What follows belongs to an exercise in optimizing a design on an open flow for small area and a short achievable clock period; a production flow would make more cautious choices. Function was checked by simulation only, so behaviour that the tests miss may differ from the original. Some runs may be left out. An edit can pass the tests and still lose a function that they never use. Power is estimated from default activity; no workload was simulated.

===== design/flow/design.v =====
module coeff_rom (
    input wire [3:0] phase,
    input wire [2:0] tap_index,
    output reg [23:0] booth
);
    always @(*) begin
        case ({phase, tap_index})
            7'd0: booth = 24'h001aae;  
            7'd1: booth = 24'h005c09;  
            7'd2: booth = 24'h155c46;  
            7'd3: booth = 24'h38ab6d;  
            7'd4: booth = 24'h245200;  
            7'd5: booth = 24'h0b12ae;  
            7'd6: booth = 24'h028215;  
            7'd7: booth = 24'h000c70;  
            7'd8: booth = 24'h001ab0;  
            7'd9: booth = 24'h0060a9;  
            7'd10: booth = 24'h150b6e;  
            7'd11: booth = 24'h3712b0;  
            7'd12: booth = 24'h2460a8;  
            7'd13: booth = 24'h056205;  
            7'd14: booth = 24'h02800e;  
            7'd15: booth = 24'h000b68;  
            7'd16: booth = 24'h001a4d;  
            7'd17: booth = 24'h02aa2e;  
            7'd18: booth = 24'h031146;  
            7'd19: booth = 24'h369146;  
            7'd20: booth = 24'h269a2e;  
            7'd21: booth = 24'h04d205;  
            7'd22: booth = 24'h028a40;  
            7'd23: booth = 24'h000a45;  
            7'd24: booth = 24'h001a6d;  
            7'd25: booth = 24'h0292a8;  
            7'd26: booth = 24'h02e2b1;  
            7'd27: booth = 24'h34056e;  
            7'd28: booth = 24'h26d0a9;  
            7'd29: booth = 24'h0402b1;  
            7'd30: booth = 24'h028b40;  
            7'd31: booth = 24'h000140;  
            7'd32: booth = 24'h001a01;  
            7'd33: booth = 24'h029008;  
            7'd34: booth = 24'h02816d;  
            7'd35: booth = 24'h348a71;  
            7'd36: booth = 24'h271216;  
            7'd37: booth = 24'h06ac40;  
            7'd38: booth = 24'h028b81;  
            7'd39: booth = 24'h000040;  
            7'd40: booth = 24'h001b4d;  
            7'd41: booth = 24'h029b48;  
            7'd42: booth = 24'h02ab8d;  
            7'd43: booth = 24'h355070;  
            7'd44: booth = 24'h215231;  
            7'd45: booth = 24'h06d196;  
            7'd46: booth = 24'h028b81;  
            7'd47: booth = 24'h000346;  
            7'd48: booth = 24'h001b8d;  
            7'd49: booth = 24'h02856d;  
            7'd50: booth = 24'h000c00;  
            7'd51: booth = 24'h22e388;  
            7'd52: booth = 24'h209030;  
            7'd53: booth = 24'h0702ad;  
            7'd54: booth = 24'h028b41;  
            7'd55: booth = 24'h00026e;  
            7'd56: booth = 24'h001c41;  
            7'd57: booth = 24'h028368;  
            7'd58: booth = 24'h002c0e;  
            7'd59: booth = 24'h2290b1;  
            7'd60: booth = 24'h20dc16;  
            7'd61: booth = 24'h00a140;  
            7'd62: booth = 24'h028a46;  
            7'd63: booth = 24'h000588;  
            7'd64: booth = 24'h000428;  
            7'd65: booth = 24'h028155;  
            7'd66: booth = 24'h008b70;  
            7'd67: booth = 24'h200189;  
            7'd68: booth = 24'h200189;  
            7'd69: booth = 24'h008b70;  
            7'd70: booth = 24'h028155;  
            7'd71: booth = 24'h000428;  
            7'd72: booth = 24'h000588;  
            7'd73: booth = 24'h028a46;  
            7'd74: booth = 24'h00a140;  
            7'd75: booth = 24'h20dc16;  
            7'd76: booth = 24'h2290b1;  
            7'd77: booth = 24'h002c0e;  
            7'd78: booth = 24'h028368;  
            7'd79: booth = 24'h001c41;  
            7'd80: booth = 24'h00026e;  
            7'd81: booth = 24'h028b41;  
            7'd82: booth = 24'h0702ad;  
            7'd83: booth = 24'h209030;  
            7'd84: booth = 24'h22e388;  
            7'd85: booth = 24'h000c00;  
            7'd86: booth = 24'h02856d;  
            7'd87: booth = 24'h001b8d;  
            7'd88: booth = 24'h000346;  
            7'd89: booth = 24'h028b81;  
            7'd90: booth = 24'h06d196;  
            7'd91: booth = 24'h215231;  
            7'd92: booth = 24'h355070;  
            7'd93: booth = 24'h02ab8d;  
            7'd94: booth = 24'h029b48;  
            7'd95: booth = 24'h001b4d;  
            7'd96: booth = 24'h000040;  
            7'd97: booth = 24'h028b81;  
            7'd98: booth = 24'h06ac40;  
            7'd99: booth = 24'h271216;  
            7'd100: booth = 24'h348a71;  
            7'd101: booth = 24'h02816d;  
            7'd102: booth = 24'h029008;  
            7'd103: booth = 24'h001a01;  
            7'd104: booth = 24'h000140;  
            7'd105: booth = 24'h028b40;  
            7'd106: booth = 24'h0402b1;  
            7'd107: booth = 24'h26d0a9;  
            7'd108: booth = 24'h34056e;  
            7'd109: booth = 24'h02e2b1;  
            7'd110: booth = 24'h0292a8;  
            7'd111: booth = 24'h001a6d;  
            7'd112: booth = 24'h000a45;  
            7'd113: booth = 24'h028a40;  
            7'd114: booth = 24'h04d205;  
            7'd115: booth = 24'h269a2e;  
            7'd116: booth = 24'h369146;  
            7'd117: booth = 24'h031146;  
            7'd118: booth = 24'h02aa2e;  
            7'd119: booth = 24'h001a4d;  
            7'd120: booth = 24'h000b68;  
            7'd121: booth = 24'h02800e;  
            7'd122: booth = 24'h056205;  
            7'd123: booth = 24'h2460a8;  
            7'd124: booth = 24'h3712b0;  
            7'd125: booth = 24'h150b6e;  
            7'd126: booth = 24'h0060a9;  
            7'd127: booth = 24'h001ab0;  
            default: booth = 24'h000000;
        endcase
    end
endmodule
module mac_tree (
    input wire [15:0] x,
    input wire [23:0] b,
    input wire [30:0] as,
    input wire [30:0] ac,
    output wire [30:0] s,
    output wire [30:0] c
);
    wire m1, m2, m3, m4, m5, m6, m7, m8, m9, m10, m11, m12, m13, m14, m15, m16, m17, m18, m19, m20, m21, m22, m23, m24, m25, m26, m27, m28, m29, m30, m31, m32, m33, m34, m35, m36, m37, m38, m39, m40, m41, m42, m43, m44, m45, m46, m47, m48, m49, m50, m51, m52, m53, m54, m55, m56, m57, m58, m59, m60, m61, m62, m63, m64, m65, m66, m67, m68, m69, m70, m71, m72, m73, m74, m75, m76, m77, m78, m79, m80, m81, m82, m83, m84, m85, m86, m87, m88, m89, m90, m91, m92, m93, m94, m95, m96, m97, m98, m99, m100, m101, m102, m103, m104, m105, m106, m107, m108, m109, m110, m111, m112, m113, m114, m115, m116, m117, m118, m119, m120, m121, m122, m123, m124, m125, m126, m127, m128, m129, m130, m131, m132, m133, m134, m135, m136, m137, m138, m139, m140, m141, m142, m143, m144, m145, m146, m147, m148, m149, m150, m151, m152, m153, m154, m155, m156, m157, m158, m159, m160, m161, m162, m163, m164, m165, m166, m167, m168, m169, m170, m171, m172, m173, m174, m175, m176, m177, m178, m179, m180, m181, m182, m183, m184, m185, m186, m187, m188, m189, m190, m191, m192, m193, m194, m195, m196, m197, m198, m199, m200, m201, m202, m203, m204, m205, m206, m207, m208, m209, m210, m211, m212, m213, m214, m215, m216, m217, m218, m219, m220, m221, m222, m223, m224, m225, m226, m227, m228, m229, m230, m231, m232, m233, m234, m235, m236, m237, m238, m239, m240, m241, m242, m243, m244, m245, m246, m247, m248, m249, m250, m251, m252, m253, m254, m255, m256, m257, m258, m259, m260, m261, m262, m263, m264, m265, m266, m267, m268, m269, m270, m271, m272, m273, m274, m275, m276, m277, m278, m279, m280, m281, m282, m283, m284, m285, m286, m287, m288, m289, m290, m291, m292, m293, m294, m295, m296, m297, m298, m299, m300, m301, m302, m303, m304, m305, m306, m307, m308, m309, m310, m311, m312, m313, m314, m315, m316, m317, m318, m319, m320, m321, m322, m323, m324, m325, m326, m327, m328, m329, m330, m331, m332, m333, m334, m335, m336, m337, m338, m339, m340, m341, m342, m343, m344, m345, m346, m347, m348, m349, m350, m351, m352, m353, m354, m355, m356, m357, m358, m359, m360, m361, m362, m363, m364, m365, m366, m367, m368, m369, m370, m371, m372, m373, m374, m375, m376, m377, m378, m379, m380, m381, m382, m383, m384, m385, m386, m387, m388, m389, m390, m391, m392, m393, m394, m395, m396, m397, m398, m399, m400, m401, m402, m403, m404, m405, m406, m407, m408, m409, m410, m411, m412, m413, m414, m415, m416, m417, m418, m419, m420, m421, m422, m423, m424, m425, m426, m427, m428, m429, m430, m431, m432, m433, m434, m435, m436, m437, m438, m439, m440, m441, m442, m443, m444, m445, m446, m447, m448, m449, m450, m451, m452, m453, m454, m455, m456, m457, m458, m459, m460, m461, m462, m463, m464, m465, m466, m467, m468, m469, m470, m471, m472, m473, m474, m475, m476, m477, m478, m479, m480, m481, m482;
    assign m1 = (b[0] & x[0]) ^ b[2];
    assign m2 = ((b[0] & x[1]) | (b[1] & x[0])) ^ b[2];
    assign m3 = ((b[0] & x[2]) | (b[1] & x[1])) ^ b[2];
    assign m4 = ((b[0] & x[3]) | (b[1] & x[2])) ^ b[2];
    assign m5 = ((b[0] & x[4]) | (b[1] & x[3])) ^ b[2];
    assign m6 = ((b[0] & x[5]) | (b[1] & x[4])) ^ b[2];
    assign m7 = ((b[0] & x[6]) | (b[1] & x[5])) ^ b[2];
    assign m8 = ((b[0] & x[7]) | (b[1] & x[6])) ^ b[2];
    assign m9 = ((b[0] & x[8]) | (b[1] & x[7])) ^ b[2];
    assign m10 = ((b[0] & x[9]) | (b[1] & x[8])) ^ b[2];
    assign m11 = ((b[0] & x[10]) | (b[1] & x[9])) ^ b[2];
    assign m12 = ((b[0] & x[11]) | (b[1] & x[10])) ^ b[2];
    assign m13 = ((b[0] & x[12]) | (b[1] & x[11])) ^ b[2];
    assign m14 = ((b[0] & x[13]) | (b[1] & x[12])) ^ b[2];
    assign m15 = ((b[0] & x[14]) | (b[1] & x[13])) ^ b[2];
    assign m16 = ((b[0] & x[15]) | (b[1] & x[14])) ^ b[2];
    assign m17 = ~(((b[0] & x[15]) | (b[1] & x[15])) ^ b[2]);
    assign m18 = (b[3] & x[0]) ^ b[5];
    assign m19 = ((b[3] & x[1]) | (b[4] & x[0])) ^ b[5];
    assign m20 = ((b[3] & x[2]) | (b[4] & x[1])) ^ b[5];
    assign m21 = ((b[3] & x[3]) | (b[4] & x[2])) ^ b[5];
    assign m22 = ((b[3] & x[4]) | (b[4] & x[3])) ^ b[5];
    assign m23 = ((b[3] & x[5]) | (b[4] & x[4])) ^ b[5];
    assign m24 = ((b[3] & x[6]) | (b[4] & x[5])) ^ b[5];
    assign m25 = ((b[3] & x[7]) | (b[4] & x[6])) ^ b[5];
    assign m26 = ((b[3] & x[8]) | (b[4] & x[7])) ^ b[5];
    assign m27 = ((b[3] & x[9]) | (b[4] & x[8])) ^ b[5];
    assign m28 = ((b[3] & x[10]) | (b[4] & x[9])) ^ b[5];
    assign m29 = ((b[3] & x[11]) | (b[4] & x[10])) ^ b[5];
    assign m30 = ((b[3] & x[12]) | (b[4] & x[11])) ^ b[5];
    assign m31 = ((b[3] & x[13]) | (b[4] & x[12])) ^ b[5];
    assign m32 = ((b[3] & x[14]) | (b[4] & x[13])) ^ b[5];
    assign m33 = ((b[3] & x[15]) | (b[4] & x[14])) ^ b[5];
    assign m34 = ~(((b[3] & x[15]) | (b[4] & x[15])) ^ b[5]);
    assign m35 = (b[6] & x[0]) ^ b[8];
    assign m36 = ((b[6] & x[1]) | (b[7] & x[0])) ^ b[8];
    assign m37 = ((b[6] & x[2]) | (b[7] & x[1])) ^ b[8];
    assign m38 = ((b[6] & x[3]) | (b[7] & x[2])) ^ b[8];
    assign m39 = ((b[6] & x[4]) | (b[7] & x[3])) ^ b[8];
    assign m40 = ((b[6] & x[5]) | (b[7] & x[4])) ^ b[8];
    assign m41 = ((b[6] & x[6]) | (b[7] & x[5])) ^ b[8];
    assign m42 = ((b[6] & x[7]) | (b[7] & x[6])) ^ b[8];
    assign m43 = ((b[6] & x[8]) | (b[7] & x[7])) ^ b[8];
    assign m44 = ((b[6] & x[9]) | (b[7] & x[8])) ^ b[8];
    assign m45 = ((b[6] & x[10]) | (b[7] & x[9])) ^ b[8];
    assign m46 = ((b[6] & x[11]) | (b[7] & x[10])) ^ b[8];
    assign m47 = ((b[6] & x[12]) | (b[7] & x[11])) ^ b[8];
    assign m48 = ((b[6] & x[13]) | (b[7] & x[12])) ^ b[8];
    assign m49 = ((b[6] & x[14]) | (b[7] & x[13])) ^ b[8];
    assign m50 = ((b[6] & x[15]) | (b[7] & x[14])) ^ b[8];
    assign m51 = ~(((b[6] & x[15]) | (b[7] & x[15])) ^ b[8]);
    assign m52 = (b[9] & x[0]) ^ b[11];
    assign m53 = ((b[9] & x[1]) | (b[10] & x[0])) ^ b[11];
    assign m54 = ((b[9] & x[2]) | (b[10] & x[1])) ^ b[11];
    assign m55 = ((b[9] & x[3]) | (b[10] & x[2])) ^ b[11];
    assign m56 = ((b[9] & x[4]) | (b[10] & x[3])) ^ b[11];
    assign m57 = ((b[9] & x[5]) | (b[10] & x[4])) ^ b[11];
    assign m58 = ((b[9] & x[6]) | (b[10] & x[5])) ^ b[11];
    assign m59 = ((b[9] & x[7]) | (b[10] & x[6])) ^ b[11];
    assign m60 = ((b[9] & x[8]) | (b[10] & x[7])) ^ b[11];
    assign m61 = ((b[9] & x[9]) | (b[10] & x[8])) ^ b[11];
    assign m62 = ((b[9] & x[10]) | (b[10] & x[9])) ^ b[11];
    assign m63 = ((b[9] & x[11]) | (b[10] & x[10])) ^ b[11];
    assign m64 = ((b[9] & x[12]) | (b[10] & x[11])) ^ b[11];
    assign m65 = ((b[9] & x[13]) | (b[10] & x[12])) ^ b[11];
    assign m66 = ((b[9] & x[14]) | (b[10] & x[13])) ^ b[11];
    assign m67 = ((b[9] & x[15]) | (b[10] & x[14])) ^ b[11];
    assign m68 = ~(((b[9] & x[15]) | (b[10] & x[15])) ^ b[11]);
    assign m69 = (b[12] & x[0]) ^ b[14];
    assign m70 = ((b[12] & x[1]) | (b[13] & x[0])) ^ b[14];
    assign m71 = ((b[12] & x[2]) | (b[13] & x[1])) ^ b[14];
    assign m72 = ((b[12] & x[3]) | (b[13] & x[2])) ^ b[14];
    assign m73 = ((b[12] & x[4]) | (b[13] & x[3])) ^ b[14];
    assign m74 = ((b[12] & x[5]) | (b[13] & x[4])) ^ b[14];
    assign m75 = ((b[12] & x[6]) | (b[13] & x[5])) ^ b[14];
    assign m76 = ((b[12] & x[7]) | (b[13] & x[6])) ^ b[14];
    assign m77 = ((b[12] & x[8]) | (b[13] & x[7])) ^ b[14];
    assign m78 = ((b[12] & x[9]) | (b[13] & x[8])) ^ b[14];
    assign m79 = ((b[12] & x[10]) | (b[13] & x[9])) ^ b[14];
    assign m80 = ((b[12] & x[11]) | (b[13] & x[10])) ^ b[14];
    assign m81 = ((b[12] & x[12]) | (b[13] & x[11])) ^ b[14];
    assign m82 = ((b[12] & x[13]) | (b[13] & x[12])) ^ b[14];
    assign m83 = ((b[12] & x[14]) | (b[13] & x[13])) ^ b[14];
    assign m84 = ((b[12] & x[15]) | (b[13] & x[14])) ^ b[14];
    assign m85 = ~(((b[12] & x[15]) | (b[13] & x[15])) ^ b[14]);
    assign m86 = (b[15] & x[0]) ^ b[17];
    assign m87 = ((b[15] & x[1]) | (b[16] & x[0])) ^ b[17];
    assign m88 = ((b[15] & x[2]) | (b[16] & x[1])) ^ b[17];
    assign m89 = ((b[15] & x[3]) | (b[16] & x[2])) ^ b[17];
    assign m90 = ((b[15] & x[4]) | (b[16] & x[3])) ^ b[17];
    assign m91 = ((b[15] & x[5]) | (b[16] & x[4])) ^ b[17];
    assign m92 = ((b[15] & x[6]) | (b[16] & x[5])) ^ b[17];
    assign m93 = ((b[15] & x[7]) | (b[16] & x[6])) ^ b[17];
    assign m94 = ((b[15] & x[8]) | (b[16] & x[7])) ^ b[17];
    assign m95 = ((b[15] & x[9]) | (b[16] & x[8])) ^ b[17];
    assign m96 = ((b[15] & x[10]) | (b[16] & x[9])) ^ b[17];
    assign m97 = ((b[15] & x[11]) | (b[16] & x[10])) ^ b[17];
    assign m98 = ((b[15] & x[12]) | (b[16] & x[11])) ^ b[17];
    assign m99 = ((b[15] & x[13]) | (b[16] & x[12])) ^ b[17];
    assign m100 = ((b[15] & x[14]) | (b[16] & x[13])) ^ b[17];
    assign m101 = ((b[15] & x[15]) | (b[16] & x[14])) ^ b[17];
    assign m102 = ~(((b[15] & x[15]) | (b[16] & x[15])) ^ b[17]);
    assign m103 = (b[18] & x[0]) ^ b[20];
    assign m104 = ((b[18] & x[1]) | (b[19] & x[0])) ^ b[20];
    assign m105 = ((b[18] & x[2]) | (b[19] & x[1])) ^ b[20];
    assign m106 = ((b[18] & x[3]) | (b[19] & x[2])) ^ b[20];
    assign m107 = ((b[18] & x[4]) | (b[19] & x[3])) ^ b[20];
    assign m108 = ((b[18] & x[5]) | (b[19] & x[4])) ^ b[20];
    assign m109 = ((b[18] & x[6]) | (b[19] & x[5])) ^ b[20];
    assign m110 = ((b[18] & x[7]) | (b[19] & x[6])) ^ b[20];
    assign m111 = ((b[18] & x[8]) | (b[19] & x[7])) ^ b[20];
    assign m112 = ((b[18] & x[9]) | (b[19] & x[8])) ^ b[20];
    assign m113 = ((b[18] & x[10]) | (b[19] & x[9])) ^ b[20];
    assign m114 = ((b[18] & x[11]) | (b[19] & x[10])) ^ b[20];
    assign m115 = ((b[18] & x[12]) | (b[19] & x[11])) ^ b[20];
    assign m116 = ((b[18] & x[13]) | (b[19] & x[12])) ^ b[20];
    assign m117 = ((b[18] & x[14]) | (b[19] & x[13])) ^ b[20];
    assign m118 = ((b[18] & x[15]) | (b[19] & x[14])) ^ b[20];
    assign m119 = ~(((b[18] & x[15]) | (b[19] & x[15])) ^ b[20]);
    assign m120 = (b[21] & x[0]) ^ b[23];
    assign m121 = ((b[21] & x[1]) | (b[22] & x[0])) ^ b[23];
    assign m122 = ((b[21] & x[2]) | (b[22] & x[1])) ^ b[23];
    assign m123 = ((b[21] & x[3]) | (b[22] & x[2])) ^ b[23];
    assign m124 = ((b[21] & x[4]) | (b[22] & x[3])) ^ b[23];
    assign m125 = ((b[21] & x[5]) | (b[22] & x[4])) ^ b[23];
    assign m126 = ((b[21] & x[6]) | (b[22] & x[5])) ^ b[23];
    assign m127 = ((b[21] & x[7]) | (b[22] & x[6])) ^ b[23];
    assign m128 = ((b[21] & x[8]) | (b[22] & x[7])) ^ b[23];
    assign m129 = ((b[21] & x[9]) | (b[22] & x[8])) ^ b[23];
    assign m130 = ((b[21] & x[10]) | (b[22] & x[9])) ^ b[23];
    assign m131 = ((b[21] & x[11]) | (b[22] & x[10])) ^ b[23];
    assign m132 = ((b[21] & x[12]) | (b[22] & x[11])) ^ b[23];
    assign m133 = ((b[21] & x[13]) | (b[22] & x[12])) ^ b[23];
    assign m134 = ((b[21] & x[14]) | (b[22] & x[13])) ^ b[23];
    assign m135 = ((b[21] & x[15]) | (b[22] & x[14])) ^ b[23];
    assign m136 = ~(((b[21] & x[15]) | (b[22] & x[15])) ^ b[23]);
    assign m137 = m13 ^ m28;
    assign m138 = m13 & m28;
    assign m139 = m14 ^ m29;
    assign m140 = m14 & m29;
    assign m141 = m15 ^ m30 ^ m45;
    assign m142 = (m15 & m30) | (m15 & m45) | (m30 & m45);
    assign m143 = m60 ^ m75;
    assign m144 = m60 & m75;
    assign m145 = m16 ^ m31 ^ m46;
    assign m146 = (m16 & m31) | (m16 & m46) | (m31 & m46);
    assign m147 = m61 ^ m76;
    assign m148 = m61 & m76;
    assign m149 = m17 ^ m32 ^ m47;
    assign m150 = (m17 & m32) | (m17 & m47) | (m32 & m47);
    assign m151 = m62 ^ m77 ^ m92;
    assign m152 = (m62 & m77) | (m62 & m92) | (m77 & m92);
    assign m153 = m33 ^ m48 ^ m63;
    assign m154 = (m33 & m48) | (m33 & m63) | (m48 & m63);
    assign m155 = m78 ^ m93;
    assign m156 = m78 & m93;
    assign m157 = m34 ^ m49 ^ m64;
    assign m158 = (m34 & m49) | (m34 & m64) | (m49 & m64);
    assign m159 = m50 ^ m65;
    assign m160 = m50 & m65;
    assign m161 = m7 ^ m22;
    assign m162 = m7 & m22;
    assign m163 = m8 ^ m23;
    assign m164 = m8 & m23;
    assign m165 = m9 ^ m24 ^ m39;
    assign m166 = (m9 & m24) | (m9 & m39) | (m24 & m39);
    assign m167 = m54 ^ m69;
    assign m168 = m54 & m69;
    assign m169 = m10 ^ m25 ^ m40;
    assign m170 = (m10 & m25) | (m10 & m40) | (m25 & m40);
    assign m171 = m55 ^ m70;
    assign m172 = m55 & m70;
    assign m173 = m11 ^ m26 ^ m41;
    assign m174 = (m11 & m26) | (m11 & m41) | (m26 & m41);
    assign m175 = m56 ^ m71 ^ m86;
    assign m176 = (m56 & m71) | (m56 & m86) | (m71 & m86);
    assign m177 = b[17] ^ as[10];
    assign m178 = b[17] & as[10];
    assign m179 = m12 ^ m27 ^ m42;
    assign m180 = (m12 & m27) | (m12 & m42) | (m27 & m42);
    assign m181 = m57 ^ m72 ^ m87;
    assign m182 = (m57 & m72) | (m57 & m87) | (m72 & m87);
    assign m183 = as[11] ^ ac[11];
    assign m184 = as[11] & ac[11];
    assign m185 = m137 ^ m43 ^ m58;
    assign m186 = (m137 & m43) | (m137 & m58) | (m43 & m58);
    assign m187 = m73 ^ m88 ^ m103;
    assign m188 = (m73 & m88) | (m73 & m103) | (m88 & m103);
    assign m189 = b[20] ^ as[12] ^ ac[12];
    assign m190 = (b[20] & as[12]) | (b[20] & ac[12]) | (as[12] & ac[12]);
    assign m191 = m138 ^ m139 ^ m44;
    assign m192 = (m138 & m139) | (m138 & m44) | (m139 & m44);
    assign m193 = m59 ^ m74 ^ m89;
    assign m194 = (m59 & m74) | (m59 & m89) | (m74 & m89);
    assign m195 = m104 ^ as[13] ^ ac[13];
    assign m196 = (m104 & as[13]) | (m104 & ac[13]) | (as[13] & ac[13]);
    assign m197 = m140 ^ m141 ^ m143;
    assign m198 = (m140 & m141) | (m140 & m143) | (m141 & m143);
    assign m199 = m90 ^ m105 ^ m120;
    assign m200 = (m90 & m105) | (m90 & m120) | (m105 & m120);
    assign m201 = b[23] ^ as[14] ^ ac[14];
    assign m202 = (b[23] & as[14]) | (b[23] & ac[14]) | (as[14] & ac[14]);
    assign m203 = m142 ^ m144 ^ m145;
    assign m204 = (m142 & m144) | (m142 & m145) | (m144 & m145);
    assign m205 = m147 ^ m91 ^ m106;
    assign m206 = (m147 & m91) | (m147 & m106) | (m91 & m106);
    assign m207 = m121 ^ as[15] ^ ac[15];
    assign m208 = (m121 & as[15]) | (m121 & ac[15]) | (as[15] & ac[15]);
    assign m209 = m146 ^ m148 ^ m149;
    assign m210 = (m146 & m148) | (m146 & m149) | (m148 & m149);
    assign m211 = m151 ^ m107 ^ m122;
    assign m212 = (m151 & m107) | (m151 & m122) | (m107 & m122);
    assign m213 = ~(as[16] ^ ac[16]);
    assign m214 = as[16] | ac[16];
    assign m215 = m150 ^ m152 ^ m153;
    assign m216 = (m150 & m152) | (m150 & m153) | (m152 & m153);
    assign m217 = m155 ^ m108 ^ m123;
    assign m218 = (m155 & m108) | (m155 & m123) | (m108 & m123);
    assign m219 = ~(as[17] ^ ac[17]);
    assign m220 = as[17] | ac[17];
    assign m221 = m154 ^ m156 ^ m157;
    assign m222 = (m154 & m156) | (m154 & m157) | (m156 & m157);
    assign m223 = m79 ^ m94 ^ m109;
    assign m224 = (m79 & m94) | (m79 & m109) | (m94 & m109);
    assign m225 = m124 ^ as[18] ^ ac[18];
    assign m226 = (m124 & as[18]) | (m124 & ac[18]) | (as[18] & ac[18]);
    assign m227 = m158 ^ m159 ^ m80;
    assign m228 = (m158 & m159) | (m158 & m80) | (m159 & m80);
    assign m229 = m95 ^ m110 ^ m125;
    assign m230 = (m95 & m110) | (m95 & m125) | (m110 & m125);
    assign m231 = ~(as[19] ^ ac[19]);
    assign m232 = as[19] | ac[19];
    assign m233 = m160 ^ m51 ^ m66;
    assign m234 = (m160 & m51) | (m160 & m66) | (m51 & m66);
    assign m235 = m81 ^ m96 ^ m111;
    assign m236 = (m81 & m96) | (m81 & m111) | (m96 & m111);
    assign m237 = m126 ^ as[20] ^ ac[20];
    assign m238 = (m126 & as[20]) | (m126 & ac[20]) | (as[20] & ac[20]);
    assign m239 = m67 ^ m82 ^ m97;
    assign m240 = (m67 & m82) | (m67 & m97) | (m82 & m97);
    assign m241 = m112 ^ m127 ^ as[21];
    assign m242 = (m112 & m127) | (m112 & as[21]) | (m127 & as[21]);
    assign m243 = ~ac[21];
    assign m244 = m68 ^ m83 ^ m98;
    assign m245 = (m68 & m83) | (m68 & m98) | (m83 & m98);
    assign m246 = m113 ^ m128 ^ as[22];
    assign m247 = (m113 & m128) | (m113 & as[22]) | (m128 & as[22]);
    assign m248 = m84 ^ m99 ^ m114;
    assign m249 = (m84 & m99) | (m84 & m114) | (m99 & m114);
    assign m250 = m129 ^ as[23];
    assign m251 = m129 & as[23];
    assign m252 = m85 ^ m100 ^ m115;
    assign m253 = (m85 & m100) | (m85 & m115) | (m100 & m115);
    assign m254 = m101 ^ m116;
    assign m255 = m101 & m116;
    assign m256 = m3 ^ m18;
    assign m257 = m3 & m18;
    assign m258 = m4 ^ m19;
    assign m259 = m4 & m19;
    assign m260 = m5 ^ m20 ^ m35;
    assign m261 = (m5 & m20) | (m5 & m35) | (m20 & m35);
    assign m262 = b[8] ^ as[4];
    assign m263 = b[8] & as[4];
    assign m264 = m6 ^ m21 ^ m36;
    assign m265 = (m6 & m21) | (m6 & m36) | (m21 & m36);
    assign m266 = as[5] ^ ac[5];
    assign m267 = as[5] & ac[5];
    assign m268 = m161 ^ m37 ^ m52;
    assign m269 = (m161 & m37) | (m161 & m52) | (m37 & m52);
    assign m270 = b[11] ^ as[6] ^ ac[6];
    assign m271 = (b[11] & as[6]) | (b[11] & ac[6]) | (as[6] & ac[6]);
    assign m272 = m162 ^ m163 ^ m38;
    assign m273 = (m162 & m163) | (m162 & m38) | (m163 & m38);
    assign m274 = m53 ^ as[7] ^ ac[7];
    assign m275 = (m53 & as[7]) | (m53 & ac[7]) | (as[7] & ac[7]);
    assign m276 = m164 ^ m165 ^ m167;
    assign m277 = (m164 & m165) | (m164 & m167) | (m165 & m167);
    assign m278 = b[14] ^ as[8] ^ ac[8];
    assign m279 = (b[14] & as[8]) | (b[14] & ac[8]) | (as[8] & ac[8]);
    assign m280 = m166 ^ m168 ^ m169;
    assign m281 = (m166 & m168) | (m166 & m169) | (m168 & m169);
    assign m282 = m171 ^ as[9] ^ ac[9];
    assign m283 = (m171 & as[9]) | (m171 & ac[9]) | (as[9] & ac[9]);
    assign m284 = m170 ^ m172 ^ m173;
    assign m285 = (m170 & m172) | (m170 & m173) | (m172 & m173);
    assign m286 = m175 ^ m177 ^ ac[10];
    assign m287 = (m175 & m177) | (m175 & ac[10]) | (m177 & ac[10]);
    assign m288 = m174 ^ m176 ^ m178;
    assign m289 = (m174 & m176) | (m174 & m178) | (m176 & m178);
    assign m290 = m179 ^ m181 ^ m183;
    assign m291 = (m179 & m181) | (m179 & m183) | (m181 & m183);
    assign m292 = m180 ^ m182 ^ m184;
    assign m293 = (m180 & m182) | (m180 & m184) | (m182 & m184);
    assign m294 = m185 ^ m187 ^ m189;
    assign m295 = (m185 & m187) | (m185 & m189) | (m187 & m189);
    assign m296 = m186 ^ m188 ^ m190;
    assign m297 = (m186 & m188) | (m186 & m190) | (m188 & m190);
    assign m298 = m191 ^ m193 ^ m195;
    assign m299 = (m191 & m193) | (m191 & m195) | (m193 & m195);
    assign m300 = m192 ^ m194 ^ m196;
    assign m301 = (m192 & m194) | (m192 & m196) | (m194 & m196);
    assign m302 = m197 ^ m199 ^ m201;
    assign m303 = (m197 & m199) | (m197 & m201) | (m199 & m201);
    assign m304 = m198 ^ m200 ^ m202;
    assign m305 = (m198 & m200) | (m198 & m202) | (m200 & m202);
    assign m306 = m203 ^ m205 ^ m207;
    assign m307 = (m203 & m205) | (m203 & m207) | (m205 & m207);
    assign m308 = m204 ^ m206 ^ m208;
    assign m309 = (m204 & m206) | (m204 & m208) | (m206 & m208);
    assign m310 = m209 ^ m211 ^ m213;
    assign m311 = (m209 & m211) | (m209 & m213) | (m211 & m213);
    assign m312 = m210 ^ m212 ^ m214;
    assign m313 = (m210 & m212) | (m210 & m214) | (m212 & m214);
    assign m314 = m215 ^ m217 ^ m219;
    assign m315 = (m215 & m217) | (m215 & m219) | (m217 & m219);
    assign m316 = m216 ^ m218 ^ m220;
    assign m317 = (m216 & m218) | (m216 & m220) | (m218 & m220);
    assign m318 = m221 ^ m223 ^ m225;
    assign m319 = (m221 & m223) | (m221 & m225) | (m223 & m225);
    assign m320 = m222 ^ m224 ^ m226;
    assign m321 = (m222 & m224) | (m222 & m226) | (m224 & m226);
    assign m322 = m227 ^ m229 ^ m231;
    assign m323 = (m227 & m229) | (m227 & m231) | (m229 & m231);
    assign m324 = m228 ^ m230 ^ m232;
    assign m325 = (m228 & m230) | (m228 & m232) | (m230 & m232);
    assign m326 = m233 ^ m235 ^ m237;
    assign m327 = (m233 & m235) | (m233 & m237) | (m235 & m237);
    assign m328 = m234 ^ m236 ^ m238;
    assign m329 = (m234 & m236) | (m234 & m238) | (m236 & m238);
    assign m330 = m239 ^ m241 ^ m243;
    assign m331 = (m239 & m241) | (m239 & m243) | (m241 & m243);
    assign m332 = m240 ^ m242 ^ ac[21];
    assign m333 = (m240 & m242) | (m240 & ac[21]) | (m242 & ac[21]);
    assign m334 = m244 ^ m246 ^ ac[22];
    assign m335 = (m244 & m246) | (m244 & ac[22]) | (m246 & ac[22]);
    assign m336 = m245 ^ m247 ^ m248;
    assign m337 = (m245 & m247) | (m245 & m248) | (m247 & m248);
    assign m338 = ~(m250 ^ ac[23]);
    assign m339 = m250 | ac[23];
    assign m340 = m249 ^ m251 ^ m252;
    assign m341 = (m249 & m251) | (m249 & m252) | (m251 & m252);
    assign m342 = m130 ^ as[24] ^ ac[24];
    assign m343 = (m130 & as[24]) | (m130 & ac[24]) | (as[24] & ac[24]);
    assign m344 = m253 ^ m254 ^ m131;
    assign m345 = (m253 & m254) | (m253 & m131) | (m254 & m131);
    assign m346 = ~(as[25] ^ ac[25]);
    assign m347 = as[25] | ac[25];
    assign m348 = m255 ^ m102 ^ m117;
    assign m349 = (m255 & m102) | (m255 & m117) | (m102 & m117);
    assign m350 = m132 ^ as[26] ^ ac[26];
    assign m351 = (m132 & as[26]) | (m132 & ac[26]) | (as[26] & ac[26]);
    assign m352 = m118 ^ m133 ^ as[27];
    assign m353 = (m118 & m133) | (m118 & as[27]) | (m133 & as[27]);
    assign m354 = ~ac[27];
    assign m355 = m119 ^ m134 ^ as[28];
    assign m356 = (m119 & m134) | (m119 & as[28]) | (m134 & as[28]);
    assign m357 = m135 ^ as[29];
    assign m358 = m135 & as[29];
    assign m359 = m1 ^ b[2];
    assign m360 = m1 & b[2];
    assign m361 = m2 ^ as[1];
    assign m362 = m2 & as[1];
    assign m363 = m256 ^ b[5] ^ as[2];
    assign m364 = (m256 & b[5]) | (m256 & as[2]) | (b[5] & as[2]);
    assign m365 = m257 ^ m258 ^ as[3];
    assign m366 = (m257 & m258) | (m257 & as[3]) | (m258 & as[3]);
    assign m367 = m259 ^ m260 ^ m262;
    assign m368 = (m259 & m260) | (m259 & m262) | (m260 & m262);
    assign m369 = m261 ^ m263 ^ m264;
    assign m370 = (m261 & m263) | (m261 & m264) | (m263 & m264);
    assign m371 = m265 ^ m267 ^ m268;
    assign m372 = (m265 & m267) | (m265 & m268) | (m267 & m268);
    assign m373 = m269 ^ m271 ^ m272;
    assign m374 = (m269 & m271) | (m269 & m272) | (m271 & m272);
    assign m375 = m273 ^ m275 ^ m276;
    assign m376 = (m273 & m275) | (m273 & m276) | (m275 & m276);
    assign m377 = m277 ^ m279 ^ m280;
    assign m378 = (m277 & m279) | (m277 & m280) | (m279 & m280);
    assign m379 = m281 ^ m283 ^ m284;
    assign m380 = (m281 & m283) | (m281 & m284) | (m283 & m284);
    assign m381 = m285 ^ m287 ^ m288;
    assign m382 = (m285 & m287) | (m285 & m288) | (m287 & m288);
    assign m383 = m289 ^ m291 ^ m292;
    assign m384 = (m289 & m291) | (m289 & m292) | (m291 & m292);
    assign m385 = m293 ^ m295 ^ m296;
    assign m386 = (m293 & m295) | (m293 & m296) | (m295 & m296);
    assign m387 = m297 ^ m299 ^ m300;
    assign m388 = (m297 & m299) | (m297 & m300) | (m299 & m300);
    assign m389 = m301 ^ m303 ^ m304;
    assign m390 = (m301 & m303) | (m301 & m304) | (m303 & m304);
    assign m391 = m305 ^ m307 ^ m308;
    assign m392 = (m305 & m307) | (m305 & m308) | (m307 & m308);
    assign m393 = m309 ^ m311 ^ m312;
    assign m394 = (m309 & m311) | (m309 & m312) | (m311 & m312);
    assign m395 = m313 ^ m315 ^ m316;
    assign m396 = (m313 & m315) | (m313 & m316) | (m315 & m316);
    assign m397 = m317 ^ m319 ^ m320;
    assign m398 = (m317 & m319) | (m317 & m320) | (m319 & m320);
    assign m399 = m321 ^ m323 ^ m324;
    assign m400 = (m321 & m323) | (m321 & m324) | (m323 & m324);
    assign m401 = m325 ^ m327 ^ m328;
    assign m402 = (m325 & m327) | (m325 & m328) | (m327 & m328);
    assign m403 = m329 ^ m331 ^ m332;
    assign m404 = (m329 & m331) | (m329 & m332) | (m331 & m332);
    assign m405 = m333 ^ m335 ^ m336;
    assign m406 = (m333 & m335) | (m333 & m336) | (m335 & m336);
    assign m407 = m337 ^ m339 ^ m340;
    assign m408 = (m337 & m339) | (m337 & m340) | (m339 & m340);
    assign m409 = m341 ^ m343 ^ m344;
    assign m410 = (m341 & m343) | (m341 & m344) | (m343 & m344);
    assign m411 = m345 ^ m347 ^ m348;
    assign m412 = (m345 & m347) | (m345 & m348) | (m347 & m348);
    assign m413 = m349 ^ m351 ^ m352;
    assign m414 = (m349 & m351) | (m349 & m352) | (m351 & m352);
    assign m415 = m353 ^ ac[27] ^ m355;
    assign m416 = (m353 & ac[27]) | (m353 & m355) | (ac[27] & m355);
    assign m417 = m356 ^ m357 ^ ac[29];
    assign m418 = (m356 & m357) | (m356 & ac[29]) | (m357 & ac[29]);
    assign m419 = m358 ^ m136 ^ as[30];
    assign m420 = (m358 & m136) | (m358 & as[30]) | (m136 & as[30]);
    assign m421 = m359 ^ as[0];
    assign m422 = m359 & as[0];
    assign m423 = m360 ^ m361 ^ ac[1];
    assign m424 = (m360 & m361) | (m360 & ac[1]) | (m361 & ac[1]);
    assign m425 = m362 ^ m363 ^ ac[2];
    assign m426 = (m362 & m363) | (m362 & ac[2]) | (m363 & ac[2]);
    assign m427 = m364 ^ m365 ^ ac[3];
    assign m428 = (m364 & m365) | (m364 & ac[3]) | (m365 & ac[3]);
    assign m429 = m366 ^ m367 ^ ac[4];
    assign m430 = (m366 & m367) | (m366 & ac[4]) | (m367 & ac[4]);
    assign m431 = m368 ^ m369 ^ m266;
    assign m432 = (m368 & m369) | (m368 & m266) | (m369 & m266);
    assign m433 = m370 ^ m371 ^ m270;
    assign m434 = (m370 & m371) | (m370 & m270) | (m371 & m270);
    assign m435 = m372 ^ m373 ^ m274;
    assign m436 = (m372 & m373) | (m372 & m274) | (m373 & m274);
    assign m437 = m374 ^ m375 ^ m278;
    assign m438 = (m374 & m375) | (m374 & m278) | (m375 & m278);
    assign m439 = m376 ^ m377 ^ m282;
    assign m440 = (m376 & m377) | (m376 & m282) | (m377 & m282);
    assign m441 = m378 ^ m379 ^ m286;
    assign m442 = (m378 & m379) | (m378 & m286) | (m379 & m286);
    assign m443 = m380 ^ m381 ^ m290;
    assign m444 = (m380 & m381) | (m380 & m290) | (m381 & m290);
    assign m445 = m382 ^ m383 ^ m294;
    assign m446 = (m382 & m383) | (m382 & m294) | (m383 & m294);
    assign m447 = m384 ^ m385 ^ m298;
    assign m448 = (m384 & m385) | (m384 & m298) | (m385 & m298);
    assign m449 = m386 ^ m387 ^ m302;
    assign m450 = (m386 & m387) | (m386 & m302) | (m387 & m302);
    assign m451 = m388 ^ m389 ^ m306;
    assign m452 = (m388 & m389) | (m388 & m306) | (m389 & m306);
    assign m453 = m390 ^ m391 ^ m310;
    assign m454 = (m390 & m391) | (m390 & m310) | (m391 & m310);
    assign m455 = m392 ^ m393 ^ m314;
    assign m456 = (m392 & m393) | (m392 & m314) | (m393 & m314);
    assign m457 = m394 ^ m395 ^ m318;
    assign m458 = (m394 & m395) | (m394 & m318) | (m395 & m318);
    assign m459 = m396 ^ m397 ^ m322;
    assign m460 = (m396 & m397) | (m396 & m322) | (m397 & m322);
    assign m461 = m398 ^ m399 ^ m326;
    assign m462 = (m398 & m399) | (m398 & m326) | (m399 & m326);
    assign m463 = m400 ^ m401 ^ m330;
    assign m464 = (m400 & m401) | (m400 & m330) | (m401 & m330);
    assign m465 = m402 ^ m403 ^ m334;
    assign m466 = (m402 & m403) | (m402 & m334) | (m403 & m334);
    assign m467 = m404 ^ m405 ^ m338;
    assign m468 = (m404 & m405) | (m404 & m338) | (m405 & m338);
    assign m469 = m406 ^ m407 ^ m342;
    assign m470 = (m406 & m407) | (m406 & m342) | (m407 & m342);
    assign m471 = m408 ^ m409 ^ m346;
    assign m472 = (m408 & m409) | (m408 & m346) | (m409 & m346);
    assign m473 = m410 ^ m411 ^ m350;
    assign m474 = (m410 & m411) | (m410 & m350) | (m411 & m350);
    assign m475 = m412 ^ m413 ^ m354;
    assign m476 = (m412 & m413) | (m412 & m354) | (m413 & m354);
    assign m477 = m414 ^ m415 ^ ac[28];
    assign m478 = (m414 & m415) | (m414 & ac[28]) | (m415 & ac[28]);
    assign m479 = ~(m416 ^ m417);
    assign m480 = m416 | m417;
    assign m481 = m418 ^ m419 ^ ac[30];
    assign m482 = (m418 & m419) | (m418 & ac[30]) | (m419 & ac[30]);
    assign s = {m480, m478, m476, m474, m472, m470, m468, m466, m464, m462, m460, m458, m456, m454, m452, m450, m448, m446, m444, m442, m440, m438, m436, m434, m432, m430, m428, m426, m424, m422, m421};
    assign c = {m481, m479, m477, m475, m473, m471, m469, m467, m465, m463, m461, m459, m457, m455, m453, m451, m449, m447, m445, m443, m441, m439, m437, m435, m433, m431, m429, m427, m425, m423, ac[0]};
endmodule
module polyphase_upsampler (
    input wire clk,
    input wire reset_n,
    input wire signed [15:0] in_sample,
    input wire               valid_in,
    output reg signed [15:0] out_sample,
    output reg valid_out
);
    parameter UPSAMPLE_NUM = 274;
    parameter UPSAMPLE_DEN = 170;
    reg [15:0] phase_accum;
    reg [127:0] sample_buf;           
    reg [2:0] wr_ptr;
    reg [2:0] tap_index;
    reg [2:0] mac_ptr;
    reg [2:0] rd_index;
    reg signed [15:0] sample_val;
    reg mac_active;
    reg [23:0] coeff_b;
    reg ph_inc, ph_dec;
    reg [30:0] acc_s;
    reg [30:0] acc_c;
    reg acc_clr;
    wire last = mac_active && (mac_ptr == 3'd7);
    wire start = !mac_active && (phase_accum >= UPSAMPLE_DEN);
    reg [15:0] phase_next;
    reg [3:0] phase_hi_next;
    reg [2:0] tap_next;
    reg [2:0] mac_ptr_next;
    always @(*) begin
        if (!reset_n) phase_next = 16'd0;
        else if (last) phase_next = phase_accum - UPSAMPLE_DEN;
        else if (valid_in) phase_next = phase_accum + UPSAMPLE_NUM;
        else phase_next = phase_accum;
        if (!reset_n) phase_hi_next = 4'd0;
        else if (last) phase_hi_next = phase_accum[15:12] - {3'd0, ph_dec};
        else if (valid_in) phase_hi_next = phase_accum[15:12] + {3'd0, ph_inc};
        else phase_hi_next = phase_accum[15:12];
        if (!reset_n) tap_next = 3'd0;
        else if (mac_active) tap_next = mac_ptr;
        else tap_next = tap_index;
        if (!reset_n || start) mac_ptr_next = 3'd0;
        else if (mac_active) mac_ptr_next = mac_ptr + 3'd1;
        else mac_ptr_next = mac_ptr;
    end
    wire [23:0] coeff_b_next;
    coeff_rom coeffs (
        .phase(phase_hi_next),
        .tap_index(tap_next),
        .booth(coeff_b_next)
    );
    wire [30:0] ts;
    wire [30:0] tc;
    mac_tree mac (
        .x(sample_val),
        .b(coeff_b),
        .as(acc_s & {31{~acc_clr}}),
        .ac(acc_c & {31{~acc_clr}}),
        .s(ts),
        .c(tc)
    );
    wire [30:0] sum = acc_s + acc_c;
    wire [15:0] din = in_sample & {16{reset_n}};
    integer i;
    always @(posedge clk) begin
        for (i = 0; i < 8; i = i + 1)
            if (!reset_n || (valid_in && wr_ptr == i))
                sample_buf[16*i +: 16] <= din;
    end
    always @(posedge clk) begin
        phase_accum <= phase_next;
        ph_inc <= (phase_next[11:0] >= 12'd3822);
        ph_dec <= (phase_next[11:0] < 12'd170);
        tap_index <= tap_next;
        mac_ptr <= mac_ptr_next;
        coeff_b <= coeff_b_next;
        acc_clr <= (mac_ptr_next == 3'd0);
        acc_s <= ts;
        acc_c <= tc;
        out_sample <= sum[30:15];
        valid_out <= 0;
        if (!reset_n) begin
            wr_ptr <= 0;
            mac_active <= 0;
            rd_index <= 0;
            sample_val <= 0;
        end else begin
            if (valid_in)
                wr_ptr <= wr_ptr + 1;
            if (start)
                mac_active <= 1;
            if (mac_active) begin
                rd_index <= wr_ptr - mac_ptr - 1;
                sample_val <= sample_buf[16*rd_index +: 16];
                if (mac_ptr == 7) begin
                    valid_out <= 1;
                    mac_active <= 0;
                end
            end
        end
    end
endmodule
module output_conversion (
    input  wire        clk,
    input  wire        reset_n,
    input  wire signed [15:0] sample_L,
    input  wire               valid_L,
    input  wire signed [15:0] sample_R,
    input  wire               valid_R,
    input  wire [7:0]  volume,
    input  wire        mute,
    output wire signed [15:0] out_L,
    output wire signed [15:0] out_R,
    output reg               valid_out
);
    wire signed [15:0] up_L, up_R;
    wire valid_up_L, valid_up_R;
    polyphase_upsampler up_left (
        .clk(clk), .reset_n(reset_n),
        .in_sample(sample_L), .valid_in(valid_L),
        .out_sample(up_L), .valid_out(valid_up_L)
    );
    polyphase_upsampler up_right (
        .clk(clk), .reset_n(reset_n),
        .in_sample(sample_R), .valid_in(valid_R),
        .out_sample(up_R), .valid_out(valid_up_R)
    );
    wire load = valid_up_L && valid_up_R;
    out_stage st_L (.clk(clk), .reset_n(reset_n), .load(load), .mute(mute),
                    .up(up_L), .volume(volume), .out(out_L));
    out_stage st_R (.clk(clk), .reset_n(reset_n), .load(load), .mute(mute),
                    .up(up_R), .volume(volume), .out(out_R));
    always @(posedge clk) begin
        if (!reset_n) valid_out <= 0;
        else valid_out <= load;
    end
endmodule
module out_stage (
    input  wire        clk,
    input  wire        reset_n,
    input  wire        load,
    input  wire        mute,
    input  wire [15:0] up,
    input  wire [7:0]  volume,
    output wire [15:0] out
);
    wire [23:0] vs, vc;
    vol_mult mul (.u(up), .v(volume), .s(vs), .c(vc));
    wire [8:0] low = {1'b0, vs[7:0]} + {1'b0, vc[7:0]};
    wire [4:0] b0 = {1'b0, vs[11:8]}  + {1'b0, vc[11:8]};
    wire [4:0] b1 = {1'b0, vs[15:12]} + {1'b0, vc[15:12]};
    wire [4:0] b2 = {1'b0, vs[19:16]} + {1'b0, vc[19:16]};
    wire [3:0] b3 = vs[23:20] + vc[23:20];
    reg [15:0] bsum;
    reg [2:0] bgen;
    reg cin;
    always @(posedge clk) begin
        if (!reset_n || (load && mute)) begin
            bsum <= 0;
            bgen <= 0;
            cin <= 0;
        end else if (load) begin
            bsum <= {b3, b2[3:0], b1[3:0], b0[3:0]};
            bgen <= {b2[4], b1[4], b0[4]};
            cin <= low[8];
        end
    end
    wire p0 = &bsum[3:0];
    wire p1 = &bsum[7:4];
    wire p2 = &bsum[11:8];
    wire c0 = cin;
    wire c1 = bgen[0] | (p0 & cin);
    wire c2 = bgen[1] | (p1 & bgen[0]) | (p1 & p0 & cin);
    wire c3 = bgen[2] | (p2 & bgen[1]) | (p2 & p1 & bgen[0]) | (p2 & p1 & p0 & cin);
    assign out = {bsum[15:12] + {3'd0, c3}, bsum[11:8] + {3'd0, c2},
                  bsum[7:4] + {3'd0, c1}, bsum[3:0] + {3'd0, c0}};
endmodule
module vol_mult (
    input wire [15:0] u,
    input wire [7:0] v,
    output wire [23:0] s,
    output wire [23:0] c
);
    wire v1, v2, v3, v4, v5, v6, v7, v8, v9, v10, v11, v12, v13, v14, v15, v16, v17, v18, v19, v20, v21, v22, v23, v24, v25, v26, v27, v28, v29, v30, v31, v32, v33, v34, v35, v36, v37, v38, v39, v40, v41, v42, v43, v44, v45, v46, v47, v48, v49, v50, v51, v52, v53, v54, v55, v56, v57, v58, v59, v60, v61, v62, v63, v64, v65, v66, v67, v68, v69, v70, v71, v72, v73, v74, v75, v76, v77, v78, v79, v80, v81, v82, v83, v84, v85, v86, v87, v88, v89, v90, v91, v92, v93, v94, v95, v96, v97, v98, v99, v100, v101, v102, v103, v104, v105, v106, v107, v108, v109, v110, v111, v112, v113, v114, v115, v116, v117, v118, v119, v120, v121, v122, v123, v124, v125, v126, v127, v128, v129, v130, v131, v132, v133, v134, v135, v136, v137, v138, v139, v140, v141, v142, v143, v144, v145, v146, v147, v148, v149, v150, v151, v152, v153, v154, v155, v156, v157, v158, v159, v160, v161, v162, v163, v164, v165, v166, v167, v168, v169, v170, v171, v172, v173, v174, v175, v176, v177, v178, v179, v180, v181, v182, v183, v184, v185, v186, v187, v188, v189, v190, v191, v192, v193, v194, v195, v196, v197, v198, v199, v200, v201, v202, v203, v204, v205, v206, v207, v208, v209, v210, v211;
    assign v1 = v[0];
    assign v2 = v[1] & ~v[0];
    assign v3 = (v1 & u[0]) ^ v[1];
    assign v4 = ((v1 & u[1]) | (v2 & u[0])) ^ v[1];
    assign v5 = ((v1 & u[2]) | (v2 & u[1])) ^ v[1];
    assign v6 = ((v1 & u[3]) | (v2 & u[2])) ^ v[1];
    assign v7 = ((v1 & u[4]) | (v2 & u[3])) ^ v[1];
    assign v8 = ((v1 & u[5]) | (v2 & u[4])) ^ v[1];
    assign v9 = ((v1 & u[6]) | (v2 & u[5])) ^ v[1];
    assign v10 = ((v1 & u[7]) | (v2 & u[6])) ^ v[1];
    assign v11 = ((v1 & u[8]) | (v2 & u[7])) ^ v[1];
    assign v12 = ((v1 & u[9]) | (v2 & u[8])) ^ v[1];
    assign v13 = ((v1 & u[10]) | (v2 & u[9])) ^ v[1];
    assign v14 = ((v1 & u[11]) | (v2 & u[10])) ^ v[1];
    assign v15 = ((v1 & u[12]) | (v2 & u[11])) ^ v[1];
    assign v16 = ((v1 & u[13]) | (v2 & u[12])) ^ v[1];
    assign v17 = ((v1 & u[14]) | (v2 & u[13])) ^ v[1];
    assign v18 = ((v1 & u[15]) | (v2 & u[14])) ^ v[1];
    assign v19 = ((v1 & 1'b0) | (v2 & u[15])) ^ v[1];
    assign v20 = ~(((v1 & 1'b0) | (v2 & 1'b0)) ^ v[1]);
    assign v21 = v[2] ^ v[1];
    assign v22 = (v[3] & ~v[2] & ~v[1]) | (~v[3] & v[2] & v[1]);
    assign v23 = (v21 & u[0]) ^ v[3];
    assign v24 = ((v21 & u[1]) | (v22 & u[0])) ^ v[3];
    assign v25 = ((v21 & u[2]) | (v22 & u[1])) ^ v[3];
    assign v26 = ((v21 & u[3]) | (v22 & u[2])) ^ v[3];
    assign v27 = ((v21 & u[4]) | (v22 & u[3])) ^ v[3];
    assign v28 = ((v21 & u[5]) | (v22 & u[4])) ^ v[3];
    assign v29 = ((v21 & u[6]) | (v22 & u[5])) ^ v[3];
    assign v30 = ((v21 & u[7]) | (v22 & u[6])) ^ v[3];
    assign v31 = ((v21 & u[8]) | (v22 & u[7])) ^ v[3];
    assign v32 = ((v21 & u[9]) | (v22 & u[8])) ^ v[3];
    assign v33 = ((v21 & u[10]) | (v22 & u[9])) ^ v[3];
    assign v34 = ((v21 & u[11]) | (v22 & u[10])) ^ v[3];
    assign v35 = ((v21 & u[12]) | (v22 & u[11])) ^ v[3];
    assign v36 = ((v21 & u[13]) | (v22 & u[12])) ^ v[3];
    assign v37 = ((v21 & u[14]) | (v22 & u[13])) ^ v[3];
    assign v38 = ((v21 & u[15]) | (v22 & u[14])) ^ v[3];
    assign v39 = ((v21 & 1'b0) | (v22 & u[15])) ^ v[3];
    assign v40 = ~(((v21 & 1'b0) | (v22 & 1'b0)) ^ v[3]);
    assign v41 = v[4] ^ v[3];
    assign v42 = (v[5] & ~v[4] & ~v[3]) | (~v[5] & v[4] & v[3]);
    assign v43 = (v41 & u[0]) ^ v[5];
    assign v44 = ((v41 & u[1]) | (v42 & u[0])) ^ v[5];
    assign v45 = ((v41 & u[2]) | (v42 & u[1])) ^ v[5];
    assign v46 = ((v41 & u[3]) | (v42 & u[2])) ^ v[5];
    assign v47 = ((v41 & u[4]) | (v42 & u[3])) ^ v[5];
    assign v48 = ((v41 & u[5]) | (v42 & u[4])) ^ v[5];
    assign v49 = ((v41 & u[6]) | (v42 & u[5])) ^ v[5];
    assign v50 = ((v41 & u[7]) | (v42 & u[6])) ^ v[5];
    assign v51 = ((v41 & u[8]) | (v42 & u[7])) ^ v[5];
    assign v52 = ((v41 & u[9]) | (v42 & u[8])) ^ v[5];
    assign v53 = ((v41 & u[10]) | (v42 & u[9])) ^ v[5];
    assign v54 = ((v41 & u[11]) | (v42 & u[10])) ^ v[5];
    assign v55 = ((v41 & u[12]) | (v42 & u[11])) ^ v[5];
    assign v56 = ((v41 & u[13]) | (v42 & u[12])) ^ v[5];
    assign v57 = ((v41 & u[14]) | (v42 & u[13])) ^ v[5];
    assign v58 = ((v41 & u[15]) | (v42 & u[14])) ^ v[5];
    assign v59 = ((v41 & 1'b0) | (v42 & u[15])) ^ v[5];
    assign v60 = ~(((v41 & 1'b0) | (v42 & 1'b0)) ^ v[5]);
    assign v61 = v[6] ^ v[5];
    assign v62 = (v[7] & ~v[6] & ~v[5]) | (~v[7] & v[6] & v[5]);
    assign v63 = (v61 & u[0]) ^ v[7];
    assign v64 = ((v61 & u[1]) | (v62 & u[0])) ^ v[7];
    assign v65 = ((v61 & u[2]) | (v62 & u[1])) ^ v[7];
    assign v66 = ((v61 & u[3]) | (v62 & u[2])) ^ v[7];
    assign v67 = ((v61 & u[4]) | (v62 & u[3])) ^ v[7];
    assign v68 = ((v61 & u[5]) | (v62 & u[4])) ^ v[7];
    assign v69 = ((v61 & u[6]) | (v62 & u[5])) ^ v[7];
    assign v70 = ((v61 & u[7]) | (v62 & u[6])) ^ v[7];
    assign v71 = ((v61 & u[8]) | (v62 & u[7])) ^ v[7];
    assign v72 = ((v61 & u[9]) | (v62 & u[8])) ^ v[7];
    assign v73 = ((v61 & u[10]) | (v62 & u[9])) ^ v[7];
    assign v74 = ((v61 & u[11]) | (v62 & u[10])) ^ v[7];
    assign v75 = ((v61 & u[12]) | (v62 & u[11])) ^ v[7];
    assign v76 = ((v61 & u[13]) | (v62 & u[12])) ^ v[7];
    assign v77 = ((v61 & u[14]) | (v62 & u[13])) ^ v[7];
    assign v78 = ((v61 & u[15]) | (v62 & u[14])) ^ v[7];
    assign v79 = ((v61 & 1'b0) | (v62 & u[15])) ^ v[7];
    assign v80 = ~(((v61 & 1'b0) | (v62 & 1'b0)) ^ v[7]);
    assign v81 = v[7] & u[0];
    assign v82 = v[7] & u[1];
    assign v83 = v[7] & u[2];
    assign v84 = v[7] & u[3];
    assign v85 = v[7] & u[4];
    assign v86 = v[7] & u[5];
    assign v87 = v[7] & u[6];
    assign v88 = v[7] & u[7];
    assign v89 = v[7] & u[8];
    assign v90 = v[7] & u[9];
    assign v91 = v[7] & u[10];
    assign v92 = v[7] & u[11];
    assign v93 = v[7] & u[12];
    assign v94 = v[7] & u[13];
    assign v95 = v[7] & u[14];
    assign v96 = v[7] & u[15];
    assign v97 = v9 ^ v27;
    assign v98 = v9 & v27;
    assign v99 = v10 ^ v28;
    assign v100 = v10 & v28;
    assign v101 = v11 ^ v29 ^ v47;
    assign v102 = (v11 & v29) | (v11 & v47) | (v29 & v47);
    assign v103 = v12 ^ v30 ^ v48;
    assign v104 = (v12 & v30) | (v12 & v48) | (v30 & v48);
    assign v105 = v13 ^ v31 ^ v49;
    assign v106 = (v13 & v31) | (v13 & v49) | (v31 & v49);
    assign v107 = v14 ^ v32 ^ v50;
    assign v108 = (v14 & v32) | (v14 & v50) | (v32 & v50);
    assign v109 = v15 ^ v33 ^ v51;
    assign v110 = (v15 & v33) | (v15 & v51) | (v33 & v51);
    assign v111 = v16 ^ v34 ^ v52;
    assign v112 = (v16 & v34) | (v16 & v52) | (v34 & v52);
    assign v113 = v17 ^ v35 ^ v53;
    assign v114 = (v17 & v35) | (v17 & v53) | (v35 & v53);
    assign v115 = v18 ^ v36 ^ v54;
    assign v116 = (v18 & v36) | (v18 & v54) | (v36 & v54);
    assign v117 = v19 ^ v37 ^ v55;
    assign v118 = (v19 & v37) | (v19 & v55) | (v37 & v55);
    assign v119 = v20 ^ v38 ^ v56;
    assign v120 = (v20 & v38) | (v20 & v56) | (v38 & v56);
    assign v121 = v74 ^ v90;
    assign v122 = v74 & v90;
    assign v123 = v39 ^ v57 ^ v75;
    assign v124 = (v39 & v57) | (v39 & v75) | (v57 & v75);
    assign v125 = ~v91;
    assign v126 = v40 ^ v58 ^ v76;
    assign v127 = (v40 & v58) | (v40 & v76) | (v58 & v76);
    assign v128 = v59 ^ v77;
    assign v129 = v59 & v77;
    assign v130 = v7 ^ v25;
    assign v131 = v7 & v25;
    assign v132 = v8 ^ v26;
    assign v133 = v8 & v26;
    assign v134 = v97 ^ v45 ^ v63;
    assign v135 = (v97 & v45) | (v97 & v63) | (v45 & v63);
    assign v136 = v98 ^ v99 ^ v46;
    assign v137 = (v98 & v99) | (v98 & v46) | (v99 & v46);
    assign v138 = v100 ^ v101 ^ v65;
    assign v139 = (v100 & v101) | (v100 & v65) | (v101 & v65);
    assign v140 = v102 ^ v103 ^ v66;
    assign v141 = (v102 & v103) | (v102 & v66) | (v103 & v66);
    assign v142 = v104 ^ v105 ^ v67;
    assign v143 = (v104 & v105) | (v104 & v67) | (v105 & v67);
    assign v144 = v106 ^ v107 ^ v68;
    assign v145 = (v106 & v107) | (v106 & v68) | (v107 & v68);
    assign v146 = v108 ^ v109 ^ v69;
    assign v147 = (v108 & v109) | (v108 & v69) | (v109 & v69);
    assign v148 = v110 ^ v111 ^ v70;
    assign v149 = (v110 & v111) | (v110 & v70) | (v111 & v70);
    assign v150 = v112 ^ v113 ^ v71;
    assign v151 = (v112 & v113) | (v112 & v71) | (v113 & v71);
    assign v152 = v114 ^ v115 ^ v72;
    assign v153 = (v114 & v115) | (v114 & v72) | (v115 & v72);
    assign v154 = v116 ^ v117 ^ v73;
    assign v155 = (v116 & v117) | (v116 & v73) | (v117 & v73);
    assign v156 = v118 ^ v119 ^ v121;
    assign v157 = (v118 & v119) | (v118 & v121) | (v119 & v121);
    assign v158 = v120 ^ v122 ^ v123;
    assign v159 = (v120 & v122) | (v120 & v123) | (v122 & v123);
    assign v160 = v124 ^ v91 ^ v126;
    assign v161 = (v124 & v91) | (v124 & v126) | (v91 & v126);
    assign v162 = v127 ^ v128 ^ v93;
    assign v163 = (v127 & v128) | (v127 & v93) | (v128 & v93);
    assign v164 = v129 ^ v60 ^ v78;
    assign v165 = (v129 & v60) | (v129 & v78) | (v60 & v78);
    assign v166 = v79 ^ v95;
    assign v167 = v79 & v95;
    assign v168 = v5 ^ v23;
    assign v169 = v5 & v23;
    assign v170 = v6 ^ v24;
    assign v171 = v6 & v24;
    assign v172 = v130 ^ v43 ^ v[5];
    assign v173 = (v130 & v43) | (v130 & v[5]) | (v43 & v[5]);
    assign v174 = v131 ^ v132 ^ v44;
    assign v175 = (v131 & v132) | (v131 & v44) | (v132 & v44);
    assign v176 = v133 ^ v134 ^ v[7];
    assign v177 = (v133 & v134) | (v133 & v[7]) | (v134 & v[7]);
    assign v178 = v135 ^ v136 ^ v64;
    assign v179 = (v135 & v136) | (v135 & v64) | (v136 & v64);
    assign v180 = v137 ^ v138 ^ v81;
    assign v181 = (v137 & v138) | (v137 & v81) | (v138 & v81);
    assign v182 = v139 ^ v140 ^ v82;
    assign v183 = (v139 & v140) | (v139 & v82) | (v140 & v82);
    assign v184 = v141 ^ v142 ^ v83;
    assign v185 = (v141 & v142) | (v141 & v83) | (v142 & v83);
    assign v186 = v143 ^ v144 ^ v84;
    assign v187 = (v143 & v144) | (v143 & v84) | (v144 & v84);
    assign v188 = v145 ^ v146 ^ v85;
    assign v189 = (v145 & v146) | (v145 & v85) | (v146 & v85);
    assign v190 = v147 ^ v148 ^ v86;
    assign v191 = (v147 & v148) | (v147 & v86) | (v148 & v86);
    assign v192 = v149 ^ v150 ^ v87;
    assign v193 = (v149 & v150) | (v149 & v87) | (v150 & v87);
    assign v194 = v151 ^ v152 ^ v88;
    assign v195 = (v151 & v152) | (v151 & v88) | (v152 & v88);
    assign v196 = v153 ^ v154 ^ v89;
    assign v197 = (v153 & v154) | (v153 & v89) | (v154 & v89);
    assign v198 = ~(v155 ^ v156);
    assign v199 = v155 | v156;
    assign v200 = v157 ^ v158 ^ v125;
    assign v201 = (v157 & v158) | (v157 & v125) | (v158 & v125);
    assign v202 = v159 ^ v160 ^ v92;
    assign v203 = (v159 & v160) | (v159 & v92) | (v160 & v92);
    assign v204 = ~(v161 ^ v162);
    assign v205 = v161 | v162;
    assign v206 = v163 ^ v164 ^ v94;
    assign v207 = (v163 & v164) | (v163 & v94) | (v164 & v94);
    assign v208 = ~(v165 ^ v166);
    assign v209 = v165 | v166;
    assign v210 = v167 ^ v80 ^ v96;
    assign v211 = (v167 & v80) | (v167 & v96) | (v80 & v96);
    assign s = {v209, v207, v205, v203, v201, v199, v197, v195, v193, v191, v189, v187, v185, v183, v181, v179, v177, v175, v173, v171, v169, v168, v4, v3};
    assign c = {v210, v208, v206, v204, v202, v200, v198, v196, v194, v192, v190, v188, v186, v184, v182, v180, v178, v176, v174, v172, v170, v[3], 1'b0, v[1]};
endmodule

===== design/flow/run.sh =====
#!/bin/bash
# synth_recipe.tcl (not shown) runs the flow's synth.tcl, then flattens the netlist and writes it again
# the make line also repeats each setting of config.mk as NAME=value (left out here)
make -C /OpenROAD-flow-scripts/flow DESIGN_CONFIG=/design/flow/config.mk WORK_HOME=/design/flow/orfs CLKGATE_MAP_FILE= SYNTH_SCRIPT=/design/flow/synth_recipe.tcl finish

===== design/flow/constraint.sdc =====
create_clock -name core_clock -period 8.0 [get_ports {clk}]
set_input_delay 1.6000 -clock core_clock [delete_from_list [all_inputs] [get_ports {clk}]]
set_output_delay 1.6000 -clock core_clock [all_outputs]
set_load 0.01 [all_outputs]

===== design/flow/config.mk =====
export PLATFORM = sky130hd
export DESIGN_NAME = output_conversion
export DESIGN_NICKNAME = output_conversion
export VERILOG_FILES = /design/flow/design.v
export SDC_FILE = /design/flow/constraint.sdc
export NUM_CORES = 4
export LEC_CHECK = 0
export CAP_MARGIN = 20
export CORE_MARGIN = 2
export CORE_UTILIZATION = 40
export SETUP_SLACK_MARGIN = 4.2
export SLEW_MARGIN = 20

**Run 1: the clock tree on the layout**

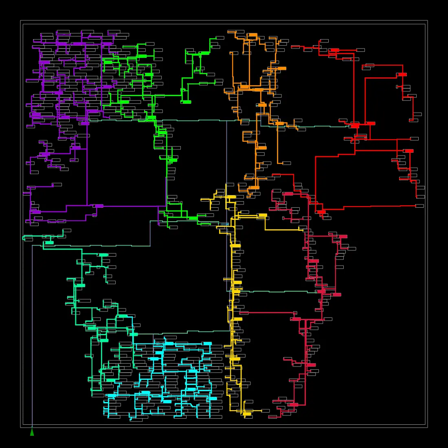
Root Buffer: clkbuf_16
H-tree depth: 3

**Run 1: cell classes on the final placement**

Drawn at 1 px/um. Fill, decap, tap and diode cells in gray.
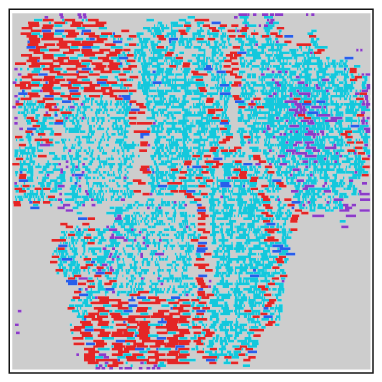
legend:
  red:
    class: flops
    cells: 595
  cyan:
    class: combinational and other logic
    cells: 4500
  blue:
    class: clock drivers and dummy loads
    cells: 125
  purple:
    class: other buffers and delay cells
    cells: 303
core area: 0.128 mm^2
Final Util: 46.3%

**Run 1: ports around the boundary**

Drawn at 1 px/um. Pins as bars across the die edge, other pins in gray.
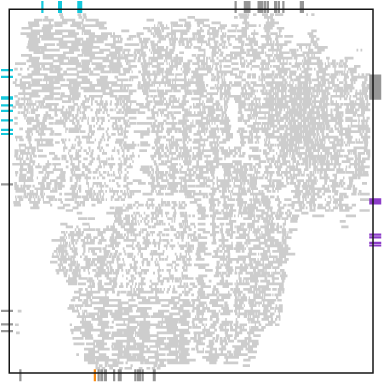
legend:
  cyan:
    port: `sample_L`
    pins: 16
    direction: input
    edge: 9 left, 7 top
  purple:
    port: `volume`
    pins: 8
    direction: input
    edge: right
  orange:
    port: `valid_R`
    pins: 1
    direction: input
    edge: bottom
die width: 362 um
Die Span Y: 362 um
number of buffers added on ports: 77

**Run 1: flops by top-level scope**

Drawn at 1.5 px/um. Other sequential cells in the stronger gray, the rest of the logic in the fainter gray.
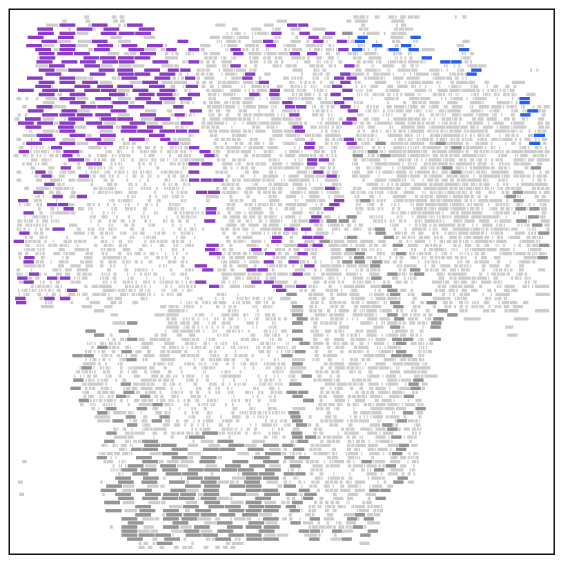
legend:
  purple:
    scope: `up_left`
    sequential_cells: 277
  blue:
    scope: `st_L`
    sequential_cells: 20
    where: upper right
full die area: 0.131 mm^2
Final Non-Filler Cells: 7185

==> run_results.csv, run 1 <==
group,metric,value,unit
pwr,p_leak,22.7,nW
pwr,powerClk,3.28,mW
detailed_routing,wl_met3,13400,um
global_route,grt_use_met3,4.21,%
detailed_routing,dr_wl_met2,70100,um
pwr,p_seq_share,25.8,%
floorplanning,nWellTaps,1662,
global_route,grt_usage,23.4,%
timing,finalCriticalPeriod,4.69,ns
floorplanning,start_util,40.3,%
global_route,grt_pass1_wl,246000,um
layout,multiInputGateArea,0.0347,mm^2
pwr,p_comb_share,56.0,%
layout,area_growth,15.0,%
synth,synthCells,5609,
timing,setup_viol,0,
detailed_routing,num_vias,43000,
synth,seq_area_frac_synth,28.2,%
placed_design,gp_congestion,0.986,
critical_path,start_kind,"input pin",
pwr,p_comb,10.1,mW
status,run_status,"no timing/DRC/antenna violations",
pwr,p_clk_share,18.2,%
global_route,grt_pass1_vias,42300,
timing,setup_tns,0,ns
timing,tightest_slew,1.13,ns
detailed_routing,top_layer,"met5",
synth,synthDistinctLibCells,99,
detailed_routing,wirelength,157000,um
layout,multi_input_area_share,58.8,%
global_route,grt_antenna_before_repair,3,
detailed_routing,ant_nets,0,
timing,slew_viol_final,0,
detailed_routing,post_drt_wl_per_cell,21.9,um
timing,finalCritPeriodShare,58.6,%
layout,drive_gt1_share,15.4,%
clocking,cts_max_path_buffers,3,
layout,nNonClkBuffers,303,
layout,seq_share,24.7,%
detailed_routing,dr.pass1.iters,7,
critical_path,cp_max_fo,8,
synth,synth-edff-count,256,
clocking,cts.repair.resized,381,
critical_path,crit_arrival,5.22,ns
global_route,grt_util_met2,36.7,%
synth,ys_ff_latch,595,
timing,relSlewSlack,24.4,%
layout,nNonClkInverters,503,
detailed_routing,met1Wirelength,66700,um
layout,fill_cells,12000,
timing,whs,0.459,ns
worst_hold_path,hold_path_class,"reg2reg",
synth,synth.most_common_cell,"inv_1",
clocking,cts_inserted_buffers,73,
synth,yosys_warnings,4,
layout,bufAreaShareNonClock,5.65,%
floorplanning,io_pins,78,
job,drv_cap,0,
global_route,use_met1,31.8,%
-- run 1: per-stage QoR --
| stage | area, um^2 | total power, mW | setup WS (ns) | std cells |
|---|---|---|---|---|
| 6_report | 59100 | 18.0 | 3.31 | 7185 |
| 5_1_grt | 59100 | 19.9 | 3.19 | 7185 |
| 4_1_cts | 58100 | 17.7 | 3.38 | 7157 |
| 3_5_place_dp | 53400 | 14.0 | 1.46 | 6916 |
| 3_3_place_gp | 53400 | 13.8 | 1.59 | 6916 |
| 2_1_floorplan | 52600 | 11.9 | 3.07 | 5609 |
-- run 1: path summary, 6_finish.rpt --
kind | slack [ns] | from | to | depth (start not counted)
worst max-delay path | 3.31 | volume[1] | st_R.bsum[6]$_SDFFE_PP0P_ | 18
worst min register to register | 0.46 | up_left.phase_accum[0]$_DFF_P_ | up_left.phase_accum[0]$_DFF_P_ | 1
worst min-delay path | 0.46 | up_left.phase_accum[0]$_DFF_P_ | up_left.phase_accum[0]$_DFF_P_ | 1
worst max register to register | 3.71 | up_left.out_sample[6]$_DFF_P_ | st_L.bsum[3]$_SDFFE_PP0P_ | 15
-- run 1: logic make-up (layout without fill, tap and decap cells) --
kind of cell | count (synthesis) | after routing | share of synthesized area [%]
compound gates | 1486 | 1486 | 19.6
flops | 595 | 595 | 28.2
simple gates | 1323 | 1331 | 12.0
fa+ha+maj | 658 | 658 | 21.4
buf+inv | 1025 | 931 | 7.87
mux | 146 | 146 | 4.54
xor+xnor | 376 | 376 | 6.41
-- run 1: worst max-delay path, stage by stage --
cell and delay, ns:
buf_16 0.12, buf_16 0.13, buf_12 0.14, nor2_4 0.21, clkbuf_16 0.21, a211oi_2 0.05
nor2_1 0.13, a221oi_2 0.06, fa_1 0.59, inv_2 0.05, fa_1 0.55, fa_1 0.44
buf_4 0.16, fa_2 0.37, nor2b_2 0.14, nor3_1 0.07, a21oi_1 0.15, nor2_1 0.05
-- run 1: flip-flops by register name, indices dropped and copies added (netlist names), 16 cells and up --
name	count
st_L.bsum	16
st_R.bsum	16
up_left.acc_c	31
up_left.acc_s	31
up_left.coeff_b	22
up_left.out_sample	16
up_left.phase_accum	16
up_left.sample_buf	128
up_left.sample_val	16
up_right.acc_c	31
up_right.acc_s	31
up_right.coeff_b	22
up_right.out_sample	16
up_right.phase_accum	16
up_right.sample_buf	128
up_right.sample_val	16
==> run 2: too many edits to list; what changed since run 1 <==
design/flow/design.v: 1031 -> 1607 lines; modules unchanged: 2
  polyphase_upsampler: edited, 102 -> 709 lines
  output_conversion: edited, 35 -> 52 lines
  vol_front: new, 27 lines
  block_add: new, 27 lines
  vol_mult: edited, 221 -> 159 lines
  removed: out_stage
==> module vol_mult as of run 2 <==
module vol_mult (
    input wire [15:0] u1,
    input wire [17:0] u3,
    input wire [7:0] v,
    output wire [23:0] s,
    output wire [23:0] c
);
    wire v1, v2, v3, v4, v5, v6, v7, v8, v9, v10, v11, v12, v13, v14, v15, v16, v17, v18, v19, v20, v21, v22, v23, v24, v25, v26, v27, v28, v29, v30, v31, v32, v33, v34, v35, v36, v37, v38, v39, v40, v41, v42, v43, v44, v45, v46, v47, v48, v49, v50, v51, v52, v53, v54, v55, v56, v57, v58, v59, v60, v61, v62, v63, v64, v65, v66, v67, v68, v69, v70, v71, v72, v73, v74, v75, v76, v77, v78, v79, v80, v81, v82, v83, v84, v85, v86, v87, v88, v89, v90, v91, v92, v93, v94, v95, v96, v97, v98, v99, v100, v101, v102, v103, v104, v105, v106, v107, v108, v109, v110, v111, v112, v113, v114, v115, v116, v117, v118, v119, v120, v121, v122, v123, v124, v125, v126, v127, v128, v129, v130, v131, v132, v133, v134, v135, v136, v137, v138, v139, v140, v141, v142, v143, v144, v145, v146, v147, v148;
    assign v1 = ~v[1] & v[0];
    assign v2 = v[1] & ~v[0];
    assign v3 = v[1] & v[0];
    assign v4 = (v1 & u1[0]) | (v3 & u3[0]);
    assign v5 = (v1 & u1[1]) | (v2 & u1[0]) | (v3 & u3[1]);
    assign v6 = (v1 & u1[2]) | (v2 & u1[1]) | (v3 & u3[2]);
    assign v7 = (v1 & u1[3]) | (v2 & u1[2]) | (v3 & u3[3]);
    assign v8 = (v1 & u1[4]) | (v2 & u1[3]) | (v3 & u3[4]);
    assign v9 = (v1 & u1[5]) | (v2 & u1[4]) | (v3 & u3[5]);
    assign v10 = (v1 & u1[6]) | (v2 & u1[5]) | (v3 & u3[6]);
    assign v11 = (v1 & u1[7]) | (v2 & u1[6]) | (v3 & u3[7]);
    assign v12 = (v1 & u1[8]) | (v2 & u1[7]) | (v3 & u3[8]);
    assign v13 = (v1 & u1[9]) | (v2 & u1[8]) | (v3 & u3[9]);
    assign v14 = (v1 & u1[10]) | (v2 & u1[9]) | (v3 & u3[10]);
    assign v15 = (v1 & u1[11]) | (v2 & u1[10]) | (v3 & u3[11]);
    assign v16 = (v1 & u1[12]) | (v2 & u1[11]) | (v3 & u3[12]);
    assign v17 = (v1 & u1[13]) | (v2 & u1[12]) | (v3 & u3[13]);
    assign v18 = (v1 & u1[14]) | (v2 & u1[13]) | (v3 & u3[14]);
    assign v19 = (v1 & u1[15]) | (v2 & u1[14]) | (v3 & u3[15]);
    assign v20 = (v2 & u1[15]) | (v3 & u3[16]);
    assign v21 = (v3 & u3[17]);
    assign v22 = ~v[3] & v[2];
    assign v23 = v[3] & ~v[2];
    assign v24 = v[3] & v[2];
    assign v25 = (v22 & u1[0]) | (v24 & u3[0]);
    assign v26 = (v22 & u1[1]) | (v23 & u1[0]) | (v24 & u3[1]);
    assign v27 = (v22 & u1[2]) | (v23 & u1[1]) | (v24 & u3[2]);
    assign v28 = (v22 & u1[3]) | (v23 & u1[2]) | (v24 & u3[3]);
    assign v29 = (v22 & u1[4]) | (v23 & u1[3]) | (v24 & u3[4]);
    assign v30 = (v22 & u1[5]) | (v23 & u1[4]) | (v24 & u3[5]);
    assign v31 = (v22 & u1[6]) | (v23 & u1[5]) | (v24 & u3[6]);
    assign v32 = (v22 & u1[7]) | (v23 & u1[6]) | (v24 & u3[7]);
    assign v33 = (v22 & u1[8]) | (v23 & u1[7]) | (v24 & u3[8]);
    assign v34 = (v22 & u1[9]) | (v23 & u1[8]) | (v24 & u3[9]);
    assign v35 = (v22 & u1[10]) | (v23 & u1[9]) | (v24 & u3[10]);
    assign v36 = (v22 & u1[11]) | (v23 & u1[10]) | (v24 & u3[11]);
    assign v37 = (v22 & u1[12]) | (v23 & u1[11]) | (v24 & u3[12]);
    assign v38 = (v22 & u1[13]) | (v23 & u1[12]) | (v24 & u3[13]);
    assign v39 = (v22 & u1[14]) | (v23 & u1[13]) | (v24 & u3[14]);
    assign v40 = (v22 & u1[15]) | (v23 & u1[14]) | (v24 & u3[15]);
    assign v41 = (v23 & u1[15]) | (v24 & u3[16]);
    assign v42 = (v24 & u3[17]);
    assign v43 = ~v[5] & v[4];
    assign v44 = v[5] & ~v[4];
    assign v45 = v[5] & v[4];
    assign v46 = (v43 & u1[0]) | (v45 & u3[0]);
    assign v47 = (v43 & u1[1]) | (v44 & u1[0]) | (v45 & u3[1]);
    assign v48 = (v43 & u1[2]) | (v44 & u1[1]) | (v45 & u3[2]);
    assign v49 = (v43 & u1[3]) | (v44 & u1[2]) | (v45 & u3[3]);
    assign v50 = (v43 & u1[4]) | (v44 & u1[3]) | (v45 & u3[4]);
    assign v51 = (v43 & u1[5]) | (v44 & u1[4]) | (v45 & u3[5]);
    assign v52 = (v43 & u1[6]) | (v44 & u1[5]) | (v45 & u3[6]);
    assign v53 = (v43 & u1[7]) | (v44 & u1[6]) | (v45 & u3[7]);
    assign v54 = (v43 & u1[8]) | (v44 & u1[7]) | (v45 & u3[8]);
    assign v55 = (v43 & u1[9]) | (v44 & u1[8]) | (v45 & u3[9]);
    assign v56 = (v43 & u1[10]) | (v44 & u1[9]) | (v45 & u3[10]);
    assign v57 = (v43 & u1[11]) | (v44 & u1[10]) | (v45 & u3[11]);
    assign v58 = (v43 & u1[12]) | (v44 & u1[11]) | (v45 & u3[12]);
    assign v59 = (v43 & u1[13]) | (v44 & u1[12]) | (v45 & u3[13]);
    assign v60 = (v43 & u1[14]) | (v44 & u1[13]) | (v45 & u3[14]);
    assign v61 = (v43 & u1[15]) | (v44 & u1[14]) | (v45 & u3[15]);
    assign v62 = (v44 & u1[15]) | (v45 & u3[16]);
    assign v63 = (v45 & u3[17]);
    assign v64 = ~v[7] & v[6];
    assign v65 = v[7] & ~v[6];
    assign v66 = v[7] & v[6];
    assign v67 = (v64 & u1[0]) | (v66 & u3[0]);
    assign v68 = (v64 & u1[1]) | (v65 & u1[0]) | (v66 & u3[1]);
    assign v69 = (v64 & u1[2]) | (v65 & u1[1]) | (v66 & u3[2]);
    assign v70 = (v64 & u1[3]) | (v65 & u1[2]) | (v66 & u3[3]);
    assign v71 = (v64 & u1[4]) | (v65 & u1[3]) | (v66 & u3[4]);
    assign v72 = (v64 & u1[5]) | (v65 & u1[4]) | (v66 & u3[5]);
    assign v73 = (v64 & u1[6]) | (v65 & u1[5]) | (v66 & u3[6]);
    assign v74 = (v64 & u1[7]) | (v65 & u1[6]) | (v66 & u3[7]);
    assign v75 = (v64 & u1[8]) | (v65 & u1[7]) | (v66 & u3[8]);
    assign v76 = (v64 & u1[9]) | (v65 & u1[8]) | (v66 & u3[9]);
    assign v77 = (v64 & u1[10]) | (v65 & u1[9]) | (v66 & u3[10]);
    assign v78 = (v64 & u1[11]) | (v65 & u1[10]) | (v66 & u3[11]);
    assign v79 = (v64 & u1[12]) | (v65 & u1[11]) | (v66 & u3[12]);
    assign v80 = (v64 & u1[13]) | (v65 & u1[12]) | (v66 & u3[13]);
    assign v81 = (v64 & u1[14]) | (v65 & u1[13]) | (v66 & u3[14]);
    assign v82 = (v64 & u1[15]) | (v65 & u1[14]) | (v66 & u3[15]);
    assign v83 = (v65 & u1[15]) | (v66 & u3[16]);
    assign v84 = (v66 & u3[17]);
    assign v85 = v10 ^ v29;
    assign v86 = v10 & v29;
    assign v87 = v11 ^ v30 ^ v49;
    assign v88 = (v11 & v30) | (v11 & v49) | (v30 & v49);
    assign v89 = v12 ^ v31 ^ v50;
    assign v90 = (v12 & v31) | (v12 & v50) | (v31 & v50);
    assign v91 = v13 ^ v32 ^ v51;
    assign v92 = (v13 & v32) | (v13 & v51) | (v32 & v51);
    assign v93 = v14 ^ v33 ^ v52;
    assign v94 = (v14 & v33) | (v14 & v52) | (v33 & v52);
    assign v95 = v15 ^ v34 ^ v53;
    assign v96 = (v15 & v34) | (v15 & v53) | (v34 & v53);
    assign v97 = v16 ^ v35 ^ v54;
    assign v98 = (v16 & v35) | (v16 & v54) | (v35 & v54);
    assign v99 = v17 ^ v36 ^ v55;
    assign v100 = (v17 & v36) | (v17 & v55) | (v36 & v55);
    assign v101 = v18 ^ v37 ^ v56;
    assign v102 = (v18 & v37) | (v18 & v56) | (v37 & v56);
    assign v103 = v19 ^ v38 ^ v57;
    assign v104 = (v19 & v38) | (v19 & v57) | (v38 & v57);
    assign v105 = v20 ^ v39 ^ v58;
    assign v106 = (v20 & v39) | (v20 & v58) | (v39 & v58);
    assign v107 = v21 ^ v40 ^ v59;
    assign v108 = (v21 & v40) | (v21 & v59) | (v40 & v59);
    assign v109 = v41 ^ v60;
    assign v110 = v41 & v60;
    assign v111 = v42 ^ v61;
    assign v112 = v42 & v61;
    assign v113 = v8 ^ v27;
    assign v114 = v8 & v27;
    assign v115 = v9 ^ v28 ^ v47;
    assign v116 = (v9 & v28) | (v9 & v47) | (v28 & v47);
    assign v117 = v85 ^ v48 ^ v67;
    assign v118 = (v85 & v48) | (v85 & v67) | (v48 & v67);
    assign v119 = v86 ^ v87 ^ v68;
    assign v120 = (v86 & v87) | (v86 & v68) | (v87 & v68);
    assign v121 = v88 ^ v89 ^ v69;
    assign v122 = (v88 & v89) | (v88 & v69) | (v89 & v69);
    assign v123 = v90 ^ v91 ^ v70;
    assign v124 = (v90 & v91) | (v90 & v70) | (v91 & v70);
    assign v125 = v92 ^ v93 ^ v71;
    assign v126 = (v92 & v93) | (v92 & v71) | (v93 & v71);
    assign v127 = v94 ^ v95 ^ v72;
    assign v128 = (v94 & v95) | (v94 & v72) | (v95 & v72);
    assign v129 = v96 ^ v97 ^ v73;
    assign v130 = (v96 & v97) | (v96 & v73) | (v97 & v73);
    assign v131 = v98 ^ v99 ^ v74;
    assign v132 = (v98 & v99) | (v98 & v74) | (v99 & v74);
    assign v133 = v100 ^ v101 ^ v75;
    assign v134 = (v100 & v101) | (v100 & v75) | (v101 & v75);
    assign v135 = v102 ^ v103 ^ v76;
    assign v136 = (v102 & v103) | (v102 & v76) | (v103 & v76);
    assign v137 = v104 ^ v105 ^ v77;
    assign v138 = (v104 & v105) | (v104 & v77) | (v105 & v77);
    assign v139 = v106 ^ v107 ^ v78;
    assign v140 = (v106 & v107) | (v106 & v78) | (v107 & v78);
    assign v141 = v108 ^ v109 ^ v79;
    assign v142 = (v108 & v109) | (v108 & v79) | (v109 & v79);
    assign v143 = v110 ^ v111 ^ v80;
    assign v144 = (v110 & v111) | (v110 & v80) | (v111 & v80);
    assign v145 = v112 ^ v62 ^ v81;
    assign v146 = (v112 & v62) | (v112 & v81) | (v62 & v81);
    assign v147 = v63 ^ v82;
    assign v148 = v63 & v82;
    assign s = {v84, v148, v146, v144, v142, v140, v138, v136, v134, v132, v130, v128, v126, v124, v122, v120, v118, v116, v114, v113, v7, v6, v5, v4};
    assign c = {1'b0, v83, v147, v145, v143, v141, v139, v137, v135, v133, v131, v129, v127, v125, v123, v121, v119, v117, v115, v46, v26, v25, 1'b0, 1'b0};
endmodule
==> module output_conversion as of run 2 <==
module output_conversion (
    input  wire        clk,
    input  wire        reset_n,
    input  wire signed [15:0] sample_L,
    input  wire               valid_L,
    input  wire signed [15:0] sample_R,
    input  wire               valid_R,
    input  wire [7:0]  volume,
    input  wire        mute,
    output wire signed [15:0] out_L,
    output wire signed [15:0] out_R,
    output reg               valid_out
);
    wire valid_up_L, valid_up_R;
    wire [15:0] up_L, up_R;
    wire [15:0] nsum_L, nsum_R;
    wire [6:0] ngen_L, ngen_R, nprop_L, nprop_R;
    wire ncin_L, ncin_R;
    polyphase_upsampler up_left (
        .clk(clk), .reset_n(reset_n),
        .in_sample(sample_L), .valid_in(valid_L),
        .out_sample(up_L), .valid_out(valid_up_L)
    );
    vol_front vol_left (.up(up_L), .volume(volume),
        .bsum(nsum_L), .bgen(ngen_L), .bprop(nprop_L), .cin(ncin_L));
    polyphase_upsampler up_right (
        .clk(clk), .reset_n(reset_n),
        .in_sample(sample_R), .valid_in(valid_R),
        .out_sample(up_R), .valid_out(valid_up_R)
    );
    vol_front vol_right (.up(up_R), .volume(volume),
        .bsum(nsum_R), .bgen(ngen_R), .bprop(nprop_R), .cin(ncin_R));
    wire load = valid_up_L && valid_up_R;
    reg [15:0] bsum_L, bsum_R;
    reg [6:0] bgen_L, bgen_R, bprop_L, bprop_R;
    reg cin_L, cin_R;
    always @(posedge clk) begin
        if (!reset_n || (load && mute)) begin
            bsum_L <= 0; bgen_L <= 0; bprop_L <= 0; cin_L <= 0;
            bsum_R <= 0; bgen_R <= 0; bprop_R <= 0; cin_R <= 0;
        end else if (load) begin
            bsum_L <= nsum_L; bgen_L <= ngen_L; bprop_L <= nprop_L; cin_L <= ncin_L;
            bsum_R <= nsum_R; bgen_R <= ngen_R; bprop_R <= nprop_R; cin_R <= ncin_R;
        end
    end
    always @(posedge clk) begin
        if (!reset_n) valid_out <= 0;
        else valid_out <= load;
    end
    block_add add_L (.bsum(bsum_L), .bgen(bgen_L), .bprop(bprop_L), .cin(cin_L), .out(out_L));
    block_add add_R (.bsum(bsum_R), .bgen(bgen_R), .bprop(bprop_R), .cin(cin_R), .out(out_R));
endmodule
==> module block_add as of run 2 <==
module block_add (
    input  wire [15:0] bsum,
    input  wire [6:0]  bgen,
    input  wire [6:0]  bprop,
    input  wire        cin,
    output wire [15:0] out
);
    wire [2:0] pg = {bgen[5] | (bprop[5] & bgen[4]), bgen[3] | (bprop[3] & bgen[2]),
                     bgen[1] | (bprop[1] & bgen[0])};
    wire [2:0] pp = {bprop[5] & bprop[4], bprop[3] & bprop[2], bprop[1] & bprop[0]};
    wire [7:0] c;
    assign c[0] = cin;
    assign c[2] = pg[0] | (pp[0] & cin);
    assign c[4] = pg[1] | (pp[1] & pg[0]) | (pp[1] & pp[0] & cin);
    assign c[6] = pg[2] | (pp[2] & pg[1]) | (pp[2] & pp[1] & pg[0]) | (pp[2] & pp[1] & pp[0] & cin);
    assign c[1] = bgen[0] | (bprop[0] & c[0]);
    assign c[3] = bgen[2] | (bprop[2] & c[2]);
    assign c[5] = bgen[4] | (bprop[4] & c[4]);
    assign c[7] = bgen[6] | (bprop[6] & c[6]);
    genvar k;
    generate
        for (k = 0; k < 8; k = k + 1) begin : inc
            assign out[2*k] = bsum[2*k] ^ c[k];
            assign out[2*k+1] = bsum[2*k+1] ^ (bsum[2*k] & c[k]);
        end
    endgenerate
endmodule
==> module vol_front as of run 2 <==
module vol_front (
    input  wire [15:0] up,
    input  wire [7:0]  volume,
    output wire [15:0] bsum,
    output wire [6:0]  bgen,
    output wire [6:0]  bprop,
    output wire        cin
);
    wire [17:0] up3 = {2'b00, up} + {1'b0, up, 1'b0};
    wire [23:0] vs, vc;
    vol_mult mul (.u1(up), .u3(up3), .v(volume), .s(vs), .c(vc));
    wire [8:0] low = {1'b0, vs[7:0]} + {1'b0, vc[7:0]};
    assign cin = low[8];
    wire [15:0] hs = vs[23:8];
    wire [15:0] hc = vc[23:8];
    genvar k;
    generate
        for (k = 0; k < 8; k = k + 1) begin : blk
            wire [2:0] t = {1'b0, hs[2*k+1:2*k]} + {1'b0, hc[2*k+1:2*k]};
            assign bsum[2*k+1:2*k] = t[1:0];
            if (k < 7) begin : gp
                assign bgen[k] = t[2];
                assign bprop[k] = (hs[2*k] ^ hc[2*k]) & (hs[2*k+1] ^ hc[2*k+1]);
            end
        end
    endgenerate
endmodule
--- a/design/flow/config.mk
+++ b/design/flow/config.mk
@@ -9,4 +9,6 @@
 export CORE_MARGIN = 2
 export CORE_UTILIZATION = 40
-export SETUP_SLACK_MARGIN = 4.2
+export SETUP_SLACK_MARGIN = 4.3
 export SLEW_MARGIN = 20
+export SYNTH_HIERARCHICAL = 1
+export SYNTH_MINIMUM_KEEP_SIZE = 300
**Run 2: cell classes on the final placement**

Drawn at 1 px/um. Fill, decap, tap and diode cells in gray.
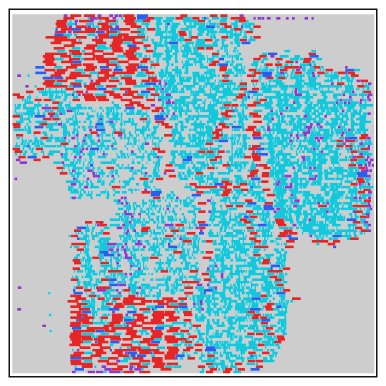
legend:
  purple:
    class: other buffers and delay cells
    cells: 296
  blue:
    class: clock drivers and dummy loads
    cells: 138
  cyan:
    class: combinational and other logic
    cells: 4290
  red:
    class: flops
    cells: 615
Final Util: 46.1%
core area: 0.130 mm^2
Seq area share: 25.3%
Final Cell Area: 0.0598 mm^2

**Run 2: ports around the boundary**

Drawn at 1 px/um. Pins as bars across the die edge, other pins in gray.
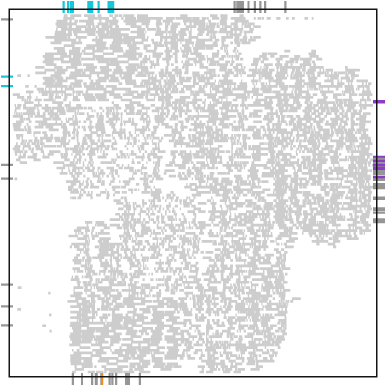
legend:
  purple:
    port: `volume`
    pins: 8
    direction: input
    edge: right
  cyan:
    port: `sample_L`
    pins: 16
    direction: input
    edge: 14 top, 2 left
  orange:
    port: `valid_R`
    pins: 1
    direction: input
    edge: bottom
Die Span Y: 366 um
die width: 366 um

**Run 2: placement density heat map**

Drawn at 1 px/um. The die is cut into 37 by 37 equal tiles; dark purple is low, yellow is high, 0 to 100% covered.
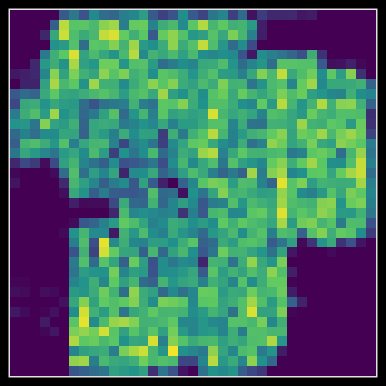
tiles over 75% full: 12%
mean over tiles: 43%
emptiest ninth of the die: lower right
nearly empty tiles: 22%
fullest tile: 98%
Starting Density: 40.4%

**Run 2: clock distribution**

Drawn at 1 px/um.
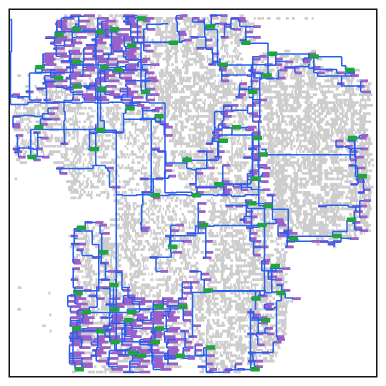
legend:
  blue:
    item: clock wires
    length: 9360 um
  green:
    item: clock drivers
    count: 74
  purple:
    item: flip-flops
    count: 615
routed clock nets: 75
clock skew: 0.0650 ns
Worst-Skew Late Latency: 0.70 ns
Clock Power: 3.64 mW
Clock power frac: 16.3%

==> run 2 against run 1 <==
Still clean on timing, DRC and antenna. Fmax up 9.7%. Clock skew up 0.0024 ns. Setup slack gained 0.41 ns. Sequential power is essentially flat. Die area increased by 2.1%. Final area increased by 1.3%. Via count decreased by 4.1%. Critical path depth down 2. Count of clock-buffer cells in the layout increased by 5. Cell count fell by 1.4%. Critical path type is now reg2reg. Critical endpoint is now bsum_L[7]$_SDFFE_PP0P_. Largest cell class unchanged.
==> run_results.csv, run 2 <==
group,metric,value,unit
status,run_status,"no timing/DRC/antenna violations",
global_route,grt_pass1_wl,234000,um
detailed_routing,dr.pass1.iters,8,
critical_path,cp-end-kind,"flip-flop",
critical_path,cp_max_fo,4,
critical_path,start_kind,"flip-flop",
global_route,grt_use_met3,3.01,%
critical_path,crit_arrival,4.87,ns
synth,synthCells,5433,
placed_design,gp_congestion,0.972,
layout,layout_commonest_cell,"inv_1",
critical_path,critPathKind,"reg2reg",
timing,finalCritPeriodShare,53.4,%
global_route,grt_usage,21.5,%
clocking,cts.reportedPaths.clkPinSlew,0.06,ns
timing,whs,0.453,ns
clocking,cts-root-buf,"clkbuf_16",
timing,relSlewSlack,33.6,%
synth,synth_top_area_cell,"edfxtp_1",
clocking,cts_max_path_buffers,3,
synth,synth.most_common_cell,"inv_1",
synth,synthDistinctLibCells,97,
placed_design,io_buffers,77,
detailed_routing,ant_nets,0,
detailed_routing,wirelength,149000,um
layout,drive_gt1_share,19.2,%
timing,tightest_slew,0.992,ns
layout,area_growth,14.1,%
global_route,grt_pass1_vias,40700,
pwr,p_leak,23.0,nW
critical_path,crit_start,"up_left.out_sample[1]$_DFF_P_",
floorplanning,die_area,0.134,mm^2
job,drv_cap,0,
critical_path,cp.required,8.60,ns
timing,finalCriticalPeriod,4.27,ns
synth,syn-cell-area,0.0524,mm^2
synth,yosys_warnings,30,
worst_hold_path,hold_path_class,"reg2reg",
clocking,cts.repair.resized,461,
detailed_routing,wl_met3,10800,um
placed_design,hpwl,99900,um
clocking,cts_inserted_buffers,74,
layout,fin_cells,7081,
placed_design,placedCellCount,6785,
detailed_routing,dr_wl_met2,67000,um
synth,yosys-top-cells-count,"inv_1, nand2_1, dfxtp_1",
clocking,htreeDepth,3,
timing,fin_ws,3.73,ns
detailed_routing,post_drt_wl_per_cell,21.0,um
global_route,use_met1,30.0,%
global_route,grt_antenna_before_repair,1,
floorplanning,io_pins,78,
synth,synth_ff_type,"dfxtp_1",
synth,seq_area_frac_synth,28.4,%
detailed_routing,met1Wirelength,65800,um
worst_hold_path,worstHoldStart,"bprop_L[4]$_SDFFE_PP0P_",
detailed_routing,viasPerCell,5.82,
timing,slew_viol_final,0,
detailed_routing,num_vias,41200,
layout,top_regs,"up_left.sample_buf x128, up_right.sample_buf x128",
global_route,grt_util_met2,33.5,%
timing,setup_viol,0,
timing,setup_tns,0,ns
synth,synth-edff-count,256,
synth,ys_ff_latch,615,
detailed_routing,top_layer,"met4",
critical_path,r2r_start,"up_left.out_sample[1]$_DFF_P_",
placed_design,pre_cts_ws,2.78,ns
## run 2: changes by cell type after synthesis, moves of 38 or more
cell      delta
a211oi_1    -51
a221oi_1    -38
a22o_1      +53
buf_4      +106
clkbuf_1   -110
inv_1       -72
mux2_2      +66
nor2_1     -142
o211ai_1    +45
o22ai_1     -63
xor2_1      -46
## run 2: modules after synthesis (local to each module, per instance)
module | flops+latches | cells inside | copies in the design
polyphase_upsampler | 276 | 2126 | 2
vol_mult | 0 | 267 | 2
output_conversion | 63 | 337 | 1
vol_front | 0 | 155 | 2
## run 2: critical path, stage by stage (launching register included)
cell and delay [ns]:
dfxtp_4 0.39, ha_4 0.17, fa_2 0.34, a21o_4 0.22, a221oi_4 0.30, buf_6 0.16, o21ai_4 0.07, o311ai_4 0.35
mux2_4 0.23, a22oi_2 0.06, fa_2 0.58, inv_2 0.04, fa_2 0.37, ha_4 0.17, fa_2 0.53, nand2_2 0.05
a21oi_2 0.15
## run 2: through the flow
step           cell area [um^2]  power (mW)  util [%]
6_report                  59800        22.3      46.1
5_1_grt                   59800        24.3      46.1
4_1_cts                   58900        21.8      45.3
3_5_place_dp              54000        16.5      41.6
3_3_place_gp              54000        16.3      41.6
2_1_floorplan             53400        14.8         -
## run 2: area by class of cell
type,instances,area [um^2]
clock buffer,98,2000
timing repair buffer,296,2690
tap,1742,2180
sequential,615,15200
clock inverter,40,628
inverter,425,1610
multi-input combinational,3865,35600
fill,12200,70000
## run 2: cells by family after synthesis
group / after synthesis / share of synthesized area, %
adder cells (fa/ha/maj): 642 / 20.4
AND/OR/NAND/NOR: 1144 / 10.4
flip-flops: 615 / 28.4
XOR/XNOR: 354 / 6.00
multiplexers: 274 / 7.22
buffers and inverters: 964 / 8.38
other: 2 / 0.0143
AO/OA/AOI/OAI: 1438 / 19.2
## run 2: worst paths after layout
| kind | depth (start not counted) | slack, ns | to |
|---|---|---|---|
| min | 2 | 0.45 | bprop_L[4]$_SDFFE_PP0P_ |
| max | 16 | 3.73 | bsum_L[7]$_SDFFE_PP0P_ |
| max reg2reg | 16 | 3.73 | bsum_L[7]$_SDFFE_PP0P_ |
| min reg2reg | 2 | 0.45 | bprop_L[4]$_SDFFE_PP0P_ |
## run 2: power by group
group | total (mW) | internal (mW) | switching (mW)
clock | 3.64 | 2.18 | 1.46
combinational | 14.0 | 7.00 | 7.02
sequential | 4.65 | 3.94 | 0.711
total | 22.3 | 13.1 | 9.18
==> run 3, diff against run 2 <==
--- a/design/flow/design.v
+++ b/design/flow/design.v
@@ -637,6 +637,7 @@
     input wire signed [15:0] in_sample,
     input wire               valid_in,
     output reg [15:0]        out_sample,
+    output reg [17:0]        out_sample_x3,    
     output reg valid_out
 );
     parameter UPSAMPLE_NUM = 274;
@@ -1318,6 +1319,7 @@
         acc_s <= ts;
         acc_c <= tc;
         out_sample <= sum[30:15];
+        out_sample_x3 <= {2'b00, sum[30:15]} + {1'b0, sum[30:15], 1'b0};
         valid_out <= 0;
         if (!reset_n) begin
             wr_ptr <= 0;
@@ -1355,22 +1357,23 @@
 );
     wire valid_up_L, valid_up_R;
     wire [15:0] up_L, up_R;
+    wire [17:0] up3_L, up3_R;
     wire [15:0] nsum_L, nsum_R;
     wire [6:0] ngen_L, ngen_R, nprop_L, nprop_R;
     wire ncin_L, ncin_R;
     polyphase_upsampler up_left (
         .clk(clk), .reset_n(reset_n),
         .in_sample(sample_L), .valid_in(valid_L),
-        .out_sample(up_L), .valid_out(valid_up_L)
+        .out_sample(up_L), .out_sample_x3(up3_L), .valid_out(valid_up_L)
     );
-    vol_front vol_left (.up(up_L), .volume(volume),
+    vol_front vol_left (.up(up_L), .up3(up3_L), .volume(volume),
         .bsum(nsum_L), .bgen(ngen_L), .bprop(nprop_L), .cin(ncin_L));
     polyphase_upsampler up_right (
         .clk(clk), .reset_n(reset_n),
         .in_sample(sample_R), .valid_in(valid_R),
-        .out_sample(up_R), .valid_out(valid_up_R)
+        .out_sample(up_R), .out_sample_x3(up3_R), .valid_out(valid_up_R)
     );
-    vol_front vol_right (.up(up_R), .volume(volume),
+    vol_front vol_right (.up(up_R), .up3(up3_R), .volume(volume),
         .bsum(nsum_R), .bgen(ngen_R), .bprop(nprop_R), .cin(ncin_R));
     wire load = valid_up_L && valid_up_R;
     reg [15:0] bsum_L, bsum_R;
@@ -1394,13 +1397,13 @@
 endmodule
 module vol_front (
     input  wire [15:0] up,
+    input  wire [17:0] up3,
     input  wire [7:0]  volume,
     output wire [15:0] bsum,
     output wire [6:0]  bgen,
     output wire [6:0]  bprop,
     output wire        cin
 );
-    wire [17:0] up3 = {2'b00, up} + {1'b0, up, 1'b0};
     wire [23:0] vs, vc;
     vol_mult mul (.u1(up), .u3(up3), .v(volume), .s(vs), .c(vc));
     wire [8:0] low = {1'b0, vs[7:0]} + {1'b0, vc[7:0]};
**Run 3: ports around the boundary**

Drawn at 1 px/um. Pins as bars across the die edge, other pins in gray.
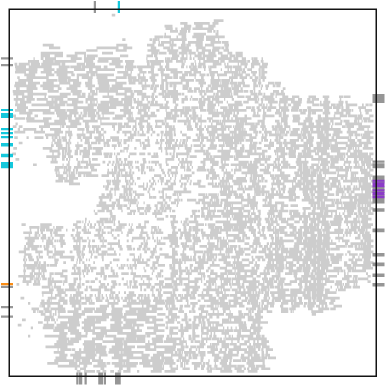
legend:
  purple:
    port: `volume`
    pins: 8
    direction: input
    edge: right
  cyan:
    port: `sample_L`
    pins: 16
    direction: input
    edge: 15 left, 1 top
  orange:
    port: `valid_R`
    pins: 1
    direction: input
    edge: left
all pins by edge: 42 right, 21 left, 13 bottom, 2 top
Die Span Y: 366 um
die width: 366 um

**Run 3: the clock tree on the layout**

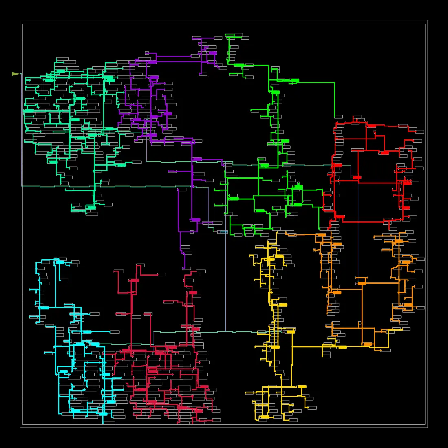
num sequential: 651
CTS sink count: 651
TritonCTS Buffers: 77

==> run 3 against run 2 <==
Highest routed layer is now met5. Power is 4.7% higher. Still clean. Critical path type is now reg2out. Combinational power grew 5%. Via count down 2.0%. Clock power decreased by 1%. Sequential cell count increased by 36. Synthesized area shrank 0.29%. Largest power group unchanged. Sequential power is 8.2% higher. Fmax rose by 7.9%. Die area decreased by 0.29%. Synthesized cell count is 0.70% lower. Largest cell class unchanged. Count of clock-buffer cells in the layout down 2. First-iteration DRC count decreased by 11%.
==> run_results.csv, run 3 <==
group,metric,value,unit
placed_design,placedCellCount,6765,
critical_path,critPathKind,"reg2out",
synth,synthDistinctLibCells,96,
critical_path,crit_arrival,2.36,ns
layout,fin_cells,7064,
clocking,clock_latency,0.69,ns
critical_path,cp.required,6.40,ns
timing,setup_viol,0,
synth,yosys.area_share.simple,11.1,%
global_route,grt_pass1_wl,231000,um
global_route,grt_util_met2,33.0,%
pwr,intPower,13.4,mW
clocking,cts_max_path_buffers,3,
global_route,grt_usage,21.7,%
worst_hold_path,hold_path_class,"reg2reg",
clocking,htreeDepth,3,
synth,synth-edff-count,256,
synth,synth_top_area_cell,"dfxtp_1",
detailed_routing,num_vias,40400,
critical_path,path_cells,"a211oi_2 > o21bai_2 > o31a_1 > a31o_1 > ha_4 > xor2_1 > buf_2",
detailed_routing,post_drt_wl_per_cell,21.2,um
global_route,grt_antenna_before_repair,3,
detailed_routing,wirelength,150000,um
timing,finalCritPeriodShare,49.5,%
critical_path,cp_max_fo,4,
timing,setup_tns,0,ns
pwr,p_comb_share,63.1,%
pwr,p_seq_share,21.5,%
floorplanning,io_pins,78,
synth,synth_ff_type,"dfxtp_1",
critical_path,cp.buffers_inverters,1,
layout,final_area,0.0602,mm^2
layout,area_growth,15.2,%
timing,whs,0.453,ns
global_route,grt_pass1_vias,39900,
pwr,total_power,23.4,mW
timing,relSlewSlack,26.4,%
layout,layout_commonest_cell,"inv_1",
clocking,cts-root-buf,"clkbuf_16",
floorplanning,die_area,0.134,mm^2
detailed_routing,dr_wl_met2,65100,um
critical_path,worst_path_max_delay_cell,"dfxtp_4",
timing,tightest_slew,1.10,ns
synth,synthMuxAreaShare,7.06,%
detailed_routing,wl_met3,10500,um
critical_path,max_stage_delay,0.36,ns
pwr,power.switching,9.96,mW
detailed_routing,viasPerCell,5.72,
detailed_routing,top_layer,"met5",
placed_design,io_buffers,77,
placed_design,placed_area,0.0542,mm^2
timing,finalCriticalPeriod,3.96,ns
synth,synthCells,5395,
synth,synth_xor_area_share,6.17,%
layout,drive_gt1_share,19.4,%
synth,synth.most_common_cell,"inv_1",
placed_design,gp_congestion,0.943,
layout,fill_cells,12000,
synth,syn-cell-area,0.0523,mm^2
critical_path,cpLargestDelayFamily,"compound AO/OA/AOI/OAI gates",
clocking,cts.reportedPaths.clkPinSlew,0.06,ns
timing,fin_ws,4.04,ns
pwr,power.share.switching,42.6,%
placed_design,hpwl,99300,um
synth,yosys_warnings,30,
detailed_routing,met1Wirelength,68200,um
status,run_status,"no timing/DRC/antenna violations",
pwr,p_leak,23.0,nW
synth,synth_compound_area_share,17.9,%
placed_design,pre_cts_ws,2.73,ns
**Run 3: clock distribution**

Drawn at 1 px/um.
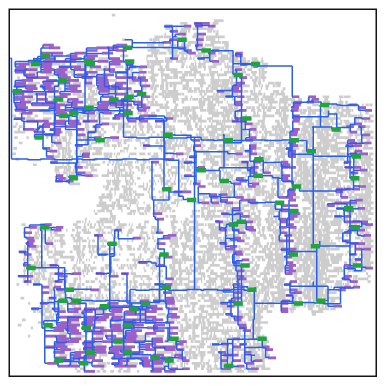
legend:
  purple:
    item: flip-flops
    count: 651
  green:
    item: clock drivers
    count: 77
  blue:
    item: clock wires
    length: 9750 um
routed clock nets: 78
Clock power frac: 15.3%
clock skew: 0.0317 ns

**Run 3: placement density heat map**

Drawn at 1 px/um. The die is cut into 37 by 37 equal tiles; dark purple is low, yellow is high, 0 to 100% covered.
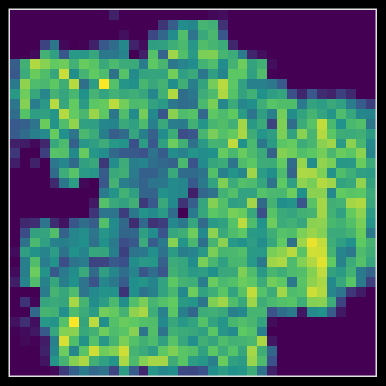
nearly empty tiles: 21%
densest ninth of the die: middle right
mean over tiles: 44%
emptiest ninth of the die: upper right
Starting Density: 40.3%
Final Util: 46.5%
core area: 0.130 mm^2

[run 3: cell count changes after synthesis, sizes merged, moves of 21 or more]
| cell | delta |
|---|---|
| xor2 | +34 |
| a211oi | +25 |
| o21a | -21 |
| xnor2 | -24 |
| o211ai | -46 |
| nor2 | +28 |
| clkbuf | +62 |
| dfxtp | +36 |
| o21ai | +49 |
| buf | -84 |
| nor3 | +31 |
[run 3: cell type report]
| class | count | area [um^2] | area share (%) |
|---|---|---|---|
| repair inverters | 2 | 10.0 | 0.0166 |
| flip-flops and latches | 651 | 15800 | 26.2 |
| well taps | 1742 | 2180 | 3.62 |
| clock buffers | 96 | 2030 | 3.37 |
| inverters | 406 | 1540 | 2.55 |
| clock inverters | 41 | 523 | 0.868 |
| repair buffers | 294 | 2980 | 4.94 |
| multi-input cells | 3832 | 35200 | 58.4 |
[run 3: repair_timing]
| item | CTS | global route |
|---|---|---|
| setup endpoints to repair | 186 | 114 |
| gates cloned | 6 | 16 |
| pin swaps | 77 | 88 |
| setup buffers | 70 | 70 |
| gates resized for setup | 434 | 171 |
[run 3: path summary, 6_finish.rpt]
path                            slack [ns]                      start                                 to  depth (start not counted)
worst min register to register        0.45     bgen_R[2]$_SDFFE_PP0P_             bgen_R[2]$_SDFFE_PP0P_                          2
worst max register to register        4.06  up_left.acc_s[16]$_DFF_P_  up_left.out_sample_x3[16]$_DFF_P_                         14
worst max-delay path                  4.04         cin_R$_SDFFE_PP0P_                          out_R[15]                          7
worst min-delay path                  0.45     bgen_R[2]$_SDFFE_PP0P_             bgen_R[2]$_SDFFE_PP0P_                          2
[run 3: kinds of logic (layout without fill, tap and decap cells)]
group                    Yosys count  count (layout)
AO/OA/AOI/OAI                   1354            1358
AND/OR/NAND/NOR                 1207            1210
buffers and inverters            923             839
flip-flops                       651             651
adder cells (fa/ha/maj)          630             630
XOR/XNOR                         364             364
multiplexers                     264             264
other                              2               6
[run 3: power by group through the flow]
stage                     registers (mW)  clock network [mW]  logic [mW]
after floorplan                     4.69                   0        10.6
after global placement              5.05                   0        12.1
after detailed placement            5.06                   0        12.3
after CTS                           5.02                3.67        13.8
after global routing                5.11                3.80        16.5
final                               5.03                3.59        14.7
[run 3: modules after synthesis, one instance, submodules excluded]
module / area, um^2 / cells inside / times used
vol_mult: 2640 / 267 / 2
polyphase_upsampler: 21700 / 2228 / 2
output_conversion: 3650 / 405 / 1
==> run 4, diff against run 3 <==
--- a/design/flow/design.v
+++ b/design/flow/design.v
@@ -11,7 +11,7 @@
             7'd3: booth = 24'h38ab6d;  
             7'd4: booth = 24'h245200;  
             7'd5: booth = 24'h0b12ae;  
-            7'd6: booth = 24'h028215;  
+            7'd6: booth = 24'h000000;  
             7'd7: booth = 24'h000c70;  
             7'd8: booth = 24'h001ab0;  
             7'd9: booth = 24'h0060a9;  
@@ -19,7 +19,7 @@
             7'd11: booth = 24'h3712b0;  
             7'd12: booth = 24'h2460a8;  
             7'd13: booth = 24'h056205;  
-            7'd14: booth = 24'h02800e;  
+            7'd14: booth = 24'h000000;  
             7'd15: booth = 24'h000b68;  
             7'd16: booth = 24'h001a4d;  
             7'd17: booth = 24'h02aa2e;  
@@ -27,7 +27,7 @@
             7'd19: booth = 24'h369146;  
             7'd20: booth = 24'h269a2e;  
             7'd21: booth = 24'h04d205;  
-            7'd22: booth = 24'h028a40;  
+            7'd22: booth = 24'h000000;  
             7'd23: booth = 24'h000a45;  
             7'd24: booth = 24'h001a6d;  
             7'd25: booth = 24'h0292a8;  
@@ -35,7 +35,7 @@
             7'd27: booth = 24'h34056e;  
             7'd28: booth = 24'h26d0a9;  
             7'd29: booth = 24'h0402b1;  
-            7'd30: booth = 24'h028b40;  
+            7'd30: booth = 24'h000000;  
             7'd31: booth = 24'h000140;  
             7'd32: booth = 24'h001a01;  
             7'd33: booth = 24'h029008;  
@@ -43,7 +43,7 @@
             7'd35: booth = 24'h348a71;  
             7'd36: booth = 24'h271216;  
             7'd37: booth = 24'h06ac40;  
-            7'd38: booth = 24'h028b81;  
+            7'd38: booth = 24'h000000;  
             7'd39: booth = 24'h000040;  
             7'd40: booth = 24'h001b4d;  
             7'd41: booth = 24'h029b48;  
@@ -51,7 +51,7 @@
             7'd43: booth = 24'h355070;  
             7'd44: booth = 24'h215231;  
             7'd45: booth = 24'h06d196;  
-            7'd46: booth = 24'h028b81;  
+            7'd46: booth = 24'h000000;  
             7'd47: booth = 24'h000346;  
             7'd48: booth = 24'h001b8d;  
             7'd49: booth = 24'h02856d;  
@@ -59,7 +59,7 @@
             7'd51: booth = 24'h22e388;  
             7'd52: booth = 24'h209030;  
             7'd53: booth = 24'h0702ad;  
-            7'd54: booth = 24'h028b41;  
+            7'd54: booth = 24'h000000;  
             7'd55: booth = 24'h00026e;  
             7'd56: booth = 24'h001c41;  
             7'd57: booth = 24'h028368;  
@@ -67,7 +67,7 @@
             7'd59: booth = 24'h2290b1;  
             7'd60: booth = 24'h20dc16;  
             7'd61: booth = 24'h00a140;  
-            7'd62: booth = 24'h028a46;  
+            7'd62: booth = 24'h000000;  
             7'd63: booth = 24'h000588;  
             7'd64: booth = 24'h000428;  
             7'd65: booth = 24'h028155;  
@@ -75,7 +75,7 @@
             7'd67: booth = 24'h200189;  
             7'd68: booth = 24'h200189;  
             7'd69: booth = 24'h008b70;  
-            7'd70: booth = 24'h028155;  
+            7'd70: booth = 24'h000000;  
             7'd71: booth = 24'h000428;  
             7'd72: booth = 24'h000588;  
             7'd73: booth = 24'h028a46;  
@@ -83,7 +83,7 @@
             7'd75: booth = 24'h20dc16;  
             7'd76: booth = 24'h2290b1;  
             7'd77: booth = 24'h002c0e;  
-            7'd78: booth = 24'h028368;  
+            7'd78: booth = 24'h000000;  
             7'd79: booth = 24'h001c41;  
             7'd80: booth = 24'h00026e;  
             7'd81: booth = 24'h028b41;  
@@ -91,7 +91,7 @@
             7'd83: booth = 24'h209030;  
             7'd84: booth = 24'h22e388;  
             7'd85: booth = 24'h000c00;  
-            7'd86: booth = 24'h02856d;  
+            7'd86: booth = 24'h000000;  
             7'd87: booth = 24'h001b8d;  
             7'd88: booth = 24'h000346;  
             7'd89: booth = 24'h028b81;  
@@ -99,7 +99,7 @@
             7'd91: booth = 24'h215231;  
             7'd92: booth = 24'h355070;  
             7'd93: booth = 24'h02ab8d;  
-            7'd94: booth = 24'h029b48;  
+            7'd94: booth = 24'h000000;  
             7'd95: booth = 24'h001b4d;  
             7'd96: booth = 24'h000040;  
             7'd97: booth = 24'h028b81;  
@@ -107,7 +107,7 @@
             7'd99: booth = 24'h271216;  
             7'd100: booth = 24'h348a71;  
             7'd101: booth = 24'h02816d;  
-            7'd102: booth = 24'h029008;  
+            7'd102: booth = 24'h000000;  
             7'd103: booth = 24'h001a01;  
             7'd104: booth = 24'h000140;  
             7'd105: booth = 24'h028b40;  
@@ -115,7 +115,7 @@
             7'd107: booth = 24'h26d0a9;  
             7'd108: booth = 24'h34056e;  
             7'd109: booth = 24'h02e2b1;  
-            7'd110: booth = 24'h0292a8;  
+            7'd110: booth = 24'h000000;  
             7'd111: booth = 24'h001a6d;  
             7'd112: booth = 24'h000a45;  
             7'd113: booth = 24'h028a40;  
@@ -123,7 +123,7 @@
             7'd115: booth = 24'h269a2e;  
             7'd116: booth = 24'h369146;  
             7'd117: booth = 24'h031146;  
-            7'd118: booth = 24'h02aa2e;  
+            7'd118: booth = 24'h000000;  
             7'd119: booth = 24'h001a4d;  
             7'd120: booth = 24'h000b68;  
             7'd121: booth = 24'h02800e;  
@@ -131,7 +131,7 @@
             7'd123: booth = 24'h2460a8;  
             7'd124: booth = 24'h3712b0;  
             7'd125: booth = 24'h150b6e;  
-            7'd126: booth = 24'h0060a9;  
+            7'd126: booth = 24'h000000;  
             7'd127: booth = 24'h001ab0;  
             default: booth = 24'h000000;
         endcase
@@ -686,7 +686,7 @@
             7'd3: coeff_b_rom = 24'h38ab6d;  
             7'd4: coeff_b_rom = 24'h245200;  
             7'd5: coeff_b_rom = 24'h0b12ae;  
-            7'd6: coeff_b_rom = 24'h028215;  
+            7'd6: coeff_b_rom = 24'h000000;  
             7'd7: coeff_b_rom = 24'h000c70;  
             7'd8: coeff_b_rom = 24'h001ab0;  
             7'd9: coeff_b_rom = 24'h0060a9;  
@@ -694,7 +694,7 @@
             7'd11: coeff_b_rom = 24'h3712b0;  
             7'd12: coeff_b_rom = 24'h2460a8;  
             7'd13: coeff_b_rom = 24'h056205;  
-            7'd14: coeff_b_rom = 24'h02800e;  
+            7'd14: coeff_b_rom = 24'h000000;  
             7'd15: coeff_b_rom = 24'h000b68;  
             7'd16: coeff_b_rom = 24'h001a4d;  
             7'd17: coeff_b_rom = 24'h02aa2e;  
@@ -702,7 +702,7 @@
             7'd19: coeff_b_rom = 24'h369146;  
             7'd20: coeff_b_rom = 24'h269a2e;  
             7'd21: coeff_b_rom = 24'h04d205;  
-            7'd22: coeff_b_rom = 24'h028a40;  
+            7'd22: coeff_b_rom = 24'h000000;  
             7'd23: coeff_b_rom = 24'h000a45;  
             7'd24: coeff_b_rom = 24'h001a6d;  
             7'd25: coeff_b_rom = 24'h0292a8;  
@@ -710,7 +710,7 @@
             7'd27: coeff_b_rom = 24'h34056e;  
             7'd28: coeff_b_rom = 24'h26d0a9;  
             7'd29: coeff_b_rom = 24'h0402b1;  
-            7'd30: coeff_b_rom = 24'h028b40;  
+            7'd30: coeff_b_rom = 24'h000000;  
             7'd31: coeff_b_rom = 24'h000140;  
             7'd32: coeff_b_rom = 24'h001a01;  
             7'd33: coeff_b_rom = 24'h029008;  
@@ -718,7 +718,7 @@
             7'd35: coeff_b_rom = 24'h348a71;  
             7'd36: coeff_b_rom = 24'h271216;  
             7'd37: coeff_b_rom = 24'h06ac40;  
-            7'd38: coeff_b_rom = 24'h028b81;  
+            7'd38: coeff_b_rom = 24'h000000;  
             7'd39: coeff_b_rom = 24'h000040;  
             7'd40: coeff_b_rom = 24'h001b4d;  
             7'd41: coeff_b_rom = 24'h029b48;  
@@ -726,7 +726,7 @@
             7'd43: coeff_b_rom = 24'h355070;  
             7'd44: coeff_b_rom = 24'h215231;  
             7'd45: coeff_b_rom = 24'h06d196;  
-            7'd46: coeff_b_rom = 24'h028b81;  
+            7'd46: coeff_b_rom = 24'h000000;  
             7'd47: coeff_b_rom = 24'h000346;  
             7'd48: coeff_b_rom = 24'h001b8d;  
             7'd49: coeff_b_rom = 24'h02856d;  
@@ -734,7 +734,7 @@
             7'd51: coeff_b_rom = 24'h22e388;  
             7'd52: coeff_b_rom = 24'h209030;  
             7'd53: coeff_b_rom = 24'h0702ad;  
-            7'd54: coeff_b_rom = 24'h028b41;  
+            7'd54: coeff_b_rom = 24'h000000;  
             7'd55: coeff_b_rom = 24'h00026e;  
             7'd56: coeff_b_rom = 24'h001c41;  
             7'd57: coeff_b_rom = 24'h028368;  
@@ -742,7 +742,7 @@
             7'd59: coeff_b_rom = 24'h2290b1;  
             7'd60: coeff_b_rom = 24'h20dc16;  
             7'd61: coeff_b_rom = 24'h00a140;  
-            7'd62: coeff_b_rom = 24'h028a46;  
+            7'd62: coeff_b_rom = 24'h000000;  
             7'd63: coeff_b_rom = 24'h000588;  
             7'd64: coeff_b_rom = 24'h000428;  
             7'd65: coeff_b_rom = 24'h028155;  
@@ -750,7 +750,7 @@
             7'd67: coeff_b_rom = 24'h200189;  
             7'd68: coeff_b_rom = 24'h200189;  
             7'd69: coeff_b_rom = 24'h008b70;  
-            7'd70: coeff_b_rom = 24'h028155;  
+            7'd70: coeff_b_rom = 24'h000000;  
             7'd71: coeff_b_rom = 24'h000428;  
             7'd72: coeff_b_rom = 24'h000588;  
             7'd73: coeff_b_rom = 24'h028a46;  
@@ -758,7 +758,7 @@
             7'd75: coeff_b_rom = 24'h20dc16;  
             7'd76: coeff_b_rom = 24'h2290b1;  
             7'd77: coeff_b_rom = 24'h002c0e;  
-            7'd78: coeff_b_rom = 24'h028368;  
+            7'd78: coeff_b_rom = 24'h000000;  
             7'd79: coeff_b_rom = 24'h001c41;  
             7'd80: coeff_b_rom = 24'h00026e;  
             7'd81: coeff_b_rom = 24'h028b41;  
@@ -766,7 +766,7 @@
             7'd83: coeff_b_rom = 24'h209030;  
             7'd84: coeff_b_rom = 24'h22e388;  
             7'd85: coeff_b_rom = 24'h000c00;  
-            7'd86: coeff_b_rom = 24'h02856d;  
+            7'd86: coeff_b_rom = 24'h000000;  
             7'd87: coeff_b_rom = 24'h001b8d;  
             7'd88: coeff_b_rom = 24'h000346;  
             7'd89: coeff_b_rom = 24'h028b81;  
@@ -774,7 +774,7 @@
             7'd91: coeff_b_rom = 24'h215231;  
             7'd92: coeff_b_rom = 24'h355070;  
             7'd93: coeff_b_rom = 24'h02ab8d;  
-            7'd94: coeff_b_rom = 24'h029b48;  
+            7'd94: coeff_b_rom = 24'h000000;  
             7'd95: coeff_b_rom = 24'h001b4d;  
             7'd96: coeff_b_rom = 24'h000040;  
             7'd97: coeff_b_rom = 24'h028b81;  
@@ -782,7 +782,7 @@
             7'd99: coeff_b_rom = 24'h271216;  
             7'd100: coeff_b_rom = 24'h348a71;  
             7'd101: coeff_b_rom = 24'h02816d;  
-            7'd102: coeff_b_rom = 24'h029008;  
+            7'd102: coeff_b_rom = 24'h000000;  
             7'd103: coeff_b_rom = 24'h001a01;  
             7'd104: coeff_b_rom = 24'h000140;  
             7'd105: coeff_b_rom = 24'h028b40;  
@@ -790,7 +790,7 @@
             7'd107: coeff_b_rom = 24'h26d0a9;  
             7'd108: coeff_b_rom = 24'h34056e;  
             7'd109: coeff_b_rom = 24'h02e2b1;  
-            7'd110: coeff_b_rom = 24'h0292a8;  
+            7'd110: coeff_b_rom = 24'h000000;  
             7'd111: coeff_b_rom = 24'h001a6d;  
             7'd112: coeff_b_rom = 24'h000a45;  
             7'd113: coeff_b_rom = 24'h028a40;  
@@ -798,7 +798,7 @@
             7'd115: coeff_b_rom = 24'h269a2e;  
             7'd116: coeff_b_rom = 24'h369146;  
             7'd117: coeff_b_rom = 24'h031146;  
-            7'd118: coeff_b_rom = 24'h02aa2e;  
+            7'd118: coeff_b_rom = 24'h000000;  
             7'd119: coeff_b_rom = 24'h001a4d;  
             7'd120: coeff_b_rom = 24'h000b68;  
             7'd121: coeff_b_rom = 24'h02800e;  
@@ -806,7 +806,7 @@
             7'd123: coeff_b_rom = 24'h2460a8;  
             7'd124: coeff_b_rom = 24'h3712b0;  
             7'd125: coeff_b_rom = 24'h150b6e;  
-            7'd126: coeff_b_rom = 24'h0060a9;  
+            7'd126: coeff_b_rom = 24'h000000;  
             7'd127: coeff_b_rom = 24'h001ab0;  
             default: coeff_b_rom = 24'h000000;
         endcase
--- a/design/flow/config.mk
+++ b/design/flow/config.mk
@@ -8,7 +8,7 @@
 export CAP_MARGIN = 20
 export CORE_MARGIN = 2
 export CORE_UTILIZATION = 40
-export SETUP_SLACK_MARGIN = 4.3
+export SETUP_SLACK_MARGIN = 4.1
 export SLEW_MARGIN = 20
 export SYNTH_HIERARCHICAL = 1
 export SYNTH_MINIMUM_KEEP_SIZE = 300
==> run 4 against run 3 <==
Clock skew is 0.032 ns higher. Count of clock-buffer cells in the layout grew 9. Critical path depth unchanged. Combinational power is 3% lower. Largest cell class unchanged.
==> run_results.csv, run 4 <==
group,metric,value,unit
clocking,cts_setup_buffers,60,
critical_path,worst_path_max_delay_cell,"dfxtp_2",
pwr,p_leak,23.1,nW
synth,synth-edff-count,256,
detailed_routing,post_drt_wl_per_cell,20.5,um
layout,layout_common_cells,"nand2_1, inv_1, fa_1",
critical_path,max_stage_delay,0.34,ns
layout,layout_commonest_cell,"nand2_1",
pwr,power.switching,9.60,mW
timing,finalCritPeriodShare,48.9,%
layout,regArea,0.0157,mm^2
pwr,power.share.switching,41.7,%
clocking,cts_sinks,651,
status,run_status,"no timing/DRC/antenna violations",
timing,relSlewSlack,24.6,%
layout,final_area,0.0583,mm^2
layout,top_regs,"up_left.sample_buf x128, up_right.sample_buf x128",
critical_path,cp-end-kind,"output port",
synth,yosys.area_share.adder,20.2,%
synth,synth_area_leaders,"dfxtp_1, edfxtp_1, fa_1",
layout,fin_cells,6900,
placed_design,hpwl,96100,um
placed_design,placedCellCount,6646,
pwr,maxPowerGroup,"combinational cells",
clocking,cts-root-buf,"clkbuf_16",
synth,syn-cell-area,0.0517,mm^2
synth,yosys.area_share.simple,10.9,%
timing,slew_viol_final,0,
synth,netlist.area_leader.share,15.3,%
layout,drive_gt1_share,17.0,%
critical_path,path_cells,"a211oi_4 > o21bai_2 > o31a_1 > a21o_1 > ha_4 > xor2_1 > buf_2",
pwr,p_comb_share,61.5,%
pwr,p_per_area,395,mW/mm^2
floorplanning,io_pins,78,
pwr,seq-power,5.07,mW
clocking,cts.reportedPaths.clkPinSlew,0.05,ns
timing,setup_tns,0,ns
synth,synthDistinctLibCells,99,
critical_path,cp_max_fo,3,
critical_path,rr_worst_depth,16,
global_route,grt_pass1_vias,39100,
synth,avgSynthCellArea,9.80,um^2
synth,yosys-top-cells-count,"nand2_1, inv_1, dfxtp_1",
worst_hold_path,hold_depth,2,
timing,tightest_slew,1.13,ns
pwr,p_comb,14.2,mW
layout,num_antenna_cells,0,
synth,async_flop_share,0,%
timing,setup_viol,0,
clocking,clock_latency,0.70,ns
critical_path,critPathKind,"reg2out",
timing,fmax,256,MHz
placed_design,pre_cts_ws,2.67,ns
clocking,cts_tree,"built",
synth,synth.most_common_cell,"nand2_1",
detailed_routing,drt_iter0_markers,3433,
placed_design,io_buffers,77,
detailed_routing,drc_errors,0,
timing,fin_ws,4.09,ns
layout,fill_cells,12000,
timing,hold_viol_final,0,
worst_hold_path,hold_path_class,"reg2reg",
timing,finalCriticalPeriod,3.91,ns
detailed_routing,wirelength,142000,um
pwr,intPower,13.4,mW
pwr,p_clk_share,16.5,%
synth,synth_top_area_cell,"dfxtp_1",
synth,yosys_warnings,30,
synth,synthCells,5279,
synth,synth_top_family_by_area,"adder cells",
timing,rsz0062_at_grt,"true",
synth,synth_ff_type,"dfxtp_1",
layout,multiInputGateArea,0.0339,mm^2
floorplanning,die_area,0.132,mm^2
global_route,grt_pass1_wl,224000,um
global_route,grt_start_max_net_pins,83,
synth,synth_xor_area_share,6.46,%
placed_design,gp_congestion,0.956,
layout,nets,5774,
clocking,cts_max_path_buffers,3,
detailed_routing,num_vias,39200,
synth,synthMuxAreaShare,7.06,%
global_route,grt_usage,21.0,%
clocking,htreeDepth,3,
placed_design,placed_area,0.0533,mm^2
critical_path,cp.required,6.40,ns
pwr,peakVddDrop,0.000360,V
synth,synth_compound_area_share,17.4,%
global_route,grt_antenna_before_repair,1,
layout,area_growth,12.7,%
critical_path,start_kind,"flip-flop",
detailed_routing,viasPerCell,5.68,
pwr,p_seq_share,22.0,%
synth,seq_area_frac_synth,30.1,%
detailed_routing,ant_nets,0,
clocking,cts.repair.resized,216,
critical_path,crit_arrival,2.31,ns
-- run 4: cell types whose count changed after synthesis, sizes merged, moves of 26 or more --
cell,change
a211oi,-52
a21oi,-26
nand2,+56
nor2,-74
nor3,-26
o211a,+34
o21ai,-58
-- run 4: area by class of cell --
type                            count  area share, %
Multi-Input combinational cell   3712           58.2
Tap cell                         1729           3.71
Sequential cell                   651           26.9
Clock inverter                     40           1.02
Timing Repair Buffer              249           3.76
Inverter                          414           2.67
Clock buffer                      105           3.71
-- run 4: path summary, 6_finish.rpt --
check,start,endpoint,slack (ns)
min,bgen_R[2]$_SDFFE_PP0P_,bgen_R[2]$_SDFFE_PP0P_,0.45
min reg2reg,bgen_R[2]$_SDFFE_PP0P_,bgen_R[2]$_SDFFE_PP0P_,0.45
max,bprop_R[0]$_SDFFE_PP0P_,out_R[13],4.09
max reg2reg,up_right.acc_s[9]$_DFF_P_,up_right.out_sample_x3[16]$_DFF_P_,4.12
-- run 4: modules after synthesis, one instance, submodules excluded --
module               copies in the design  flip-flops and latches  cells inside
output_conversion                       1                      63           405
polyphase_upsampler                     2                     294          2170
vol_mult                                2                       0           267
-- run 4: cells by family after synthesis --
logic type                 count (synthesis)
buffers and inverters                    923
muxes                                    258
AOI/OAI and AO/OA                       1278
DFF                                      651
xor gates and xnor gates                 374
adders and majority gates                622
other                                      2
and+or+nand+nor                         1171
-- run 4: through the flow --
| stage | hold slack [ns] | power (mW) |
|---|---|---|
| detailed placement | 0.443 | 16.9 |
| finish | 0.449 | 23.0 |
| global placement | 0.439 | 16.6 |
| global route | 0.468 | 25.0 |
| CTS | 0.449 | 21.9 |
| floorplan | 0.428 | 14.8 |
-- run 4: routing by layer --
| layer | routed length (um) | up-vias | track usage [%] |
|---|---|---|---|
| met2 | 63100 | 1436 | 32.6 |
| li1 | - | 18100 | - |
| met4 | 4770 | 0 | 8.17 |
| met5 | 0 | - | 0 |
| met3 | 8880 | 329 | 2.81 |
| met1 | 65000 | 19300 | 29.8 |
-- run 4: critical path: cells and delay by family, from the launching register on --
kind | cells | cell delay (ns)
compound gates | 4 | 0.84
flops | 1 | 0.34
fa+ha+maj | 1 | 0.16
xor+xnor | 1 | 0.15
buf+inv | 1 | 0.15
**Run 4: clock distribution**

Drawn at 1 px/um.
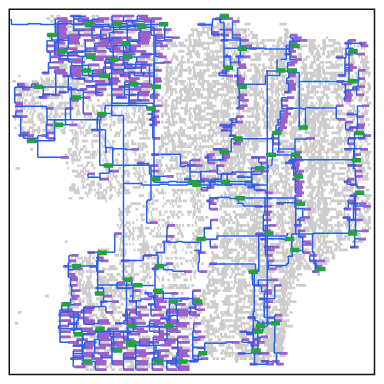
legend:
  blue:
    item: clock wires
    length: 9630 um
  purple:
    item: flip-flops
    count: 651
  green:
    item: clock drivers
    count: 79
routed clock nets: 80
flops lie: all over the die
Clock Power: 3.79 mW
clock skew: 0.0637 ns

**Run 4: ports around the boundary**

Drawn at 1 px/um. Pins as bars across the die edge, other pins in gray.
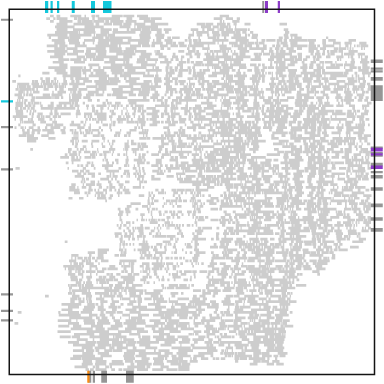
legend:
  orange:
    port: `valid_R`
    pins: 1
    direction: input
    edge: bottom
  purple:
    port: `volume`
    pins: 8
    direction: input
    edge: 5 right, 3 top
  cyan:
    port: `sample_L`
    pins: 16
    direction: input
    edge: 15 top, 1 left
all pins by edge: 38 right, 19 top, 14 bottom, 7 left
Die Span Y: 364 um
die width: 364 um

**Run 4: the clock tree on the layout**

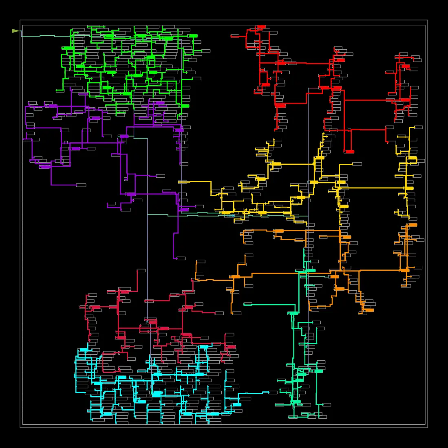
TritonCTS Buffers: 79

**Run 4: placement density heat map**

Drawn at 1 px/um. The die is cut into 36 by 36 equal tiles; dark purple is low, yellow is high, 0 to 100% covered.
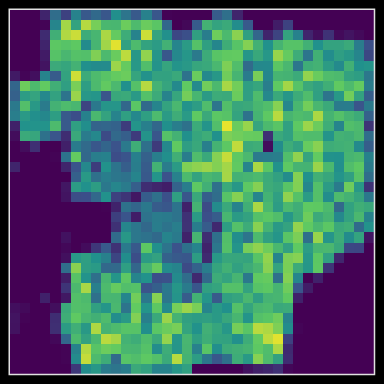
nearly empty tiles: 21%
densest ninth of the die: middle right
mean over tiles: 43%
core area: 0.128 mm^2
Final Util: 45.6%
Starting Density: 40.4%

**Run 4: cell classes on the final placement**

Drawn at 1 px/um. Fill, decap, tap and diode cells in gray.
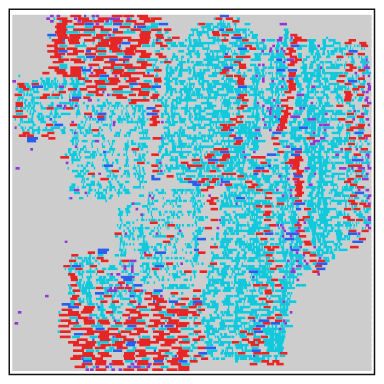

==> run 5, diff against run 4 <==
--- a/design/flow/config.mk
+++ b/design/flow/config.mk
@@ -8,6 +8,7 @@
 export CAP_MARGIN = 20
 export CORE_MARGIN = 2
 export CORE_UTILIZATION = 40
+export CTS_BUF_LIST = sky130_fd_sc_hd__clkbuf_8
 export SETUP_SLACK_MARGIN = 4.1
 export SLEW_MARGIN = 20
 export SYNTH_HIERARCHICAL = 1
**Run 5: cell classes on the final placement**

Drawn at 1 px/um. Fill, decap, tap and diode cells in gray.
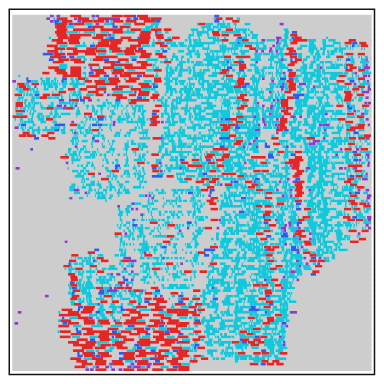
legend:
  cyan:
    class: combinational and other logic
    cells: 4126
  blue:
    class: clock drivers and dummy loads
    cells: 213
  purple:
    class: other buffers and delay cells
    cells: 247
  red:
    class: flops
    cells: 651
Core Rows: 131
Final Cell Area: 0.0579 mm^2
Final Util: 45.2%
Seq area share: 27.1%

**Run 5: clock distribution**

Drawn at 1 px/um.
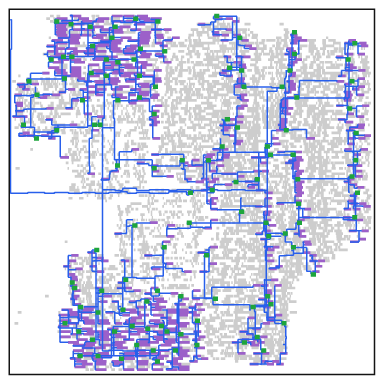
legend:
  purple:
    item: flip-flops
    count: 651
  blue:
    item: clock wires
    length: 9990 um
  green:
    item: clock drivers
    count: 116
flops lie: all over the die
Clock power frac: 14.5%
clock skew: 0.0796 ns
Clock Power: 3.25 mW
Worst-Skew Late Latency: 0.86 ns

**Run 5: placement density heat map**

Drawn at 1 px/um. The die is cut into 36 by 36 equal tiles; dark purple is low, yellow is high, 0 to 100% covered.
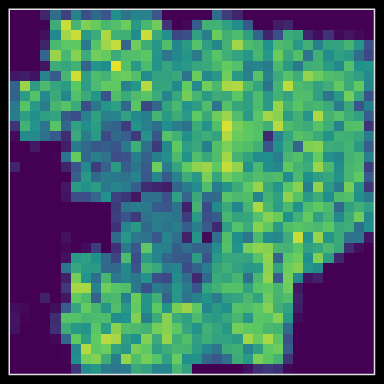
mean over tiles: 42%
tiles over 75% full: 10%
fullest tile: 96%
nearly empty tiles: 21%
emptiest ninth of the die: middle left

**Run 5: ports around the boundary**

Drawn at 1 px/um. Pins as bars across the die edge, other pins in gray.
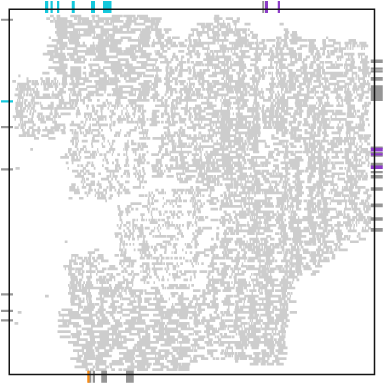
legend:
  orange:
    port: `valid_R`
    pins: 1
    direction: input
    edge: bottom
  cyan:
    port: `sample_L`
    pins: 16
    direction: input
    edge: 15 top, 1 left
  purple:
    port: `volume`
    pins: 8
    direction: input
    edge: 5 right, 3 top
all pins by edge: 38 right, 19 top, 14 bottom, 7 left

==> run 5 against run 4 <==
Register-to-register slack lost 0.04 ns. Via count is essentially flat. Hold slack gained 0.00068 ns. Power shrank 2.5%. Synthesized cell count is the same. Utilization shrank 0.34 points. Global-route usage is essentially flat. Die area is the same.
==> run_results.csv, run 5 <==
group,metric,value,unit
critical_path,start_kind,"flip-flop",
pwr,p_per_area,388,mW/mm^2
global_route,use_met1,29.6,%
floorplanning,io_pins,78,
clocking,cts_tree,"built",
detailed_routing,met1Wirelength,65400,um
detailed_routing,ant_nets,0,
floorplanning,start_util,40.4,%
critical_path,worst_path_max_delay_cell,"dfxtp_4",
synth,avgSynthCellArea,9.80,um^2
floorplanning,dieWidth,364,um
clocking,cts.reportedPaths.clkPinSlew,0.07,ns
worst_hold_path,holdPathEnd,"bgen_R[2]$_SDFFE_PP0P_",
placed_design,io_buffers,77,
timing,hold_viol_final,0,
worst_hold_path,worstHoldStart,"bgen_R[2]$_SDFFE_PP0P_",
pwr,p_comb_share,63.0,%
layout,area_growth,11.9,%
layout,layout_common_cells,"nand2_1, inv_1, fa_1",
critical_path,cp-end-kind,"output port",
detailed_routing,drc_errors,0,
synth,synth_top_area_cell,"dfxtp_1",
global_route,grt_usage,21.0,%
timing,finalCritPeriodShare,50.6,%
global_route,grt_pass1_wl,224000,um
critical_path,r2r_start,"up_right.acc_s[4]$_DFF_P_",
critical_path,rr_worst_depth,17,
synth,synth-edff-count,256,
detailed_routing,dr_wl_met2,63200,um
synth,async_flop_share,0,%
critical_path,cp.required,6.40,ns
pwr,p_leak,23.0,nW
clocking,cts_inserted_buffers,116,
synth,seq_area_frac_synth,30.1,%
floorplanning,core-area,0.128,mm^2
floorplanning,fp.dieH,364,um
global_route,grt_start_max_net_pins,83,
timing,setup_tns,0,ns
clocking,htreeDepth,3,
synth,synthDistinctLibCells,99,
clocking,cts-root-buf,"clkbuf_8",
pwr,power.share.switching,42.7,%
timing,finalCriticalPeriod,4.05,ns
timing,setup_viol,0,
global_route,grt_pass1_vias,39300,
critical_path,timing.rr.end,"up_right.out_sample_x3[16]$_DFF_P_",
synth,yosys_warnings,30,
clocking,cts_setup_buffers,54,
detailed_routing,viasPerCell,5.63,
synth,yosys-top-cells-count,"nand2_1, inv_1, dfxtp_1",
critical_path,critPathKind,"reg2out",
status,run_status,"no timing/DRC/antenna violations",
timing,rsz0062_at_grt,"true",
==> run 5: critical path, delay by kind of cell, from the launching register on <==
family / cells / cell delay, ns
AO/OA/AOI/OAI: 4 / 0.78
flip-flops: 1 / 0.37
adder cells (fa/ha/maj): 1 / 0.18
buffers and inverters: 1 / 0.15
XOR/XNOR: 1 / 0.13
==> run 5: cell families (layout without fill, tap and decap cells) <==
family / count (synthesis) / in the layout / share of synthesized area [%]
xor gates and xnor gates: 374 / 374 / 6.46
other: 2 / 9 / 0.0145
muxes: 258 / 258 / 7.06
buffers and inverters: 923 / 874 / 7.84
AOI/OAI and AO/OA: 1278 / 1278 / 17.4
DFF: 651 / 651 / 30.1
adders and majority gates: 622 / 622 / 20.2
and+or+nand+nor: 1171 / 1174 / 10.9
==> run 5: layout make-up <==
| type | instances | area (um^2) | share of cell area [%] |
|---|---|---|---|
| sequential | 651 | 15700 | 27.1 |
| antenna | 3 | 7.51 | 0.0130 |
| clock inverter | 82 | 634 | 1.10 |
| tap | 1729 | 2160 | 3.74 |
| inverter | 414 | 1560 | 2.69 |
| timing repair buffer | 247 | 2110 | 3.64 |
| multi-input combinational | 3712 | 33900 | 58.6 |
| clock buffer | 131 | 1800 | 3.11 |
==> run 5: how the worst max path moves through the flow <==
stage | slack (ns) | from | depth (start not counted) | end
detailed placement | 2.67 | valid_L | 10 | up_left.coeff_b[15]$_SDFF_PN0_
global route | 3.79 | bprop_R[0]$_SDFFE_PP0P_ | 7 | out_R[15]
CTS | 3.75 | cin_R$_SDFFE_PP0P_ | 7 | out_R[15]
finish | 3.95 | cin_L$_SDFFE_PP0P_ | 7 | out_L[15]
floorplan | 3.81 | volume[0] | 12 | bsum_L[3]$_SDFFE_PP0P_
global placement | 2.70 | valid_L | 10 | up_left.coeff_b[15]$_SDFF_PN0_
==> run 5: through the flow <==
stage                     utilization [%]  worst slack [ns]  instances
final                                45.2              3.95       6969
after floorplan                         -              3.81       5283
after global routing                 45.2              3.79       6968
after detailed placement             41.6              2.67       6646
after global placement               41.6              2.70       6646
after CTS                            44.3              3.75       6914
==> run 5: power by group through the flow <==
stage	registers [mW]	logic, mW	clock network [mW]
final	5.06	14.1	3.25
after global routing	5.14	15.8	3.49
after CTS	5.01	12.9	3.36
after detailed placement	5.03	11.8	0
after global placement	5.01	11.6	0
after floorplan	4.66	10.2	0
==> run 6, diff against run 5 <==
--- a/design/flow/config.mk
+++ b/design/flow/config.mk
@@ -8,8 +8,7 @@
 export CAP_MARGIN = 20
 export CORE_MARGIN = 2
 export CORE_UTILIZATION = 40
-export CTS_BUF_LIST = sky130_fd_sc_hd__clkbuf_8
-export SETUP_SLACK_MARGIN = 4.1
+export SETUP_SLACK_MARGIN = 4.3
 export SLEW_MARGIN = 20
 export SYNTH_HIERARCHICAL = 1
 export SYNTH_MINIMUM_KEEP_SIZE = 300
**Run 6: placement density heat map**

Drawn at 1 px/um. The die is cut into 36 by 36 equal tiles; dark purple is low, yellow is high, 0 to 100% covered.
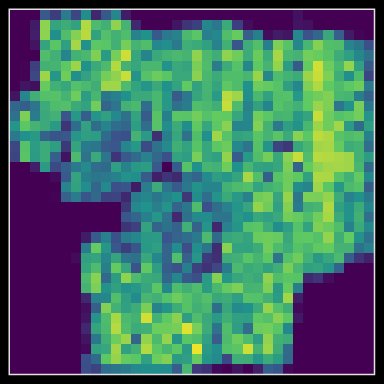
nearly empty tiles: 22%
densest ninth of the die: middle right
fullest tile: 97%
mean over tiles: 44%
tiles over 75% full: 14%
Final Util: 46.6%

**Run 6: cell classes on the final placement**

Drawn at 1 px/um. Fill, decap, tap and diode cells in gray.
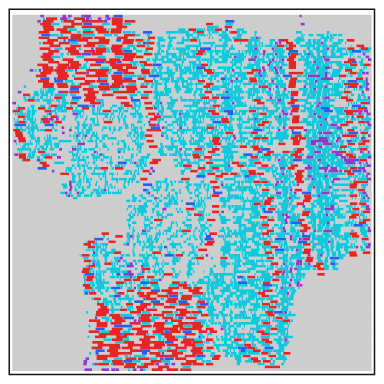
legend:
  red:
    class: flops
    cells: 651
  blue:
    class: clock drivers and dummy loads
    cells: 143
  purple:
    class: other buffers and delay cells
    cells: 315
  cyan:
    class: combinational and other logic
    cells: 4130
Seq area share: 26.5%
Final Cell Area: 0.0596 mm^2

**Run 6: the clock tree on the layout**

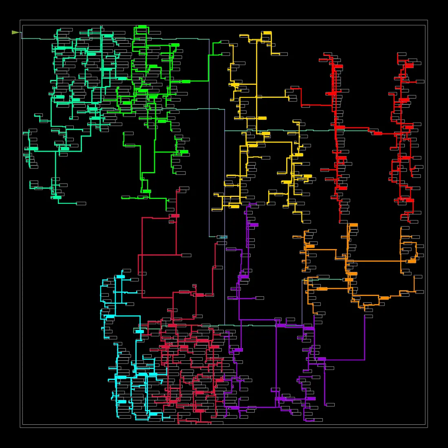
TritonCTS Buffers: 78

**Run 6: clock distribution**

Drawn at 1 px/um.
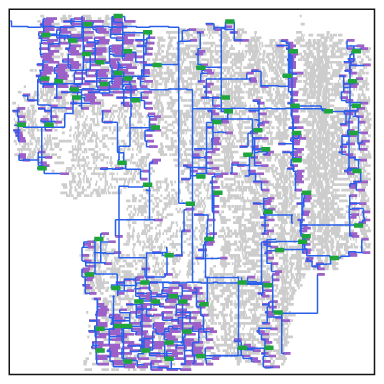
legend:
  green:
    item: clock drivers
    count: 78
  blue:
    item: clock wires
    length: 9390 um
  purple:
    item: flip-flops
    count: 651
routed clock nets: 79
flops lie: all over the die
clock skew: 0.0379 ns
Worst-Skew Late Latency: 0.69 ns

==> run 6 against run 5 <==
Non-clock buffer count is 68 higher. Global-route usage is 0.16 points higher. Wire length grew 1.5%. Die area unchanged. Cell count unchanged. Sequential share of layout area decreased by 0.64 points. Count of clock-buffer cells in the layout is 31 lower. Combinational power increased by 6%. Synthesized area unchanged. Clock power grew 12%. Final area rose by 3.0%. Fmax up 3.2%.
==> run_results.csv, run 6 <==
group,metric,value,unit
synth,netlist.area_leader.share,15.3,%
timing,finalCritPeriodShare,49.0,%
layout,area_growth,15.2,%
synth,seq_area_frac_synth,30.1,%
layout,fin_cells,6969,
clocking,cts_max_path_buffers,3,
timing,hold_viol_final,0,
layout,layout_common_cells,"nand2_1, inv_1, fa_1",
clocking,cts-root-buf,"clkbuf_16",
layout,layout_commonest_cell,"nand2_1",
layout,nets,5843,
placed_design,hpwl,95100,um
floorplanning,std_cell_rows,131,
synth,syn-cell-area,0.0517,mm^2
detailed_routing,viasPerCell,5.69,
synth,synth-edff-count,256,
layout,drive_gt1_share,20.1,%
job,drv_cap,0,
critical_path,r2r_start,"up_right.acc_s[4]$_DFF_P_",
critical_path,timing.rr.end,"up_right.out_sample_x3[16]$_DFF_P_",
global_route,grt_start_max_net_pins,75,
clocking,htreeDepth,3,
synth,avgSynthCellArea,9.80,um^2
placed_design,io_buffers,77,
synth,synth.most_common_cell,"nand2_1",
synth,ys_ff_latch,651,
detailed_routing,ant_nets,0,
clocking,cts_hold_buf,0,
placed_design,placedCellCount,6644,
critical_path,rr_worst_depth,16,
worst_hold_path,holdPathEnd,"bgen_R[2]$_SDFFE_PP0P_",
synth,synthDistinctLibCells,99,
timing,fmax,255,MHz
timing,finalCriticalPeriod,3.92,ns
detailed_routing,dr.pass1.iters,7,
pwr,total_power,23.6,mW
placed_design,gp_congestion,0.970,
critical_path,rrSetupSlack,4.24,ns
clocking,cts.repair.resized,372,
status,run_status,"no timing/DRC/antenna violations",
clocking,cts_setup_buffers,94,
synth,yosys_warnings,30,
timing,relSlewSlack,25.0,%
synth,async_flop_share,0,%
floorplanning,io_pins,78,
clocking,cts_sinks,651,
placed_design,placed_area,0.0536,mm^2
critical_path,cp_max_fo,3,
global_route,grt_overflow,0,
synth,synth_top_area_cell,"dfxtp_1",
worst_hold_path,worstHoldStart,"bgen_R[2]$_SDFFE_PP0P_",
timing,setup_viol,0,
timing,tightest_slew,1.12,ns
timing,fin_ws,4.08,ns
global_route,grt_pass1_vias,39900,
worst_hold_path,hold_depth,2,
layout,top_regs,"up_left.sample_buf x128, up_right.sample_buf x128",
floorplanning,dieWidth,364,um
timing,whs,0.450,ns
pwr,p_per_area,395,mW/mm^2
clocking,cts_tree,"built",
critical_path,start_kind,"flip-flop",
global_route,grt_pass1_wl,226000,um
synth,yosys-top-cells-count,"nand2_1, inv_1, dfxtp_1",
critical_path,cp-end-kind,"output port",
detailed_routing,wirelength,144000,um
floorplanning,die_area,0.132,mm^2
clocking,cts.reportedPaths.clkPinSlew,0.06,ns
pwr,peakVddDrop,0.000326,V
detailed_routing,drc_errors,0,
pwr,p_leak,23.5,nW
floorplanning,start_util,40.4,%
synth,synth_ff_type,"dfxtp_1",
critical_path,crit_arrival,2.32,ns
floorplanning,fp.dieH,364,um
global_route,grt_antenna_before_repair,3,
critical_path,cp.required,6.40,ns
placed_design,pre_cts_ws,2.73,ns
synth,synthCells,5279,
global_route,grt_usage,21.2,%
synth,synth_area_leaders,"dfxtp_1, edfxtp_1, fa_1",
critical_path,critPathKind,"reg2out",
timing,rsz0062_at_grt,"true",
detailed_routing,post_drt_wl_per_cell,20.7,um
timing,slew_viol_final,0,
floorplanning,core-area,0.128,mm^2
timing,setup_tns,0,ns
==> run 6: cell counts after synthesis <==
Identical to the previous run, type by type.
==> run 6: power breakdown <==
part	leakage [nW]	switching [mW]	internal (mW)
clock network	1.32	1.50	2.14
registers	5.91	0.777	4.29
logic	16.3	7.53	7.33
==> run 6: area by class of cell <==
| cell class | count | area (um^2) |
|---|---|---|
| Multi-Input combinational cell | 3715 | 34400 |
| Fill cell | 11900 | 68400 |
| Clock buffer | 100 | 2220 |
| Sequential cell | 651 | 15800 |
| Clock inverter | 43 | 447 |
| Antenna cell | 1 | 2.50 |
| Inverter | 414 | 1560 |
| Timing Repair Buffer | 315 | 2990 |
| Timing Repair inverter | 1 | 5.00 |
| Tap cell | 1729 | 2160 |
==> run 6: cells by family (layout without fill, tap and decap cells) <==
kind of cell,count (synthesis),after routing,synth area share (%)
XOR/XNOR,374,376,6.46
AO/OA/AOI/OAI,1278,1278,17.4
flip-flops,651,651,30.1
multiplexers,258,258,7.06
buffers and inverters,923,873,7.84
adder cells (fa/ha/maj),622,622,20.2
AND/OR/NAND/NOR,1171,1175,10.9
other,2,7,0.0145
==> run 6: worst max-delay path, cell delays in order, from the launching register on <==
cell and delay, ns:
dfxtp_1 0.35, a211oi_4 0.24, o21bai_2 0.09, o31a_1 0.29, a31o_1 0.20, ha_2 0.17
xor2_1 0.17, buf_4 0.16
==> run 6: worst max-delay path by stage <==
stage / startpoint / end / slack (ns)
5_1_grt: cin_R$_SDFFE_PP0P_ / out_R[15] / 3.97
2_1_floorplan: volume[0] / bsum_R[3]$_SDFFE_PP0P_ / 3.81
3_3_place_gp: valid_R / up_right.coeff_b[12]$_SDFF_PN1_ / 2.69
6_report: bgen_R[0]$_SDFFE_PP0P_ / out_R[15] / 4.08
4_1_cts: bprop_L[0]$_SDFFE_PP0P_ / out_L[15] / 3.95
3_5_place_dp: valid_R / up_right.coeff_b[12]$_SDFF_PN1_ / 2.73
==> run 6: Yosys stat by module, one instance, submodules excluded <==
| module | cells | copies in the design |
|---|---|---|
| polyphase_upsampler | 2170 | 2 |
| vol_mult | 267 | 2 |
| output_conversion | 405 | 1 |
==> run 6: per-layer routing <==
layer / wire, um / global-route usage [%]
met5: 0 / 0
met4: 5320 / 7.84
met3: 10700 / 3.68
met2: 65600 / 33.4
met1: 62600 / 29.2
==> run 7, diff against run 6 <==
--- a/design/flow/config.mk
+++ b/design/flow/config.mk
@@ -7,8 +7,8 @@
 export LEC_CHECK = 0
 export CAP_MARGIN = 20
 export CORE_MARGIN = 2
-export CORE_UTILIZATION = 40
-export SETUP_SLACK_MARGIN = 4.3
+export CORE_UTILIZATION = 55
+export SETUP_SLACK_MARGIN = 4.1
 export SLEW_MARGIN = 20
 export SYNTH_HIERARCHICAL = 1
 export SYNTH_MINIMUM_KEEP_SIZE = 300
**Run 7: ports around the boundary**

Drawn at 1 px/um. Pins as bars across the die edge, other pins in gray.
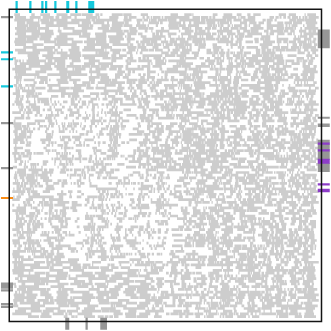
legend:
  cyan:
    port: `sample_L`
    pins: 16
    direction: input
    edge: 13 top, 3 left
  orange:
    port: `valid_R`
    pins: 1
    direction: input
    edge: left
  purple:
    port: `volume`
    pins: 8
    direction: input
    edge: right
all pins by edge: 42 right, 14 left, 13 top, 9 bottom
Die Span Y: 311 um
die width: 311 um

**Run 7: placement density heat map**

Drawn at 1 px/um. The die is cut into 31 by 31 equal tiles; dark purple is low, yellow is high, 0 to 100% covered.
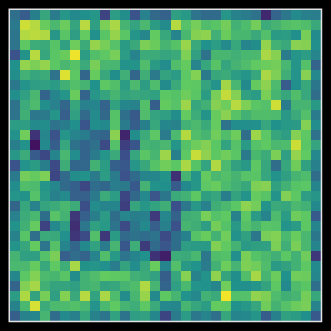
fullest tile: 98%
tiles over 75% full: 16%
mean over tiles: 58%
emptiest ninth of the die: middle left
Final Util: 61.4%
Starting Density: 55.4%
core area: 0.0933 mm^2

**Run 7: the clock tree on the layout**

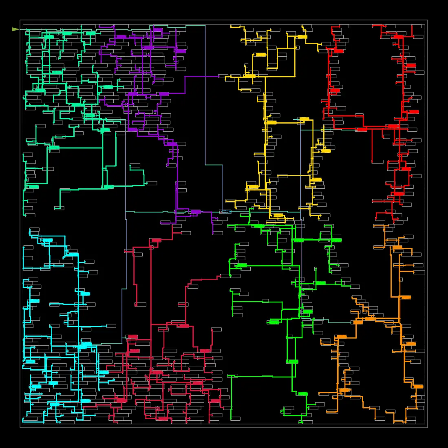
TritonCTS Buffers: 79

**Run 7: cell classes on the final placement**

Drawn at 1.5 px/um. Fill, decap, tap and diode cells in gray.
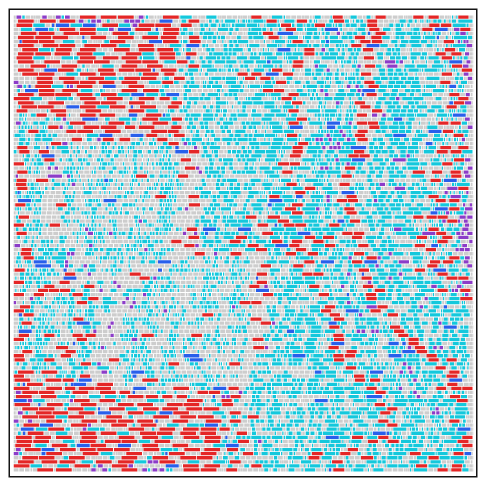
legend:
  red:
    class: flops
    cells: 651
  purple:
    class: other buffers and delay cells
    cells: 228
  cyan:
    class: combinational and other logic
    cells: 4131
  blue:
    class: clock drivers and dummy loads
    cells: 145
Seq area share: 27.4%
Final Cell Area: 0.0573 mm^2

==> run 7 against run 6 <==
Final area is 3.9% lower. Sequential cell count stayed put. Critical path type unchanged. Cell count is 8.0% lower. Synthesized area stayed put. Wire length is 3.0% lower. Sequential power hardly changed. Hold slack worse by 0.0012 ns. Largest cell class unchanged. Die area is 27% lower. Clock skew is 0.0021 ns lower. Synthesized cell count stayed put. Global-route usage is 6.9 points higher. Sequential share of layout area is 0.93 points higher.
==> run_results.csv, run 7 <==
group,metric,value,unit
critical_path,max_stage_delay,0.34,ns
clocking,cts-root-buf,"clkbuf_16",
detailed_routing,wirelength,140000,um
critical_path,cp-end-kind,"output port",
timing,setup_tns,0,ns
clocking,cts_max_path_buffers,3,
timing,slew_viol_final,0,
critical_path,cp.required,6.40,ns
clocking,cts_tree,"built",
global_route,grt_start_max_net_pins,105,
synth,avgSynthCellArea,9.80,um^2
global_route,use_met1,41.0,%
timing,final.setup_skew,0.0359,ns
synth,synthDistinctLibCells,99,
clocking,clock_latency,0.67,ns
layout,nets,5758,
timing,finalCriticalPeriod,4.02,ns
critical_path,cpLargestDelayFamily,"compound AO/OA/AOI/OAI gates",
layout,layout_common_cells,"nand2_1, inv_1, fa_1",
clocking,cts.reportedPaths.clkPinSlew,0.06,ns
layout,top_regs,"up_left.sample_buf x128, up_right.sample_buf x128",
status,run_status,"no timing/DRC/antenna violations",
synth,synthMuxAreaShare,7.06,%
pwr,p_per_area,387,mW/mm^2
synth,synth.most_common_cell,"nand2_1",
synth,yosys-top-cells-count,"nand2_1, inv_1, dfxtp_1",
floorplanning,die_area,0.0966,mm^2
synth,synth_compound_area_share,17.4,%
critical_path,cp.buffers_inverters,2,
synth,syn-cell-area,0.0517,mm^2
placed_design,hpwl,94400,um
synth,netlist.area_leader.share,15.3,%
clocking,cts.repair.resized,218,
global_route,grt_pass1_wl,220000,um
timing,setup_viol,0,
critical_path,worst_path_max_delay_cell,"dfxtp_2",
detailed_routing,viasPerCell,6.14,
synth,synth_top_family_by_area,"adder cells",
timing,tightest_slew,1.09,ns
critical_path,crit_arrival,2.42,ns
synth,synth-edff-count,256,
global_route,top_usage_layer,"met2",
floorplanning,io_pins,78,
timing,relSlewSlack,27.6,%
clocking,htreeDepth,3,
global_route,grt_use_met3,4.87,%
detailed_routing,dr.pass1.iters,8,
detailed_routing,ant_nets,0,
layout,drive_gt1_share,16.2,%
placed_design,gp_congestion,0.978,
timing,rsz0062_at_grt,"true",
global_route,grt_usage,28.1,%
clocking,cts_hold_buf,0,
detailed_routing,num_vias,39400,
synth,synth_xor_area_share,6.46,%
synth,seq_area_frac_synth,30.1,%
worst_hold_path,hold_path_class,"reg2reg",
global_route,grt_util_met2,42.5,%
critical_path,cp_max_fo,3,
timing,fin_ws,3.98,ns
global_route,grt_antenna_before_repair,3,
synth,async_flop_share,0,%
timing,hold_viol_final,0,
timing,finalCritPeriodShare,50.2,%
synth,ys_ff_latch,651,
pwr,p_leak,22.9,nW
synth,synth_area_leaders,"dfxtp_1, edfxtp_1, fa_1",
timing,fmax,249,MHz
synth,yosys.area_share.simple,10.9,%
global_route,grt_pass1_vias,39000,
pwr,peakVddDrop,0.000284,V
critical_path,path_cells,"a211oi_4 > o21bai_2 > o31a_1 > buf_4 > a31o_4 > ha_4 > xor2_1 > buf_2",
critical_path,start_kind,"flip-flop",
synth,synth_ff_type,"dfxtp_1",
detailed_routing,drc_errors,0,
synth,synth_top_area_cell,"dfxtp_1",
detailed_routing,drt_iter0_markers,3885,
floorplanning,std_cell_rows,112,
global_route,grt_overflow,0,
clocking,cts_sinks,651,
synth,yosys.area_share.adder,20.2,%
layout,area_growth,10.7,%
detailed_routing,post_drt_wl_per_cell,21.8,um
placed_design,pre_cts_ws,2.80,ns
layout,layout_commonest_cell,"nand2_1",
placed_design,io_buffers,77,
critical_path,critPathKind,"reg2out",
synth,yosys_warnings,30,
clocking,cts_setup_buffers,46,
synth,synthCells,5279,
job,drv_cap,0,
run 7: cell type report:
cell class | instances | area, um^2
Clock inverter | 43 | 435
Multi-Input combinational cell | 3717 | 33800
Timing Repair Buffer | 228 | 2060
Antenna cell | 1 | 2.50
Tap cell | 1254 | 1570
Sequential cell | 651 | 15700
Fill cell | 7916 | 36000
Inverter | 414 | 1550
Clock buffer | 102 | 2150
run 7: through the flow:
stage          hold slack [ns]  util, %  instance area (um^2)  instances  power (mW)
6_report                 0.449     61.4                 57300       6410        22.2
5_1_grt                  0.471     61.4                 57300       6409        24.1
4_1_cts                  0.450     60.4                 56400       6372        21.4
3_5_place_dp             0.444     56.5                 52700       6177        16.8
3_3_place_gp             0.443     56.5                 52700       6177        16.6
2_1_floorplan            0.428        -                 52400       5283        14.8
run 7: routing by layer:
metal	part of all wire, %	vias to the layer above
met2	44	1682
met4	3.3	0
met1	45	19200
met5	0	-
met3	7.8	359
li1	-	18100
run 7: kinds of logic (layout without fill, tap and decap cells):
group | Yosys count | in the layout
DFF | 651 | 651
xor gates and xnor gates | 374 | 375
AOI/OAI and AO/OA | 1278 | 1278
other | 2 | 7
muxes | 258 | 258
buffers and inverters | 923 | 787
adders and majority gates | 622 | 622
and+or+nand+nor | 1171 | 1178
run 7: report_power, final:
group | internal [mW] | switching [mW]
sequential | 4.29 | 0.786
clock | 2.08 | 1.49
combinational | 6.47 | 7.04
run 7: per-module statistics from Yosys, one instance, submodules excluded:
module / cells inside / area, um^2 / flip-flops and latches / copies in the design
polyphase_upsampler: 2170 / 21400 / 294 / 2
output_conversion: 405 / 3650 / 63 / 1
vol_mult: 267 / 2640 / 0 / 2
run 7: final timing paths:
kind              cells after the start  slack (ns)                            endpoint                       from
setup / recovery                      8        3.98                           out_R[15]    bprop_R[0]$_SDFFE_PP0P_
hold / removal                        2        0.45              bgen_R[2]$_SDFFE_PP0P_     bgen_R[2]$_SDFFE_PP0P_
setup reg to reg                     16        4.05  up_right.out_sample_x3[16]$_DFF_P_  up_right.acc_s[9]$_DFF_P_
hold reg to reg                       2        0.45              bgen_R[2]$_SDFFE_PP0P_     bgen_R[2]$_SDFFE_PP0P_
run 7: worst min-delay path, cell delays in order, from the launching register on:
cell,delay [ns]
dfxtp_1,0.30
nand2_1,0.05
a21oi_1,0.05
==> run 8, diff against run 7 <==
--- a/design/flow/config.mk
+++ b/design/flow/config.mk
@@ -7,8 +7,8 @@
 export LEC_CHECK = 0
 export CAP_MARGIN = 20
 export CORE_MARGIN = 2
-export CORE_UTILIZATION = 55
+export CORE_UTILIZATION = 40
 export SETUP_SLACK_MARGIN = 4.1
 export SLEW_MARGIN = 20
 export SYNTH_HIERARCHICAL = 1
-export SYNTH_MINIMUM_KEEP_SIZE = 300
+export SYNTH_MINIMUM_KEEP_SIZE = 1000
**Run 8: cell classes on the final placement**

Drawn at 1.5 px/um. Fill, decap, tap and diode cells in gray.
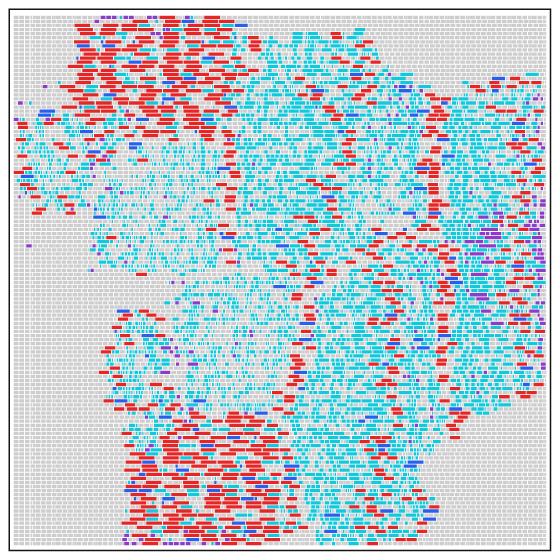
legend:
  blue:
    class: clock drivers and dummy loads
    cells: 140
  purple:
    class: other buffers and delay cells
    cells: 225
  cyan:
    class: combinational and other logic
    cells: 4170
  red:
    class: flops
    cells: 651
Seq area share: 27.4%
Final Util: 45.7%

**Run 8: the clock tree on the layout**

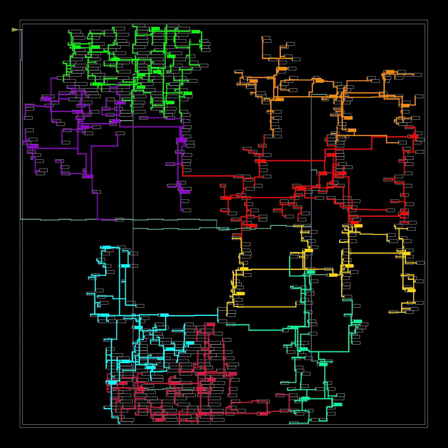
TritonCTS Buffers: 77

**Run 8: placement density heat map**

Drawn at 1 px/um. The die is cut into 36 by 36 equal tiles; dark purple is low, yellow is high, 0 to 100% covered.
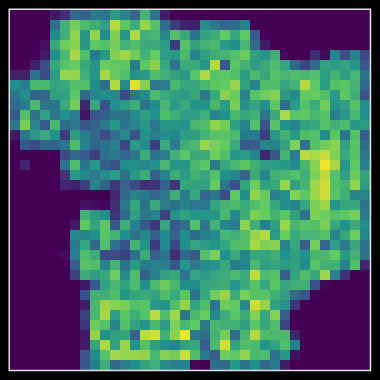
fullest tile: 97%
nearly empty tiles: 22%
tiles over 75% full: 11%
core area: 0.126 mm^2
Starting Density: 40.3%

**Run 8: clock distribution**

Drawn at 1 px/um.
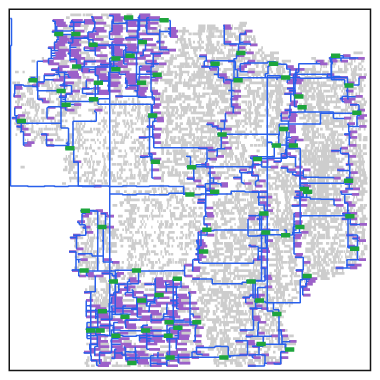
legend:
  purple:
    item: flip-flops
    count: 651
  blue:
    item: clock wires
    length: 9630 um
  green:
    item: clock drivers
    count: 77
flops lie: all over the die
clock skew: 0.0351 ns
Clock Power: 3.60 mW
Clock power frac: 16.3%

==> run 8 against run 7 <==
Combinational power about the same. Via count decreased by 0.68%. Synthesized area decreased by 2.1%. Count of clock-buffer cells in the layout grew 10. Sequential cell count unchanged. Sequential power down 0.8%. Largest cell class unchanged. Highest routed layer is now met5.
==> run_results.csv, run 8 <==
group,metric,value,unit
clocking,cts-root-buf,"clkbuf_16",
synth,synth_top_area_cell,"dfxtp_1",
synth,avgSynthCellArea,9.68,um^2
critical_path,start_kind,"flip-flop",
layout,drive_gt1_share,15.4,%
timing,rsz0062_at_grt,"true",
clocking,cts_tree,"built",
global_route,grt_pass1_vias,39100,
detailed_routing,top_layer,"met5",
floorplanning,dieWidth,360,um
detailed_routing,wirelength,138000,um
pwr,total_power,22.1,mW
critical_path,cp-end-kind,"flip-flop",
detailed_routing,num_vias,39100,
worst_hold_path,hold_depth,2,
global_route,grt_usage,20.9,%
synth,seq_area_frac_synth,30.8,%
floorplanning,io_pins,78,
placed_design,placed_area,0.0525,mm^2
layout,area_growth,13.2,%
global_route,grt_start_max_net_pins,108,
pwr,p_comb_share,61.0,%
detailed_routing,drt_iter0_markers,3200,
critical_path,timing.rr.end,"up_left.out_sample_x3[15]$_DFF_P_",
synth,syn-cell-area,0.0506,mm^2
critical_path,cp.required,8.52,ns
critical_path,crit_arrival,4.46,ns
critical_path,cpLargestDelayFamily,"compound AO/OA/AOI/OAI gates",
detailed_routing,drc_errors,0,
layout,final_area,0.0573,mm^2
layout,layout_common_cells,"nand2_1, inv_1, fa_1",
synth,synthCells,5232,
critical_path,rr_worst_depth,16,
timing,tightest_slew,1.09,ns
placed_design,hpwl,91900,um
timing,relSlewSlack,27.2,%
timing,hold_viol_final,0,
placed_design,pre_cts_ws,2.34,ns
clocking,cts_sinks,651,
detailed_routing,dr_wl_met2,62700,um
synth,synth_area_leaders,"dfxtp_1, edfxtp_1, fa_1",
detailed_routing,post_drt_wl_per_cell,20.2,um
synth,synth_ff_type,"dfxtp_1",
floorplanning,std_cell_rows,130,
timing,finalCritPeriodShare,49.2,%
layout,top_regs,"up_left.sample_buf x128, up_right.sample_buf x128",
clocking,cts_hold_buf,0,
synth,ys_ff_latch,651,
detailed_routing,ant_nets,0,
critical_path,cp_max_fo,6,
detailed_routing,met1Wirelength,61400,um
worst_hold_path,hold_path_class,"reg2reg",
critical_path,rrSetupSlack,4.06,ns
floorplanning,fp.dieH,360,um
timing,slew_viol_final,0,
synth,yosys-top-cells-count,"nand2_1, inv_1, dfxtp_1",
floorplanning,die_area,0.129,mm^2
timing,fin_ws,4.06,ns
layout,fin_cells,6838,
placed_design,io_buffers,77,
synth,netlist.area_leader.share,15.6,%
synth,synth-edff-count,256,
synth,synthDistinctLibCells,87,
placed_design,gp_congestion,0.945,
placed_design,placedCellCount,6605,
global_route,grt_overflow,0,
layout,layout_commonest_cell,"nand2_1",
pwr,p_leak,22.9,nW
pwr,p_per_area,386,mW/mm^2
pwr,p_seq_share,22.7,%
global_route,grt_pass1_wl,221000,um
detailed_routing,wl_met3,10100,um
clocking,htreeDepth,3,
worst_hold_path,worstHoldStart,"bprop_R[4]$_SDFFE_PP0P_",
clocking,clock_latency,0.69,ns
detailed_routing,dr.pass1.iters,6,
critical_path,critPathKind,"reg2reg",
timing,setup_tns,0,ns
pwr,power.switching,9.40,mW
critical_path,path_cells,"ha_4 > a21o_1 > o21bai_4 > a311oi_2 > nand3_2 > a311oi_2 > nor2b_1 > o21a_1 > o2111a_1 > a2111oi_4 > xor2_2 > ha_4 > inv_6 > nor3_4 > a2111oi_4 > o311ai_2",
pwr,power.share.switching,42.5,%
timing,whs,0.451,ns
pwr,intPower,12.7,mW
job,drv_cap,0,
synth,yosys_warnings,30,
global_route,grt_antenna_before_repair,3,
clocking,cts.reportedPaths.clkPinSlew,0.05,ns
critical_path,cp.buffers_inverters,1,
timing,setup_viol,0,
timing,fmax,254,MHz
synth,synth.most_common_cell,"nand2_1",
detailed_routing,viasPerCell,5.72,
critical_path,worst_path_max_delay_cell,"a2111oi_4",
synth,async_flop_share,0,%
timing,finalCriticalPeriod,3.94,ns
status,run_status,"no timing/DRC/antenna violations",
critical_path,r2r_start,"up_left.acc_s[19]$_DFF_P_",
critical_path,max_stage_delay,0.35,ns
clocking,cts_max_path_buffers,3,
worst_hold_path,holdPathEnd,"bprop_R[4]$_SDFFE_PP0P_",
-- run 8: changes by cell type after synthesis, sizes merged, moves of 17 or more --
cell    change
buf       -108
clkbuf     +17
inv        +28
nor2       -20
nor3       +23
o211ai     -18
o21ai      +53
-- run 8: modules after synthesis, one instance, submodules excluded --
module | area (um^2) | flops+latches | cells | copies in the design
output_conversion | 7830 | 63 | 852 | 1
polyphase_upsampler | 21400 | 294 | 2190 | 2
-- run 8: cells by family after synthesis --
logic type      synth area share, %
compound gates                 17.2
simple gates                   11.4
mux                            7.04
flops                          30.8
buf+inv                        6.58
fa+ha+maj                      20.6
xor+xnor                       6.35
-- run 8: layout make-up --
class	instances	area, um^2
Fill cell	11800	68200
Timing Repair Buffer	225	2250
Inverter	442	1670
Tap cell	1650	2060
Multi-Input combinational cell	3728	33100
Sequential cell	651	15700
Clock buffer	112	2220
Antenna cell	2	5.00
Clock inverter	28	375
-- run 8: metal layers --
layer,up-vias,track usage [%]
li1,18200,-
met1,19000,28.9
met2,1546,33.1
met3,305,3.52
met4,2,7.13
met5,-,0
-- run 8: worst max path at each step --
stage | start | to | slack (ns) | cells past startpoint
finish | up_left.acc_s[19]$_DFF_P_ | up_left.out_sample_x3[15]$_DFF_P_ | 4.06 | 16
floorplan | volume[4] | bsum_R[1]$_SDFFE_PP0P_ | 3.71 | 12
detailed placement | volume[4] | bsum_R[5]$_SDFFE_PP0P_ | 2.34 | 11
global route | up_left.acc_s[19]$_DFF_P_ | up_left.out_sample_x3[16]$_DFF_P_ | 3.88 | 17
CTS | bgen_L[2]$_SDFFE_PP0P_ | out_L[12] | 3.91 | 6
global placement | volume[4] | bsum_R[11]$_SDFFE_PP0P_ | 2.39 | 12
-- run 8: timing repair --
action / in CTS / in global routing
setup buffers: 42 / 33
endpoints found under the setup margin: 156 / 105
cloned: 12 / 4
pin swaps: 37 / 66
gates resized for setup: 227 / 207
-- run 8: power by group through the flow --
stage | registers (mW) | clock network [mW] | logic [mW]
2_1_floorplan | 4.64 | 0 | 9.58
3_3_place_gp | 5.01 | 0 | 11.4
3_5_place_dp | 5.01 | 0 | 11.7
4_1_cts | 4.98 | 3.71 | 12.3
5_1_grt | 5.11 | 3.84 | 15.3
6_report | 5.03 | 3.60 | 13.5
==> run 9, diff against run 8 <==
--- a/design/flow/config.mk
+++ b/design/flow/config.mk
@@ -5,6 +5,7 @@
 export SDC_FILE = /design/flow/constraint.sdc
 export NUM_CORES = 4
 export LEC_CHECK = 0
+export ABC_AREA = 1
 export CAP_MARGIN = 20
 export CORE_MARGIN = 2
 export CORE_UTILIZATION = 40
**Run 9: the clock tree on the layout**

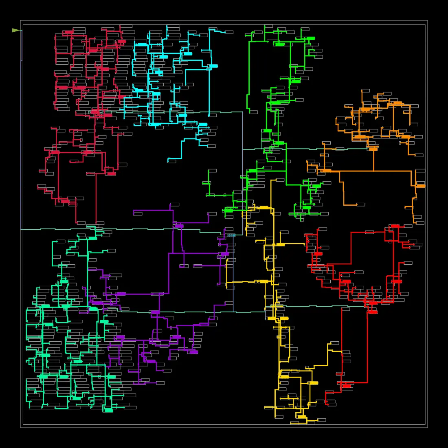
CTS sink count: 649
num sequential: 649
TritonCTS Buffers: 79

**Run 9: placement density heat map**

Drawn at 1 px/um. The die is cut into 36 by 36 equal tiles; dark purple is low, yellow is high, 0 to 100% covered.
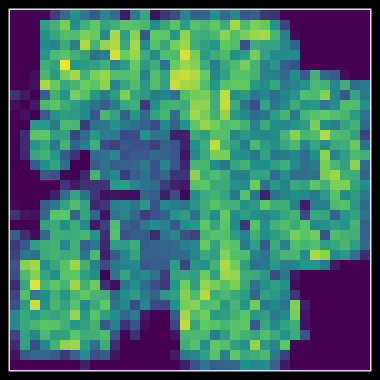
nearly empty tiles: 16%
fullest tile: 98%
mean over tiles: 43%
emptiest ninth of the die: lower right
tiles over 75% full: 9.0%
densest ninth of the die: top center
core area: 0.126 mm^2
Starting Density: 40.3%

==> run 9 against run 8 <==
Still clean. Combinational power is 4% higher. Wire length is 14% higher. Synthesized area hardly changed. Utilization is 0.072 points lower. Critical path depth is 3 lower. Setup slack better by 0.055 ns. Highest routed layer is now met4.
==> run_results.csv, run 9 <==
group,metric,value,unit
status,run_status,"no timing/DRC/antenna violations",
synth,avgSynthCellArea,8.05,um^2
detailed_routing,viasPerCell,5.43,
synth,netlist.area_leader.share,15.5,%
layout,area_growth,13.1,%
critical_path,start_kind,"input pin",
timing,setup_tns,0,ns
global_route,grt_pass1_vias,43100,
layout,layout_common_cells,"nand2_1, inv_1, nor2_1",
global_route,grt_usage,23.8,%
pwr,p_per_area,399,mW/mm^2
layout,num_antenna_cells,0,
global_route,grt_overflow,0,
layout,top_regs,"up_left.sample_buf x128, up_right.sample_buf x128",
synth,synth-edff-count,256,
global_route,grt_pass1_wl,246000,um
clocking,cts.reportedPaths.clkPinSlew,0.06,ns
timing,tightest_slew,1.11,ns
timing,setup_viol,0,
pwr,p_leak,26.1,nW
layout,drive_gt1_share,10.3,%
floorplanning,std_cell_rows,130,
global_route,use_met1,32.0,%
floorplanning,io_pins,78,
timing,hold_viol_final,0,
timing,relSlewSlack,25.5,%
synth,seq_area_frac_synth,30.7,%
synth,synth_area_leaders,"dfxtp_1, edfxtp_1, fa_1",
detailed_routing,drt_iter0_markers,4194,
synth,ys_ff_latch,649,
synth,synthCells,6297,
detailed_routing,drc_errors,0,
detailed_routing,ant_nets,0,
clocking,cts-root-buf,"clkbuf_16",
clocking,htreeDepth,3,
floorplanning,die_area,0.130,mm^2
synth,syn-cell-area,0.0507,mm^2
critical_path,cp-end-kind,"flip-flop",
detailed_routing,wirelength,157000,um
placed_design,hpwl,114000,um
critical_path,cp.required,8.60,ns
critical_path,critPathKind,"in2reg",
clocking,cts_tree,"built",
timing,finalCriticalPeriod,3.88,ns
layout,regArea,0.0156,mm^2
synth,synthDistinctLibCells,63,
timing,fin_ws,4.12,ns
global_route,grt_start_max_net_pins,81,
critical_path,crit_arrival,4.48,ns
timing,slew_viol_final,0,
timing,finalCritPeriodShare,48.6,%
synth,yosys-top-cells-count,"nand2_1, inv_1, dfxtp_1",
global_route,top_usage_layer,"met2",
global_route,grt_use_met3,4.59,%
synth,synth.most_common_cell,"nand2_1",
clocking,cts_max_path_buffers,3,
global_route,grt_antenna_before_repair,1,
worst_hold_path,hold_path_class,"reg2reg",
synth,yosys_warnings,30,
placed_design,io_buffers,77,
timing,rsz0062_at_grt,"true",
synth,synth_ff_type,"dfxtp_1",
timing,fmax,257,MHz
detailed_routing,post_drt_wl_per_cell,19.4,um
layout,multiInputGateArea,0.0300,mm^2
job,drv_cap,0,
layout,fill_cells,12300,
critical_path,cp_max_fo,13,
synth,async_flop_share,0,%
global_route,grt_util_met2,38.1,%
clocking,cts_hold_buf,0,
detailed_routing,dr.pass1.iters,7,
placed_design,pre_cts_ws,2.54,ns
detailed_routing,num_vias,43900,
**Run 9: ports around the boundary**

Drawn at 1 px/um. Pins as bars across the die edge, other pins in gray.
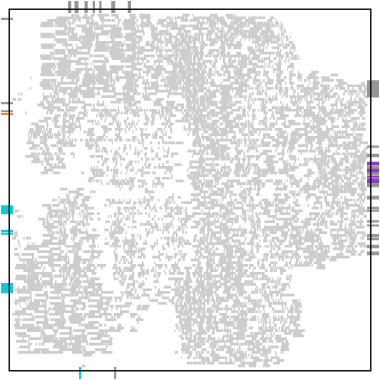
legend:
  purple:
    port: `volume`
    pins: 8
    direction: input
    edge: right
  orange:
    port: `valid_R`
    pins: 1
    direction: input
    edge: left
  cyan:
    port: `sample_L`
    pins: 16
    direction: input
    edge: 15 left, 1 bottom
all pins by edge: 43 right, 19 left, 14 top, 2 bottom
Die Span Y: 360 um
die width: 360 um

**Run 9: clock distribution**

Drawn at 1 px/um.
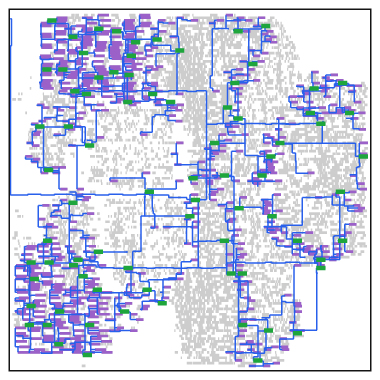
legend:
  green:
    item: clock drivers
    count: 79
  blue:
    item: clock wires
    length: 9860 um
  purple:
    item: flip-flops
    count: 649
flops lie: all over the die
routed clock nets: 80
Worst-Skew Late Latency: 0.70 ns
clock skew: 0.0455 ns

run 9: per-layer routing:
layer	wire length (um)	part of all wire (%)
met1	68500	44
met2	70700	45
met3	12100	7.7
met4	5940	3.8
met5	0	0
run 9: final timing paths:
kind	to	slack [ns]	depth (start not counted)	startpoint
max	bsum_L[1]$_SDFFE_PP0P_	4.12	13	volume[5]
min	up_right.acc_c[0]$_DFF_P_	0.44	2	up_right.acc_c[0]$_DFF_P_
max reg2reg	up_right.acc_c[17]$_DFF_P_	4.15	8	up_right.coeff_b[14]$_SDFF_PN0_
min reg2reg	up_right.acc_c[0]$_DFF_P_	0.44	2	up_right.acc_c[0]$_DFF_P_
run 9: cells by family after synthesis:
family / synth area share (%)
DFF: 30.7
adders and majority gates: 20.6
muxes: 1.26
buffers and inverters: 11.0
xor gates and xnor gates: 5.18
and+or+nand+nor: 15.5
AOI/OAI and AO/OA: 15.8
run 9: modules after synthesis, one instance, submodules excluded:
module	area, um^2	copies in the design	cells inside
polyphase_upsampler	21700	2	2670
output_conversion	7230	1	957
run 9: final cells by class:
cell class                      instances  area share, %
Multi-Input combinational cell       4217           52.3
Sequential cell                       649           27.3
Inverter                             1155           7.95
Timing Repair Buffer                  270           4.01
Clock buffer                           91           3.62
Tap cell                             1650           3.60
Clock inverter                         54           1.20
Timing Repair inverter                  2         0.0175
run 9: worst max-delay path, cell delays in order:
cell	delay [ns]
clkbuf_4	0.20
nand2_4	0.13
buf_12	0.15
clkinvlp_4	0.12
buf_12	0.14
a21oi_1	0.21
fa_1	0.45
inv_1	0.09
fa_1	0.42
ha_1	0.21
fa_1	0.50
nand2_1	0.07
a21oi_2	0.17
run 9: where the power goes:
group / total [mW] / internal (mW) / switching [mW]
combinational: 14.1 / 5.17 / 8.95
sequential: 4.98 / 4.34 / 0.640
clock: 3.80 / 2.22 / 1.58
run 9: repair_timing:
item,4_1_cts,5_1_grt
pin swaps,10,21
endpoints found under the setup margin,153,100
cloned,5,5
setup buffers,44,99
resized for setup,137,136
run 9: stage by stage:
stage	util (%)	total power, mW	area (um^2)	hold slack [ns]	cells
finish	45.6	22.9	57300	0.439	8088
CTS	44.7	22.9	56200	0.442	7984
global placement	42.0	18.7	52800	0.424	7790
detailed placement	42.0	18.9	52800	0.432	7790
floorplan	-	15.3	50900	0.417	6297
global route	45.6	25.5	57300	0.463	8088
==> run 10, diff against run 9 <==
--- a/design/flow/config.mk
+++ b/design/flow/config.mk
@@ -5,10 +5,11 @@
 export SDC_FILE = /design/flow/constraint.sdc
 export NUM_CORES = 4
 export LEC_CHECK = 0
-export ABC_AREA = 1
 export CAP_MARGIN = 20
 export CORE_MARGIN = 2
 export CORE_UTILIZATION = 40
+export CTS_CLUSTER_DIAMETER = 100
+export CTS_CLUSTER_SIZE = 30
 export SETUP_SLACK_MARGIN = 4.1
 export SLEW_MARGIN = 20
 export SYNTH_HIERARCHICAL = 1
**Run 10: the clock tree on the layout**

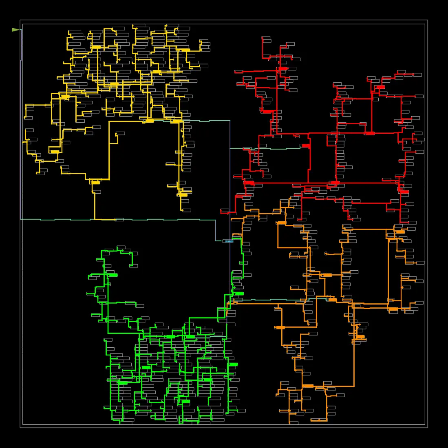
CTS sink count: 651
TritonCTS Buffers: 36
num sequential: 651
H-tree depth: 2

**Run 10: cell classes on the final placement**

Drawn at 1.5 px/um. Fill, decap, tap and diode cells in gray.
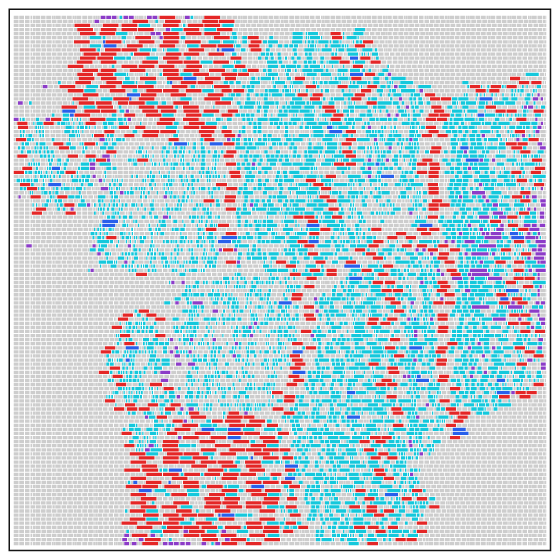
legend:
  purple:
    class: other buffers and delay cells
    cells: 241
  cyan:
    class: combinational and other logic
    cells: 4170
  blue:
    class: clock drivers and dummy loads
    cells: 66
  red:
    class: flops
    cells: 651
core area: 0.126 mm^2
Final Cell Area: 0.0563 mm^2
Seq area share: 27.9%

**Run 10: placement density heat map**

Drawn at 1 px/um. The die is cut into 36 by 36 equal tiles; dark purple is low, yellow is high, 0 to 100% covered.
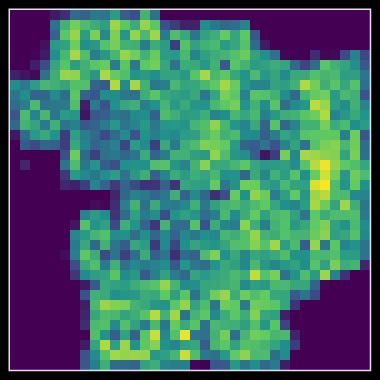
nearly empty tiles: 22%
densest ninth of the die: middle right
fullest tile: 99%
tiles over 75% full: 9.7%
mean over tiles: 42%
Starting Density: 40.3%
Final Util: 44.8%

**Run 10: clock distribution**

Drawn at 1 px/um.
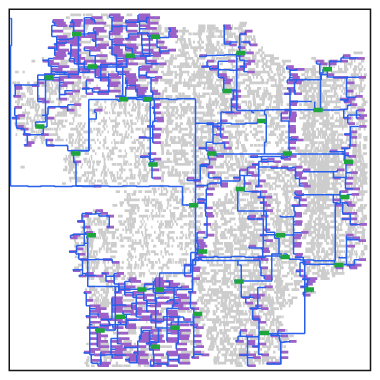
legend:
  green:
    item: clock drivers
    count: 36
  blue:
    item: clock wires
    length: 8220 um
  purple:
    item: flip-flops
    count: 651
flops lie: all over the die
routed clock nets: 37
Clock Power: 2.29 mW
Worst-Skew Late Latency: 0.66 ns
clock skew: 0.0345 ns
Clock power frac: 11.1%

==> run 10 against run 9 <==
Still clean. Register-to-register slack lost 0.18 ns. Synthesized cell count shrank 17%. Fmax shrank 3.7%.
==> run_results.csv, run 10 <==
group,metric,value,unit
status,run_status,"no timing/DRC/antenna violations",
detailed_routing,viasPerCell,5.71,
placed_design,hpwl,91900,um
critical_path,cp.required,8.51,ns
critical_path,critPathKind,"reg2reg",
global_route,grt_pass1_wl,221000,um
job,drv_cap,0,
synth,synthDistinctLibCells,87,
floorplanning,io_pins,78,
global_route,grt_pass1_vias,38900,
clocking,cts.repair.resized,253,
critical_path,worst_path_max_delay_cell,"a2111oi_4",
pwr,p_leak,22.3,nW
synth,yosys-top-cells-count,"nand2_1, inv_1, dfxtp_1",
timing,finalCritPeriodShare,50.4,%
synth,avgSynthCellArea,9.68,um^2
timing,setup_tns,0,ns
timing,slew_viol_final,0,
global_route,grt_usage,20.7,%
floorplanning,die_area,0.129,mm^2
detailed_routing,drc_errors,0,
timing,finalCriticalPeriod,4.03,ns
synth,synth.most_common_cell,"nand2_1",
clocking,cts-root-buf,"clkbuf_16",
detailed_routing,ant_nets,0,
worst_hold_path,worstHoldStart,"bprop_R[4]$_SDFFE_PP0P_",
clocking,cts_max_path_buffers,3,
floorplanning,dieWidth,360,um
detailed_routing,wirelength,137000,um
synth,seq_area_frac_synth,30.8,%
synth,async_flop_share,0,%
clocking,cts_tree,"built",
critical_path,crit_start,"up_left.acc_s[19]$_DFF_P_",
synth,synth_area_leaders,"dfxtp_1, edfxtp_1, fa_1",
floorplanning,fp.dieH,360,um
floorplanning,std_cell_rows,130,
layout,area_growth,11.1,%
synth,yosys_warnings,30,
clocking,cts_setup_buffers,53,
timing,relSlewSlack,27.5,%
global_route,grt_antenna_before_repair,2,
global_route,grt_overflow,0,
synth,synth_ff_type,"dfxtp_1",
pwr,p_per_area,366,mW/mm^2
placed_design,placed_area,0.0525,mm^2
detailed_routing,drt_iter0_markers,3463,
detailed_routing,dr.pass1.iters,6,
clocking,cts.reportedPaths.clkPinSlew,0.11,ns
layout,layout_common_cells,"nand2_1, inv_1, fa_1",
clocking,cts_hold_buf,0,
critical_path,start_kind,"flip-flop",
critical_path,crit_arrival,4.54,ns
synth,synthCells,5232,
critical_path,path_cells,"ha_4 > a21o_1 > o21bai_4 > a311oi_2 > nand3_2 > a311oi_2 > nor2b_1 > o21a_1 > o2111a_1 > a2111oi_4 > xor2_2 > ha_4 > inv_6 > nor3_4 > a2111oi_4 > o311ai_2",
global_route,grt_start_max_net_pins,108,
detailed_routing,num_vias,38700,
synth,syn-cell-area,0.0506,mm^2
synth,synth-edff-count,256,
layout,top_regs,"up_left.sample_buf x128, up_right.sample_buf x128",
synth,netlist.area_leader.share,15.6,%
detailed_routing,post_drt_wl_per_cell,20.2,um
layout,drive_gt1_share,14.8,%
timing,setup_viol,0,
critical_path,cp-end-kind,"flip-flop",
synth,ys_ff_latch,651,
critical_path,r2r_start,"up_left.acc_s[19]$_DFF_P_",
timing,rsz0062_at_grt,"true",
## run 10: cell count changes after synthesis, moves of 78 or more
cell and change:
a22oi_1 +270, o21ai_0 -136, nor2b_1 +109, a21oi_1 -78, nor2_1 -212, xor2_1 -132
inv_1 -674, nand2_1 -666, clkbuf_1 +193, and2_1 +94, o22ai_1 -259, xnor2_1 +192
mux2_2 +125
## run 10: worst max-delay path: cells and delay by family (launching register included)
kind            cells  cell delay [ns]
simple gates        3             0.31
fa+ha+maj           2             0.51
xor+xnor            1             0.28
compound gates      9             2.37
flops               1             0.35
buf+inv             1             0.08
## run 10: power breakdown
part	internal, mW	switching, mW	leakage (nW)
clock	0.989	1.30	0.632
sequential	4.29	0.734	5.90
combinational	6.16	7.11	15.8
## run 10: cells by family after synthesis
logic type                 synth area share, %
AOI/OAI and AO/OA                         17.2
xor gates and xnor gates                  6.35
adders and majority gates                 20.6
buffers and inverters                     6.58
DFF                                       30.8
muxes                                     7.04
and+or+nand+nor                           11.4
## run 10: Yosys stat by module (local to each module, per instance)
module,times used,cell area (um^2)
polyphase_upsampler,2,21400
output_conversion,1,7830
## run 10: metal layers
| metal | global-route usage, % | part of all wire, % | vias to the layer above |
|---|---|---|---|
| li1 | - | - | 18100 |
| met1 | 28.9 | 45 | 18800 |
| met2 | 33.4 | 45 | 1515 |
| met3 | 3.00 | 6.8 | 261 |
| met4 | 6.10 | 2.9 | 0 |
| met5 | 0 | 0 | - |
## run 10: final cells by class
type                       count  area (um^2)
antenna                        1         2.50
clock buffer                  45          966
clock inverter                21          354
fill                       11900        69300
inverter                     442         1670
multi-input combinational   3728        33100
sequential                   651        15700
tap                         1650         2060
timing repair buffer         241         2420
## run 10: stage by stage
stage	cells	hold WS, ns	setup WS, ns	total power, mW
finish	6779	0.458	3.97	20.6
global route	6778	0.476	3.77	22.7
CTS	6738	0.460	3.97	19.8
detailed placement	6605	0.448	2.34	16.7
global placement	6605	0.440	2.39	16.4
floorplan	5232	0.428	3.71	14.2
## run 10: final timing paths
check                                      endpoint  slack (ns)  depth (start not counted)
hold reg to reg             bprop_R[4]$_SDFFE_PP0P_        0.46                          2
hold / removal              bprop_R[4]$_SDFFE_PP0P_        0.46                          2
setup / recovery  up_left.out_sample_x3[15]$_DFF_P_        3.97                         16
setup reg to reg  up_left.out_sample_x3[15]$_DFF_P_        3.97                         16
==> run 11, diff against run 10 <==
==> design/flow/config.mk (replaced) <==
export PLATFORM = sky130hd
export DESIGN_NAME = output_conversion
export DESIGN_NICKNAME = output_conversion
export VERILOG_FILES = /design/flow/design.v
export SDC_FILE = /design/flow/constraint.sdc
export NUM_CORES = 4
export LEC_CHECK = 0
export ABC_AREA = 1
export CAP_MARGIN = 20
export CORE_MARGIN = 2
export CORE_UTILIZATION = 40
export SETUP_SLACK_MARGIN = 4.1
export SLEW_MARGIN = 20
export SYNTH_HIERARCHICAL = 1
export SYNTH_MINIMUM_KEEP_SIZE = 300
==> run 11 against run 10 <==
Sequential share of layout area fell by 1.1 points. Sequential cell count fell by 2. Critical path depth fell by 7. Still clean on timing, DRC and antenna. First-iteration DRC count rose by 19%. Largest cell class unchanged.
==> run_results.csv, run 11 <==
group,metric,value,unit
status,run_status,"no timing/DRC/antenna violations",
global_route,grt_pass1_wl,253000,um
timing,setup_viol,0,
synth,synth_area_leaders,"dfxtp_1, edfxtp_1, fa_1",
global_route,grt_pass1_vias,44600,
detailed_routing,num_vias,45000,
timing,setup_tns,0,ns
global_route,grt_util_met2,38.1,%
timing,rsz0062_at_grt,"true",
critical_path,cp.buffers_inverters,2,
placed_design,pre_cts_ws,2.58,ns
clocking,cts.reportedPaths.clkPinSlew,0.06,ns
clocking,cts_hold_buf,0,
synth,synth_ff_type,"dfxtp_1",
layout,fill_cells,13100,
synth,yosys_warnings,30,
synth,synth-edff-count,256,
timing,relSlewSlack,33.1,%
detailed_routing,ant_nets,0,
critical_path,worst_path_max_delay_cell,"dfxtp_4",
detailed_routing,dr.pass1.iters,6,
global_route,grt_use_met3,3.47,%
clocking,cts_setup_buffers,20,
critical_path,cpLargestDelayFamily,"simple AND/OR/NAND/NOR gates",
synth,yosys-top-cells-count,"nand2_1, inv_1, nor2_1",
placed_design,hpwl,118000,um
synth,synthCells,6753,
pwr,p_seq_share,22.5,%
pwr,seq-power,5.03,mW
floorplanning,die_area,0.135,mm^2
synth,avgSynthCellArea,7.82,um^2
synth,syn-cell-area,0.0528,mm^2
synth,seq_area_frac_synth,29.5,%
timing,finalCriticalPeriod,3.81,ns
clocking,cts_tree,"built",
clocking,cts-root-buf,"clkbuf_16",
layout,top_regs,"up_left.sample_buf x128, up_right.sample_buf x128",
pwr,p_comb_share,60.9,%
pwr,p_per_area,385,mW/mm^2
job,drv_cap,0,
detailed_routing,viasPerCell,5.30,
critical_path,critPathKind,"reg2out",
layout,layout_common_cells,"nand2_1, inv_1, nand3_1",
layout,area_growth,10.2,%
global_route,grt_antenna_before_repair,0,
placed_design,placedCellCount,8235,
global_route,use_met1,31.9,%
detailed_routing,wirelength,161000,um
synth,netlist.area_leader.share,14.9,%
synth,synth_top_area_cell,"dfxtp_1",
pwr,p_leak,26.8,nW
pwr,power.share.switching,48.2,%
timing,whs,0.443,ns
pwr,total_power,22.4,mW
detailed_routing,post_drt_wl_per_cell,18.9,um
timing,finalCritPeriodShare,47.6,%
layout,fin_cells,8496,
layout,drive_gt1_share,8.77,%
critical_path,cp.required,6.40,ns
floorplanning,io_pins,78,
global_route,grt_overflow,0,
synth,synthDistinctLibCells,65,
clocking,cts.repair.resized,113,
worst_hold_path,hold_depth,2,
pwr,power.switching,10.8,mW
global_route,grt_start_max_net_pins,98,
global_route,grt_usage,23.4,%
detailed_routing,drt_iter0_markers,4133,
pwr,p_comb,13.6,mW
critical_path,cp-end-kind,"output port",
critical_path,path_cells,"nand2_4 > inv_2 > a21oi_4 > nand3_4 > nand2_2 > nand2_2 > ha_4 > xor2_4 > buf_6",
clocking,cts_inserted_buffers,80,
timing,slew_viol_final,0,
detailed_routing,drc_errors,0,
-- run 11: changes by cell type after synthesis, sizes merged, moves of 153 or more --
cell    before   now
buf         79   259
nor2       172   542
xnor2      212    18
clkbuf     339   147
o22ai       24   224
inv        440  1125
nand3      120   509
o21ai      243   396
nand2      456  1258
a22oi      270     2
-- run 11: routing by layer --
layer  vias up  wire [um]
li1      21600          -
met4         0       5360
met1     21300      71400
met2      1764      73100
met3       369      11100
met5         -          0
-- run 11: stage by stage --
stage / area (um^2) / util [%]
2_1_floorplan: 53100 / -
3_3_place_gp: 54000 / 41.2
3_5_place_dp: 54000 / 41.2
4_1_cts: 57100 / 43.5
5_1_grt: 58200 / 44.3
6_report: 58200 / 44.3
-- run 11: modules after synthesis, one instance, submodules excluded --
| module | cells | area, um^2 | copies in the design | flip-flops and latches |
|---|---|---|---|---|
| polyphase_upsampler | 2663 | 21700 | 2 | 293 |
| vol_mult | 475 | 2810 | 2 | 0 |
| output_conversion | 477 | 3820 | 1 | 63 |
-- run 11: cells by family (layout without fill, tap and decap cells) --
kind of cell             after synthesis  in the layout  share of synthesized area (%)
adder cells (fa/ha/maj)              622            622                           19.8
AO/OA/AOI/OAI                       1137           1137                           12.5
XOR/XNOR                             302            302                           5.04
flip-flops                           649            649                           29.5
buffers and inverters               1537           1520                           12.3
AND/OR/NAND/NOR                     2440           2440                           19.7
multiplexers                          64             64                           1.21
other                                  2              7                         0.0142
-- run 11: worst paths after layout --
| path | startpoint | endpoint | slack, ns |
|---|---|---|---|
| hold reg to reg | up_right.acc_c[0]$_DFF_P_ | up_right.acc_c[0]$_DFF_P_ | 0.44 |
| setup reg to reg | up_right.coeff_b[9]$_SDFF_PN1_ | up_right.acc_c[19]$_DFF_P_ | 4.21 |
| hold / removal | up_right.acc_c[0]$_DFF_P_ | up_right.acc_c[0]$_DFF_P_ | 0.44 |
| setup / recovery | bprop_R[4]$_SDFFE_PP0P_ | out_R[15] | 4.19 |
-- run 11: final cells by class --
type                    count  area (um^2)  share of cell area [%]
multi-input cells        4571        31100                    53.4
repair inverters            1         5.00                 0.00860
inverters                1131         4450                    7.65
flip-flops and latches    649        15600                    26.8
clock inverters            45          548                   0.942
diodes                      1         2.50                 0.00430
clock buffers             102         2160                    3.71
repair buffers            241         2130                    3.66
well taps                1755         2200                    3.77
**Run 11: ports around the boundary**

Drawn at 1 px/um. Pins as bars across the die edge, other pins in gray.
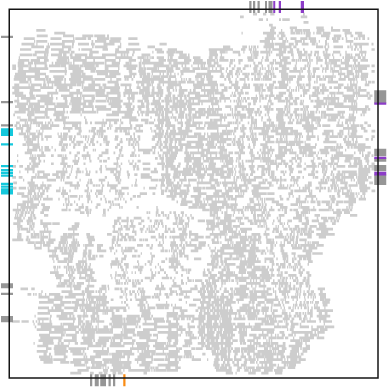
legend:
  orange:
    port: `valid_R`
    pins: 1
    direction: input
    edge: bottom
  cyan:
    port: `sample_L`
    pins: 16
    direction: input
    edge: left
  purple:
    port: `volume`
    pins: 8
    direction: input
    edge: 4 right, 4 top
all pins by edge: 31 right, 27 left, 11 top, 9 bottom
die width: 367 um
Die Span Y: 367 um

**Run 11: placement density heat map**

Drawn at 1 px/um. The die is cut into 37 by 37 equal tiles; dark purple is low, yellow is high, 0 to 100% covered.
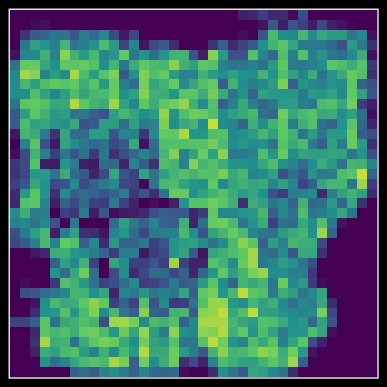
emptiest ninth of the die: lower right
mean over tiles: 42%
nearly empty tiles: 15%
tiles over 75% full: 7.9%
fullest tile: 92%
Final Util: 44.3%
Starting Density: 40.2%

**Run 11: clock distribution**

Drawn at 1 px/um.
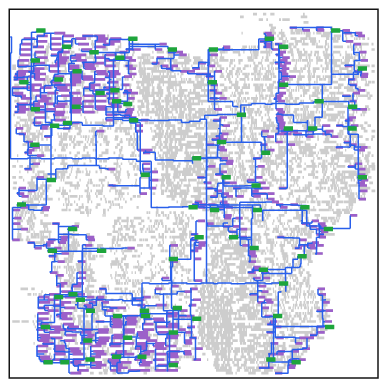
legend:
  purple:
    item: flip-flops
    count: 649
  green:
    item: clock drivers
    count: 80
  blue:
    item: clock wires
    length: 9790 um
routed clock nets: 81
Clock Power: 3.72 mW
clock skew: 0.0419 ns
Clock power frac: 16.6%
Worst-Skew Late Latency: 0.71 ns

**Run 11: cell classes on the final placement**

Drawn at 1 px/um. Fill, decap, tap and diode cells in gray.
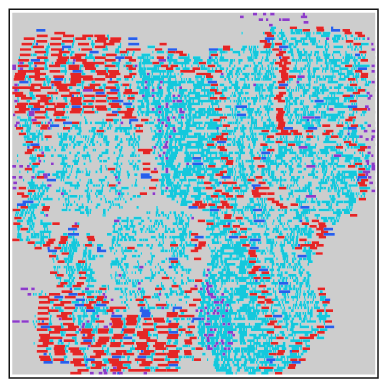
legend:
  blue:
    class: clock drivers and dummy loads
    cells: 147
  purple:
    class: other buffers and delay cells
    cells: 241
  red:
    class: flops
    cells: 649
  cyan:
    class: combinational and other logic
    cells: 5703
Final Cell Area: 0.0582 mm^2
core area: 0.131 mm^2
Core Rows: 133
Seq area share: 26.8%

## what the ideal ports hide
The results above use ideal ports. As a check the final layouts listed here were re-extracted and re-timed, cells and wires unchanged.
Step 1 assumes that a clkbuf_16 drives the clock port and a buf_2 every other input.
Step 2 also shifts input and output timing later by t, the mid clock arrival at the registers, as if the neighbouring blocks saw the same clock.
a / b / c = no drivers / after step 1 / after step 2; a / b = the first two.
run | shift t [ns] | setup WS [ns] | worst setup path after step 2 | slew at the worst register clock pin (ns) | worst data-port slew with drivers (ns)
run 1 | 0.756 | 3.315 / 3.281 / 2.525 | input to register | 0.07 / 0.07 | 0.23
run 2 | 0.746 | 3.728 / 3.728 / 3.231 | input to register | 0.07 / 0.07 | 0.04
run 3 | 0.752 | 4.041 / 3.968 / 3.383 | input to register | 0.07 / 0.07 | 0.21
run 4 | 0.744 | 4.090 / 4.014 / 3.464 | input to register | 0.07 / 0.07 | 0.07
run 5 | 0.894 | 3.954 / 3.884 / 3.308 | input to register | 0.07 / 0.07 | 0.05
run 6 | 0.748 | 4.079 / 3.996 / 3.489 | input to register | 0.07 / 0.07 | 0.19
run 7 | 0.733 | 3.984 / 3.907 / 3.459 | input to register | 0.08 / 0.08 | 0.07
run 8 | 0.742 | 4.061 / 4.020 / 3.339 | input to register | 0.07 / 0.07 | 0.08
run 9 | 0.748 | 4.115 / 4.070 / 3.403 | input to register | 0.07 / 0.07 | 0.09
run 10 | 0.705 | 3.967 / 3.967 / 3.385 | input to register | 0.11 / 0.11 | 0.11
run 11 | 0.764 | 4.191 / 4.113 / 3.508 | input to register | 0.07 / 0.07 | 0.09
After both steps every run listed still meets setup and hold. The setup slack of run 1, which loses most, moves by -0.034 ns with the drivers and by -0.790 ns with both steps.
